Context: an optimization exercise on an open-source flow, tuned for small area, a short achievable clock period and few clock cycles. The choices shown serve that exercise and are no tape-out recipe. Function was checked by simulation only, so behaviour that the tests miss may differ from the original. Some runs may be left out. An edit can pass the tests and still lose a function that they never use.

**design.v**
```verilog
module CVAE_top #(
    parameter ADDR_WIDTH = 16,
    parameter DATA_WIDTH = 32
)(
    input wire clk,
    input wire rst_n,
    input wire start,
    output reg finish,
    input wire [DATA_WIDTH-1:0] init_data,
    output reg sram_state_wea,
    output reg [ADDR_WIDTH-1:0] sram_state_addr,
    output wire [DATA_WIDTH-1:0] sram_state_wdata,
    output reg [ADDR_WIDTH-1:0] sram_weight_addr,
    input wire [DATA_WIDTH-1:0] sram_weight_rdata,
    output reg [ADDR_WIDTH-1:0] sram_bias_addr,
    input wire [DATA_WIDTH-1:0] sram_bias_rdata,
    output reg [5:0] seq_lens
);
    localparam PH_IDLE = 3'd0, PH_LOAD = 3'd1, PH_L2H = 3'd2, PH_NEUR = 3'd3,
               PH_TAIL = 3'd4, PH_CONF = 3'd5, PH_STATE = 3'd6, PH_DONE = 3'd7;
    localparam MS_HOLD = 3'd0, MS_X = 3'd1, MS_HA = 3'd2, MS_HB = 3'd3,
               MS_COR = 3'd5, MS_H = 3'd6;
    localparam BS_MEM = 2'd0, BS_A = 2'd1, BS_G = 2'd2;
    localparam TG_A = 2'd0, TG_B = 2'd1, TG_H = 2'd2, TG_R = 2'd3;
    reg rst_q;
    always @(posedge clk) rst_q <= rst_n;
    wire rst = !rst_q;
    reg [2:0] phase;
    reg [8:0] cnt;
    reg [4:0] j;
    reg [9:0] jx19;
    reg       cur;           
    reg [4:0] hidx;          
    reg [4:0] xidx;          
    reg [2:0] ts;            
    localparam P_HZ = 4'd0, P_IZ = 4'd1, P_TC = 4'd2, P_HR = 4'd3, P_IR = 4'd4,
               P_ZC = 4'd5, P_HN = 4'd6, P_IN = 4'd7, P_N = 4'd8;
    reg [3:0] part;
    reg [4:0] pcnt;
    reg       pfirst;
    wire      plast = (pcnt == 5'd0);
    reg [1:0] lp;            
    reg [5:0] lq;            
    reg       l2h_on;
    reg       tge2, tge43;
    reg [2:0] gcnt;
    reg       stop;
    reg [3:0] wrow;
    wire [4:0] hidx2 = hidx + 5'd2;
    wire [4:0] hidx4 = hidx + 5'd4;
    reg  [4:0] xidx2;        
    reg [15:0] row;          
    reg        row_x;        
    wire [15:0] row_addr = row + {11'd0, (row_x ? xidx2 : hidx2)};
    reg [19*32-1:0] xr;
    reg [32*32-1:0] ha;
    reg [32*32-1:0] hb;
    wire [31:0] x_head  = xr[31:0];
    wire [31:0] ha_head = ha[31:0];
    wire [31:0] hb_head = hb[31:0];
    wire [31:0] cur_head = cur ? hb_head : ha_head;
    reg [31:0] A, B, G, H;
    reg        o_valid;
    reg [2:0]  o_ms;
    reg [1:0]  o_bs;
    reg        o_bias;
    reg [1:0]  o_tg;
    reg        o_clr;
    reg        o_cun;     
    reg        o_gzm;     
    reg        o_clu;     
    reg        o_clt;     
    reg        o_hdn;     
    reg        o_rdn;     
    reg        o_cmp;     
    reg [15:0] o_wa;
    reg [15:0] o_ba;
    wire [2:0] ms_cur = cur ? MS_HB : MS_HA;
    wire [2:0] ms_new = cur ? MS_HA : MS_HB;
    always @(*) begin
        o_valid = 1'b0; o_ms = MS_HOLD; o_bs = BS_MEM; o_bias = 1'b0;
        o_tg = TG_A; o_clr = 1'b0; o_cun = 1'b0; o_gzm = 1'b0;
        o_clu = 1'b0; o_clt = 1'b0; o_hdn = 1'b0; o_rdn = 1'b0; o_cmp = 1'b0;
        o_wa = 16'd0; o_ba = 16'd0;
        case (phase)
        PH_L2H: begin
            if (l2h_on) begin
                if (lq == 6'd0) begin
                    o_ms = MS_HB;
                end else begin
                    o_valid = 1'b1; o_tg = TG_R; o_clr = (lp == 2'd0); o_bias = (lp == 2'd0);
                    o_wa = {(11'd1347 + {6'd0, hidx4}), lp};
                    o_ba = 16'd207 + {11'd0, hidx4};
                end
            end
        end
        PH_NEUR: begin
            o_valid = 1'b1;
            case (part)
            P_HZ: begin
                o_ms = ms_cur; o_tg = TG_A; o_clr = pfirst; o_bias = pfirst;
                o_wa = row_addr; o_ba = 16'd160 + {11'd0, j};
            end
            P_IZ: begin
                o_ms = MS_X; o_tg = TG_A; o_bias = pfirst; o_clu = plast;
                o_wa = row_addr; o_ba = 16'd64 + {11'd0, j};
            end
            P_TC: begin                          
                o_valid = (j != 5'd0);
                o_ms = MS_COR; o_bs = BS_G; o_tg = TG_H; o_hdn = (j != 5'd0);
            end
            P_HR: begin
                o_ms = ms_cur; o_tg = TG_A; o_clr = pfirst; o_bias = pfirst;
                o_wa = row_addr; o_ba = 16'd128 + {11'd0, j};
            end
            P_IR: begin
                o_ms = MS_X; o_tg = TG_A; o_bias = pfirst; o_clu = plast;
                o_wa = row_addr; o_ba = 16'd32 + {11'd0, j};
            end
            P_ZC: begin                          
                o_ms = MS_COR; o_bs = BS_G; o_tg = TG_H; o_clr = 1'b1; o_gzm = 1'b1;
            end
            P_HN: begin
                o_ms = ms_cur; o_tg = TG_A; o_clr = pfirst; o_bias = pfirst;
                o_wa = row_addr; o_ba = 16'd96 + {11'd0, j};
            end
            P_IN: begin
                o_ms = MS_X; o_tg = TG_B; o_clr = pfirst; o_bias = pfirst;
                o_wa = row_addr; o_ba = {11'd0, j};
            end
            default: begin                       
                o_ms = MS_COR; o_cun = 1'b1; o_bs = BS_A; o_tg = TG_B; o_clt = 1'b1;
            end
            endcase
        end
        PH_TAIL: begin
            case (ts)
            3'd0, 3'd2: if (tge2 && xidx2 == 5'd13) begin
                o_valid = 1'b1; o_ms = MS_X; o_tg = ts[1] ? TG_B : TG_A; o_clr = 1'b1; o_bias = 1'b1;
                o_wa = row_addr; o_ba = ts[1] ? 16'd206 : 16'd205;
            end
            3'd1, 3'd3: begin
                o_valid = 1'b1; o_ms = MS_X; o_tg = ts[1] ? TG_B : TG_A;
                o_wa = row_addr;
            end
            3'd4: if (tge43) begin
                o_valid = 1'b1; o_ms = MS_COR; o_bs = BS_G; o_tg = TG_H; o_hdn = 1'b1;
            end
            default: ;
            endcase
        end
        PH_CONF: begin
            o_valid = 1'b1; o_ms = (hidx2 == 5'd31) ? MS_H : ms_new;
            o_tg = cnt[5] ? TG_B : TG_A;
            o_wa = row_addr;
            o_cmp = (cnt == 9'd63);
        end
        PH_STATE: begin
            o_valid = 1'b1; o_ms = (hidx2 == 5'd31) ? MS_H : ms_new;
            o_tg = cnt[5] ? TG_A : TG_B;
            o_clr = (cnt[4:0] == 5'd0); o_bias = (cnt[4:0] == 5'd0);
            o_wa = row_addr;
            o_ba = 16'd192 + {12'd0, cnt[8:5]};
            o_rdn = (cnt[4:0] == 5'd31);
        end
        default: ;
        endcase
    end
    reg hpend; reg [4:0] hslot;
    reg xpend; reg [3:0] xslot; reg xsrc;
    wire h_ins = hpend && (hidx == hslot);
    wire x_ins = xpend && ({1'b0, xslot} == xidx);
    reg        t1_valid, t2_valid, t3_valid;
    reg [2:0]  t1_ms, t2_ms;
    reg [1:0]  t1_bs, t2_bs;
    reg        t1_bias, t2_bias;
    reg [1:0]  t1_tg, t2_tg, t3_tg;
    reg        t1_clr, t2_clr, t3_clr;
    reg        t1_cun, t2_cun;
    reg        t4_sa, t4_sb, t4_sh, t4_sr;       
    reg        t4_wa, t4_wb, t4_wh, t4_wr;       
    reg        t1_gzm, t2_gzm, t3_gzm;
    reg [4:0]  t1_ev, t2_ev, t3_ev, t4_ev, t5_ev;    
    always @(posedge clk) begin
        if (rst) begin
            t1_valid <= 1'b0; t2_valid <= 1'b0; t3_valid <= 1'b0;
            t1_ev <= 5'd0; t2_ev <= 5'd0; t3_ev <= 5'd0; t4_ev <= 5'd0; t5_ev <= 5'd0;
            t1_gzm <= 1'b0; t2_gzm <= 1'b0; t3_gzm <= 1'b0;
            t1_ms <= MS_HOLD; t2_ms <= MS_HOLD;
        end else begin
            t1_valid <= o_valid; t2_valid <= t1_valid; t3_valid <= t2_valid;
            t1_ev <= {o_cmp, o_rdn, o_hdn, o_clt, o_clu};
            t2_ev <= t1_ev; t3_ev <= t2_ev; t4_ev <= t3_ev; t5_ev <= t4_ev;
            t1_gzm <= o_gzm; t2_gzm <= t1_gzm; t3_gzm <= t2_gzm;
            t1_ms <= o_ms; t2_ms <= t1_ms;
        end
        t1_bs <= o_bs; t2_bs <= t1_bs;
        t1_bias <= o_bias; t2_bias <= t1_bias;
        t1_tg <= o_tg; t2_tg <= t1_tg; t3_tg <= t2_tg;
        t1_clr <= o_clr; t2_clr <= t1_clr; t3_clr <= t2_clr;
        t1_cun <= o_cun; t2_cun <= t1_cun;
        t4_sa <= !t3_clr && t3_tg == TG_A;
        t4_sb <= !t3_clr && t3_tg == TG_B;
        t4_sh <= !t3_clr && t3_tg == TG_H;
        t4_sr <= !t3_clr && t3_tg == TG_R;
        t4_wa <= t3_valid && t3_tg == TG_A;
        t4_wb <= t3_valid && t3_tg == TG_B;
        t4_wh <= t3_valid && t3_tg == TG_H;
        t4_wr <= t3_valid && t3_tg == TG_R;
    end
    reg [31:0] cx, cy, cz;
    reg [5:0]  cstep;       
    reg        ctanh;
    wire [23:0] c_t24  = cz[23:0];
    wire [31:0] zm_val = {24'h010000 - cz[23:0], 8'd0};
    reg [32:0] Mr;
    reg [15:0] bneg, bone, btwo;
    reg [31:0] biasr;
    reg [31:0] bsrc;
    always @(*) begin
        bsrc = ({32{t2_bs == BS_MEM}} & sram_weight_rdata) | ({32{t2_bs == BS_A}} & A) |
               ({32{t2_bs == BS_G}} & G);
    end
    wire [32:0] bsx = {bsrc, 1'b0};
    integer bi;
    always @(posedge clk) begin
        Mr <= ({33{t2_ms == MS_X}} & {x_head[31], x_head}) |
              ({33{t2_ms == MS_HA}} & {ha_head[31], ha_head}) |
              ({33{t2_ms == MS_HB}} & {hb_head[31], hb_head}) |
              ({33{t2_ms == MS_COR}} & {(~t2_cun & c_t24[23]), c_t24, 8'd0}) |
              ({33{t2_ms == MS_H}} & {H[31], H}) |
              ({33{t2_ms == MS_HOLD}} & Mr);
        for (bi = 0; bi < 16; bi = bi + 1) begin
            bneg[bi] <= bsx[2*bi+2];
            bone[bi] <= bsx[2*bi+1] ^ bsx[2*bi];
            btwo[bi] <= (bsx[2*bi+2] & ~bsx[2*bi+1] & ~bsx[2*bi]) | (~bsx[2*bi+2] & bsx[2*bi+1] & bsx[2*bi]);
        end
        biasr <= t2_bias ? sram_bias_rdata : 32'd0;
    end
    wire [55:0] tS, tC, tT;
    mul_tree mt (.m(Mr), .neg(bneg), .one(bone), .two(btwo), .bias(biasr), .S(tS), .C(tC), .T(tT));
    wire [12:0] plo12 = {1'b0, tS[11:0]} + {1'b0, tC[11:0]};
    reg [55:12] pS, pC, pT;
    reg         pc12;
    always @(posedge clk) begin
        pS <= tS[55:12];
        pC <= tC[55:12];
        pT <= tT[55:12];
        pc12 <= plo12[12];
    end
    wire [31:0] acc_in = ({32{t4_sa}} & A) | ({32{t4_sb}} & B) | ({32{t4_sh}} & H) |
                         ({32{t4_sr}} & ha_head);
    wire [23:12] l3s = pS[23:12] ^ pC[23:12] ^ pT[23:12];
    wire [23:12] l3c = (pS[23:12] & pC[23:12]) | (pT[23:12] & (pS[23:12] ^ pC[23:12]));
    wire [13:0] l12 = {1'b0, l3s, 1'b1} + {1'b0, l3c[22:12], 1'b0, pc12};
    wire [31:0] h1s = pS[55:24] ^ pC[55:24] ^ pT[55:24];
    wire [31:0] h1c = (pS[55:24] & pC[55:24]) | (pT[55:24] & (pS[55:24] ^ pC[55:24]));
    wire [31:0] h1k = {h1c[30:0], l3c[23]};
    wire [31:0] q_s = h1s ^ h1k ^ acc_in;
    wire [31:0] q_c = (h1s & h1k) | (acc_in & (h1s ^ h1k));
    wire [31:0] acc_out = q_s + {q_c[30:0], l12[13]};
    wire w_ring = t4_wr;
    always @(posedge clk) begin
        if (t4_wa) A <= acc_out;
        if (t4_wb) B <= acc_out;
        if (t4_wh) H <= acc_out;
    end
    wire g_cap = (phase == PH_NEUR) && ((part == P_HR && pcnt < 5'd30) || part == P_IR) && (hidx == j);
    always @(posedge clk) begin
        if (t3_gzm) G <= zm_val;
        else if (g_cap) G <= cur_head;
    end
    wire ld_x = (phase == PH_LOAD) && (cnt < 9'd19);
    wire ld_z = (phase == PH_LOAD) && (cnt >= 9'd19);
    wire [31:0] x_tail = ld_x ? init_data : x_ins ? (xsrc ? A : B) : x_head;
    wire [31:0] ha_tail = w_ring ? acc_out : (h_ins && cur) ? H : ha_head;
    wire [31:0] hb_tail = ld_z ? init_data : (h_ins && !cur) ? H : hb_head;
    always @(posedge clk) begin
        xr <= {x_tail, xr[19*32-1:32]};
        ha <= {ha_tail, ha[32*32-1:32]};
        hb <= {hb_tail, hb[32*32-1:32]};
    end
    assign sram_state_wdata = xr[19*32-1:18*32];
    function [37:0] cctl;    
        input [5:0] st;
        input tnh;
        reg [4:0] sh; reg [18:0] cn; reg [2:0] cl;
        begin
            sh = 5'd0; cn = 19'd0; cl = 3'd0;
            case (st)
                6'd1: begin cn = 19'd386121; cl = 3'd1; end
                6'd2: begin cn = 19'd204353; cl = 3'd1; end
                6'd3: begin cn = 19'd112524; cl = 3'd1; end
                6'd4: begin cn = 19'd63763;  cl = 3'd1; end
                6'd5: begin sh = 5'd1;  cn = 19'd35999; cl = 3'd2; end
                6'd6: begin sh = 5'd2;  cn = 19'd16738; cl = 3'd2; end
                6'd7: begin sh = 5'd3;  cn = 19'd8235;  cl = 3'd2; end
                6'd8: begin sh = 5'd4;  cn = 19'd4101;  cl = 3'd2; end
                6'd9: begin sh = 5'd4;  cn = 19'd4101;  cl = 3'd2; end
                6'd10: begin sh = 5'd5;  cn = 19'd2048; cl = 3'd2; end
                6'd11: begin sh = 5'd6;  cn = 19'd1024; cl = 3'd2; end
                6'd12: begin sh = 5'd7;  cn = 19'd512;  cl = 3'd2; end
                6'd13: begin sh = 5'd8;  cn = 19'd256;  cl = 3'd2; end
                6'd14: begin sh = 5'd9;  cn = 19'd128;  cl = 3'd2; end
                6'd15: begin sh = 5'd10; cn = 19'd64;   cl = 3'd2; end
                6'd16: begin sh = 5'd11; cn = 19'd32;   cl = 3'd2; end
                6'd17: begin sh = 5'd12; cn = 19'd16;   cl = 3'd2; end
                6'd18: begin sh = 5'd13; cn = 19'd8;    cl = 3'd2; end
                6'd19: begin sh = 5'd13; cn = 19'd8;    cl = 3'd2; end
                6'd20: begin sh = 5'd14; cn = 19'd4;    cl = 3'd2; end
                6'd21: begin sh = 5'd15; cn = 19'd2;    cl = 3'd2; end
                6'd22, 6'd23: begin cl = 3'd3; end
                default: if (st >= 6'd24 && st <= 6'd40) begin
                    cn = (tnh ? 19'd131072 : 19'd65536) >> (st[4:0] - 5'd24);
                    cl = 3'd4;
                end
            endcase
            cctl = {11'd0, sh, cn, cl};
        end
    endfunction
    reg [4:0]  csh;
    reg [18:0] ccon;
    reg [2:0]  ccl;       
    reg [2:0]  cdsr;      
    wire c_ld_u = t5_ev[0];
    wire c_ld_t = t5_ev[1];
    wire [37:0] cnext = cctl((c_ld_u || c_ld_t) ? 6'd1 : cstep + 6'd1, ctanh);
    wire cdz = cz[31];
    wire cdy = cy[31];
    reg c_np, c_rot, c_vec, c_x22;       
    reg [63:0] cnp;
    always @(*) begin
        case ({cdsr, cdz})
            4'd0:  cnp = {32'h5c52a2a0, 32'h5c52a2a0};
            4'd1:  cnp = {32'he89e173e, 32'he89e1738};
            4'd2:  cnp = {32'h092bf4c5, 32'h092bf4b1};
            4'd3:  cnp = {32'h014f6c61, 32'h014f6bd3};
            4'd4:  cnp = {32'h008e7130, 32'h008e6fe1};
            4'd5:  cnp = {32'h00145dce, 32'h001454a1};
            4'd6:  cnp = {32'h0004ac95, 32'h000483f8};
            4'd7:  cnp = {32'h00013631, 32'h000019e2};
            4'd8:  cnp = {32'h00013634, 32'hffffe620};
            4'd9:  cnp = {32'h0004ac96, 32'hfffb7c08};
            4'd10: cnp = {32'h00145dce, 32'hffebab5e};
            4'd11: cnp = {32'h008e7130, 32'hff71901e};
            4'd12: cnp = {32'h014f6c61, 32'hfeb0942c};
            4'd13: cnp = {32'h092bf4c5, 32'hf6d40b4e};
            4'd14: cnp = {32'he89e173d, 32'h1761e8c7};
            default: cnp = {32'h5c52a29d, 32'ha3ad5d63};
        endcase
    end
    wire       cx_sub = c_rot & cdz;
    wire       cx_en  = c_rot | c_x22;
    wire       cy_sub = (c_rot & cdz) | (c_vec & ~cdy);
    wire       cy_en  = c_rot | c_vec;
    wire [31:0] csx = $signed((cx ^ {32{cy_sub}}) & {32{cy_en}}) >>> csh;
    wire [31:0] csy = $signed((cy ^ {32{cx_sub}}) & {32{cx_en}}) >>> csh;
    wire [31:0] cx_a = c_np ? cnp[63:32] : cx;
    wire [31:0] cy_a = c_np ? cnp[31:0] : c_x22 ? 32'd65536 : cy;
    wire [32:0] cx_add_w = {cx_a, 1'b1} + {csy, cx_sub};
    wire [31:0] cx_add = cx_add_w[32:1];
    wire [32:0] cy_add_w = {cy_a, 1'b1} + {csx, cy_sub};
    wire [31:0] cy_add = cy_add_w[32:1];
    wire       cz_sub = (c_vec & (cdy ^ ctanh)) | (~c_vec & ~cdz);
    wire [32:0] cz_add_w = {cz, 1'b1} + {(cz_sub ? ~{13'd0, ccon} : {13'd0, ccon}), cz_sub};
    wire [31:0] cz_add = cz_add_w[32:1];
    wire [31:0] c_src = c_ld_t ? B : A;
    wire [31:0] c_d   = {{8{c_src[31]}}, c_src[31:8]};
    always @(posedge clk) begin
        if (rst) begin
            cstep <= 6'd0;
        end else if (c_ld_u || c_ld_t) begin
            cstep <= 6'd1;
        end else if (cstep != 6'd0) begin
            cstep <= (cstep == 6'd40) ? 6'd0 : cstep + 6'd1;
        end
        csh <= cnext[26:22];
        cx <= c_vec ? {cx[31], cx[31:1]} : cx_add;
        cy <= cy_add;
        ccon <= cnext[21:3];
        ccl <= cnext[2:0];
        c_np  <= (cnext[2:0] == 3'd1);
        c_rot <= (cnext[2:0] == 3'd2);
        c_x22 <= (cnext[2:0] == 3'd3);
        c_vec <= (cnext[2:0] == 3'd4);
        if (c_ld_u || c_ld_t) begin
            cz <= c_ld_t ? {c_d[30:0], 1'b0} : (~c_d + 32'd1);
            ctanh <= c_ld_t;
        end else if (cstep != 6'd0) begin
            if (c_np) cdsr <= {cdsr[1:0], cdz};
            cz <= c_x22 ? {15'd0, ctanh, 16'd0} : cz_add;
        end
    end
    always @(posedge clk) begin
        sram_weight_addr <= o_wa;
        sram_bias_addr <= o_ba;
    end
    always @(posedge clk) begin
        if (rst) begin
            phase <= PH_IDLE; cnt <= 9'd0; j <= 5'd0; jx19 <= 10'd0; cur <= 1'b0;
            ts <= 3'd0; gcnt <= 3'd0; stop <= 1'b0; wrow <= 4'd0;
            l2h_on <= 1'b0; part <= P_HZ; pcnt <= 5'd31; pfirst <= 1'b1;
            hpend <= 1'b0; xpend <= 1'b0;
            finish <= 1'b0; sram_state_wea <= 1'b0; seq_lens <= 6'd0;
            hidx <= 5'd0; xidx <= 5'd0; xidx2 <= 5'd2;
        end else begin
            if (phase == PH_IDLE) begin
                hidx <= 5'd0; xidx <= 5'd0; xidx2 <= 5'd2;
            end else begin
                hidx <= hidx + 5'd1;
                xidx <= (xidx == 5'd18) ? 5'd0 : xidx + 5'd1;
                xidx2 <= (xidx2 == 5'd18) ? 5'd0 : xidx2 + 5'd1;
            end
            if (t5_ev[2]) begin
                hpend <= 1'b1;
                hslot <= (phase == PH_NEUR) ? j - 5'd1 : 5'd31;
            end else if (h_ins) hpend <= 1'b0;
            sram_state_wea <= x_ins;
            if (sram_state_wea) sram_state_addr <= sram_state_addr + 16'd1;
            if (t5_ev[3]) begin
                xpend <= 1'b1;
            end else if (x_ins) begin
                xpend <= 1'b0;
                xslot <= xslot + 4'd1;
                xsrc <= ~xsrc;
                wrow <= wrow + 4'd1;
            end
            if (t5_ev[4]) begin
                stop <= ($signed(A) < $signed(B));
                seq_lens <= seq_lens + 6'd1;
            end
            case (phase)
            PH_IDLE: begin
                cnt <= 9'd0;
                sram_state_addr <= 16'd13;
                if (start) phase <= PH_LOAD;
            end
            PH_LOAD: begin
                cnt <= cnt + 9'd1;
                if (cnt == 9'd22) begin phase <= PH_L2H; cnt <= 9'd0; end
            end
            PH_L2H: begin
                cnt <= cnt + 9'd1;
                row <= {11'd121, 5'd0}; row_x <= 1'b0;
                part <= P_HZ; pcnt <= 5'd31; pfirst <= 1'b1;
                if (cnt == 9'd25) begin l2h_on <= 1'b1; lp <= 2'd0; lq <= 6'd0; end
                if (l2h_on) begin
                    lq <= (lq == 6'd32) ? 6'd0 : lq + 6'd1;
                    if (lq == 6'd32) begin
                        lp <= lp + 2'd1;
                        if (lp == 2'd3) l2h_on <= 1'b0;
                    end
                end
                if (cnt == 9'd159) begin
                    phase <= PH_NEUR; cnt <= 9'd0; j <= 5'd0; jx19 <= 10'd0; cur <= 1'b0;
                end
            end
            PH_NEUR: begin
                pcnt <= pcnt - 5'd1;
                pfirst <= 1'b0;
                if (plast) begin
                    pfirst <= 1'b1;
                    case (part)
                    P_HZ: begin part <= P_IZ; pcnt <= 5'd18; row <= 16'd1216 + {6'd0, jx19}; row_x <= 1'b1; end
                    P_IZ: begin part <= (j == 5'd0) ? P_HR : P_TC; pcnt <= (j == 5'd0) ? 5'd31 : 5'd0; row <= {(11'd89 + {6'd0, j}), 5'd0}; row_x <= 1'b0; end
                    P_TC: begin part <= P_HR; pcnt <= 5'd31; end
                    P_HR: begin part <= P_IR; pcnt <= 5'd18; row <= 16'd608 + {6'd0, jx19}; row_x <= 1'b1; end
                    P_IR: begin part <= P_ZC; pcnt <= 5'd0; row <= {(11'd57 + {6'd0, j}), 5'd0}; row_x <= 1'b0; end
                    P_ZC: begin part <= P_HN; pcnt <= 5'd31; end
                    P_HN: begin part <= P_IN; pcnt <= 5'd18; row <= {6'd0, jx19}; row_x <= 1'b1; end
                    P_IN: begin part <= P_N; pcnt <= 5'd0;
                          row <= (j == 5'd31) ? 16'd5331 : {(11'd122 + {6'd0, j}), 5'd0}; row_x <= (j == 5'd31); end
                    default: begin
                        part <= P_HZ; pcnt <= 5'd31;
                        cnt <= 9'd0;
                        tge2 <= 1'b0; tge43 <= 1'b0;
                        if (j == 5'd31) begin
                            phase <= PH_TAIL; ts <= 3'd0;
                        end else begin
                            j <= j + 5'd1; jx19 <= jx19 + 10'd19;
                        end
                    end
                    endcase
                end
            end
            PH_TAIL: begin
                cnt <= cnt + 9'd1;
                if (cnt == 9'd1) tge2 <= 1'b1;
                if (cnt == 9'd42) tge43 <= 1'b1;
                case (ts)
                3'd0, 3'd2: if (cnt >= 9'd2 && xidx2 == 5'd13) begin ts <= ts + 3'd1; gcnt <= 3'd1; end
                3'd1, 3'd3: begin
                    gcnt <= gcnt + 3'd1;
                    if (gcnt == 3'd5) begin ts <= ts + 3'd1; row <= 16'd5369; end
                end
                3'd4: if (cnt >= 9'd43) begin ts <= 3'd5; gcnt <= 3'd0; end
                3'd5: if (gcnt != 3'd2) gcnt <= gcnt + 3'd1;
                      else begin
                    phase <= PH_CONF; cnt <= 9'd0; row <= 16'd5312; row_x <= 1'b0;
                end
                default: ;
                endcase
            end
            PH_CONF: begin
                cnt <= cnt + 9'd1;
                if (cnt == 9'd31) row <= 16'd5350;
                if (cnt == 9'd63) row <= {11'd153, 5'd0};
                if (cnt == 9'd63) begin
                    phase <= PH_STATE; cnt <= 9'd0;
                    wrow <= 4'd0; xslot <= 4'd0; xsrc <= 1'b0;
                end
            end
            PH_STATE: begin
                cnt <= cnt + 9'd1;
                if (cnt[4:0] == 5'd31) row <= row + 16'd32;
                if (cnt == 9'd415) begin
                    row <= {11'd121, 5'd0};
                    cnt <= 9'd0;
                    part <= P_HZ; pcnt <= 5'd31; pfirst <= 1'b1;
                    if (stop) begin
                        phase <= PH_DONE;
                    end else begin
                        phase <= PH_NEUR; j <= 5'd0; jx19 <= 10'd0; cur <= ~cur;
                    end
                end
            end
            PH_DONE: begin
                if (wrow == 4'd13) finish <= 1'b1;
            end
            default: phase <= PH_IDLE;
            endcase
        end
    end
endmodule
module mul_tree (
    input wire [32:0] m,
    input wire [15:0] neg, one, two,
    input wire [31:0] bias,
    output wire [55:0] S, C, T
);
    wire [33:0] mx = {m[32], m};
    wire [33:0] pp0 = (({34{one[0]}} & mx) | ({34{two[0]}} & {mx[32:0], 1'b0})) ^ {34{neg[0]}};
    wire [33:0] pp1 = (({34{one[1]}} & mx) | ({34{two[1]}} & {mx[32:0], 1'b0})) ^ {34{neg[1]}};
    wire [33:0] pp2 = (({34{one[2]}} & mx) | ({34{two[2]}} & {mx[32:0], 1'b0})) ^ {34{neg[2]}};
    wire [33:0] pp3 = (({34{one[3]}} & mx) | ({34{two[3]}} & {mx[32:0], 1'b0})) ^ {34{neg[3]}};
    wire [33:0] pp4 = (({34{one[4]}} & mx) | ({34{two[4]}} & {mx[32:0], 1'b0})) ^ {34{neg[4]}};
    wire [33:0] pp5 = (({34{one[5]}} & mx) | ({34{two[5]}} & {mx[32:0], 1'b0})) ^ {34{neg[5]}};
    wire [33:0] pp6 = (({34{one[6]}} & mx) | ({34{two[6]}} & {mx[32:0], 1'b0})) ^ {34{neg[6]}};
    wire [33:0] pp7 = (({34{one[7]}} & mx) | ({34{two[7]}} & {mx[32:0], 1'b0})) ^ {34{neg[7]}};
    wire [33:0] pp8 = (({34{one[8]}} & mx) | ({34{two[8]}} & {mx[32:0], 1'b0})) ^ {34{neg[8]}};
    wire [33:0] pp9 = (({34{one[9]}} & mx) | ({34{two[9]}} & {mx[32:0], 1'b0})) ^ {34{neg[9]}};
    wire [33:0] pp10 = (({34{one[10]}} & mx) | ({34{two[10]}} & {mx[32:0], 1'b0})) ^ {34{neg[10]}};
    wire [33:0] pp11 = (({34{one[11]}} & mx) | ({34{two[11]}} & {mx[32:0], 1'b0})) ^ {34{neg[11]}};
    wire [33:0] pp12 = (({34{one[12]}} & mx) | ({34{two[12]}} & {mx[32:0], 1'b0})) ^ {34{neg[12]}};
    wire [33:0] pp13 = (({34{one[13]}} & mx) | ({34{two[13]}} & {mx[32:0], 1'b0})) ^ {34{neg[13]}};
    wire [33:0] pp14 = (({34{one[14]}} & mx) | ({34{two[14]}} & {mx[32:0], 1'b0})) ^ {34{neg[14]}};
    wire [33:0] pp15 = (({34{one[15]}} & mx) | ({34{two[15]}} & {mx[32:0], 1'b0})) ^ {34{neg[15]}};
    wire hs1;
    wire hc1;
    wire hs2;
    wire hc2;
    wire hs3;
    wire hc3;
    wire fs4;
    wire fc4;
    wire hs5;
    wire hc5;
    wire fs6;
    wire fc6;
    wire hs7;
    wire hc7;
    wire fs8;
    wire fc8;
    wire fs9;
    wire fc9;
    wire hs10;
    wire hc10;
    wire fs11;
    wire fc11;
    wire fs12;
    wire fc12;
    wire hs13;
    wire hc13;
    wire fs14;
    wire fc14;
    wire fs15;
    wire fc15;
    wire fs16;
    wire fc16;
    wire hs17;
    wire hc17;
    wire fs18;
    wire fc18;
    wire fs19;
    wire fc19;
    wire fs20;
    wire fc20;
    wire hs21;
    wire hc21;
    wire fs22;
    wire fc22;
    wire fs23;
    wire fc23;
    wire fs24;
    wire fc24;
    wire fs25;
    wire fc25;
    wire hs26;
    wire hc26;
    wire fs27;
    wire fc27;
    wire fs28;
    wire fc28;
    wire fs29;
    wire fc29;
    wire fs30;
    wire fc30;
    wire fs31;
    wire fc31;
    wire fs32;
    wire fc32;
    wire fs33;
    wire fc33;
    wire fs34;
    wire fc34;
    wire fs35;
    wire fc35;
    wire hs36;
    wire hc36;
    wire fs37;
    wire fc37;
    wire fs38;
    wire fc38;
    wire fs39;
    wire fc39;
    wire fs40;
    wire fc40;
    wire hs41;
    wire hc41;
    wire fs42;
    wire fc42;
    wire fs43;
    wire fc43;
    wire fs44;
    wire fc44;
    wire fs45;
    wire fc45;
    wire fs46;
    wire fc46;
    wire hs47;
    wire hc47;
    wire fs48;
    wire fc48;
    wire fs49;
    wire fc49;
    wire fs50;
    wire fc50;
    wire fs51;
    wire fc51;
    wire fs52;
    wire fc52;
    wire hs53;
    wire hc53;
    wire fs54;
    wire fc54;
    wire fs55;
    wire fc55;
    wire fs56;
    wire fc56;
    wire fs57;
    wire fc57;
    wire fs58;
    wire fc58;
    wire fs59;
    wire fc59;
    wire hs60;
    wire hc60;
    wire fs61;
    wire fc61;
    wire fs62;
    wire fc62;
    wire fs63;
    wire fc63;
    wire fs64;
    wire fc64;
    wire fs65;
    wire fc65;
    wire fs66;
    wire fc66;
    wire hs67;
    wire hc67;
    wire fs68;
    wire fc68;
    wire fs69;
    wire fc69;
    wire fs70;
    wire fc70;
    wire fs71;
    wire fc71;
    wire fs72;
    wire fc72;
    wire fs73;
    wire fc73;
    wire fs74;
    wire fc74;
    wire hs75;
    wire hc75;
    wire fs76;
    wire fc76;
    wire fs77;
    wire fc77;
    wire fs78;
    wire fc78;
    wire fs79;
    wire fc79;
    wire fs80;
    wire fc80;
    wire fs81;
    wire fc81;
    wire fs82;
    wire fc82;
    wire hs83;
    wire hc83;
    wire fs84;
    wire fc84;
    wire fs85;
    wire fc85;
    wire fs86;
    wire fc86;
    wire fs87;
    wire fc87;
    wire fs88;
    wire fc88;
    wire fs89;
    wire fc89;
    wire fs90;
    wire fc90;
    wire fs91;
    wire fc91;
    wire hs92;
    wire hc92;
    wire fs93;
    wire fc93;
    wire fs94;
    wire fc94;
    wire fs95;
    wire fc95;
    wire fs96;
    wire fc96;
    wire fs97;
    wire fc97;
    wire fs98;
    wire fc98;
    wire fs99;
    wire fc99;
    wire fs100;
    wire fc100;
    wire hs101;
    wire hc101;
    wire fs102;
    wire fc102;
    wire fs103;
    wire fc103;
    wire fs104;
    wire fc104;
    wire fs105;
    wire fc105;
    wire fs106;
    wire fc106;
    wire fs107;
    wire fc107;
    wire fs108;
    wire fc108;
    wire fs109;
    wire fc109;
    wire fs110;
    wire fc110;
    wire hs111;
    wire hc111;
    wire fs112;
    wire fc112;
    wire fs113;
    wire fc113;
    wire fs114;
    wire fc114;
    wire fs115;
    wire fc115;
    wire fs116;
    wire fc116;
    wire fs117;
    wire fc117;
    wire fs118;
    wire fc118;
    wire fs119;
    wire fc119;
    wire fs120;
    wire fc120;
    wire fs121;
    wire fc121;
    wire fs122;
    wire fc122;
    wire fs123;
    wire fc123;
    wire fs124;
    wire fc124;
    wire fs125;
    wire fc125;
    wire fs126;
    wire fc126;
    wire fs127;
    wire fc127;
    wire fs128;
    wire fc128;
    wire fs129;
    wire fc129;
    wire fs130;
    wire fc130;
    wire fs131;
    wire fc131;
    wire fs132;
    wire fc132;
    wire fs133;
    wire fc133;
    wire fs134;
    wire fc134;
    wire fs135;
    wire fc135;
    wire fs136;
    wire fc136;
    wire fs137;
    wire fc137;
    wire fs138;
    wire fc138;
    wire fs139;
    wire fc139;
    wire fs140;
    wire fc140;
    wire fs141;
    wire fc141;
    wire fs142;
    wire fc142;
    wire fs143;
    wire fc143;
    wire fs144;
    wire fc144;
    wire fs145;
    wire fc145;
    wire fs146;
    wire fc146;
    wire fs147;
    wire fc147;
    wire fs148;
    wire fc148;
    wire fs149;
    wire fc149;
    wire fs150;
    wire fc150;
    wire fs151;
    wire fc151;
    wire fs152;
    wire fc152;
    wire fs153;
    wire fc153;
    wire fs154;
    wire fc154;
    wire fs155;
    wire fc155;
    wire fs156;
    wire fc156;
    wire fs157;
    wire fc157;
    wire fs158;
    wire fc158;
    wire fs159;
    wire fc159;
    wire fs160;
    wire fc160;
    wire fs161;
    wire fc161;
    wire fs162;
    wire fc162;
    wire fs163;
    wire fc163;
    wire fs164;
    wire fc164;
    wire fs165;
    wire fc165;
    wire fs166;
    wire fc166;
    wire fs167;
    wire fc167;
    wire fs168;
    wire fc168;
    wire fs169;
    wire fc169;
    wire fs170;
    wire fc170;
    wire fs171;
    wire fc171;
    wire fs172;
    wire fc172;
    wire fs173;
    wire fc173;
    wire fs174;
    wire fc174;
    wire fs175;
    wire fc175;
    wire fs176;
    wire fc176;
    wire fs177;
    wire fc177;
    wire fs178;
    wire fc178;
    wire fs179;
    wire fc179;
    wire fs180;
    wire fc180;
    wire fs181;
    wire fc181;
    wire fs182;
    wire fc182;
    wire fs183;
    wire fc183;
    wire fs184;
    wire fc184;
    wire fs185;
    wire fc185;
    wire fs186;
    wire fc186;
    wire fs187;
    wire fc187;
    wire fs188;
    wire fc188;
    wire fs189;
    wire fc189;
    wire fs190;
    wire fc190;
    wire fs191;
    wire fc191;
    wire fs192;
    wire fc192;
    wire fs193;
    wire fc193;
    wire fs194;
    wire fc194;
    wire fs195;
    wire fc195;
    wire fs196;
    wire fc196;
    wire fs197;
    wire fc197;
    wire fs198;
    wire fc198;
    wire fs199;
    wire fc199;
    wire fs200;
    wire fc200;
    wire fs201;
    wire fc201;
    wire fs202;
    wire fc202;
    wire fs203;
    wire fc203;
    wire fs204;
    wire fc204;
    wire fs205;
    wire fc205;
    wire fs206;
    wire fc206;
    wire fs207;
    wire fc207;
    wire fs208;
    wire fc208;
    wire fs209;
    wire fc209;
    wire fs210;
    wire fc210;
    wire fs211;
    wire fc211;
    wire fs212;
    wire fc212;
    wire fs213;
    wire fc213;
    wire fs214;
    wire fc214;
    wire fs215;
    wire fc215;
    wire fs216;
    wire fc216;
    wire fs217;
    wire fc217;
    wire fs218;
    wire fc218;
    wire fs219;
    wire fc219;
    wire fs220;
    wire fc220;
    wire fs221;
    wire fc221;
    wire fs222;
    wire fc222;
    wire fs223;
    wire fc223;
    wire fs224;
    wire fc224;
    wire fs225;
    wire fc225;
    wire fs226;
    wire fc226;
    wire fs227;
    wire fc227;
    wire fs228;
    wire fc228;
    wire fs229;
    wire fc229;
    wire fs230;
    wire fc230;
    wire fs231;
    wire fc231;
    wire fs232;
    wire fc232;
    wire fs233;
    wire fc233;
    wire fs234;
    wire fc234;
    wire hs235;
    wire hc235;
    wire fs236;
    wire fc236;
    wire fs237;
    wire fc237;
    wire fs238;
    wire fc238;
    wire fs239;
    wire fc239;
    wire fs240;
    wire fc240;
    wire fs241;
    wire fc241;
    wire fs242;
    wire fc242;
    wire fs243;
    wire fc243;
    wire fs244;
    wire fc244;
    wire fs245;
    wire fc245;
    wire fs246;
    wire fc246;
    wire fs247;
    wire fc247;
    wire fs248;
    wire fc248;
    wire fs249;
    wire fc249;
    wire hs250;
    wire hc250;
    wire fs251;
    wire fc251;
    wire fs252;
    wire fc252;
    wire fs253;
    wire fc253;
    wire fs254;
    wire fc254;
    wire fs255;
    wire fc255;
    wire fs256;
    wire fc256;
    wire fs257;
    wire fc257;
    wire fs258;
    wire fc258;
    wire fs259;
    wire fc259;
    wire fs260;
    wire fc260;
    wire fs261;
    wire fc261;
    wire fs262;
    wire fc262;
    wire fs263;
    wire fc263;
    wire fs264;
    wire fc264;
    wire fs265;
    wire fc265;
    wire fs266;
    wire fc266;
    wire fs267;
    wire fc267;
    wire fs268;
    wire fc268;
    wire fs269;
    wire fc269;
    wire fs270;
    wire fc270;
    wire fs271;
    wire fc271;
    wire fs272;
    wire fc272;
    wire fs273;
    wire fc273;
    wire fs274;
    wire fc274;
    wire fs275;
    wire fc275;
    wire fs276;
    wire fc276;
    wire fs277;
    wire fc277;
    wire fs278;
    wire fc278;
    wire hs279;
    wire hc279;
    wire fs280;
    wire fc280;
    wire fs281;
    wire fc281;
    wire fs282;
    wire fc282;
    wire fs283;
    wire fc283;
    wire fs284;
    wire fc284;
    wire fs285;
    wire fc285;
    wire fs286;
    wire fc286;
    wire fs287;
    wire fc287;
    wire fs288;
    wire fc288;
    wire fs289;
    wire fc289;
    wire fs290;
    wire fc290;
    wire fs291;
    wire fc291;
    wire fs292;
    wire fc292;
    wire fs293;
    wire fc293;
    wire fs294;
    wire fc294;
    wire fs295;
    wire fc295;
    wire fs296;
    wire fc296;
    wire fs297;
    wire fc297;
    wire fs298;
    wire fc298;
    wire fs299;
    wire fc299;
    wire fs300;
    wire fc300;
    wire fs301;
    wire fc301;
    wire fs302;
    wire fc302;
    wire fs303;
    wire fc303;
    wire fs304;
    wire fc304;
    wire fs305;
    wire fc305;
    wire hs306;
    wire hc306;
    wire fs307;
    wire fc307;
    wire fs308;
    wire fc308;
    wire fs309;
    wire fc309;
    wire fs310;
    wire fc310;
    wire fs311;
    wire fc311;
    wire fs312;
    wire fc312;
    wire fs313;
    wire fc313;
    wire fs314;
    wire fc314;
    wire fs315;
    wire fc315;
    wire fs316;
    wire fc316;
    wire fs317;
    wire fc317;
    wire fs318;
    wire fc318;
    wire fs319;
    wire fc319;
    wire fs320;
    wire fc320;
    wire fs321;
    wire fc321;
    wire fs322;
    wire fc322;
    wire fs323;
    wire fc323;
    wire fs324;
    wire fc324;
    wire fs325;
    wire fc325;
    wire fs326;
    wire fc326;
    wire fs327;
    wire fc327;
    wire fs328;
    wire fc328;
    wire fs329;
    wire fc329;
    wire fs330;
    wire fc330;
    wire hs331;
    wire hc331;
    wire fs332;
    wire fc332;
    wire fs333;
    wire fc333;
    wire fs334;
    wire fc334;
    wire fs335;
    wire fc335;
    wire fs336;
    wire fc336;
    wire fs337;
    wire fc337;
    wire fs338;
    wire fc338;
    wire fs339;
    wire fc339;
    wire fs340;
    wire fc340;
    wire fs341;
    wire fc341;
    wire fs342;
    wire fc342;
    wire fs343;
    wire fc343;
    wire fs344;
    wire fc344;
    wire fs345;
    wire fc345;
    wire fs346;
    wire fc346;
    wire fs347;
    wire fc347;
    wire fs348;
    wire fc348;
    wire fs349;
    wire fc349;
    wire fs350;
    wire fc350;
    wire fs351;
    wire fc351;
    wire fs352;
    wire fc352;
    wire fs353;
    wire fc353;
    wire hs354;
    wire hc354;
    wire fs355;
    wire fc355;
    wire fs356;
    wire fc356;
    wire fs357;
    wire fc357;
    wire fs358;
    wire fc358;
    wire fs359;
    wire fc359;
    wire fs360;
    wire fc360;
    wire fs361;
    wire fc361;
    wire fs362;
    wire fc362;
    wire fs363;
    wire fc363;
    wire fs364;
    wire fc364;
    wire fs365;
    wire fc365;
    wire fs366;
    wire fc366;
    wire fs367;
    wire fc367;
    wire fs368;
    wire fc368;
    wire fs369;
    wire fc369;
    wire fs370;
    wire fc370;
    wire fs371;
    wire fc371;
    wire fs372;
    wire fc372;
    wire fs373;
    wire fc373;
    wire fs374;
    wire fc374;
    wire hs375;
    wire hc375;
    wire fs376;
    wire fc376;
    wire fs377;
    wire fc377;
    wire fs378;
    wire fc378;
    wire fs379;
    wire fc379;
    wire fs380;
    wire fc380;
    wire fs381;
    wire fc381;
    wire fs382;
    wire fc382;
    wire fs383;
    wire fc383;
    wire fs384;
    wire fc384;
    wire fs385;
    wire fc385;
    wire fs386;
    wire fc386;
    wire fs387;
    wire fc387;
    wire fs388;
    wire fc388;
    wire fs389;
    wire fc389;
    wire fs390;
    wire fc390;
    wire fs391;
    wire fc391;
    wire fs392;
    wire fc392;
    wire fs393;
    wire fc393;
    wire hs394;
    wire hc394;
    wire fs395;
    wire fc395;
    wire fs396;
    wire fc396;
    wire fs397;
    wire fc397;
    wire fs398;
    wire fc398;
    wire fs399;
    wire fc399;
    wire fs400;
    wire fc400;
    wire fs401;
    wire fc401;
    wire fs402;
    wire fc402;
    wire fs403;
    wire fc403;
    wire fs404;
    wire fc404;
    wire fs405;
    wire fc405;
    wire fs406;
    wire fc406;
    wire fs407;
    wire fc407;
    wire fs408;
    wire fc408;
    wire fs409;
    wire fc409;
    wire fs410;
    wire fc410;
    wire hs411;
    wire hc411;
    wire fs412;
    wire fc412;
    wire fs413;
    wire fc413;
    wire fs414;
    wire fc414;
    wire fs415;
    wire fc415;
    wire fs416;
    wire fc416;
    wire fs417;
    wire fc417;
    wire fs418;
    wire fc418;
    wire fs419;
    wire fc419;
    wire fs420;
    wire fc420;
    wire fs421;
    wire fc421;
    wire fs422;
    wire fc422;
    wire fs423;
    wire fc423;
    wire fs424;
    wire fc424;
    wire fs425;
    wire fc425;
    wire hs426;
    wire hc426;
    wire fs427;
    wire fc427;
    wire fs428;
    wire fc428;
    wire fs429;
    wire fc429;
    wire fs430;
    wire fc430;
    wire fs431;
    wire fc431;
    wire fs432;
    wire fc432;
    wire fs433;
    wire fc433;
    wire fs434;
    wire fc434;
    wire fs435;
    wire fc435;
    wire fs436;
    wire fc436;
    wire fs437;
    wire fc437;
    wire fs438;
    wire fc438;
    wire hs439;
    wire hc439;
    wire fs440;
    wire fc440;
    wire fs441;
    wire fc441;
    wire fs442;
    wire fc442;
    wire fs443;
    wire fc443;
    wire fs444;
    wire fc444;
    wire fs445;
    wire fc445;
    wire fs446;
    wire fc446;
    wire fs447;
    wire fc447;
    wire fs448;
    wire fc448;
    wire fs449;
    wire fc449;
    wire hs450;
    wire hc450;
    wire fs451;
    wire fc451;
    wire fs452;
    wire fc452;
    wire fs453;
    wire fc453;
    wire fs454;
    wire fc454;
    wire fs455;
    wire fc455;
    wire fs456;
    wire fc456;
    wire fs457;
    wire fc457;
    wire fs458;
    wire fc458;
    assign hs1 = neg[1] ^ pp0[2];
    assign hc1 = neg[1] & pp0[2];
    assign hs2 = pp0[3] ^ pp1[1];
    assign hc2 = pp0[3] & pp1[1];
    assign hs3 = neg[2] ^ pp0[4];
    assign hc3 = neg[2] & pp0[4];
    assign fs4 = pp1[2] ^ pp2[0] ^ hc2;
    assign fc4 = (pp1[2] & pp2[0]) | (hc2 & (pp1[2] ^ pp2[0]));
    assign hs5 = pp0[5] ^ pp1[3];
    assign hc5 = pp0[5] & pp1[3];
    assign fs6 = pp2[1] ^ hc3 ^ hs5;
    assign fc6 = (pp2[1] & hc3) | (hs5 & (pp2[1] ^ hc3));
    assign hs7 = neg[3] ^ pp0[6];
    assign hc7 = neg[3] & pp0[6];
    assign fs8 = pp1[4] ^ pp2[2] ^ pp3[0];
    assign fc8 = (pp1[4] & pp2[2]) | (pp3[0] & (pp1[4] ^ pp2[2]));
    assign fs9 = hc5 ^ hs7 ^ fs8;
    assign fc9 = (hc5 & hs7) | (fs8 & (hc5 ^ hs7));
    assign hs10 = pp0[7] ^ pp1[5];
    assign hc10 = pp0[7] & pp1[5];
    assign fs11 = pp2[3] ^ pp3[1] ^ hc7;
    assign fc11 = (pp2[3] & pp3[1]) | (hc7 & (pp2[3] ^ pp3[1]));
    assign fs12 = hs10 ^ fc8 ^ fs11;
    assign fc12 = (hs10 & fc8) | (fs11 & (hs10 ^ fc8));
    assign hs13 = neg[4] ^ pp0[8];
    assign hc13 = neg[4] & pp0[8];
    assign fs14 = pp1[6] ^ pp2[4] ^ pp3[2];
    assign fc14 = (pp1[6] & pp2[4]) | (pp3[2] & (pp1[6] ^ pp2[4]));
    assign fs15 = pp4[0] ^ hc10 ^ hs13;
    assign fc15 = (pp4[0] & hc10) | (hs13 & (pp4[0] ^ hc10));
    assign fs16 = fs14 ^ fc11 ^ fs15;
    assign fc16 = (fs14 & fc11) | (fs15 & (fs14 ^ fc11));
    assign hs17 = pp0[9] ^ pp1[7];
    assign hc17 = pp0[9] & pp1[7];
    assign fs18 = pp2[5] ^ pp3[3] ^ pp4[1];
    assign fc18 = (pp2[5] & pp3[3]) | (pp4[1] & (pp2[5] ^ pp3[3]));
    assign fs19 = hc13 ^ hs17 ^ fc14;
    assign fc19 = (hc13 & hs17) | (fc14 & (hc13 ^ hs17));
    assign fs20 = fs18 ^ fc15 ^ fs19;
    assign fc20 = (fs18 & fc15) | (fs19 & (fs18 ^ fc15));
    assign hs21 = neg[5] ^ pp0[10];
    assign hc21 = neg[5] & pp0[10];
    assign fs22 = pp1[8] ^ pp2[6] ^ pp3[4];
    assign fc22 = (pp1[8] & pp2[6]) | (pp3[4] & (pp1[8] ^ pp2[6]));
    assign fs23 = pp4[2] ^ pp5[0] ^ hc17;
    assign fc23 = (pp4[2] & pp5[0]) | (hc17 & (pp4[2] ^ pp5[0]));
    assign fs24 = hs21 ^ fc18 ^ fs22;
    assign fc24 = (hs21 & fc18) | (fs22 & (hs21 ^ fc18));
    assign fs25 = fs23 ^ fc19 ^ fs24;
    assign fc25 = (fs23 & fc19) | (fs24 & (fs23 ^ fc19));
    assign hs26 = pp0[11] ^ pp1[9];
    assign hc26 = pp0[11] & pp1[9];
    assign fs27 = pp2[7] ^ pp3[5] ^ pp4[3];
    assign fc27 = (pp2[7] & pp3[5]) | (pp4[3] & (pp2[7] ^ pp3[5]));
    assign fs28 = pp5[1] ^ hc21 ^ hs26;
    assign fc28 = (pp5[1] & hc21) | (hs26 & (pp5[1] ^ hc21));
    assign fs29 = fc22 ^ fs27 ^ fc23;
    assign fc29 = (fc22 & fs27) | (fc23 & (fc22 ^ fs27));
    assign fs30 = fs28 ^ fc24 ^ fs29;
    assign fc30 = (fs28 & fc24) | (fs29 & (fs28 ^ fc24));
    assign fs31 = neg[6] ^ pp0[12] ^ pp1[10];
    assign fc31 = (neg[6] & pp0[12]) | (pp1[10] & (neg[6] ^ pp0[12]));
    assign fs32 = pp2[8] ^ pp3[6] ^ pp4[4];
    assign fc32 = (pp2[8] & pp3[6]) | (pp4[4] & (pp2[8] ^ pp3[6]));
    assign fs33 = pp5[2] ^ pp6[0] ^ hc26;
    assign fc33 = (pp5[2] & pp6[0]) | (hc26 & (pp5[2] ^ pp6[0]));
    assign fs34 = fc27 ^ fs31 ^ fs32;
    assign fc34 = (fc27 & fs31) | (fs32 & (fc27 ^ fs31));
    assign fs35 = fs33 ^ fc28 ^ fc29;
    assign fc35 = (fs33 & fc28) | (fc29 & (fs33 ^ fc28));
    assign hs36 = pp0[13] ^ pp1[11];
    assign hc36 = pp0[13] & pp1[11];
    assign fs37 = pp2[9] ^ pp3[7] ^ pp4[5];
    assign fc37 = (pp2[9] & pp3[7]) | (pp4[5] & (pp2[9] ^ pp3[7]));
    assign fs38 = pp5[3] ^ pp6[1] ^ hs36;
    assign fc38 = (pp5[3] & pp6[1]) | (hs36 & (pp5[3] ^ pp6[1]));
    assign fs39 = fc31 ^ fc32 ^ fs37;
    assign fc39 = (fc31 & fc32) | (fs37 & (fc31 ^ fc32));
    assign fs40 = fc33 ^ fs38 ^ fc34;
    assign fc40 = (fc33 & fs38) | (fc34 & (fc33 ^ fs38));
    assign hs41 = neg[7] ^ pp0[14];
    assign hc41 = neg[7] & pp0[14];
    assign fs42 = pp1[12] ^ pp2[10] ^ pp3[8];
    assign fc42 = (pp1[12] & pp2[10]) | (pp3[8] & (pp1[12] ^ pp2[10]));
    assign fs43 = pp4[6] ^ pp5[4] ^ pp6[2];
    assign fc43 = (pp4[6] & pp5[4]) | (pp6[2] & (pp4[6] ^ pp5[4]));
    assign fs44 = pp7[0] ^ hc36 ^ hs41;
    assign fc44 = (pp7[0] & hc36) | (hs41 & (pp7[0] ^ hc36));
    assign fs45 = fc37 ^ fs42 ^ fs43;
    assign fc45 = (fc37 & fs42) | (fs43 & (fc37 ^ fs42));
    assign fs46 = fc38 ^ fs44 ^ fc39;
    assign fc46 = (fc38 & fs44) | (fc39 & (fc38 ^ fs44));
    assign hs47 = pp0[15] ^ pp1[13];
    assign hc47 = pp0[15] & pp1[13];
    assign fs48 = pp2[11] ^ pp3[9] ^ pp4[7];
    assign fc48 = (pp2[11] & pp3[9]) | (pp4[7] & (pp2[11] ^ pp3[9]));
    assign fs49 = pp5[5] ^ pp6[3] ^ pp7[1];
    assign fc49 = (pp5[5] & pp6[3]) | (pp7[1] & (pp5[5] ^ pp6[3]));
    assign fs50 = hc41 ^ hs47 ^ fc42;
    assign fc50 = (hc41 & hs47) | (fc42 & (hc41 ^ hs47));
    assign fs51 = fc43 ^ fs48 ^ fs49;
    assign fc51 = (fc43 & fs48) | (fs49 & (fc43 ^ fs48));
    assign fs52 = fc44 ^ fs50 ^ fc45;
    assign fc52 = (fc44 & fs50) | (fc45 & (fc44 ^ fs50));
    assign hs53 = neg[8] ^ pp0[16];
    assign hc53 = neg[8] & pp0[16];
    assign fs54 = pp1[14] ^ pp2[12] ^ pp3[10];
    assign fc54 = (pp1[14] & pp2[12]) | (pp3[10] & (pp1[14] ^ pp2[12]));
    assign fs55 = pp4[8] ^ pp5[6] ^ pp6[4];
    assign fc55 = (pp4[8] & pp5[6]) | (pp6[4] & (pp4[8] ^ pp5[6]));
    assign fs56 = pp7[2] ^ pp8[0] ^ hc47;
    assign fc56 = (pp7[2] & pp8[0]) | (hc47 & (pp7[2] ^ pp8[0]));
    assign fs57 = hs53 ^ fc48 ^ fc49;
    assign fc57 = (hs53 & fc48) | (fc49 & (hs53 ^ fc48));
    assign fs58 = fs54 ^ fs55 ^ fs56;
    assign fc58 = (fs54 & fs55) | (fs56 & (fs54 ^ fs55));
    assign fs59 = fc50 ^ fc51 ^ fs57;
    assign fc59 = (fc50 & fc51) | (fs57 & (fc50 ^ fc51));
    assign hs60 = pp0[17] ^ pp1[15];
    assign hc60 = pp0[17] & pp1[15];
    assign fs61 = pp2[13] ^ pp3[11] ^ pp4[9];
    assign fc61 = (pp2[13] & pp3[11]) | (pp4[9] & (pp2[13] ^ pp3[11]));
    assign fs62 = pp5[7] ^ pp6[5] ^ pp7[3];
    assign fc62 = (pp5[7] & pp6[5]) | (pp7[3] & (pp5[7] ^ pp6[5]));
    assign fs63 = pp8[1] ^ hc53 ^ hs60;
    assign fc63 = (pp8[1] & hc53) | (hs60 & (pp8[1] ^ hc53));
    assign fs64 = fc54 ^ fc55 ^ fs61;
    assign fc64 = (fc54 & fc55) | (fs61 & (fc54 ^ fc55));
    assign fs65 = fs62 ^ fc56 ^ fs63;
    assign fc65 = (fs62 & fc56) | (fs63 & (fs62 ^ fc56));
    assign fs66 = fc57 ^ fs64 ^ fc58;
    assign fc66 = (fc57 & fs64) | (fc58 & (fc57 ^ fs64));
    assign hs67 = neg[9] ^ pp0[18];
    assign hc67 = neg[9] & pp0[18];
    assign fs68 = pp1[16] ^ pp2[14] ^ pp3[12];
    assign fc68 = (pp1[16] & pp2[14]) | (pp3[12] & (pp1[16] ^ pp2[14]));
    assign fs69 = pp4[10] ^ pp5[8] ^ pp6[6];
    assign fc69 = (pp4[10] & pp5[8]) | (pp6[6] & (pp4[10] ^ pp5[8]));
    assign fs70 = pp7[4] ^ pp8[2] ^ pp9[0];
    assign fc70 = (pp7[4] & pp8[2]) | (pp9[0] & (pp7[4] ^ pp8[2]));
    assign fs71 = hc60 ^ hs67 ^ fc61;
    assign fc71 = (hc60 & hs67) | (fc61 & (hc60 ^ hs67));
    assign fs72 = fc62 ^ fs68 ^ fs69;
    assign fc72 = (fc62 & fs68) | (fs69 & (fc62 ^ fs68));
    assign fs73 = fs70 ^ fc63 ^ fs71;
    assign fc73 = (fs70 & fc63) | (fs71 & (fs70 ^ fc63));
    assign fs74 = fc64 ^ fs72 ^ fc65;
    assign fc74 = (fc64 & fs72) | (fc65 & (fc64 ^ fs72));
    assign hs75 = pp0[19] ^ pp1[17];
    assign hc75 = pp0[19] & pp1[17];
    assign fs76 = pp2[15] ^ pp3[13] ^ pp4[11];
    assign fc76 = (pp2[15] & pp3[13]) | (pp4[11] & (pp2[15] ^ pp3[13]));
    assign fs77 = pp5[9] ^ pp6[7] ^ pp7[5];
    assign fc77 = (pp5[9] & pp6[7]) | (pp7[5] & (pp5[9] ^ pp6[7]));
    assign fs78 = pp8[3] ^ pp9[1] ^ hc67;
    assign fc78 = (pp8[3] & pp9[1]) | (hc67 & (pp8[3] ^ pp9[1]));
    assign fs79 = hs75 ^ fc68 ^ fc69;
    assign fc79 = (hs75 & fc68) | (fc69 & (hs75 ^ fc68));
    assign fs80 = fc70 ^ fs76 ^ fs77;
    assign fc80 = (fc70 & fs76) | (fs77 & (fc70 ^ fs76));
    assign fs81 = fs78 ^ fc71 ^ fc72;
    assign fc81 = (fs78 & fc71) | (fc72 & (fs78 ^ fc71));
    assign fs82 = fs79 ^ fs80 ^ fc73;
    assign fc82 = (fs79 & fs80) | (fc73 & (fs79 ^ fs80));
    assign hs83 = neg[10] ^ pp0[20];
    assign hc83 = neg[10] & pp0[20];
    assign fs84 = pp10[0] ^ pp1[18] ^ pp2[16];
    assign fc84 = (pp10[0] & pp1[18]) | (pp2[16] & (pp10[0] ^ pp1[18]));
    assign fs85 = pp3[14] ^ pp4[12] ^ pp5[10];
    assign fc85 = (pp3[14] & pp4[12]) | (pp5[10] & (pp3[14] ^ pp4[12]));
    assign fs86 = pp6[8] ^ pp7[6] ^ pp8[4];
    assign fc86 = (pp6[8] & pp7[6]) | (pp8[4] & (pp6[8] ^ pp7[6]));
    assign fs87 = pp9[2] ^ hc75 ^ hs83;
    assign fc87 = (pp9[2] & hc75) | (hs83 & (pp9[2] ^ hc75));
    assign fs88 = fc76 ^ fc77 ^ fs84;
    assign fc88 = (fc76 & fc77) | (fs84 & (fc76 ^ fc77));
    assign fs89 = fs85 ^ fs86 ^ fc78;
    assign fc89 = (fs85 & fs86) | (fc78 & (fs85 ^ fs86));
    assign fs90 = fs87 ^ fc79 ^ fc80;
    assign fc90 = (fs87 & fc79) | (fc80 & (fs87 ^ fc79));
    assign fs91 = fs88 ^ fs89 ^ fc81;
    assign fc91 = (fs88 & fs89) | (fc81 & (fs88 ^ fs89));
    assign hs92 = pp0[21] ^ pp10[1];
    assign hc92 = pp0[21] & pp10[1];
    assign fs93 = pp1[19] ^ pp2[17] ^ pp3[15];
    assign fc93 = (pp1[19] & pp2[17]) | (pp3[15] & (pp1[19] ^ pp2[17]));
    assign fs94 = pp4[13] ^ pp5[11] ^ pp6[9];
    assign fc94 = (pp4[13] & pp5[11]) | (pp6[9] & (pp4[13] ^ pp5[11]));
    assign fs95 = pp7[7] ^ pp8[5] ^ pp9[3];
    assign fc95 = (pp7[7] & pp8[5]) | (pp9[3] & (pp7[7] ^ pp8[5]));
    assign fs96 = hc83 ^ hs92 ^ fc84;
    assign fc96 = (hc83 & hs92) | (fc84 & (hc83 ^ hs92));
    assign fs97 = fc85 ^ fc86 ^ fs93;
    assign fc97 = (fc85 & fc86) | (fs93 & (fc85 ^ fc86));
    assign fs98 = fs94 ^ fs95 ^ fc87;
    assign fc98 = (fs94 & fs95) | (fc87 & (fs94 ^ fs95));
    assign fs99 = fs96 ^ fc88 ^ fc89;
    assign fc99 = (fs96 & fc88) | (fc89 & (fs96 ^ fc88));
    assign fs100 = fs97 ^ fs98 ^ fc90;
    assign fc100 = (fs97 & fs98) | (fc90 & (fs97 ^ fs98));
    assign hs101 = neg[11] ^ pp0[22];
    assign hc101 = neg[11] & pp0[22];
    assign fs102 = pp10[2] ^ pp11[0] ^ pp1[20];
    assign fc102 = (pp10[2] & pp11[0]) | (pp1[20] & (pp10[2] ^ pp11[0]));
    assign fs103 = pp2[18] ^ pp3[16] ^ pp4[14];
    assign fc103 = (pp2[18] & pp3[16]) | (pp4[14] & (pp2[18] ^ pp3[16]));
    assign fs104 = pp5[12] ^ pp6[10] ^ pp7[8];
    assign fc104 = (pp5[12] & pp6[10]) | (pp7[8] & (pp5[12] ^ pp6[10]));
    assign fs105 = pp8[6] ^ pp9[4] ^ hc92;
    assign fc105 = (pp8[6] & pp9[4]) | (hc92 & (pp8[6] ^ pp9[4]));
    assign fs106 = hs101 ^ fc93 ^ fc94;
    assign fc106 = (hs101 & fc93) | (fc94 & (hs101 ^ fc93));
    assign fs107 = fc95 ^ fs102 ^ fs103;
    assign fc107 = (fc95 & fs102) | (fs103 & (fc95 ^ fs102));
    assign fs108 = fs104 ^ fs105 ^ fc96;
    assign fc108 = (fs104 & fs105) | (fc96 & (fs104 ^ fs105));
    assign fs109 = fc97 ^ fs106 ^ fs107;
    assign fc109 = (fc97 & fs106) | (fs107 & (fc97 ^ fs106));
    assign fs110 = fc98 ^ fs108 ^ fc99;
    assign fc110 = (fc98 & fs108) | (fc99 & (fc98 ^ fs108));
    assign hs111 = pp0[23] ^ pp10[3];
    assign hc111 = pp0[23] & pp10[3];
    assign fs112 = pp11[1] ^ pp1[21] ^ pp2[19];
    assign fc112 = (pp11[1] & pp1[21]) | (pp2[19] & (pp11[1] ^ pp1[21]));
    assign fs113 = pp3[17] ^ pp4[15] ^ pp5[13];
    assign fc113 = (pp3[17] & pp4[15]) | (pp5[13] & (pp3[17] ^ pp4[15]));
    assign fs114 = pp6[11] ^ pp7[9] ^ pp8[7];
    assign fc114 = (pp6[11] & pp7[9]) | (pp8[7] & (pp6[11] ^ pp7[9]));
    assign fs115 = pp9[5] ^ hc101 ^ hs111;
    assign fc115 = (pp9[5] & hc101) | (hs111 & (pp9[5] ^ hc101));
    assign fs116 = fc102 ^ fc103 ^ fc104;
    assign fc116 = (fc102 & fc103) | (fc104 & (fc102 ^ fc103));
    assign fs117 = fs112 ^ fs113 ^ fs114;
    assign fc117 = (fs112 & fs113) | (fs114 & (fs112 ^ fs113));
    assign fs118 = fc105 ^ fs115 ^ fc106;
    assign fc118 = (fc105 & fs115) | (fc106 & (fc105 ^ fs115));
    assign fs119 = fc107 ^ fs116 ^ fs117;
    assign fc119 = (fc107 & fs116) | (fs117 & (fc107 ^ fs116));
    assign fs120 = fc108 ^ fs118 ^ fc109;
    assign fc120 = (fc108 & fs118) | (fc109 & (fc108 ^ fs118));
    assign fs121 = bias[0] ^ neg[12] ^ pp0[24];
    assign fc121 = (bias[0] & neg[12]) | (pp0[24] & (bias[0] ^ neg[12]));
    assign fs122 = pp10[4] ^ pp11[2] ^ pp12[0];
    assign fc122 = (pp10[4] & pp11[2]) | (pp12[0] & (pp10[4] ^ pp11[2]));
    assign fs123 = pp1[22] ^ pp2[20] ^ pp3[18];
    assign fc123 = (pp1[22] & pp2[20]) | (pp3[18] & (pp1[22] ^ pp2[20]));
    assign fs124 = pp4[16] ^ pp5[14] ^ pp6[12];
    assign fc124 = (pp4[16] & pp5[14]) | (pp6[12] & (pp4[16] ^ pp5[14]));
    assign fs125 = pp7[10] ^ pp8[8] ^ pp9[6];
    assign fc125 = (pp7[10] & pp8[8]) | (pp9[6] & (pp7[10] ^ pp8[8]));
    assign fs126 = hc111 ^ fs121 ^ fc112;
    assign fc126 = (hc111 & fs121) | (fc112 & (hc111 ^ fs121));
    assign fs127 = fc113 ^ fc114 ^ fs122;
    assign fc127 = (fc113 & fc114) | (fs122 & (fc113 ^ fc114));
    assign fs128 = fs123 ^ fs124 ^ fs125;
    assign fc128 = (fs123 & fs124) | (fs125 & (fs123 ^ fs124));
    assign fs129 = fc115 ^ fs126 ^ fc116;
    assign fc129 = (fc115 & fs126) | (fc116 & (fc115 ^ fs126));
    assign fs130 = fc117 ^ fs127 ^ fs128;
    assign fc130 = (fc117 & fs127) | (fs128 & (fc117 ^ fs127));
    assign fs131 = fc118 ^ fs129 ^ fc119;
    assign fc131 = (fc118 & fs129) | (fc119 & (fc118 ^ fs129));
    assign fs132 = bias[1] ^ pp0[25] ^ pp10[5];
    assign fc132 = (bias[1] & pp0[25]) | (pp10[5] & (bias[1] ^ pp0[25]));
    assign fs133 = pp11[3] ^ pp12[1] ^ pp1[23];
    assign fc133 = (pp11[3] & pp12[1]) | (pp1[23] & (pp11[3] ^ pp12[1]));
    assign fs134 = pp2[21] ^ pp3[19] ^ pp4[17];
    assign fc134 = (pp2[21] & pp3[19]) | (pp4[17] & (pp2[21] ^ pp3[19]));
    assign fs135 = pp5[15] ^ pp6[13] ^ pp7[11];
    assign fc135 = (pp5[15] & pp6[13]) | (pp7[11] & (pp5[15] ^ pp6[13]));
    assign fs136 = pp8[9] ^ pp9[7] ^ fc121;
    assign fc136 = (pp8[9] & pp9[7]) | (fc121 & (pp8[9] ^ pp9[7]));
    assign fs137 = fc122 ^ fc123 ^ fc124;
    assign fc137 = (fc122 & fc123) | (fc124 & (fc122 ^ fc123));
    assign fs138 = fc125 ^ fs132 ^ fs133;
    assign fc138 = (fc125 & fs132) | (fs133 & (fc125 ^ fs132));
    assign fs139 = fs134 ^ fs135 ^ fs136;
    assign fc139 = (fs134 & fs135) | (fs136 & (fs134 ^ fs135));
    assign fs140 = fc126 ^ fc127 ^ fc128;
    assign fc140 = (fc126 & fc127) | (fc128 & (fc126 ^ fc127));
    assign fs141 = fs137 ^ fs138 ^ fs139;
    assign fc141 = (fs137 & fs138) | (fs139 & (fs137 ^ fs138));
    assign fs142 = fc129 ^ fc130 ^ fs140;
    assign fc142 = (fc129 & fc130) | (fs140 & (fc129 ^ fc130));
    assign fs143 = bias[2] ^ neg[13] ^ pp0[26];
    assign fc143 = (bias[2] & neg[13]) | (pp0[26] & (bias[2] ^ neg[13]));
    assign fs144 = pp10[6] ^ pp11[4] ^ pp12[2];
    assign fc144 = (pp10[6] & pp11[4]) | (pp12[2] & (pp10[6] ^ pp11[4]));
    assign fs145 = pp13[0] ^ pp1[24] ^ pp2[22];
    assign fc145 = (pp13[0] & pp1[24]) | (pp2[22] & (pp13[0] ^ pp1[24]));
    assign fs146 = pp3[20] ^ pp4[18] ^ pp5[16];
    assign fc146 = (pp3[20] & pp4[18]) | (pp5[16] & (pp3[20] ^ pp4[18]));
    assign fs147 = pp6[14] ^ pp7[12] ^ pp8[10];
    assign fc147 = (pp6[14] & pp7[12]) | (pp8[10] & (pp6[14] ^ pp7[12]));
    assign fs148 = pp9[8] ^ fs143 ^ fc132;
    assign fc148 = (pp9[8] & fs143) | (fc132 & (pp9[8] ^ fs143));
    assign fs149 = fc133 ^ fc134 ^ fc135;
    assign fc149 = (fc133 & fc134) | (fc135 & (fc133 ^ fc134));
    assign fs150 = fs144 ^ fs145 ^ fs146;
    assign fc150 = (fs144 & fs145) | (fs146 & (fs144 ^ fs145));
    assign fs151 = fs147 ^ fc136 ^ fs148;
    assign fc151 = (fs147 & fc136) | (fs148 & (fs147 ^ fc136));
    assign fs152 = fc137 ^ fc138 ^ fs149;
    assign fc152 = (fc137 & fc138) | (fs149 & (fc137 ^ fc138));
    assign fs153 = fs150 ^ fc139 ^ fs151;
    assign fc153 = (fs150 & fc139) | (fs151 & (fs150 ^ fc139));
    assign fs154 = fc140 ^ fc141 ^ fs152;
    assign fc154 = (fc140 & fc141) | (fs152 & (fc140 ^ fc141));
    assign fs155 = bias[3] ^ pp0[27] ^ pp10[7];
    assign fc155 = (bias[3] & pp0[27]) | (pp10[7] & (bias[3] ^ pp0[27]));
    assign fs156 = pp11[5] ^ pp12[3] ^ pp13[1];
    assign fc156 = (pp11[5] & pp12[3]) | (pp13[1] & (pp11[5] ^ pp12[3]));
    assign fs157 = pp1[25] ^ pp2[23] ^ pp3[21];
    assign fc157 = (pp1[25] & pp2[23]) | (pp3[21] & (pp1[25] ^ pp2[23]));
    assign fs158 = pp4[19] ^ pp5[17] ^ pp6[15];
    assign fc158 = (pp4[19] & pp5[17]) | (pp6[15] & (pp4[19] ^ pp5[17]));
    assign fs159 = pp7[13] ^ pp8[11] ^ pp9[9];
    assign fc159 = (pp7[13] & pp8[11]) | (pp9[9] & (pp7[13] ^ pp8[11]));
    assign fs160 = fc143 ^ fc144 ^ fc145;
    assign fc160 = (fc143 & fc144) | (fc145 & (fc143 ^ fc144));
    assign fs161 = fc146 ^ fc147 ^ fs155;
    assign fc161 = (fc146 & fc147) | (fs155 & (fc146 ^ fc147));
    assign fs162 = fs156 ^ fs157 ^ fs158;
    assign fc162 = (fs156 & fs157) | (fs158 & (fs156 ^ fs157));
    assign fs163 = fs159 ^ fc148 ^ fc149;
    assign fc163 = (fs159 & fc148) | (fc149 & (fs159 ^ fc148));
    assign fs164 = fc150 ^ fs160 ^ fs161;
    assign fc164 = (fc150 & fs160) | (fs161 & (fc150 ^ fs160));
    assign fs165 = fs162 ^ fc151 ^ fs163;
    assign fc165 = (fs162 & fc151) | (fs163 & (fs162 ^ fc151));
    assign fs166 = fc152 ^ fs164 ^ fc153;
    assign fc166 = (fc152 & fs164) | (fc153 & (fc152 ^ fs164));
    assign fs167 = bias[4] ^ neg[14] ^ pp0[28];
    assign fc167 = (bias[4] & neg[14]) | (pp0[28] & (bias[4] ^ neg[14]));
    assign fs168 = pp10[8] ^ pp11[6] ^ pp12[4];
    assign fc168 = (pp10[8] & pp11[6]) | (pp12[4] & (pp10[8] ^ pp11[6]));
    assign fs169 = pp13[2] ^ pp14[0] ^ pp1[26];
    assign fc169 = (pp13[2] & pp14[0]) | (pp1[26] & (pp13[2] ^ pp14[0]));
    assign fs170 = pp2[24] ^ pp3[22] ^ pp4[20];
    assign fc170 = (pp2[24] & pp3[22]) | (pp4[20] & (pp2[24] ^ pp3[22]));
    assign fs171 = pp5[18] ^ pp6[16] ^ pp7[14];
    assign fc171 = (pp5[18] & pp6[16]) | (pp7[14] & (pp5[18] ^ pp6[16]));
    assign fs172 = pp8[12] ^ pp9[10] ^ fs167;
    assign fc172 = (pp8[12] & pp9[10]) | (fs167 & (pp8[12] ^ pp9[10]));
    assign fs173 = fc155 ^ fc156 ^ fc157;
    assign fc173 = (fc155 & fc156) | (fc157 & (fc155 ^ fc156));
    assign fs174 = fc158 ^ fc159 ^ fs168;
    assign fc174 = (fc158 & fc159) | (fs168 & (fc158 ^ fc159));
    assign fs175 = fs169 ^ fs170 ^ fs171;
    assign fc175 = (fs169 & fs170) | (fs171 & (fs169 ^ fs170));
    assign fs176 = fs172 ^ fc160 ^ fc161;
    assign fc176 = (fs172 & fc160) | (fc161 & (fs172 ^ fc160));
    assign fs177 = fc162 ^ fs173 ^ fs174;
    assign fc177 = (fc162 & fs173) | (fs174 & (fc162 ^ fs173));
    assign fs178 = fs175 ^ fc163 ^ fc164;
    assign fc178 = (fs175 & fc163) | (fc164 & (fs175 ^ fc163));
    assign fs179 = fs176 ^ fs177 ^ fc165;
    assign fc179 = (fs176 & fs177) | (fc165 & (fs176 ^ fs177));
    assign fs180 = bias[5] ^ pp0[29] ^ pp10[9];
    assign fc180 = (bias[5] & pp0[29]) | (pp10[9] & (bias[5] ^ pp0[29]));
    assign fs181 = pp11[7] ^ pp12[5] ^ pp13[3];
    assign fc181 = (pp11[7] & pp12[5]) | (pp13[3] & (pp11[7] ^ pp12[5]));
    assign fs182 = pp14[1] ^ pp1[27] ^ pp2[25];
    assign fc182 = (pp14[1] & pp1[27]) | (pp2[25] & (pp14[1] ^ pp1[27]));
    assign fs183 = pp3[23] ^ pp4[21] ^ pp5[19];
    assign fc183 = (pp3[23] & pp4[21]) | (pp5[19] & (pp3[23] ^ pp4[21]));
    assign fs184 = pp6[17] ^ pp7[15] ^ pp8[13];
    assign fc184 = (pp6[17] & pp7[15]) | (pp8[13] & (pp6[17] ^ pp7[15]));
    assign fs185 = pp9[11] ^ fc167 ^ fc168;
    assign fc185 = (pp9[11] & fc167) | (fc168 & (pp9[11] ^ fc167));
    assign fs186 = fc169 ^ fc170 ^ fc171;
    assign fc186 = (fc169 & fc170) | (fc171 & (fc169 ^ fc170));
    assign fs187 = fs180 ^ fs181 ^ fs182;
    assign fc187 = (fs180 & fs181) | (fs182 & (fs180 ^ fs181));
    assign fs188 = fs183 ^ fs184 ^ fc172;
    assign fc188 = (fs183 & fs184) | (fc172 & (fs183 ^ fs184));
    assign fs189 = fs185 ^ fc173 ^ fc174;
    assign fc189 = (fs185 & fc173) | (fc174 & (fs185 ^ fc173));
    assign fs190 = fc175 ^ fs186 ^ fs187;
    assign fc190 = (fc175 & fs186) | (fs187 & (fc175 ^ fs186));
    assign fs191 = fs188 ^ fc176 ^ fc177;
    assign fc191 = (fs188 & fc176) | (fc177 & (fs188 ^ fc176));
    assign fs192 = fs189 ^ fs190 ^ fc178;
    assign fc192 = (fs189 & fs190) | (fc178 & (fs189 ^ fs190));
    assign fs193 = bias[6] ^ neg[15] ^ pp0[30];
    assign fc193 = (bias[6] & neg[15]) | (pp0[30] & (bias[6] ^ neg[15]));
    assign fs194 = pp10[10] ^ pp11[8] ^ pp12[6];
    assign fc194 = (pp10[10] & pp11[8]) | (pp12[6] & (pp10[10] ^ pp11[8]));
    assign fs195 = pp13[4] ^ pp14[2] ^ pp15[0];
    assign fc195 = (pp13[4] & pp14[2]) | (pp15[0] & (pp13[4] ^ pp14[2]));
    assign fs196 = pp1[28] ^ pp2[26] ^ pp3[24];
    assign fc196 = (pp1[28] & pp2[26]) | (pp3[24] & (pp1[28] ^ pp2[26]));
    assign fs197 = pp4[22] ^ pp5[20] ^ pp6[18];
    assign fc197 = (pp4[22] & pp5[20]) | (pp6[18] & (pp4[22] ^ pp5[20]));
    assign fs198 = pp7[16] ^ pp8[14] ^ pp9[12];
    assign fc198 = (pp7[16] & pp8[14]) | (pp9[12] & (pp7[16] ^ pp8[14]));
    assign fs199 = fs193 ^ fc180 ^ fc181;
    assign fc199 = (fs193 & fc180) | (fc181 & (fs193 ^ fc180));
    assign fs200 = fc182 ^ fc183 ^ fc184;
    assign fc200 = (fc182 & fc183) | (fc184 & (fc182 ^ fc183));
    assign fs201 = fs194 ^ fs195 ^ fs196;
    assign fc201 = (fs194 & fs195) | (fs196 & (fs194 ^ fs195));
    assign fs202 = fs197 ^ fs198 ^ fc185;
    assign fc202 = (fs197 & fs198) | (fc185 & (fs197 ^ fs198));
    assign fs203 = fc186 ^ fc187 ^ fs199;
    assign fc203 = (fc186 & fc187) | (fs199 & (fc186 ^ fc187));
    assign fs204 = fs200 ^ fs201 ^ fc188;
    assign fc204 = (fs200 & fs201) | (fc188 & (fs200 ^ fs201));
    assign fs205 = fs202 ^ fc189 ^ fc190;
    assign fc205 = (fs202 & fc189) | (fc190 & (fs202 ^ fc189));
    assign fs206 = fs203 ^ fs204 ^ fc191;
    assign fc206 = (fs203 & fs204) | (fc191 & (fs203 ^ fs204));
    assign fs207 = bias[7] ^ pp0[31] ^ pp10[11];
    assign fc207 = (bias[7] & pp0[31]) | (pp10[11] & (bias[7] ^ pp0[31]));
    assign fs208 = pp11[9] ^ pp12[7] ^ pp13[5];
    assign fc208 = (pp11[9] & pp12[7]) | (pp13[5] & (pp11[9] ^ pp12[7]));
    assign fs209 = pp14[3] ^ pp15[1] ^ pp1[29];
    assign fc209 = (pp14[3] & pp15[1]) | (pp1[29] & (pp14[3] ^ pp15[1]));
    assign fs210 = pp2[27] ^ pp3[25] ^ pp4[23];
    assign fc210 = (pp2[27] & pp3[25]) | (pp4[23] & (pp2[27] ^ pp3[25]));
    assign fs211 = pp5[21] ^ pp6[19] ^ pp7[17];
    assign fc211 = (pp5[21] & pp6[19]) | (pp7[17] & (pp5[21] ^ pp6[19]));
    assign fs212 = pp8[15] ^ pp9[13] ^ fc193;
    assign fc212 = (pp8[15] & pp9[13]) | (fc193 & (pp8[15] ^ pp9[13]));
    assign fs213 = fc194 ^ fc195 ^ fc196;
    assign fc213 = (fc194 & fc195) | (fc196 & (fc194 ^ fc195));
    assign fs214 = fc197 ^ fc198 ^ fs207;
    assign fc214 = (fc197 & fc198) | (fs207 & (fc197 ^ fc198));
    assign fs215 = fs208 ^ fs209 ^ fs210;
    assign fc215 = (fs208 & fs209) | (fs210 & (fs208 ^ fs209));
    assign fs216 = fs211 ^ fs212 ^ fc199;
    assign fc216 = (fs211 & fs212) | (fc199 & (fs211 ^ fs212));
    assign fs217 = fc200 ^ fc201 ^ fs213;
    assign fc217 = (fc200 & fc201) | (fs213 & (fc200 ^ fc201));
    assign fs218 = fs214 ^ fs215 ^ fc202;
    assign fc218 = (fs214 & fs215) | (fc202 & (fs214 ^ fs215));
    assign fs219 = fs216 ^ fc203 ^ fc204;
    assign fc219 = (fs216 & fc203) | (fc204 & (fs216 ^ fc203));
    assign fs220 = fs217 ^ fs218 ^ fc205;
    assign fc220 = (fs217 & fs218) | (fc205 & (fs217 ^ fs218));
    assign fs221 = bias[8] ^ pp0[32] ^ pp10[12];
    assign fc221 = (bias[8] & pp0[32]) | (pp10[12] & (bias[8] ^ pp0[32]));
    assign fs222 = pp11[10] ^ pp12[8] ^ pp13[6];
    assign fc222 = (pp11[10] & pp12[8]) | (pp13[6] & (pp11[10] ^ pp12[8]));
    assign fs223 = pp14[4] ^ pp15[2] ^ pp1[30];
    assign fc223 = (pp14[4] & pp15[2]) | (pp1[30] & (pp14[4] ^ pp15[2]));
    assign fs224 = pp2[28] ^ pp3[26] ^ pp4[24];
    assign fc224 = (pp2[28] & pp3[26]) | (pp4[24] & (pp2[28] ^ pp3[26]));
    assign fs225 = pp5[22] ^ pp6[20] ^ pp7[18];
    assign fc225 = (pp5[22] & pp6[20]) | (pp7[18] & (pp5[22] ^ pp6[20]));
    assign fs226 = pp8[16] ^ pp9[14] ^ fc207;
    assign fc226 = (pp8[16] & pp9[14]) | (fc207 & (pp8[16] ^ pp9[14]));
    assign fs227 = fc208 ^ fc209 ^ fc210;
    assign fc227 = (fc208 & fc209) | (fc210 & (fc208 ^ fc209));
    assign fs228 = fc211 ^ fs221 ^ fs222;
    assign fc228 = (fc211 & fs221) | (fs222 & (fc211 ^ fs221));
    assign fs229 = fs223 ^ fs224 ^ fs225;
    assign fc229 = (fs223 & fs224) | (fs225 & (fs223 ^ fs224));
    assign fs230 = fc212 ^ fs226 ^ fc213;
    assign fc230 = (fc212 & fs226) | (fc213 & (fc212 ^ fs226));
    assign fs231 = fc214 ^ fc215 ^ fs227;
    assign fc231 = (fc214 & fc215) | (fs227 & (fc214 ^ fc215));
    assign fs232 = fs228 ^ fs229 ^ fc216;
    assign fc232 = (fs228 & fs229) | (fc216 & (fs228 ^ fs229));
    assign fs233 = fs230 ^ fc217 ^ fc218;
    assign fc233 = (fs230 & fc217) | (fc218 & (fs230 ^ fc217));
    assign fs234 = fs231 ^ fs232 ^ fc219;
    assign fc234 = (fs231 & fs232) | (fc219 & (fs231 ^ fs232));
    assign hs235 = 1'b1 ^ bias[9];
    assign hc235 = 1'b1 & bias[9];
    assign fs236 = hs235 ^ pp10[13] ^ pp11[11];
    assign fc236 = (hs235 & pp10[13]) | (pp11[11] & (hs235 ^ pp10[13]));
    assign fs237 = pp12[9] ^ pp13[7] ^ pp14[5];
    assign fc237 = (pp12[9] & pp13[7]) | (pp14[5] & (pp12[9] ^ pp13[7]));
    assign fs238 = pp15[3] ^ pp1[31] ^ pp2[29];
    assign fc238 = (pp15[3] & pp1[31]) | (pp2[29] & (pp15[3] ^ pp1[31]));
    assign fs239 = pp3[27] ^ pp4[25] ^ pp5[23];
    assign fc239 = (pp3[27] & pp4[25]) | (pp5[23] & (pp3[27] ^ pp4[25]));
    assign fs240 = pp6[21] ^ pp7[19] ^ pp8[17];
    assign fc240 = (pp6[21] & pp7[19]) | (pp8[17] & (pp6[21] ^ pp7[19]));
    assign fs241 = pp9[15] ^ ~pp0[33] ^ fc221;
    assign fc241 = (pp9[15] & ~pp0[33]) | (fc221 & (pp9[15] ^ ~pp0[33]));
    assign fs242 = fc222 ^ fc223 ^ fc224;
    assign fc242 = (fc222 & fc223) | (fc224 & (fc222 ^ fc223));
    assign fs243 = fc225 ^ fs236 ^ fs237;
    assign fc243 = (fc225 & fs236) | (fs237 & (fc225 ^ fs236));
    assign fs244 = fs238 ^ fs239 ^ fs240;
    assign fc244 = (fs238 & fs239) | (fs240 & (fs238 ^ fs239));
    assign fs245 = fc226 ^ fs241 ^ fc227;
    assign fc245 = (fc226 & fs241) | (fc227 & (fc226 ^ fs241));
    assign fs246 = fc228 ^ fc229 ^ fs242;
    assign fc246 = (fc228 & fc229) | (fs242 & (fc228 ^ fc229));
    assign fs247 = fs243 ^ fs244 ^ fc230;
    assign fc247 = (fs243 & fs244) | (fc230 & (fs243 ^ fs244));
    assign fs248 = fs245 ^ fc231 ^ fs246;
    assign fc248 = (fs245 & fc231) | (fs246 & (fs245 ^ fc231));
    assign fs249 = fc232 ^ fs247 ^ fc233;
    assign fc249 = (fc232 & fs247) | (fc233 & (fc232 ^ fs247));
    assign hs250 = 1'b1 ^ bias[10];
    assign hc250 = 1'b1 & bias[10];
    assign fs251 = hc235 ^ hs250 ^ pp10[14];
    assign fc251 = (hc235 & hs250) | (pp10[14] & (hc235 ^ hs250));
    assign fs252 = pp11[12] ^ pp12[10] ^ pp13[8];
    assign fc252 = (pp11[12] & pp12[10]) | (pp13[8] & (pp11[12] ^ pp12[10]));
    assign fs253 = pp14[6] ^ pp15[4] ^ pp1[32];
    assign fc253 = (pp14[6] & pp15[4]) | (pp1[32] & (pp14[6] ^ pp15[4]));
    assign fs254 = pp2[30] ^ pp3[28] ^ pp4[26];
    assign fc254 = (pp2[30] & pp3[28]) | (pp4[26] & (pp2[30] ^ pp3[28]));
    assign fs255 = pp5[24] ^ pp6[22] ^ pp7[20];
    assign fc255 = (pp5[24] & pp6[22]) | (pp7[20] & (pp5[24] ^ pp6[22]));
    assign fs256 = pp8[18] ^ pp9[16] ^ fs251;
    assign fc256 = (pp8[18] & pp9[16]) | (fs251 & (pp8[18] ^ pp9[16]));
    assign fs257 = fc236 ^ fc237 ^ fc238;
    assign fc257 = (fc236 & fc237) | (fc238 & (fc236 ^ fc237));
    assign fs258 = fc239 ^ fc240 ^ fs252;
    assign fc258 = (fc239 & fc240) | (fs252 & (fc239 ^ fc240));
    assign fs259 = fs253 ^ fs254 ^ fs255;
    assign fc259 = (fs253 & fs254) | (fs255 & (fs253 ^ fs254));
    assign fs260 = fs256 ^ fc241 ^ fc242;
    assign fc260 = (fs256 & fc241) | (fc242 & (fs256 ^ fc241));
    assign fs261 = fc243 ^ fc244 ^ fs257;
    assign fc261 = (fc243 & fc244) | (fs257 & (fc243 ^ fc244));
    assign fs262 = fs258 ^ fs259 ^ fc245;
    assign fc262 = (fs258 & fs259) | (fc245 & (fs258 ^ fs259));
    assign fs263 = fs260 ^ fc246 ^ fs261;
    assign fc263 = (fs260 & fc246) | (fs261 & (fs260 ^ fc246));
    assign fs264 = fc247 ^ fs262 ^ fc248;
    assign fc264 = (fc247 & fs262) | (fc248 & (fc247 ^ fs262));
    assign fs265 = bias[11] ^ hc250 ^ pp10[15];
    assign fc265 = (bias[11] & hc250) | (pp10[15] & (bias[11] ^ hc250));
    assign fs266 = pp11[13] ^ pp12[11] ^ pp13[9];
    assign fc266 = (pp11[13] & pp12[11]) | (pp13[9] & (pp11[13] ^ pp12[11]));
    assign fs267 = pp14[7] ^ pp15[5] ^ pp2[31];
    assign fc267 = (pp14[7] & pp15[5]) | (pp2[31] & (pp14[7] ^ pp15[5]));
    assign fs268 = pp3[29] ^ pp4[27] ^ pp5[25];
    assign fc268 = (pp3[29] & pp4[27]) | (pp5[25] & (pp3[29] ^ pp4[27]));
    assign fs269 = pp6[23] ^ pp7[21] ^ pp8[19];
    assign fc269 = (pp6[23] & pp7[21]) | (pp8[19] & (pp6[23] ^ pp7[21]));
    assign fs270 = pp9[17] ^ ~pp1[33] ^ fc251;
    assign fc270 = (pp9[17] & ~pp1[33]) | (fc251 & (pp9[17] ^ ~pp1[33]));
    assign fs271 = fs265 ^ fc252 ^ fc253;
    assign fc271 = (fs265 & fc252) | (fc253 & (fs265 ^ fc252));
    assign fs272 = fc254 ^ fc255 ^ fs266;
    assign fc272 = (fc254 & fc255) | (fs266 & (fc254 ^ fc255));
    assign fs273 = fs267 ^ fs268 ^ fs269;
    assign fc273 = (fs267 & fs268) | (fs269 & (fs267 ^ fs268));
    assign fs274 = fc256 ^ fs270 ^ fc257;
    assign fc274 = (fc256 & fs270) | (fc257 & (fc256 ^ fs270));
    assign fs275 = fc258 ^ fc259 ^ fs271;
    assign fc275 = (fc258 & fc259) | (fs271 & (fc258 ^ fc259));
    assign fs276 = fs272 ^ fs273 ^ fc260;
    assign fc276 = (fs272 & fs273) | (fc260 & (fs272 ^ fs273));
    assign fs277 = fs274 ^ fc261 ^ fs275;
    assign fc277 = (fs274 & fc261) | (fs275 & (fs274 ^ fc261));
    assign fs278 = fc262 ^ fs276 ^ fc263;
    assign fc278 = (fc262 & fs276) | (fc263 & (fc262 ^ fs276));
    assign hs279 = 1'b1 ^ bias[12];
    assign hc279 = 1'b1 & bias[12];
    assign fs280 = hs279 ^ pp10[16] ^ pp11[14];
    assign fc280 = (hs279 & pp10[16]) | (pp11[14] & (hs279 ^ pp10[16]));
    assign fs281 = pp12[12] ^ pp13[10] ^ pp14[8];
    assign fc281 = (pp12[12] & pp13[10]) | (pp14[8] & (pp12[12] ^ pp13[10]));
    assign fs282 = pp15[6] ^ pp2[32] ^ pp3[30];
    assign fc282 = (pp15[6] & pp2[32]) | (pp3[30] & (pp15[6] ^ pp2[32]));
    assign fs283 = pp4[28] ^ pp5[26] ^ pp6[24];
    assign fc283 = (pp4[28] & pp5[26]) | (pp6[24] & (pp4[28] ^ pp5[26]));
    assign fs284 = pp7[22] ^ pp8[20] ^ pp9[18];
    assign fc284 = (pp7[22] & pp8[20]) | (pp9[18] & (pp7[22] ^ pp8[20]));
    assign fs285 = fc265 ^ fc266 ^ fc267;
    assign fc285 = (fc265 & fc266) | (fc267 & (fc265 ^ fc266));
    assign fs286 = fc268 ^ fc269 ^ fs280;
    assign fc286 = (fc268 & fc269) | (fs280 & (fc268 ^ fc269));
    assign fs287 = fs281 ^ fs282 ^ fs283;
    assign fc287 = (fs281 & fs282) | (fs283 & (fs281 ^ fs282));
    assign fs288 = fs284 ^ fc270 ^ fc271;
    assign fc288 = (fs284 & fc270) | (fc271 & (fs284 ^ fc270));
    assign fs289 = fc272 ^ fc273 ^ fs285;
    assign fc289 = (fc272 & fc273) | (fs285 & (fc272 ^ fc273));
    assign fs290 = fs286 ^ fs287 ^ fc274;
    assign fc290 = (fs286 & fs287) | (fc274 & (fs286 ^ fs287));
    assign fs291 = fs288 ^ fc275 ^ fs289;
    assign fc291 = (fs288 & fc275) | (fs289 & (fs288 ^ fc275));
    assign fs292 = fc276 ^ fs290 ^ fc277;
    assign fc292 = (fc276 & fs290) | (fc277 & (fc276 ^ fs290));
    assign fs293 = bias[13] ^ hc279 ^ pp10[17];
    assign fc293 = (bias[13] & hc279) | (pp10[17] & (bias[13] ^ hc279));
    assign fs294 = pp11[15] ^ pp12[13] ^ pp13[11];
    assign fc294 = (pp11[15] & pp12[13]) | (pp13[11] & (pp11[15] ^ pp12[13]));
    assign fs295 = pp14[9] ^ pp15[7] ^ pp3[31];
    assign fc295 = (pp14[9] & pp15[7]) | (pp3[31] & (pp14[9] ^ pp15[7]));
    assign fs296 = pp4[29] ^ pp5[27] ^ pp6[25];
    assign fc296 = (pp4[29] & pp5[27]) | (pp6[25] & (pp4[29] ^ pp5[27]));
    assign fs297 = pp7[23] ^ pp8[21] ^ pp9[19];
    assign fc297 = (pp7[23] & pp8[21]) | (pp9[19] & (pp7[23] ^ pp8[21]));
    assign fs298 = ~pp2[33] ^ fs293 ^ fc280;
    assign fc298 = (~pp2[33] & fs293) | (fc280 & (~pp2[33] ^ fs293));
    assign fs299 = fc281 ^ fc282 ^ fc283;
    assign fc299 = (fc281 & fc282) | (fc283 & (fc281 ^ fc282));
    assign fs300 = fc284 ^ fs294 ^ fs295;
    assign fc300 = (fc284 & fs294) | (fs295 & (fc284 ^ fs294));
    assign fs301 = fs296 ^ fs297 ^ fs298;
    assign fc301 = (fs296 & fs297) | (fs298 & (fs296 ^ fs297));
    assign fs302 = fc285 ^ fc286 ^ fc287;
    assign fc302 = (fc285 & fc286) | (fc287 & (fc285 ^ fc286));
    assign fs303 = fs299 ^ fs300 ^ fc288;
    assign fc303 = (fs299 & fs300) | (fc288 & (fs299 ^ fs300));
    assign fs304 = fs301 ^ fc289 ^ fs302;
    assign fc304 = (fs301 & fc289) | (fs302 & (fs301 ^ fc289));
    assign fs305 = fc290 ^ fs303 ^ fc291;
    assign fc305 = (fc290 & fs303) | (fc291 & (fc290 ^ fs303));
    assign hs306 = 1'b1 ^ bias[14];
    assign hc306 = 1'b1 & bias[14];
    assign fs307 = hs306 ^ pp10[18] ^ pp11[16];
    assign fc307 = (hs306 & pp10[18]) | (pp11[16] & (hs306 ^ pp10[18]));
    assign fs308 = pp12[14] ^ pp13[12] ^ pp14[10];
    assign fc308 = (pp12[14] & pp13[12]) | (pp14[10] & (pp12[14] ^ pp13[12]));
    assign fs309 = pp15[8] ^ pp3[32] ^ pp4[30];
    assign fc309 = (pp15[8] & pp3[32]) | (pp4[30] & (pp15[8] ^ pp3[32]));
    assign fs310 = pp5[28] ^ pp6[26] ^ pp7[24];
    assign fc310 = (pp5[28] & pp6[26]) | (pp7[24] & (pp5[28] ^ pp6[26]));
    assign fs311 = pp8[22] ^ pp9[20] ^ fc293;
    assign fc311 = (pp8[22] & pp9[20]) | (fc293 & (pp8[22] ^ pp9[20]));
    assign fs312 = fc294 ^ fc295 ^ fc296;
    assign fc312 = (fc294 & fc295) | (fc296 & (fc294 ^ fc295));
    assign fs313 = fc297 ^ fs307 ^ fs308;
    assign fc313 = (fc297 & fs307) | (fs308 & (fc297 ^ fs307));
    assign fs314 = fs309 ^ fs310 ^ fs311;
    assign fc314 = (fs309 & fs310) | (fs311 & (fs309 ^ fs310));
    assign fs315 = fc298 ^ fc299 ^ fc300;
    assign fc315 = (fc298 & fc299) | (fc300 & (fc298 ^ fc299));
    assign fs316 = fs312 ^ fs313 ^ fs314;
    assign fc316 = (fs312 & fs313) | (fs314 & (fs312 ^ fs313));
    assign fs317 = fc301 ^ fc302 ^ fs315;
    assign fc317 = (fc301 & fc302) | (fs315 & (fc301 ^ fc302));
    assign fs318 = fs316 ^ fc303 ^ fc304;
    assign fc318 = (fs316 & fc303) | (fc304 & (fs316 ^ fc303));
    assign fs319 = bias[15] ^ hc306 ^ pp10[19];
    assign fc319 = (bias[15] & hc306) | (pp10[19] & (bias[15] ^ hc306));
    assign fs320 = pp11[17] ^ pp12[15] ^ pp13[13];
    assign fc320 = (pp11[17] & pp12[15]) | (pp13[13] & (pp11[17] ^ pp12[15]));
    assign fs321 = pp14[11] ^ pp15[9] ^ pp4[31];
    assign fc321 = (pp14[11] & pp15[9]) | (pp4[31] & (pp14[11] ^ pp15[9]));
    assign fs322 = pp5[29] ^ pp6[27] ^ pp7[25];
    assign fc322 = (pp5[29] & pp6[27]) | (pp7[25] & (pp5[29] ^ pp6[27]));
    assign fs323 = pp8[23] ^ pp9[21] ^ ~pp3[33];
    assign fc323 = (pp8[23] & pp9[21]) | (~pp3[33] & (pp8[23] ^ pp9[21]));
    assign fs324 = fs319 ^ fc307 ^ fc308;
    assign fc324 = (fs319 & fc307) | (fc308 & (fs319 ^ fc307));
    assign fs325 = fc309 ^ fc310 ^ fs320;
    assign fc325 = (fc309 & fc310) | (fs320 & (fc309 ^ fc310));
    assign fs326 = fs321 ^ fs322 ^ fs323;
    assign fc326 = (fs321 & fs322) | (fs323 & (fs321 ^ fs322));
    assign fs327 = fc311 ^ fc312 ^ fc313;
    assign fc327 = (fc311 & fc312) | (fc313 & (fc311 ^ fc312));
    assign fs328 = fs324 ^ fs325 ^ fs326;
    assign fc328 = (fs324 & fs325) | (fs326 & (fs324 ^ fs325));
    assign fs329 = fc314 ^ fc315 ^ fs327;
    assign fc329 = (fc314 & fc315) | (fs327 & (fc314 ^ fc315));
    assign fs330 = fc316 ^ fs328 ^ fc317;
    assign fc330 = (fc316 & fs328) | (fc317 & (fc316 ^ fs328));
    assign hs331 = 1'b1 ^ bias[16];
    assign hc331 = 1'b1 & bias[16];
    assign fs332 = hs331 ^ pp10[20] ^ pp11[18];
    assign fc332 = (hs331 & pp10[20]) | (pp11[18] & (hs331 ^ pp10[20]));
    assign fs333 = pp12[16] ^ pp13[14] ^ pp14[12];
    assign fc333 = (pp12[16] & pp13[14]) | (pp14[12] & (pp12[16] ^ pp13[14]));
    assign fs334 = pp15[10] ^ pp4[32] ^ pp5[30];
    assign fc334 = (pp15[10] & pp4[32]) | (pp5[30] & (pp15[10] ^ pp4[32]));
    assign fs335 = pp6[28] ^ pp7[26] ^ pp8[24];
    assign fc335 = (pp6[28] & pp7[26]) | (pp8[24] & (pp6[28] ^ pp7[26]));
    assign fs336 = pp9[22] ^ fc319 ^ fc320;
    assign fc336 = (pp9[22] & fc319) | (fc320 & (pp9[22] ^ fc319));
    assign fs337 = fc321 ^ fc322 ^ fc323;
    assign fc337 = (fc321 & fc322) | (fc323 & (fc321 ^ fc322));
    assign fs338 = fs332 ^ fs333 ^ fs334;
    assign fc338 = (fs332 & fs333) | (fs334 & (fs332 ^ fs333));
    assign fs339 = fs335 ^ fs336 ^ fc324;
    assign fc339 = (fs335 & fs336) | (fc324 & (fs335 ^ fs336));
    assign fs340 = fc325 ^ fc326 ^ fs337;
    assign fc340 = (fc325 & fc326) | (fs337 & (fc325 ^ fc326));
    assign fs341 = fs338 ^ fc327 ^ fs339;
    assign fc341 = (fs338 & fc327) | (fs339 & (fs338 ^ fc327));
    assign fs342 = fc328 ^ fs340 ^ fc329;
    assign fc342 = (fc328 & fs340) | (fc329 & (fc328 ^ fs340));
    assign fs343 = bias[17] ^ hc331 ^ pp10[21];
    assign fc343 = (bias[17] & hc331) | (pp10[21] & (bias[17] ^ hc331));
    assign fs344 = pp11[19] ^ pp12[17] ^ pp13[15];
    assign fc344 = (pp11[19] & pp12[17]) | (pp13[15] & (pp11[19] ^ pp12[17]));
    assign fs345 = pp14[13] ^ pp15[11] ^ pp5[31];
    assign fc345 = (pp14[13] & pp15[11]) | (pp5[31] & (pp14[13] ^ pp15[11]));
    assign fs346 = pp6[29] ^ pp7[27] ^ pp8[25];
    assign fc346 = (pp6[29] & pp7[27]) | (pp8[25] & (pp6[29] ^ pp7[27]));
    assign fs347 = pp9[23] ^ ~pp4[33] ^ fs343;
    assign fc347 = (pp9[23] & ~pp4[33]) | (fs343 & (pp9[23] ^ ~pp4[33]));
    assign fs348 = fc332 ^ fc333 ^ fc334;
    assign fc348 = (fc332 & fc333) | (fc334 & (fc332 ^ fc333));
    assign fs349 = fc335 ^ fs344 ^ fs345;
    assign fc349 = (fc335 & fs344) | (fs345 & (fc335 ^ fs344));
    assign fs350 = fs346 ^ fs347 ^ fc336;
    assign fc350 = (fs346 & fs347) | (fc336 & (fs346 ^ fs347));
    assign fs351 = fc337 ^ fc338 ^ fs348;
    assign fc351 = (fc337 & fc338) | (fs348 & (fc337 ^ fc338));
    assign fs352 = fs349 ^ fs350 ^ fc339;
    assign fc352 = (fs349 & fs350) | (fc339 & (fs349 ^ fs350));
    assign fs353 = fc340 ^ fs351 ^ fc341;
    assign fc353 = (fc340 & fs351) | (fc341 & (fc340 ^ fs351));
    assign hs354 = 1'b1 ^ bias[18];
    assign hc354 = 1'b1 & bias[18];
    assign fs355 = hs354 ^ pp10[22] ^ pp11[20];
    assign fc355 = (hs354 & pp10[22]) | (pp11[20] & (hs354 ^ pp10[22]));
    assign fs356 = pp12[18] ^ pp13[16] ^ pp14[14];
    assign fc356 = (pp12[18] & pp13[16]) | (pp14[14] & (pp12[18] ^ pp13[16]));
    assign fs357 = pp15[12] ^ pp5[32] ^ pp6[30];
    assign fc357 = (pp15[12] & pp5[32]) | (pp6[30] & (pp15[12] ^ pp5[32]));
    assign fs358 = pp7[28] ^ pp8[26] ^ pp9[24];
    assign fc358 = (pp7[28] & pp8[26]) | (pp9[24] & (pp7[28] ^ pp8[26]));
    assign fs359 = fc343 ^ fc344 ^ fc345;
    assign fc359 = (fc343 & fc344) | (fc345 & (fc343 ^ fc344));
    assign fs360 = fc346 ^ fs355 ^ fs356;
    assign fc360 = (fc346 & fs355) | (fs356 & (fc346 ^ fs355));
    assign fs361 = fs357 ^ fs358 ^ fc347;
    assign fc361 = (fs357 & fs358) | (fc347 & (fs357 ^ fs358));
    assign fs362 = fc348 ^ fc349 ^ fs359;
    assign fc362 = (fc348 & fc349) | (fs359 & (fc348 ^ fc349));
    assign fs363 = fs360 ^ fs361 ^ fc350;
    assign fc363 = (fs360 & fs361) | (fc350 & (fs360 ^ fs361));
    assign fs364 = fc351 ^ fs362 ^ fs363;
    assign fc364 = (fc351 & fs362) | (fs363 & (fc351 ^ fs362));
    assign fs365 = bias[19] ^ hc354 ^ pp10[23];
    assign fc365 = (bias[19] & hc354) | (pp10[23] & (bias[19] ^ hc354));
    assign fs366 = pp11[21] ^ pp12[19] ^ pp13[17];
    assign fc366 = (pp11[21] & pp12[19]) | (pp13[17] & (pp11[21] ^ pp12[19]));
    assign fs367 = pp14[15] ^ pp15[13] ^ pp6[31];
    assign fc367 = (pp14[15] & pp15[13]) | (pp6[31] & (pp14[15] ^ pp15[13]));
    assign fs368 = pp7[29] ^ pp8[27] ^ pp9[25];
    assign fc368 = (pp7[29] & pp8[27]) | (pp9[25] & (pp7[29] ^ pp8[27]));
    assign fs369 = ~pp5[33] ^ fs365 ^ fc355;
    assign fc369 = (~pp5[33] & fs365) | (fc355 & (~pp5[33] ^ fs365));
    assign fs370 = fc356 ^ fc357 ^ fc358;
    assign fc370 = (fc356 & fc357) | (fc358 & (fc356 ^ fc357));
    assign fs371 = fs366 ^ fs367 ^ fs368;
    assign fc371 = (fs366 & fs367) | (fs368 & (fs366 ^ fs367));
    assign fs372 = fs369 ^ fc359 ^ fc360;
    assign fc372 = (fs369 & fc359) | (fc360 & (fs369 ^ fc359));
    assign fs373 = fs370 ^ fs371 ^ fc361;
    assign fc373 = (fs370 & fs371) | (fc361 & (fs370 ^ fs371));
    assign fs374 = fc362 ^ fs372 ^ fs373;
    assign fc374 = (fc362 & fs372) | (fs373 & (fc362 ^ fs372));
    assign hs375 = 1'b1 ^ bias[20];
    assign hc375 = 1'b1 & bias[20];
    assign fs376 = hs375 ^ pp10[24] ^ pp11[22];
    assign fc376 = (hs375 & pp10[24]) | (pp11[22] & (hs375 ^ pp10[24]));
    assign fs377 = pp12[20] ^ pp13[18] ^ pp14[16];
    assign fc377 = (pp12[20] & pp13[18]) | (pp14[16] & (pp12[20] ^ pp13[18]));
    assign fs378 = pp15[14] ^ pp6[32] ^ pp7[30];
    assign fc378 = (pp15[14] & pp6[32]) | (pp7[30] & (pp15[14] ^ pp6[32]));
    assign fs379 = pp8[28] ^ pp9[26] ^ fc365;
    assign fc379 = (pp8[28] & pp9[26]) | (fc365 & (pp8[28] ^ pp9[26]));
    assign fs380 = fc366 ^ fc367 ^ fc368;
    assign fc380 = (fc366 & fc367) | (fc368 & (fc366 ^ fc367));
    assign fs381 = fs376 ^ fs377 ^ fs378;
    assign fc381 = (fs376 & fs377) | (fs378 & (fs376 ^ fs377));
    assign fs382 = fs379 ^ fc369 ^ fc370;
    assign fc382 = (fs379 & fc369) | (fc370 & (fs379 ^ fc369));
    assign fs383 = fc371 ^ fs380 ^ fs381;
    assign fc383 = (fc371 & fs380) | (fs381 & (fc371 ^ fs380));
    assign fs384 = fs382 ^ fc372 ^ fc373;
    assign fc384 = (fs382 & fc372) | (fc373 & (fs382 ^ fc372));
    assign fs385 = bias[21] ^ hc375 ^ pp10[25];
    assign fc385 = (bias[21] & hc375) | (pp10[25] & (bias[21] ^ hc375));
    assign fs386 = pp11[23] ^ pp12[21] ^ pp13[19];
    assign fc386 = (pp11[23] & pp12[21]) | (pp13[19] & (pp11[23] ^ pp12[21]));
    assign fs387 = pp14[17] ^ pp15[15] ^ pp7[31];
    assign fc387 = (pp14[17] & pp15[15]) | (pp7[31] & (pp14[17] ^ pp15[15]));
    assign fs388 = pp8[29] ^ pp9[27] ^ ~pp6[33];
    assign fc388 = (pp8[29] & pp9[27]) | (~pp6[33] & (pp8[29] ^ pp9[27]));
    assign fs389 = fs385 ^ fc376 ^ fc377;
    assign fc389 = (fs385 & fc376) | (fc377 & (fs385 ^ fc376));
    assign fs390 = fc378 ^ fs386 ^ fs387;
    assign fc390 = (fc378 & fs386) | (fs387 & (fc378 ^ fs386));
    assign fs391 = fs388 ^ fc379 ^ fc380;
    assign fc391 = (fs388 & fc379) | (fc380 & (fs388 ^ fc379));
    assign fs392 = fc381 ^ fs389 ^ fs390;
    assign fc392 = (fc381 & fs389) | (fs390 & (fc381 ^ fs389));
    assign fs393 = fc382 ^ fs391 ^ fc383;
    assign fc393 = (fc382 & fs391) | (fc383 & (fc382 ^ fs391));
    assign hs394 = 1'b1 ^ bias[22];
    assign hc394 = 1'b1 & bias[22];
    assign fs395 = hs394 ^ pp10[26] ^ pp11[24];
    assign fc395 = (hs394 & pp10[26]) | (pp11[24] & (hs394 ^ pp10[26]));
    assign fs396 = pp12[22] ^ pp13[20] ^ pp14[18];
    assign fc396 = (pp12[22] & pp13[20]) | (pp14[18] & (pp12[22] ^ pp13[20]));
    assign fs397 = pp15[16] ^ pp7[32] ^ pp8[30];
    assign fc397 = (pp15[16] & pp7[32]) | (pp8[30] & (pp15[16] ^ pp7[32]));
    assign fs398 = pp9[28] ^ fc385 ^ fc386;
    assign fc398 = (pp9[28] & fc385) | (fc386 & (pp9[28] ^ fc385));
    assign fs399 = fc387 ^ fc388 ^ fs395;
    assign fc399 = (fc387 & fc388) | (fs395 & (fc387 ^ fc388));
    assign fs400 = fs396 ^ fs397 ^ fs398;
    assign fc400 = (fs396 & fs397) | (fs398 & (fs396 ^ fs397));
    assign fs401 = fc389 ^ fc390 ^ fs399;
    assign fc401 = (fc389 & fc390) | (fs399 & (fc389 ^ fc390));
    assign fs402 = fc391 ^ fs400 ^ fc392;
    assign fc402 = (fc391 & fs400) | (fc392 & (fc391 ^ fs400));
    assign fs403 = bias[23] ^ hc394 ^ pp10[27];
    assign fc403 = (bias[23] & hc394) | (pp10[27] & (bias[23] ^ hc394));
    assign fs404 = pp11[25] ^ pp12[23] ^ pp13[21];
    assign fc404 = (pp11[25] & pp12[23]) | (pp13[21] & (pp11[25] ^ pp12[23]));
    assign fs405 = pp14[19] ^ pp15[17] ^ pp8[31];
    assign fc405 = (pp14[19] & pp15[17]) | (pp8[31] & (pp14[19] ^ pp15[17]));
    assign fs406 = pp9[29] ^ ~pp7[33] ^ fs403;
    assign fc406 = (pp9[29] & ~pp7[33]) | (fs403 & (pp9[29] ^ ~pp7[33]));
    assign fs407 = fc395 ^ fc396 ^ fc397;
    assign fc407 = (fc395 & fc396) | (fc397 & (fc395 ^ fc396));
    assign fs408 = fs404 ^ fs405 ^ fs406;
    assign fc408 = (fs404 & fs405) | (fs406 & (fs404 ^ fs405));
    assign fs409 = fc398 ^ fc399 ^ fs407;
    assign fc409 = (fc398 & fc399) | (fs407 & (fc398 ^ fc399));
    assign fs410 = fs408 ^ fc400 ^ fc401;
    assign fc410 = (fs408 & fc400) | (fc401 & (fs408 ^ fc400));
    assign hs411 = 1'b1 ^ bias[24];
    assign hc411 = 1'b1 & bias[24];
    assign fs412 = hs411 ^ pp10[28] ^ pp11[26];
    assign fc412 = (hs411 & pp10[28]) | (pp11[26] & (hs411 ^ pp10[28]));
    assign fs413 = pp12[24] ^ pp13[22] ^ pp14[20];
    assign fc413 = (pp12[24] & pp13[22]) | (pp14[20] & (pp12[24] ^ pp13[22]));
    assign fs414 = pp15[18] ^ pp8[32] ^ pp9[30];
    assign fc414 = (pp15[18] & pp8[32]) | (pp9[30] & (pp15[18] ^ pp8[32]));
    assign fs415 = fc403 ^ fc404 ^ fc405;
    assign fc415 = (fc403 & fc404) | (fc405 & (fc403 ^ fc404));
    assign fs416 = fs412 ^ fs413 ^ fs414;
    assign fc416 = (fs412 & fs413) | (fs414 & (fs412 ^ fs413));
    assign fs417 = fc406 ^ fc407 ^ fs415;
    assign fc417 = (fc406 & fc407) | (fs415 & (fc406 ^ fc407));
    assign fs418 = fs416 ^ fc408 ^ fc409;
    assign fc418 = (fs416 & fc408) | (fc409 & (fs416 ^ fc408));
    assign fs419 = bias[25] ^ hc411 ^ pp10[29];
    assign fc419 = (bias[25] & hc411) | (pp10[29] & (bias[25] ^ hc411));
    assign fs420 = pp11[27] ^ pp12[25] ^ pp13[23];
    assign fc420 = (pp11[27] & pp12[25]) | (pp13[23] & (pp11[27] ^ pp12[25]));
    assign fs421 = pp14[21] ^ pp15[19] ^ pp9[31];
    assign fc421 = (pp14[21] & pp15[19]) | (pp9[31] & (pp14[21] ^ pp15[19]));
    assign fs422 = ~pp8[33] ^ fs419 ^ fc412;
    assign fc422 = (~pp8[33] & fs419) | (fc412 & (~pp8[33] ^ fs419));
    assign fs423 = fc413 ^ fc414 ^ fs420;
    assign fc423 = (fc413 & fc414) | (fs420 & (fc413 ^ fc414));
    assign fs424 = fs421 ^ fs422 ^ fc415;
    assign fc424 = (fs421 & fs422) | (fc415 & (fs421 ^ fs422));
    assign fs425 = fc416 ^ fs423 ^ fc417;
    assign fc425 = (fc416 & fs423) | (fc417 & (fc416 ^ fs423));
    assign hs426 = 1'b1 ^ bias[26];
    assign hc426 = 1'b1 & bias[26];
    assign fs427 = hs426 ^ pp10[30] ^ pp11[28];
    assign fc427 = (hs426 & pp10[30]) | (pp11[28] & (hs426 ^ pp10[30]));
    assign fs428 = pp12[26] ^ pp13[24] ^ pp14[22];
    assign fc428 = (pp12[26] & pp13[24]) | (pp14[22] & (pp12[26] ^ pp13[24]));
    assign fs429 = pp15[20] ^ pp9[32] ^ fc419;
    assign fc429 = (pp15[20] & pp9[32]) | (fc419 & (pp15[20] ^ pp9[32]));
    assign fs430 = fc420 ^ fc421 ^ fs427;
    assign fc430 = (fc420 & fc421) | (fs427 & (fc420 ^ fc421));
    assign fs431 = fs428 ^ fs429 ^ fc422;
    assign fc431 = (fs428 & fs429) | (fc422 & (fs428 ^ fs429));
    assign fs432 = fc423 ^ fs430 ^ fs431;
    assign fc432 = (fc423 & fs430) | (fs431 & (fc423 ^ fs430));
    assign fs433 = bias[27] ^ hc426 ^ pp10[31];
    assign fc433 = (bias[27] & hc426) | (pp10[31] & (bias[27] ^ hc426));
    assign fs434 = pp11[29] ^ pp12[27] ^ pp13[25];
    assign fc434 = (pp11[29] & pp12[27]) | (pp13[25] & (pp11[29] ^ pp12[27]));
    assign fs435 = pp14[23] ^ pp15[21] ^ ~pp9[33];
    assign fc435 = (pp14[23] & pp15[21]) | (~pp9[33] & (pp14[23] ^ pp15[21]));
    assign fs436 = fs433 ^ fc427 ^ fc428;
    assign fc436 = (fs433 & fc427) | (fc428 & (fs433 ^ fc427));
    assign fs437 = fs434 ^ fs435 ^ fc429;
    assign fc437 = (fs434 & fs435) | (fc429 & (fs434 ^ fs435));
    assign fs438 = fc430 ^ fs436 ^ fs437;
    assign fc438 = (fc430 & fs436) | (fs437 & (fc430 ^ fs436));
    assign hs439 = 1'b1 ^ bias[28];
    assign hc439 = 1'b1 & bias[28];
    assign fs440 = hs439 ^ pp10[32] ^ pp11[30];
    assign fc440 = (hs439 & pp10[32]) | (pp11[30] & (hs439 ^ pp10[32]));
    assign fs441 = pp12[28] ^ pp13[26] ^ pp14[24];
    assign fc441 = (pp12[28] & pp13[26]) | (pp14[24] & (pp12[28] ^ pp13[26]));
    assign fs442 = pp15[22] ^ fc433 ^ fc434;
    assign fc442 = (pp15[22] & fc433) | (fc434 & (pp15[22] ^ fc433));
    assign fs443 = fc435 ^ fs440 ^ fs441;
    assign fc443 = (fc435 & fs440) | (fs441 & (fc435 ^ fs440));
    assign fs444 = fs442 ^ fc436 ^ fs443;
    assign fc444 = (fs442 & fc436) | (fs443 & (fs442 ^ fc436));
    assign fs445 = bias[29] ^ hc439 ^ pp11[31];
    assign fc445 = (bias[29] & hc439) | (pp11[31] & (bias[29] ^ hc439));
    assign fs446 = pp12[29] ^ pp13[27] ^ pp14[25];
    assign fc446 = (pp12[29] & pp13[27]) | (pp14[25] & (pp12[29] ^ pp13[27]));
    assign fs447 = pp15[23] ^ ~pp10[33] ^ fs445;
    assign fc447 = (pp15[23] & ~pp10[33]) | (fs445 & (pp15[23] ^ ~pp10[33]));
    assign fs448 = fc440 ^ fc441 ^ fs446;
    assign fc448 = (fc440 & fc441) | (fs446 & (fc440 ^ fc441));
    assign fs449 = fs447 ^ fc442 ^ fc443;
    assign fc449 = (fs447 & fc442) | (fc443 & (fs447 ^ fc442));
    assign hs450 = 1'b1 ^ bias[30];
    assign hc450 = 1'b1 & bias[30];
    assign fs451 = hs450 ^ pp11[32] ^ pp12[30];
    assign fc451 = (hs450 & pp11[32]) | (pp12[30] & (hs450 ^ pp11[32]));
    assign fs452 = pp13[28] ^ pp14[26] ^ pp15[24];
    assign fc452 = (pp13[28] & pp14[26]) | (pp15[24] & (pp13[28] ^ pp14[26]));
    assign fs453 = fc445 ^ fc446 ^ fs451;
    assign fc453 = (fc445 & fc446) | (fs451 & (fc445 ^ fc446));
    assign fs454 = fs452 ^ fc447 ^ fc448;
    assign fc454 = (fs452 & fc447) | (fc448 & (fs452 ^ fc447));
    assign fs455 = bias[31] ^ hc450 ^ pp12[31];
    assign fc455 = (bias[31] & hc450) | (pp12[31] & (bias[31] ^ hc450));
    assign fs456 = pp13[29] ^ pp14[27] ^ pp15[25];
    assign fc456 = (pp13[29] & pp14[27]) | (pp15[25] & (pp13[29] ^ pp14[27]));
    assign fs457 = ~pp11[33] ^ fs455 ^ fc451;
    assign fc457 = (~pp11[33] & fs455) | (fc451 & (~pp11[33] ^ fs455));
    assign fs458 = fc452 ^ fs456 ^ fs457;
    assign fc458 = (fc452 & fs456) | (fs457 & (fc452 ^ fs456));
    assign S = {fc453, fs453, fs448, fc437, fc431, fc424, fs424, fs417, fs409, fs401, fs392, fs383, fc363, fc352, fs352, fs341, fs329, fs317, fs304, fs291, fs277, fs263, fs248, fs233, fs219, fs205, fs191, fs178, fs165, fs153, fs141, fs130, fs119, fs109, fs99, fs90, fs81, fs73, fs65, fs58, fs51, fs45, fs39, fs34, fc25, fc20, fc16, fc12, fc9, fc6, fc4, hs3, hc1, pp1[0], pp0[1], neg[0]};
    assign C = {fc454, fc449, fc444, fc438, fs438, fs432, fc418, fc410, fc402, fc393, fc384, fc374, fs374, fs364, fc342, fc330, fc318, fc305, fc292, fc278, fc264, fc249, fc234, fc220, fc206, fc192, fc179, fc166, fc154, fc142, fc131, fc120, fc110, fc100, fc91, fc82, fc74, fc66, fc59, fc52, fc46, fc40, fc35, fc30, fs30, fs25, fs20, fs16, fs12, fs9, fs6, fs4, hs2, hs1, 1'b0, pp0[0]};
    assign T = {fs458, fs454, fs449, fs444, fc432, fc425, fs425, fs418, fs410, fs402, fs393, fs384, fc364, fc353, fs353, fs342, fs330, fs318, fs305, fs292, fs278, fs264, fs249, fs234, fs220, fs206, fs192, fs179, fs166, fs154, fs142, fs131, fs120, fs110, fs100, fs91, fs82, fs74, fs66, fs59, fs52, fs46, fs40, fs35, 1'b0, 1'b0, 1'b0, 1'b0, 1'b0, 1'b0, 1'b0, 1'b0, 1'b0, 1'b0, 1'b0, 1'b0};
endmodule
```
**flow/run.sh**
```bash
#!/bin/bash
# Standard layout (standard.sh, all steps unchanged) with a larger
# setup-slack target for the resizer's repair_timing passes, so that it
# works on paths well inside the clock period. The SDC is not touched.
set -euo pipefail
bash standard.sh SETUP_SLACK_MARGIN=9.1 finish > standard_make.log 2>&1
```
**standard.sh**
```bash
#!/bin/bash
# synth_recipe.tcl (not shown) runs the flow's synth.tcl, then flattens the netlist and writes it again
# the make line also repeats each setting of config.mk as NAME=value (left out here)
make -C /OpenROAD-flow-scripts/flow DESIGN_CONFIG=/design/flow/config.mk WORK_HOME=/design/flow/orfs CLKGATE_MAP_FILE= SYNTH_SCRIPT=/design/flow/synth_recipe.tcl "${@:-finish}"
```
**constraint.sdc**
```tcl
create_clock -name core_clock -period 13.0 [get_ports {clk}]
set_input_delay 2.6000 -clock core_clock [delete_from_list [all_inputs] [get_ports {clk}]]
set_output_delay 2.6000 -clock core_clock [all_outputs]
set_load 0.01 [all_outputs]
```
**config.mk**
```make
export PLATFORM = sky130hd
export DESIGN_NAME = CVAE_top
export DESIGN_NICKNAME = CVAE_top
export VERILOG_FILES = /design/flow/design.v
export SDC_FILE = /design/flow/constraint.sdc
export NUM_CORES = 8
export LEC_CHECK = 0
export ABC_AREA = 1
export CAP_MARGIN = 20
export CORE_MARGIN = 2
export CORE_UTILIZATION = 40
export CTS_CLUSTER_DIAMETER = 60
export CTS_CLUSTER_SIZE = 24
export SLEW_MARGIN = 20
```
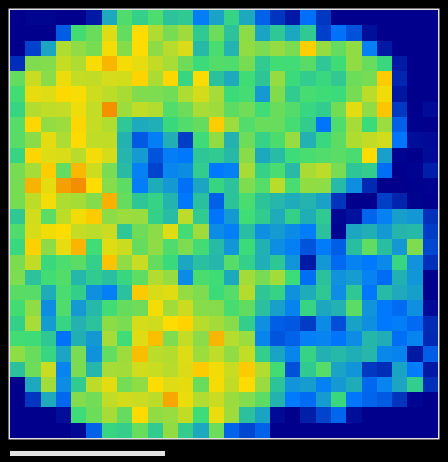
*Cell area per tile, run 1*
Bar = 200 µm. The die is cut into 28 by 28 equal tiles; dark blue is low, red is high, 0 to 100% covered.
fullest tile: 84%
nearly empty tiles: 9.8%
densest ninth of the die: middle left
mean over tiles: 43%
core outline area: 0.299 mm²
starting density of the core: 40.1%
Final Util: 45.7%

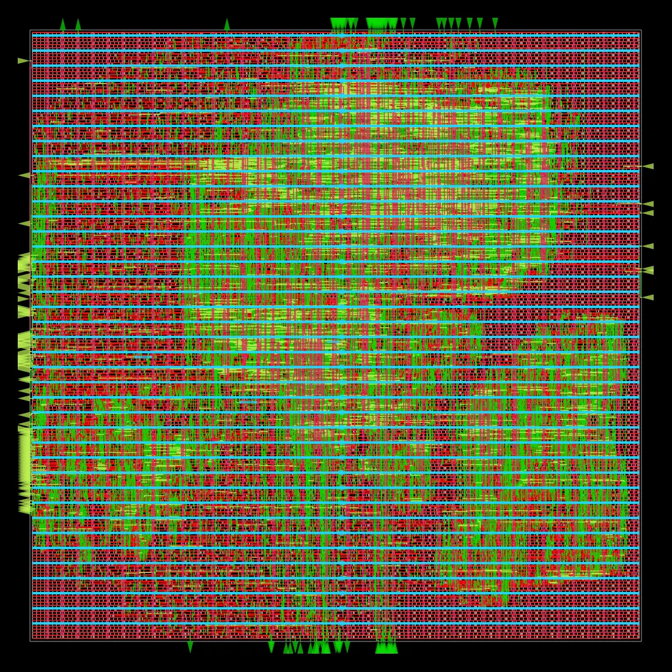
*Top view of the die, run 1*
Die ar.: 0.304 mm²
die span in x: 552 µm
Non-Filler Instances: 15700
post-route cell area: 0.137 mm²

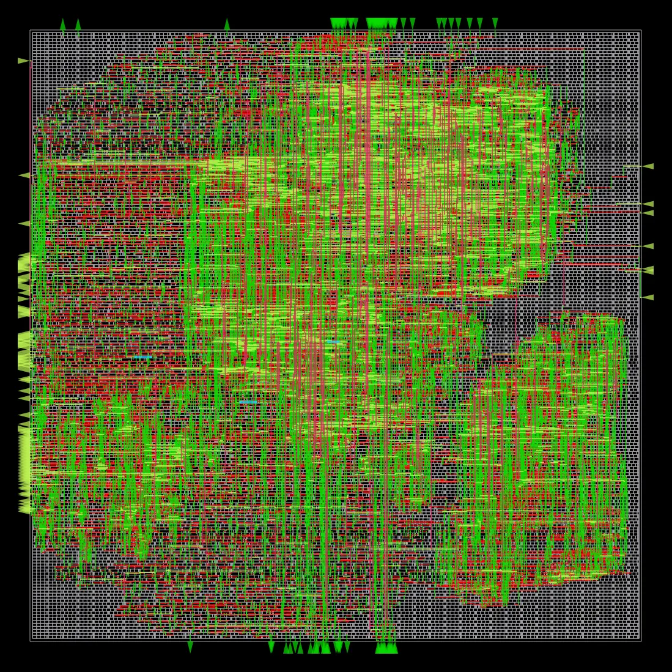
*Signal routing as the flow saved it, run 1*
uppermost routed layer: met5
met3 wire length: 33000 µm
Met2 Routed Length: 172000 µm
drt total wl: 388000 µm

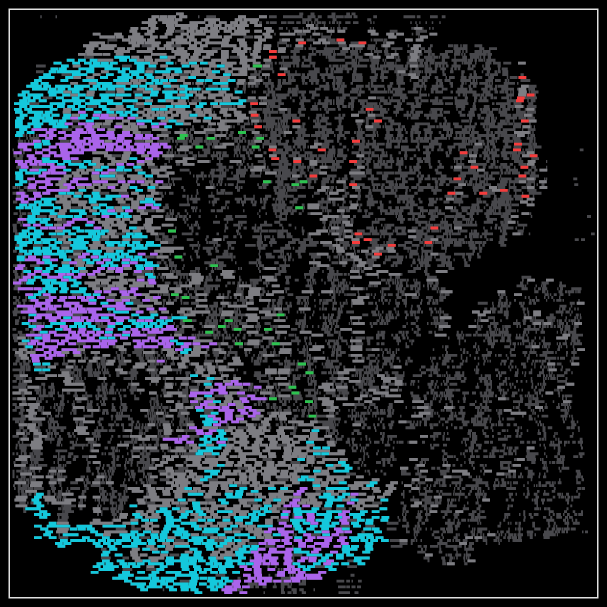
*Register map, names as in the netlist, run 1*
Other sequential cells in the stronger grey, the rest of the logic in the fainter grey.
legend:
  cyan:
    signal: hb
    sequential_cells: 1024
  green:
    signal: Mr
    sequential_cells: 33
    where: centre
  purple:
    signal: xr
    sequential_cells: 608
  red:
    signal: pC
    sequential_cells: 44

==> flow_metrics.py, run 1 <==
metrics = {
    "clock_network": {
        "htree_levels": 4,
        "cts_tree": "done",
        "postCtsSetupBuffers": 74,
        "clockBufferDepth": 4,
    },
    "timing": {
        "tightestPinTransition_ps": 1260,
        "slew_headroom_pct": 14.8,
        "finalSetupTns_ps": 0,
        "period_minus_slack_ps": 4140,
        "fin_crit_sh_pct": 31.9,
        "fin_hold_ws_ps": 287,
        "setup_violations": 0,
    },
    "critical_path": {
        "rr_endpoint": "H[20]$_DFFE_PP_",
        "worstPathCellList": "buf_2",
        "worstPathMaxFanout": 4,
        "cp.required_ps": 10400,
        "cp.depth": 1,
        "cp_top_family": "flip-flops",
        "crit_buf_inv": 1,
        "cp-endpoint": "sram_state_addr[10]",
        "reg2reg_from": "pT[13]$_DFF_P_",
        "worstRegToRegCells": 24,
        "startpoint": "sram_state_addr[10]$_SDFFCE_PP0P_",
        "reg2reg_slack_ps": 8900,
    },
    "route": {
        "drc": 0,
        "wl_met1_um": 160000,
    },
    "hold_path": {
        "hold_path_depth": 0,
        "holdCritStartpoint": "hb[938]$_DFF_P_",
    },
    "synth": {
        "ys_warn_count": 1,
        "ys_seq_area_share_pct": 58.1,
        "yosys.area_share.simple_pct": 9.37,
        "synthArstFlopShare_pct": 0,
        "synth_compound_area_share_pct": 10.2,
        "synth_most_common_cell": "dfxtp_1",
        "synth_area_leaders": "dfxtp_1 53%, fa_1 8.3%, edfxtp_1 5.3%",
        "synthTopCellsByCount": "3168 x dfxtp_1, 1429 x nand2_1, 1261 x inv_1",
        "synth-seq-cells": 3378,
        "synth-edff-count": 210,
        "synth_area_mm2": 0.120,
        "synthDistinctLibCells": 71,
    },
    "final_layout": {
        "multi_input_area_mm2": 0.0451,
        "area_delta_synth_final_pct": 13.9,
        "mostFrequentLayoutCell": "dfxtp_1",
        "fill_cells": 28000,
        "final_cell_mix": "3076 x dfxtp_1, 1382 x nand2_1, 1206 x inv_1",
        "drive_above_1_share_pct": 10.7,
    },
    "global_routing": {
        "grt_max_degree": 72,
        "grt.busiest_layer": "met2",
        "grt_util_met2_pct": 39.1,
        "grt_overflow_total": 0,
        "grt_util_met1_pct": 32.5,
    },
    "outcome": {
        "status": "complete, no violations",
    },
    "place": {
        "routabilityCongestion": 0.977,
        "place.port_buffers": 178,
    },
}
Testbench counts for the RTL of run 1, summed over its fixed seeds: cycles 9,131,180.
## run 1: final cells by class
class,instances,share of cell area (%)
Multi-Input combinational cell,6226,33.0
Tap cell,3958,3.62
Sequential cell,3378,51.1
Timing Repair Buffer,449,3.42
Antenna cell,12,0.0220
Inverter,1307,3.71
Clock inverter,91,0.995
Clock buffer,244,4.13
Timing Repair inverter,3,0.0146
## run 1: per-stage QoR
step | worst slack, ps | cell area [µm²] | instances
2_1_floorplan | 9160 | 120000 | 11400
3_3_place_gp | 7880 | 126000 | 15200
3_5_place_dp | 7890 | 126000 | 15200
4_1_cts | 8780 | 135000 | 15600
5_1_grt | 8760 | 137000 | 15700
6_report | 8860 | 137000 | 15700
## run 1: flip-flops by register name (all words and copies together), names as in the netlist, 19 cells and up
register and flops:
xr 608, G 32, hb 1024, biasr 32
ha 1024, Mr 33, ccon 19, cy 32
B 32, H 32, pC 44, pS 44
A 32, cz 32, pT 44, cx 32
==> run 2, diff against run 1 <==
==> flow/run.sh (replaced) <==
#!/bin/bash
# Standard layout (standard.sh, all steps unchanged) with a larger
# setup-slack target for the resizer's repair_timing passes, so that it
# works on paths well inside the clock period. The SDC is not touched.
set -euo pipefail
bash standard.sh SETUP_SLACK_MARGIN=8.9 finish > standard_make.log 2>&1
--- a/config.mk
+++ b/config.mk
@@ -6,9 +6,9 @@
 export NUM_CORES = 8
 export LEC_CHECK = 0
 export ABC_AREA = 1
-export CAP_MARGIN = 20
+export CAP_MARGIN = 5
 export CORE_MARGIN = 2
 export CORE_UTILIZATION = 40
 export CTS_CLUSTER_DIAMETER = 60
 export CTS_CLUSTER_SIZE = 24
-export SLEW_MARGIN = 20
+export SLEW_MARGIN = 5
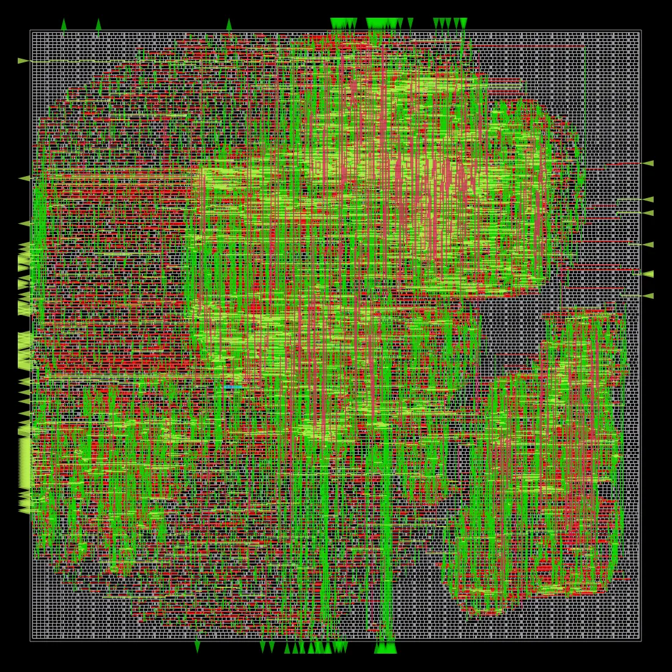
*Signal routing as the flow saved it, run 2*
drt total wl: 388000 µm
WL/cell: 24.8 µm
met3 wire length: 35200 µm

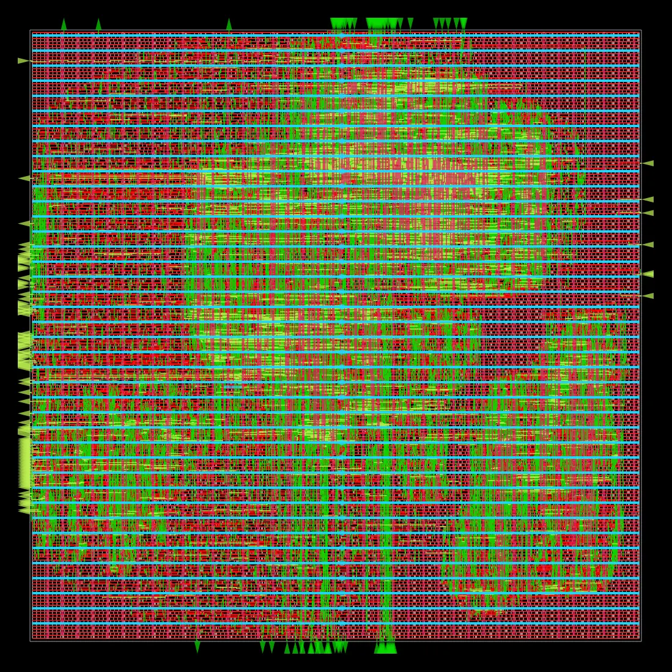
*Top view of the die, run 2*
Non-Filler Instances: 15600
I/O pins: 187
post-route cell area: 0.135 mm²
Final Util: 45.0%

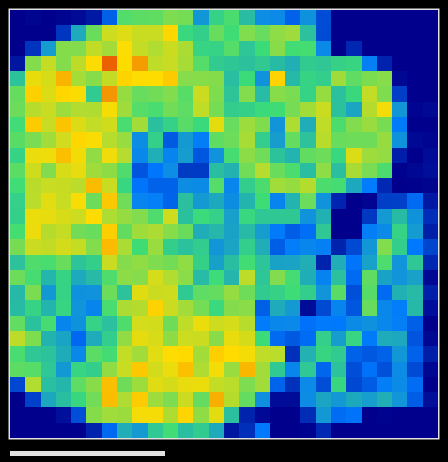
*Cell area per tile, run 2*
Bar = 200 µm. The die is cut into 28 by 28 equal tiles; dark blue is low, red is high, 0 to 100% covered.
emptiest ninth of the die: lower right
mean over tiles: 43%
fullest tile: 89%

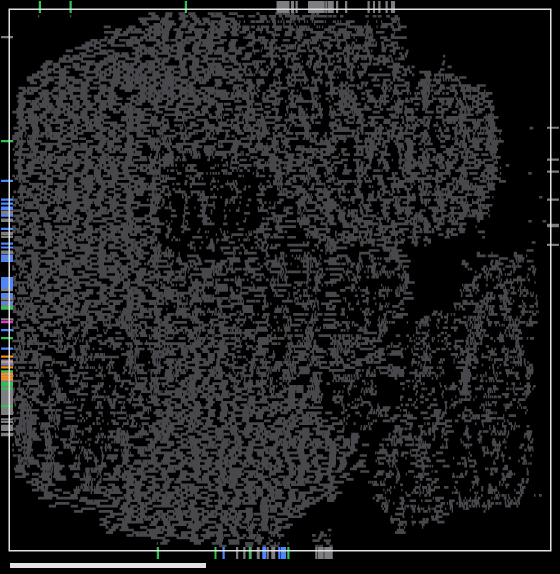
*Pin placement, run 2*
Bar = 200 µm. Pins as bars across the die edge, other pins in grey.
legend:
  green:
    port: sram_bias_addr
    pins: 16
    direction: output
    edge: 9 left, 4 bottom, 3 top
  magenta:
    port: sram_state_wea
    pins: 1
    direction: output
    edge: left
  orange:
    port: seq_lens
    pins: 6
    direction: output
    edge: left
  blue:
    port: sram_state_wdata
    pins: 32
    direction: output
    edge: 25 left, 7 bottom
all pins by edge: 99 left, 46 top, 35 bottom, 7 right

==> flow_metrics.py, run 2 <==
metrics = {
    "outcome": {
        "status": "complete, no violations",
    },
    "clock_network": {
        "cts_tree": "done",
        "insertion_delay_ps": 930,
        "cts_root_buf": "clkbuf_16",
        "hold_buffers": 0,
        "htree_levels": 4,
        "clockBufferDepth": 4,
    },
    "synth": {
        "synth-seq-cells": 3378,
        "synth_most_common_cell": "dfxtp_1",
        "ys_seq_area_share_pct": 58.1,
        "synth_area_per_cell_um2": 10.5,
        "synthTopCellsByCount": "3168 x dfxtp_1, 1429 x nand2_1, 1261 x inv_1",
        "yosysTopAreaCell": "dfxtp_1",
        "synthDistinctLibCells": 71,
        "ys_warn_count": 1,
        "yosys.area_share.simple_pct": 9.37,
        "synth_xor_area_share_pct": 4.95,
        "synth_area_leaders": "dfxtp_1 53%, fa_1 8.3%, edfxtp_1 5.3%",
        "synthFlopType": "dfxtp_1",
        "synth_area_mm2": 0.120,
        "synthArstFlopShare_pct": 0,
        "synth-edff-count": 210,
        "synth_compound_area_share_pct": 10.2,
    },
    "die": {
        "die_w_um": 552,
        "die_h_um": 552,
        "dieArea_mm2": 0.304,
        "core-area_mm2": 0.299,
        "start_util_pct": 40.1,
    },
    "timing": {
        "tightestPinTransition_ps": 1220,
        "fin_crit_sh_pct": 31.8,
        "setup_violations": 0,
        "slew_headroom_pct": 18.9,
        "finalSetupTns_ps": 0,
        "fin_ws_ps": 8860,
        "period_minus_slack_ps": 4140,
        "clock_skew_ps": 74.1,
        "fin_hold_ws_ps": 290,
    },
    "critical_path": {
        "startpoint": "sram_state_addr[2]$_SDFFCE_PP1P_",
        "worstPathMaxFanout": 3,
        "rr_endpoint": "H[28]$_DFFE_PP_",
        "cp.required_ps": 10400,
        "worstPathCellList": "buf_2",
        "reg2reg_slack_ps": 8900,
        "critPathKind": "flop to output port",
        "cp_top_family": "flip-flops",
        "reg2reg_from": "pS[13]$_DFF_P_",
        "crit_buf_inv": 1,
        "cp-endpoint": "sram_state_addr[2]",
        "cp.depth": 1,
        "worstRegToRegCells": 24,
        "cpPeakStageDelay_ps": 440,
    },
    "final_layout": {
        "largest_registers": "ha x1024, hb x1024, xr x608",
        "area_delta_synth_final_pct": 12.3,
        "final_cell_mix": "3103 x dfxtp_1, 1410 x nand2_1, 1210 x inv_1",
        "drive_above_1_share_pct": 9.00,
        "mostFrequentLayoutCell": "dfxtp_1",
    },
    "global_routing": {
        "grt_pass1_vias": 81400,
        "grt_overflow_total": 0,
        "grt_max_degree": 74,
        "grt_pass1_wl_um": 557000,
    },
    "hold_path": {
        "hold_path_depth": 0,
        "holdCritStartpoint": "xr[427]$_DFF_P_",
    },
    "place": {
        "place.port_buffers": 178,
        "dp_cells": 15200,
        "placed_cell_area_mm2": 0.126,
        "place_worst_setup_slack_ps": 7270,
        "routabilityCongestion": 0.996,
    },
    "route": {
        "drc": 0,
    },
}
## run 2: what timing repair did
| action | in CTS | in global routing |
|---|---|---|
| pin swaps | 21 | 29 |
| resized for setup | 561 | 216 |
| setup endpoints to repair | 332 | 176 |
| cloned | 4 | 1 |
| buffers inserted | 52 | 24 |
## run 2: routing by layer
| layer | vias up | routed length [µm] | track usage [%] |
|---|---|---|---|
| met5 | - | 13 | 0 |
| met4 | 2 | 24200 | 12.8 |
| met3 | 1070 | 35200 | 6.01 |
| met2 | 3946 | 171000 | 39.3 |
| met1 | 39800 | 157000 | 32.0 |
| li1 | 37300 | - | - |
## run 2: cell type report
class	count	area, µm²
Fill cell	28000	165000
Sequential cell	3378	69800
Multi-Input combinational cell	6226	44300
Clock buffer	237	5670
Inverter	1307	5020
Tap cell	3958	4950
Timing Repair Buffer	397	3460
Clock inverter	105	1490
Antenna cell	11	27.5
Timing Repair inverter	1	7.51
==> run 3, diff against run 2 <==
--- a/config.mk
+++ b/config.mk
@@ -6,9 +6,9 @@
 export NUM_CORES = 8
 export LEC_CHECK = 0
 export ABC_AREA = 1
-export CAP_MARGIN = 5
+export CAP_MARGIN = 20
 export CORE_MARGIN = 2
-export CORE_UTILIZATION = 40
+export CORE_UTILIZATION = 30
 export CTS_CLUSTER_DIAMETER = 60
 export CTS_CLUSTER_SIZE = 24
-export SLEW_MARGIN = 5
+export SLEW_MARGIN = 20
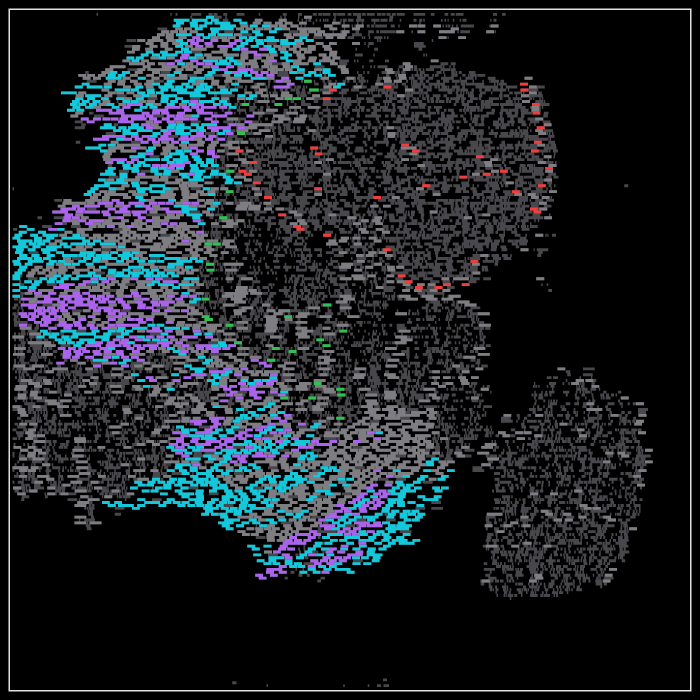
*Register map, names as in the netlist, run 3*
Other sequential cells in the stronger grey, the rest of the logic in the fainter grey.
legend:
  cyan:
    signal: hb
    sequential_cells: 1024
  red:
    signal: pC
    sequential_cells: 44
  green:
    signal: Mr
    sequential_cells: 33
  purple:
    signal: xr
    sequential_cells: 608

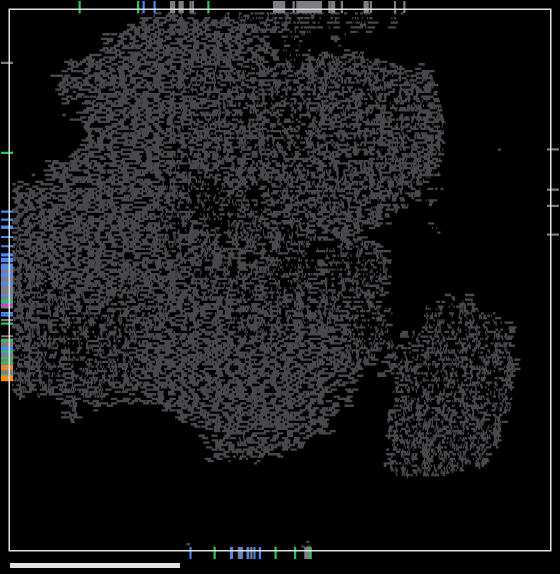
*Pin placement, run 3*
Bar = 200 µm. Pins as bars across the die edge, other pins in grey.
legend:
  green:
    port: sram_bias_addr
    pins: 16
    direction: output
    edge: 9 left, 4 bottom, 3 top
  magenta:
    port: sram_state_wea
    pins: 1
    direction: output
    edge: left
  blue:
    port: sram_state_wdata
    pins: 32
    direction: output
    edge: 24 left, 6 bottom, 2 top
  orange:
    port: seq_lens
    pins: 6
    direction: output
    edge: left
all pins by edge: 92 left, 73 top, 18 bottom, 4 right

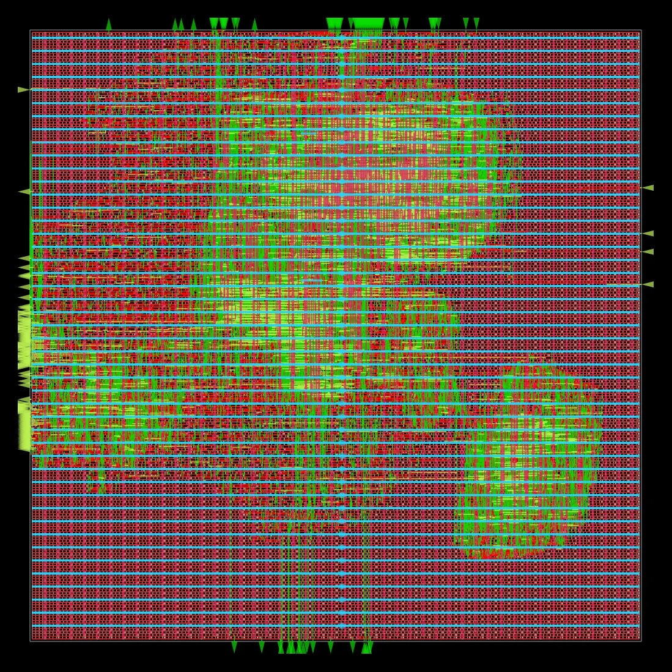
*Top view of the die, run 3*
Final Util: 34.1%
Die Ht: 636 µm

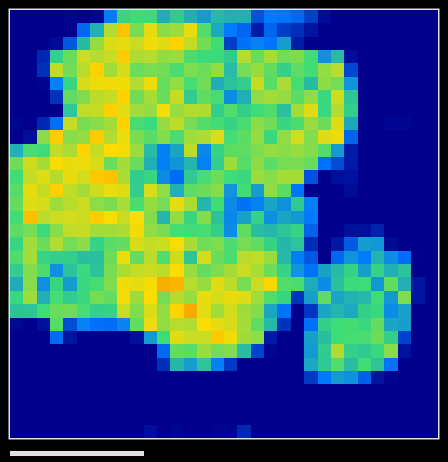
*Cell area per tile, run 3*
Bar = 200 µm. The die is cut into 32 by 32 equal tiles; dark blue is low, red is high, 0 to 100% covered.
densest ninth of the die: middle left
mean over tiles: 32%
nearly empty tiles: 36%
fullest tile: 81%
emptiest ninth of the die: lower left
tiles over 75% full: 2.1%

==> flow_metrics.py, run 3 <==
metrics = {
    "outcome": {
        "status": "complete, no violations",
    },
    "final_layout": {
        "drive_above_1_share_pct": 8.56,
        "seq_cells": 3378,
        "nClkBuffers": 235,
        "diodes": 19,
        "multi_input_comb_cells": 6226,
        "final_cell_mix": "3106 x dfxtp_1, 1412 x nand2_1, 1208 x inv_1",
        "area_delta_synth_final_pct": 13.5,
        "stdcell_area_mm2": 0.136,
        "multi_input_area_mm2": 0.0440,
        "largest_registers": "ha x1024, hb x1024, xr x608",
        "mostFrequentLayoutCell": "dfxtp_1",
    },
    "timing": {
        "fin_hold_ws_ps": 261,
        "period_minus_slack_ps": 4210,
        "clock_skew_ps": 139,
        "tightestPinTransition_ps": 1030,
        "fin_crit_sh_pct": 32.4,
        "slew_headroom_pct": 31.1,
    },
    "clock_network": {
        "postCtsSetupBuffers": 46,
        "cts_root_buf": "clkbuf_16",
        "hold_buffers": 0,
        "insertion_delay_ps": 960,
        "cts_resized": 554,
        "htree_levels": 4,
    },
    "route": {
        "highest_layer": "met5",
        "wl_met2_um": 151000,
        "wl_met1_um": 150000,
        "wirelength_um": 360000,
        "drc": 0,
    },
    "global_routing": {
        "grt_overflow_total": 0,
        "grt_util_met1_pct": 22.5,
        "grt_max_degree": 68,
        "grt.busiest_layer": "met2",
        "grt_pass1_vias": 78100,
    },
    "synth": {
        "ys_seq_area_share_pct": 58.1,
        "synthArstFlopShare_pct": 0,
        "yosysTopAreaCell": "dfxtp_1",
        "synth-seq-cells": 3378,
        "ys_warn_count": 1,
        "synth_area_mm2": 0.120,
    },
    "critical_path": {
        "critPathKind": "flop to flop",
        "cp.required_ps": 13690,
    },
    "die": {
        "die_w_um": 636,
        "ios": 187,
    },
}
-- run 3: kinds of logic after synthesis --
kind of cell,count (synthesis),share of synthesized area (%)
compound gates,2054,10.2
xor+xnor,676,4.95
fa+ha+maj,779,11.2
buf+inv,1816,5.87
flops,3378,58.1
mux,37,0.309
other cells,1,0.00312
simple gates,2671,9.37
-- run 3: final timing paths --
| check | from | to | slack [ps] | depth (start not counted) |
|---|---|---|---|---|
| hold / removal | hb[976]$_DFF_P_ | hb[944]$_DFF_P_ | 260 | 0 |
| hold reg to reg | hb[976]$_DFF_P_ | hb[944]$_DFF_P_ | 260 | 0 |
| setup reg to reg | t4_sb$_DFF_P_ | H[30]$_DFFE_PP_ | 8790 | 16 |
| setup / recovery | t4_sb$_DFF_P_ | H[30]$_DFFE_PP_ | 8790 | 16 |
-- run 3: worst max-delay path: stages, from the launching register on --
cell        delay [ps]
dfxtp_1            330
buf_6              240
clkinvlp_4         250
buf_4              200
o21ai_1            460
fa_1               510
ha_1               450
inv_1              150
o21bai_1           210
nor2_1             110
o21ai_1            290
a21oi_4             70
buf_6              130
buf_6              110
o21ai_4            190
nand2_2             70
and2_4             170
==> run 4, diff against run 3 <==
--- a/config.mk
+++ b/config.mk
@@ -8,7 +8,8 @@
 export ABC_AREA = 1
 export CAP_MARGIN = 20
 export CORE_MARGIN = 2
-export CORE_UTILIZATION = 30
+export CORE_UTILIZATION = 40
 export CTS_CLUSTER_DIAMETER = 60
 export CTS_CLUSTER_SIZE = 24
+export PLACE_DENSITY = 0.5
 export SLEW_MARGIN = 20
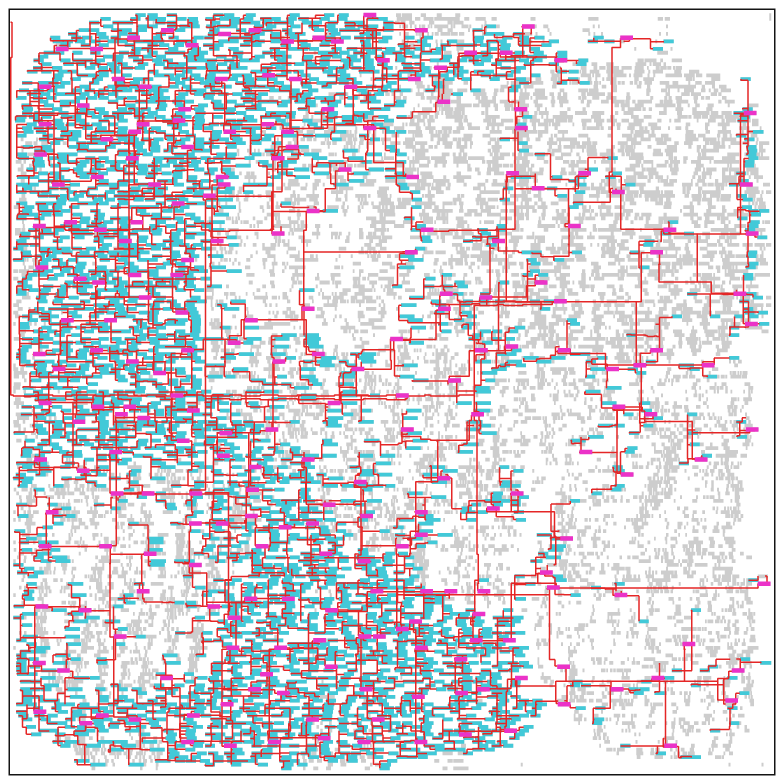
*Clock wires, drivers and flops, run 4*
legend:
  cyan:
    item: flip-flops
    count: 3378
  red:
    item: clock wires
    length: 35.1 mm
  magenta:
    item: clock-net drivers
    count: 234
routed clock nets: 235

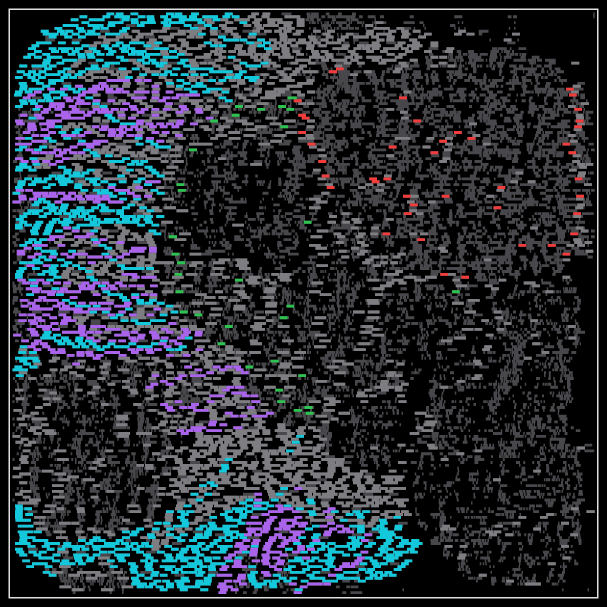
*Register map, names as in the netlist, run 4*
Other sequential cells in the stronger grey, the rest of the logic in the fainter grey.
legend:
  cyan:
    signal: hb
    sequential_cells: 1024
  red:
    signal: pC
    sequential_cells: 44
  purple:
    signal: xr
    sequential_cells: 608
  green:
    signal: Mr
    sequential_cells: 33
not coloured: 1669

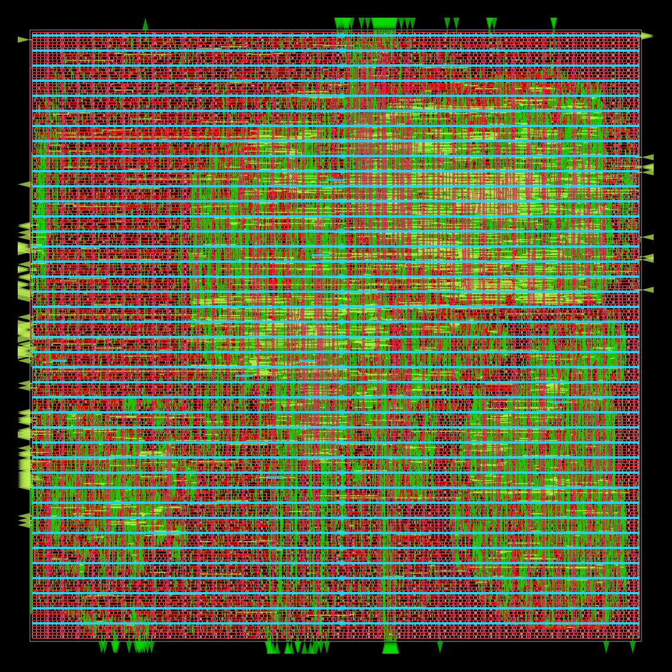
*Top view of the die, run 4*
Non-Filler Instances: 15700
post-route cell area: 0.136 mm²
row cnt: 201
drt total wl: 399000 µm

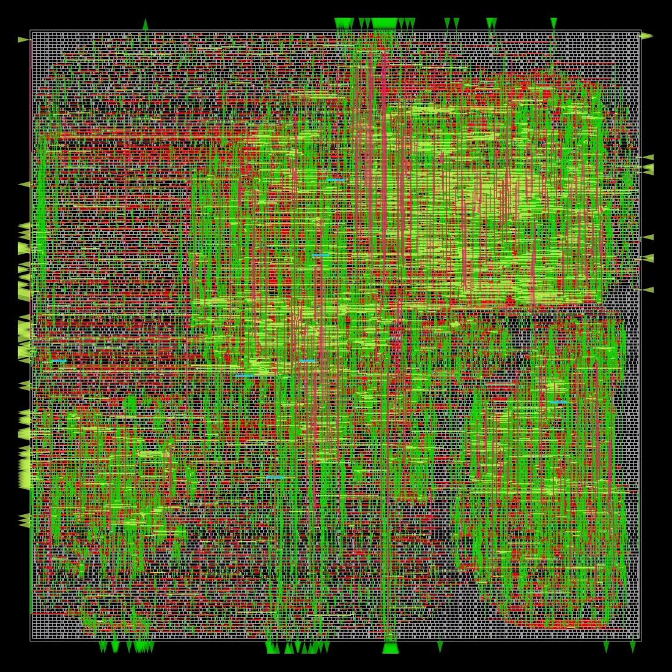
*Signal routing as the flow saved it, run 4*
vias: 81900
Post-Route M1 WL: 169000 µm
met3 wire length: 32100 µm
gr usage total: 25.8%

==> flow_metrics.py, run 4 <==
metrics = {
    "critical_path": {
        "cp.required_ps": 13680,
        "worstPathCellList": "inv_2 -> fa_1 -> inv_1 -> ha_1 -> a31o_2 -> a21oi_2 -> o21bai_1 -> a21oi_1 -> o21ai_1 -> nand3_1 -> nand2_4 -> ha_4 -> inv_2 -> fa_2 -> nand3b_1 -> nand2_2 -> a21oi_4 -> o21ai_4 -> nand2_2 -> nand2_4 -> nand3_2 -> nand2_1 -> nand2_1 -> and2_4",
        "reg2reg_slack_ps": 8890,
        "critPathKind": "flop to flop",
        "cpPeakStageDelay_ps": 520,
        "cp_top_family": "adder cells",
        "reg2reg_from": "pS[13]$_DFF_P_",
        "slowest_stage": "fa_1",
        "crit_buf_inv": 3,
        "worstRegToRegCells": 24,
    },
    "final_layout": {
        "largest_registers": "ha x1024, hb x1024, xr x608",
        "seqCellArea_mm2": 0.0698,
        "largest_cell_class": "sequential cells",
        "diodes": 10,
        "multi_input_area_mm2": 0.0443,
        "seq_area_share_pct": 51.4,
        "seq_cells": 3378,
        "n_all_buffers": 399,
        "fill_cells": 28100,
        "utilization_pct": 45.4,
        "mostFrequentLayoutCell": "dfxtp_1",
        "final_cell_mix": "3107 x dfxtp_1, 1408 x nand2_1, 1205 x inv_1",
        "area_delta_synth_final_pct": 13.1,
        "drive_above_1_share_pct": 9.30,
        "n_all_inverters": 1311,
        "final-clk-cell-share_pct": 5.84,
        "buffer_area_share_pct": 2.72,
        "nClkBuffers": 256,
    },
    "hold_path": {
        "hold_path_end": "ha[241]$_DFF_P_",
        "hold_path_depth": 0,
        "holdCritStartpoint": "ha[273]$_DFF_P_",
    },
    "synth": {
        "synthDistinctLibCells": 71,
        "synth-edff-count": 210,
        "synthArstFlopShare_pct": 0,
        "ys_warn_count": 1,
        "synth_area_mm2": 0.120,
        "synth_area_per_cell_um2": 10.5,
        "synthTopCellsByCount": "3168 x dfxtp_1, 1429 x nand2_1, 1261 x inv_1",
        "synth_most_common_cell": "dfxtp_1",
        "synth-seq-cells": 3378,
        "synthFlopType": "dfxtp_1",
        "yosysTopAreaCell": "dfxtp_1",
        "synth_area_leaders": "dfxtp_1 53%, fa_1 8.3%, edfxtp_1 5.3%",
    },
    "global_routing": {
        "grt_use_met3_pct": 4.99,
        "grt_util_met2_pct": 40.5,
        "grt_antenna_before_repair": 19,
        "grt_max_degree": 74,
        "grt_pass1_wl_um": 571000,
        "grt_pass1_vias": 80600,
        "grt_util_met1_pct": 34.2,
        "grt_overflow_total": 0,
        "grt.busiest_layer": "met2",
    },
    "timing": {
        "clock_skew_ps": 97.9,
        "tightestPinTransition_ps": 1380,
        "slew_headroom_pct": 7.18,
        "fin_ws_ps": 8890,
        "period_minus_slack_ps": 4110,
        "finalSetupTns_ps": 0,
        "fin_crit_sh_pct": 31.6,
        "setup_violations": 0,
        "fin_hold_ws_ps": 252,
    },
    "die": {
        "die_h_um": 552,
        "num_tap_cells": 3958,
        "dieArea_mm2": 0.304,
        "core-area_mm2": 0.299,
        "die_w_um": 552,
        "start_util_pct": 40.1,
        "ios": 187,
    },
    "place": {
        "routabilityCongestion": 0.964,
        "place_worst_setup_slack_ps": 7740,
        "placed_cell_area_mm2": 0.126,
    },
    "route": {
        "wl_per_cell_um": 25.5,
        "wl_met2_um": 177000,
        "drc": 0,
        "highest_layer": "met5",
    },
    "clock_network": {
        "cts_buffers": 234,
        "clockBufferDepth": 4,
        "cts_root_buf": "clkbuf_16",
        "htree_levels": 4,
        "cts_tree": "done",
        "hold_buffers": 0,
        "insertion_delay_ps": 950,
    },
    "outcome": {
        "status": "complete, no violations",
    },
}
run 4: timing repair:
action                     CTS  global route
setup buffers               43            32
setup endpoints to repair  302           174
resized for setup          592           234
pin swaps                   13            40
gates cloned                 4             5
hold endpoints to repair     0             0
run 4: cells by family (layout without fill, tap and decap cells):
logic type	Yosys count	in the layout	synth area share (%)
buf+inv	1816	2085	5.87
xor+xnor	676	676	4.95
compound gates	2054	2054	10.2
other cells	1	18	0.00312
fa+ha+maj	779	779	11.2
flops	3378	3378	58.1
mux	37	37	0.309
simple gates	2671	2672	9.37
run 4: how the worst max path moves through the flow:
stage / start / slack (ps) / endpoint / cells past startpoint
2_1_floorplan: t4_sr$_DFF_P_ / 9080 / A[28]$_DFFE_PP_ / 20
3_3_place_gp: cdsr[1]$_DFFE_PP_ / 7570 / cy[21]$_DFF_P_ / 14
3_5_place_dp: pS[13]$_DFF_P_ / 7740 / A[12]$_DFFE_PP_ / 21
4_1_cts: sram_state_addr[2]$_SDFFCE_PP1P_ / 8750 / sram_state_addr[2] / 1
5_1_grt: pS[13]$_DFF_P_ / 8660 / H[28]$_DFFE_PP_ / 24
6_report: pS[13]$_DFF_P_ / 8890 / H[28]$_DFFE_PP_ / 24
==> run 5, diff against run 4 <==
--- a/config.mk
+++ b/config.mk
@@ -11,5 +11,4 @@
 export CORE_UTILIZATION = 40
 export CTS_CLUSTER_DIAMETER = 60
 export CTS_CLUSTER_SIZE = 24
-export PLACE_DENSITY = 0.5
 export SLEW_MARGIN = 20
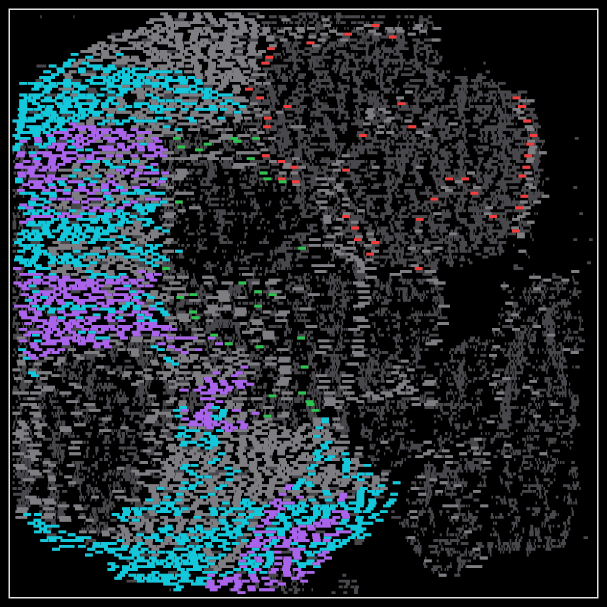
*Register map, names as in the netlist, run 5*
Other sequential cells in the stronger grey, the rest of the logic in the fainter grey.
legend:
  cyan:
    signal: hb
    sequential_cells: 1024
  red:
    signal: pC
    sequential_cells: 44
  green:
    signal: Mr
    sequential_cells: 33
    where: centre
  purple:
    signal: xr
    sequential_cells: 608

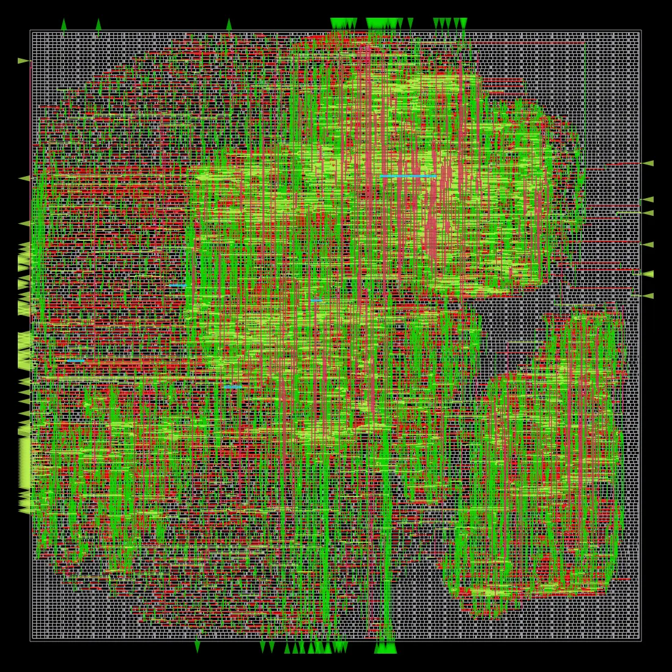
*Signal routing as the flow saved it, run 5*
WL/cell: 24.8 µm
met3 wire length: 34800 µm
drt total wl: 388000 µm
gr usage total: 25.0%
vias: 81800

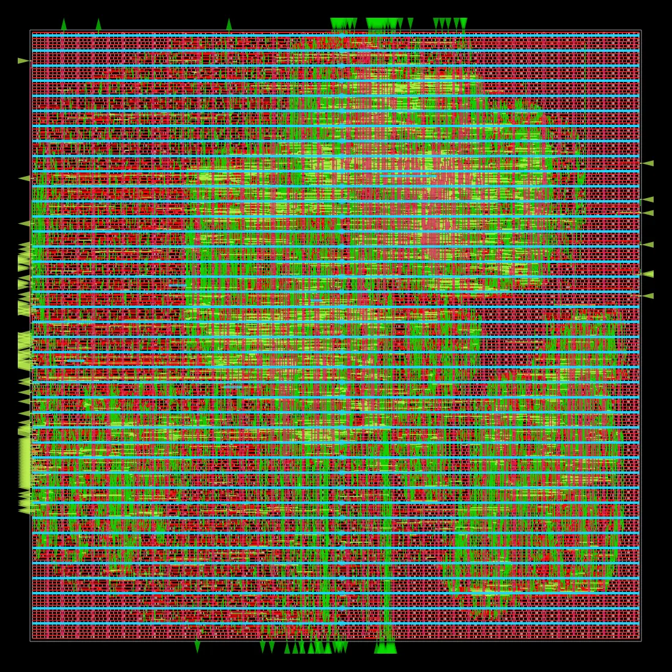
*Top view of the die, run 5*
Die Ht: 552 µm
Non-Filler Instances: 15600

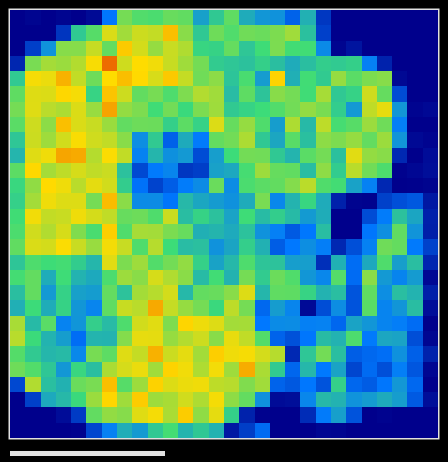
*Cell area per tile, run 5*
Bar = 200 µm. The die is cut into 28 by 28 equal tiles; dark blue is low, red is high, 0 to 100% covered.
tiles over 75% full: 3.7%
nearly empty tiles: 11%
mean over tiles: 43%
fullest tile: 88%
Final Util: 45.1%

==> flow_metrics.py, run 5 <==
metrics = {
    "hold_path": {
        "hold_path_depth": 0,
        "holdCritStartpoint": "hb[426]$_DFF_P_",
    },
    "critical_path": {
        "reg2reg_from": "t4_sb$_DFF_P_",
        "worstRegToRegCells": 12,
        "worstPathMaxFanout": 20,
        "reg2reg_slack_ps": 8880,
        "cp.required_ps": 13630,
        "slowest_stage": "xnor2_1",
    },
    "synth": {
        "ys_seq_area_share_pct": 58.1,
        "yosysTopAreaCell": "dfxtp_1",
        "synthFlopType": "dfxtp_1",
        "synth_most_common_cell": "dfxtp_1",
        "synth-seq-cells": 3378,
        "synthTopCellsByCount": "3168 x dfxtp_1, 1429 x nand2_1, 1261 x inv_1",
        "synth-edff-count": 210,
        "synth_area_leaders": "dfxtp_1 53%, fa_1 8.3%, edfxtp_1 5.3%",
    },
    "final_layout": {
        "drive_above_1_share_pct": 9.08,
        "multi_input_area_mm2": 0.0443,
        "mostFrequentLayoutCell": "dfxtp_1",
        "largest_registers": "ha x1024, hb x1024, xr x608",
        "area_delta_synth_final_pct": 12.4,
        "stdcell_area_mm2": 0.135,
        "final_cell_mix": "3104 x dfxtp_1, 1415 x nand2_1, 1210 x inv_1",
    },
    "timing": {
        "tightestPinTransition_ps": 1130,
        "period_minus_slack_ps": 4120,
        "fin_crit_sh_pct": 31.7,
        "setup_violations": 0,
    },
    "global_routing": {
        "grt_max_degree": 74,
        "grt_pass1_wl_um": 558000,
    },
    "place": {
        "dp_cells": 15200,
        "place_worst_setup_slack_ps": 7760,
        "place.port_buffers": 178,
        "placed_cell_area_mm2": 0.126,
    },
    "die": {
        "die_w_um": 552,
        "start_util_pct": 40.1,
        "dieArea_mm2": 0.304,
        "rows": 201,
        "ios": 187,
    },
    "clock_network": {
        "cts_resized": 552,
        "postCtsSetupBuffers": 45,
        "htree_levels": 4,
        "cts_tree": "done",
        "insertion_delay_ps": 930,
        "hold_buffers": 0,
    },
    "outcome": {
        "status": "complete, no violations",
    },
}
==> run 5: routing by layer <==
layer  vias to the layer above  track usage, %  wire length [µm]
met5                         -           0.172                98
met4                        10            13.3             24800
met3                      1043            5.79             34800
met2                      3946            39.1            171000
met1                     39400            32.2            158000
li1                      37300               -                 -
==> run 5: kinds of logic after synthesis <==
family	synth area share, %
simple gates	9.37
buf+inv	5.87
other cells	0.00312
xor+xnor	4.95
compound gates	10.2
mux	0.309
flops	58.1
fa+ha+maj	11.2
==> run 5: area by class of cell <==
type	count	share of cell area, %
inverters	1307	3.73
clock buffers	243	4.36
repair inverters	2	0.00928
diodes	14	0.0260
clock inverters	105	1.04
multi-input cells	6226	32.8
repair buffers	396	2.54
flip-flops and latches	3378	51.8
well taps	3958	3.67
==> run 6, diff against run 5 <==
==> flow/run.sh (replaced) <==
#!/bin/bash
# Standard layout (standard.sh, all steps unchanged) with a larger
# setup-slack target for the resizer's repair_timing passes, so that it
# works on paths well inside the clock period, and a clock tree built
# without dummy balancing loads. The SDC is not touched.
set -euo pipefail
bash standard.sh SETUP_SLACK_MARGIN=8.9 \
  "CTS_ARGS=-sink_clustering_enable -repair_clock_nets -sink_clustering_size 24 -sink_clustering_max_diameter 60 -dont_use_dummy_load" \
  finish > standard_make.log 2>&1
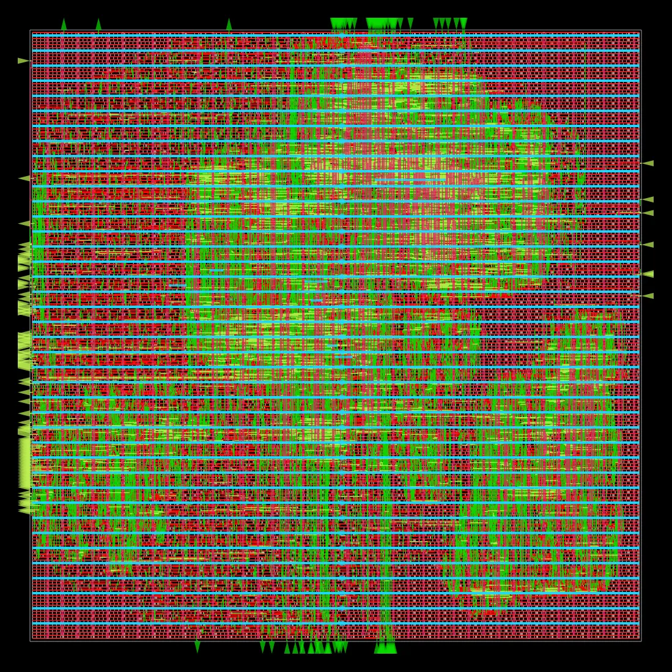
*Top view of the die, run 6*
Non-Filler Instances: 15500
drt total wl: 387000 µm
post-route cell area: 0.133 mm²
Final Util: 44.5%

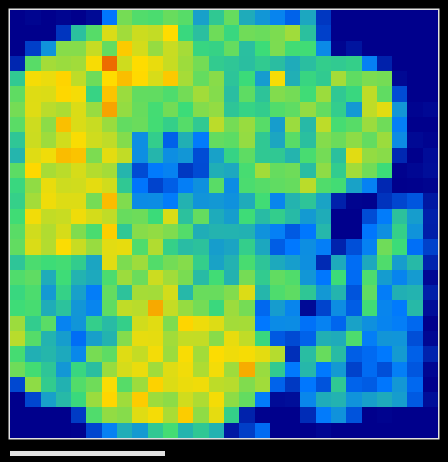
*Cell area per tile, run 6*
Bar = 200 µm. The die is cut into 28 by 28 equal tiles; dark blue is low, red is high, 0 to 100% covered.
nearly empty tiles: 11%
mean over tiles: 42%
tiles over 75% full: 2.8%
fullest tile: 88%

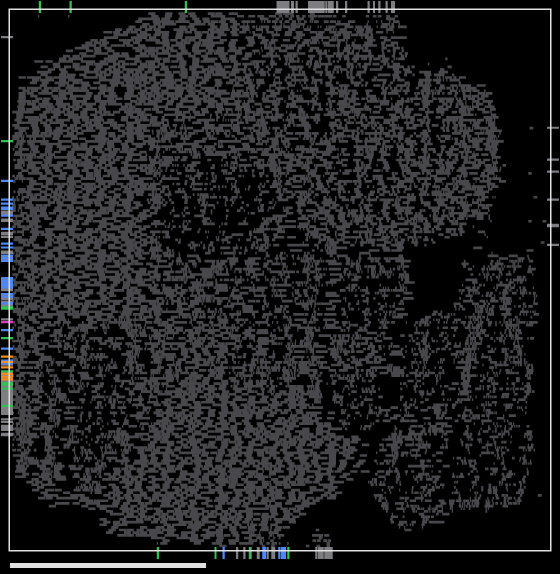
*Pin placement, run 6*
Bar = 200 µm. Pins as bars across the die edge, other pins in grey.
legend:
  green:
    port: sram_bias_addr
    pins: 16
    direction: output
    edge: 9 left, 4 bottom, 3 top
  magenta:
    port: sram_state_wea
    pins: 1
    direction: output
    edge: left
  blue:
    port: sram_state_wdata
    pins: 32
    direction: output
    edge: 25 left, 7 bottom
  orange:
    port: seq_lens
    pins: 6
    direction: output
    edge: left

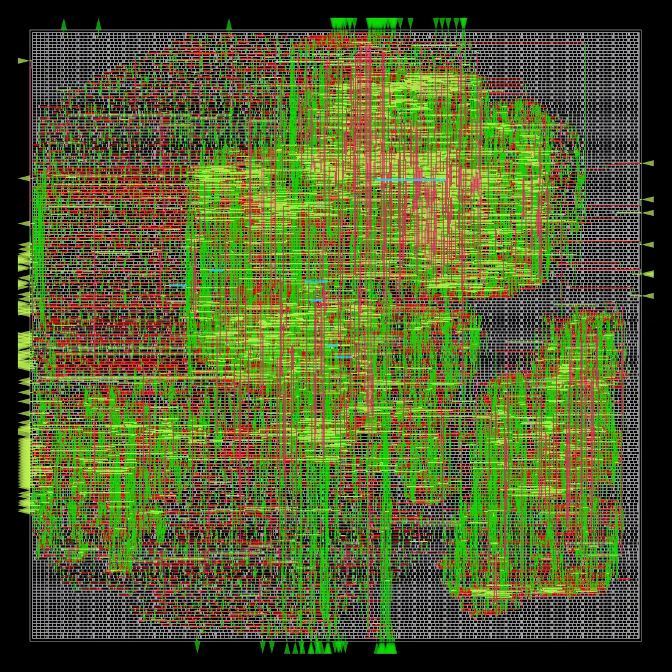
*Signal routing as the flow saved it, run 6*
Met2 Routed Length: 171000 µm
WL/cell: 25.0 µm

==> flow_metrics.py, run 6 <==
metrics = {
    "synth": {
        "synthAdderAreaFrac_pct": 11.2,
        "ys_warn_count": 1,
        "synthTopCellsByCount": "3168 x dfxtp_1, 1429 x nand2_1, 1261 x inv_1",
        "synthDistinctLibCells": 71,
        "synth-edff-count": 210,
        "ys_seq_area_share_pct": 58.1,
        "synth_xor_area_share_pct": 4.95,
        "muxShareOfSynthArea_pct": 0.309,
        "synth_most_common_cell": "dfxtp_1",
        "yosys.area_share.simple_pct": 9.37,
        "synthArstFlopShare_pct": 0,
        "yosysTopAreaCell": "dfxtp_1",
        "synth_area_leaders": "dfxtp_1 53%, fa_1 8.3%, edfxtp_1 5.3%",
        "synth_area_per_cell_um2": 10.5,
        "synth-seq-cells": 3378,
        "synthFlopType": "dfxtp_1",
        "synth_area_mm2": 0.120,
        "synth_compound_area_share_pct": 10.2,
    },
    "timing": {
        "clock_skew_ps": 135,
        "fin_hold_ws_ps": 267,
        "finalSetupTns_ps": 0,
        "fin_ws_ps": 8840,
        "setup_violations": 0,
        "period_minus_slack_ps": 4160,
    },
    "route": {
        "drc": 0,
        "vias": 81600,
    },
    "die": {
        "die_w_um": 552,
        "start_util_pct": 40.1,
        "core-area_mm2": 0.299,
        "rows": 201,
        "num_tap_cells": 3958,
    },
    "final_layout": {
        "seq_cells": 3378,
        "n_all_buffers": 388,
        "largest_registers": "ha x1024, hb x1024, xr x608",
        "n_all_inverters": 1308,
        "final-clk-cell-share_pct": 4.23,
        "mostFrequentLayoutCell": "dfxtp_1",
        "largest_cell_class": "sequential cells",
        "nClkBuffers": 225,
        "drive_above_1_share_pct": 7.99,
        "multi_input_area_share_pct": 33.2,
        "multi_input_area_mm2": 0.0443,
        "seqCellArea_mm2": 0.0698,
        "final_cell_mix": "3109 x dfxtp_1, 1412 x nand2_1, 1211 x inv_1",
        "fill_cells": 28100,
        "seq_area_share_pct": 52.4,
        "diodes": 11,
    },
    "clock_network": {
        "cts_buffers": 225,
        "cts_resized": 519,
        "clockBufferDepth": 4,
        "htree_levels": 4,
        "insertion_delay_ps": 920,
        "hold_buffers": 0,
        "postCtsSetupBuffers": 52,
        "cts_tree": "done",
        "cts_root_buf": "clkbuf_16",
    },
    "critical_path": {
        "slowest_stage": "xnor2_1",
        "cp_top_family": "compound AO/OA/AOI/OAI gates",
        "cp.required_ps": 13600,
        "reg2reg_slack_ps": 8840,
        "cpPeakStageDelay_ps": 700,
        "crit_buf_inv": 5,
        "worstPathCellList": "buf_4 -> clkinv_1 -> buf_12 -> o22ai_1 -> a21oi_1 -> o21ai_2 -> fa_1 -> ha_1 -> a21oi_2 -> inv_1 -> a31oi_1 -> o31ai_4 -> xnor2_1 -> inv_1",
        "worstPathMaxFanout": 25,
    },
    "global_routing": {
        "grt_use_met3_pct": 5.49,
        "grt_pass1_wl_um": 557000,
        "grt_util_met2_pct": 39.2,
        "grt.busiest_layer": "met2",
        "grt_pass1_vias": 81200,
        "grt_overflow_total": 0,
        "grt_util_met1_pct": 32.2,
        "grt_antenna_before_repair": 16,
    },
    "outcome": {
        "status": "complete, no violations",
    },
    "place": {
        "routabilityCongestion": 0.996,
        "place_worst_setup_slack_ps": 7760,
        "dp_cells": 15200,
    },
}
==> run 6: path summary, 6_finish.rpt <==
path | start | end | depth (start not counted)
worst max-delay path | t4_sh$_DFF_P_ | A[7]$_DFFE_PP_ | 14
worst min-delay path | xr[374]$_DFF_P_ | xr[342]$_DFF_P_ | 0
worst max register to register | t4_sh$_DFF_P_ | A[7]$_DFFE_PP_ | 14
worst min register to register | xr[374]$_DFF_P_ | xr[342]$_DFF_P_ | 0
==> run 6: layer usage <==
| layer | vias up | part of all wire [%] |
|---|---|---|
| met4 | 14 | 6.3 |
| met3 | 1026 | 8.8 |
| met5 | - | 0.034 |
| li1 | 37100 | - |
| met2 | 3941 | 44 |
| met1 | 39500 | 41 |

static timing again, ports no longer ideal:
No port has a modelled driver above. Below, the same layouts with a new extraction and two added sets of constraints.
Step 1, drivers: a clkbuf_16 drives clk and a buf_2 each remaining input, both assumed.
Step 2 also shifts input and output timing later by t, the mid clock arrival at the registers, as if the neighbouring blocks saw the same clock.
a / b / c = ideal / step 1 / step 2; a / b = the first two.
run	shift t [ns]	setup WS [ns]	hold slack, ns	worst data-port slew with drivers (ns)
run 1	0.968	8.856 / 8.758 / 8.454	0.287 / 0.287 / 0.287	0.09
run 2	1.002	8.862 / 8.756 / 8.273	0.290 / 0.290 / 0.290	0.09
run 3	0.999	8.792 / 8.714 / 8.248	0.261 / 0.261 / 0.261	0.19
run 4	1.002	8.887 / 8.785 / 8.300	0.252 / 0.252 / 0.252	0.08
run 5	0.994	8.883 / 8.784 / 8.284	0.283 / 0.283 / 0.283	0.10
run 6	0.965	8.841 / 8.813 / 8.276	0.267 / 0.267 / 0.267	0.11
After both steps every run listed still meets setup and hold. For run 5, which loses most, drivers alone change the setup slack by -0.099 ns; drivers and shift together by -0.599 ns.
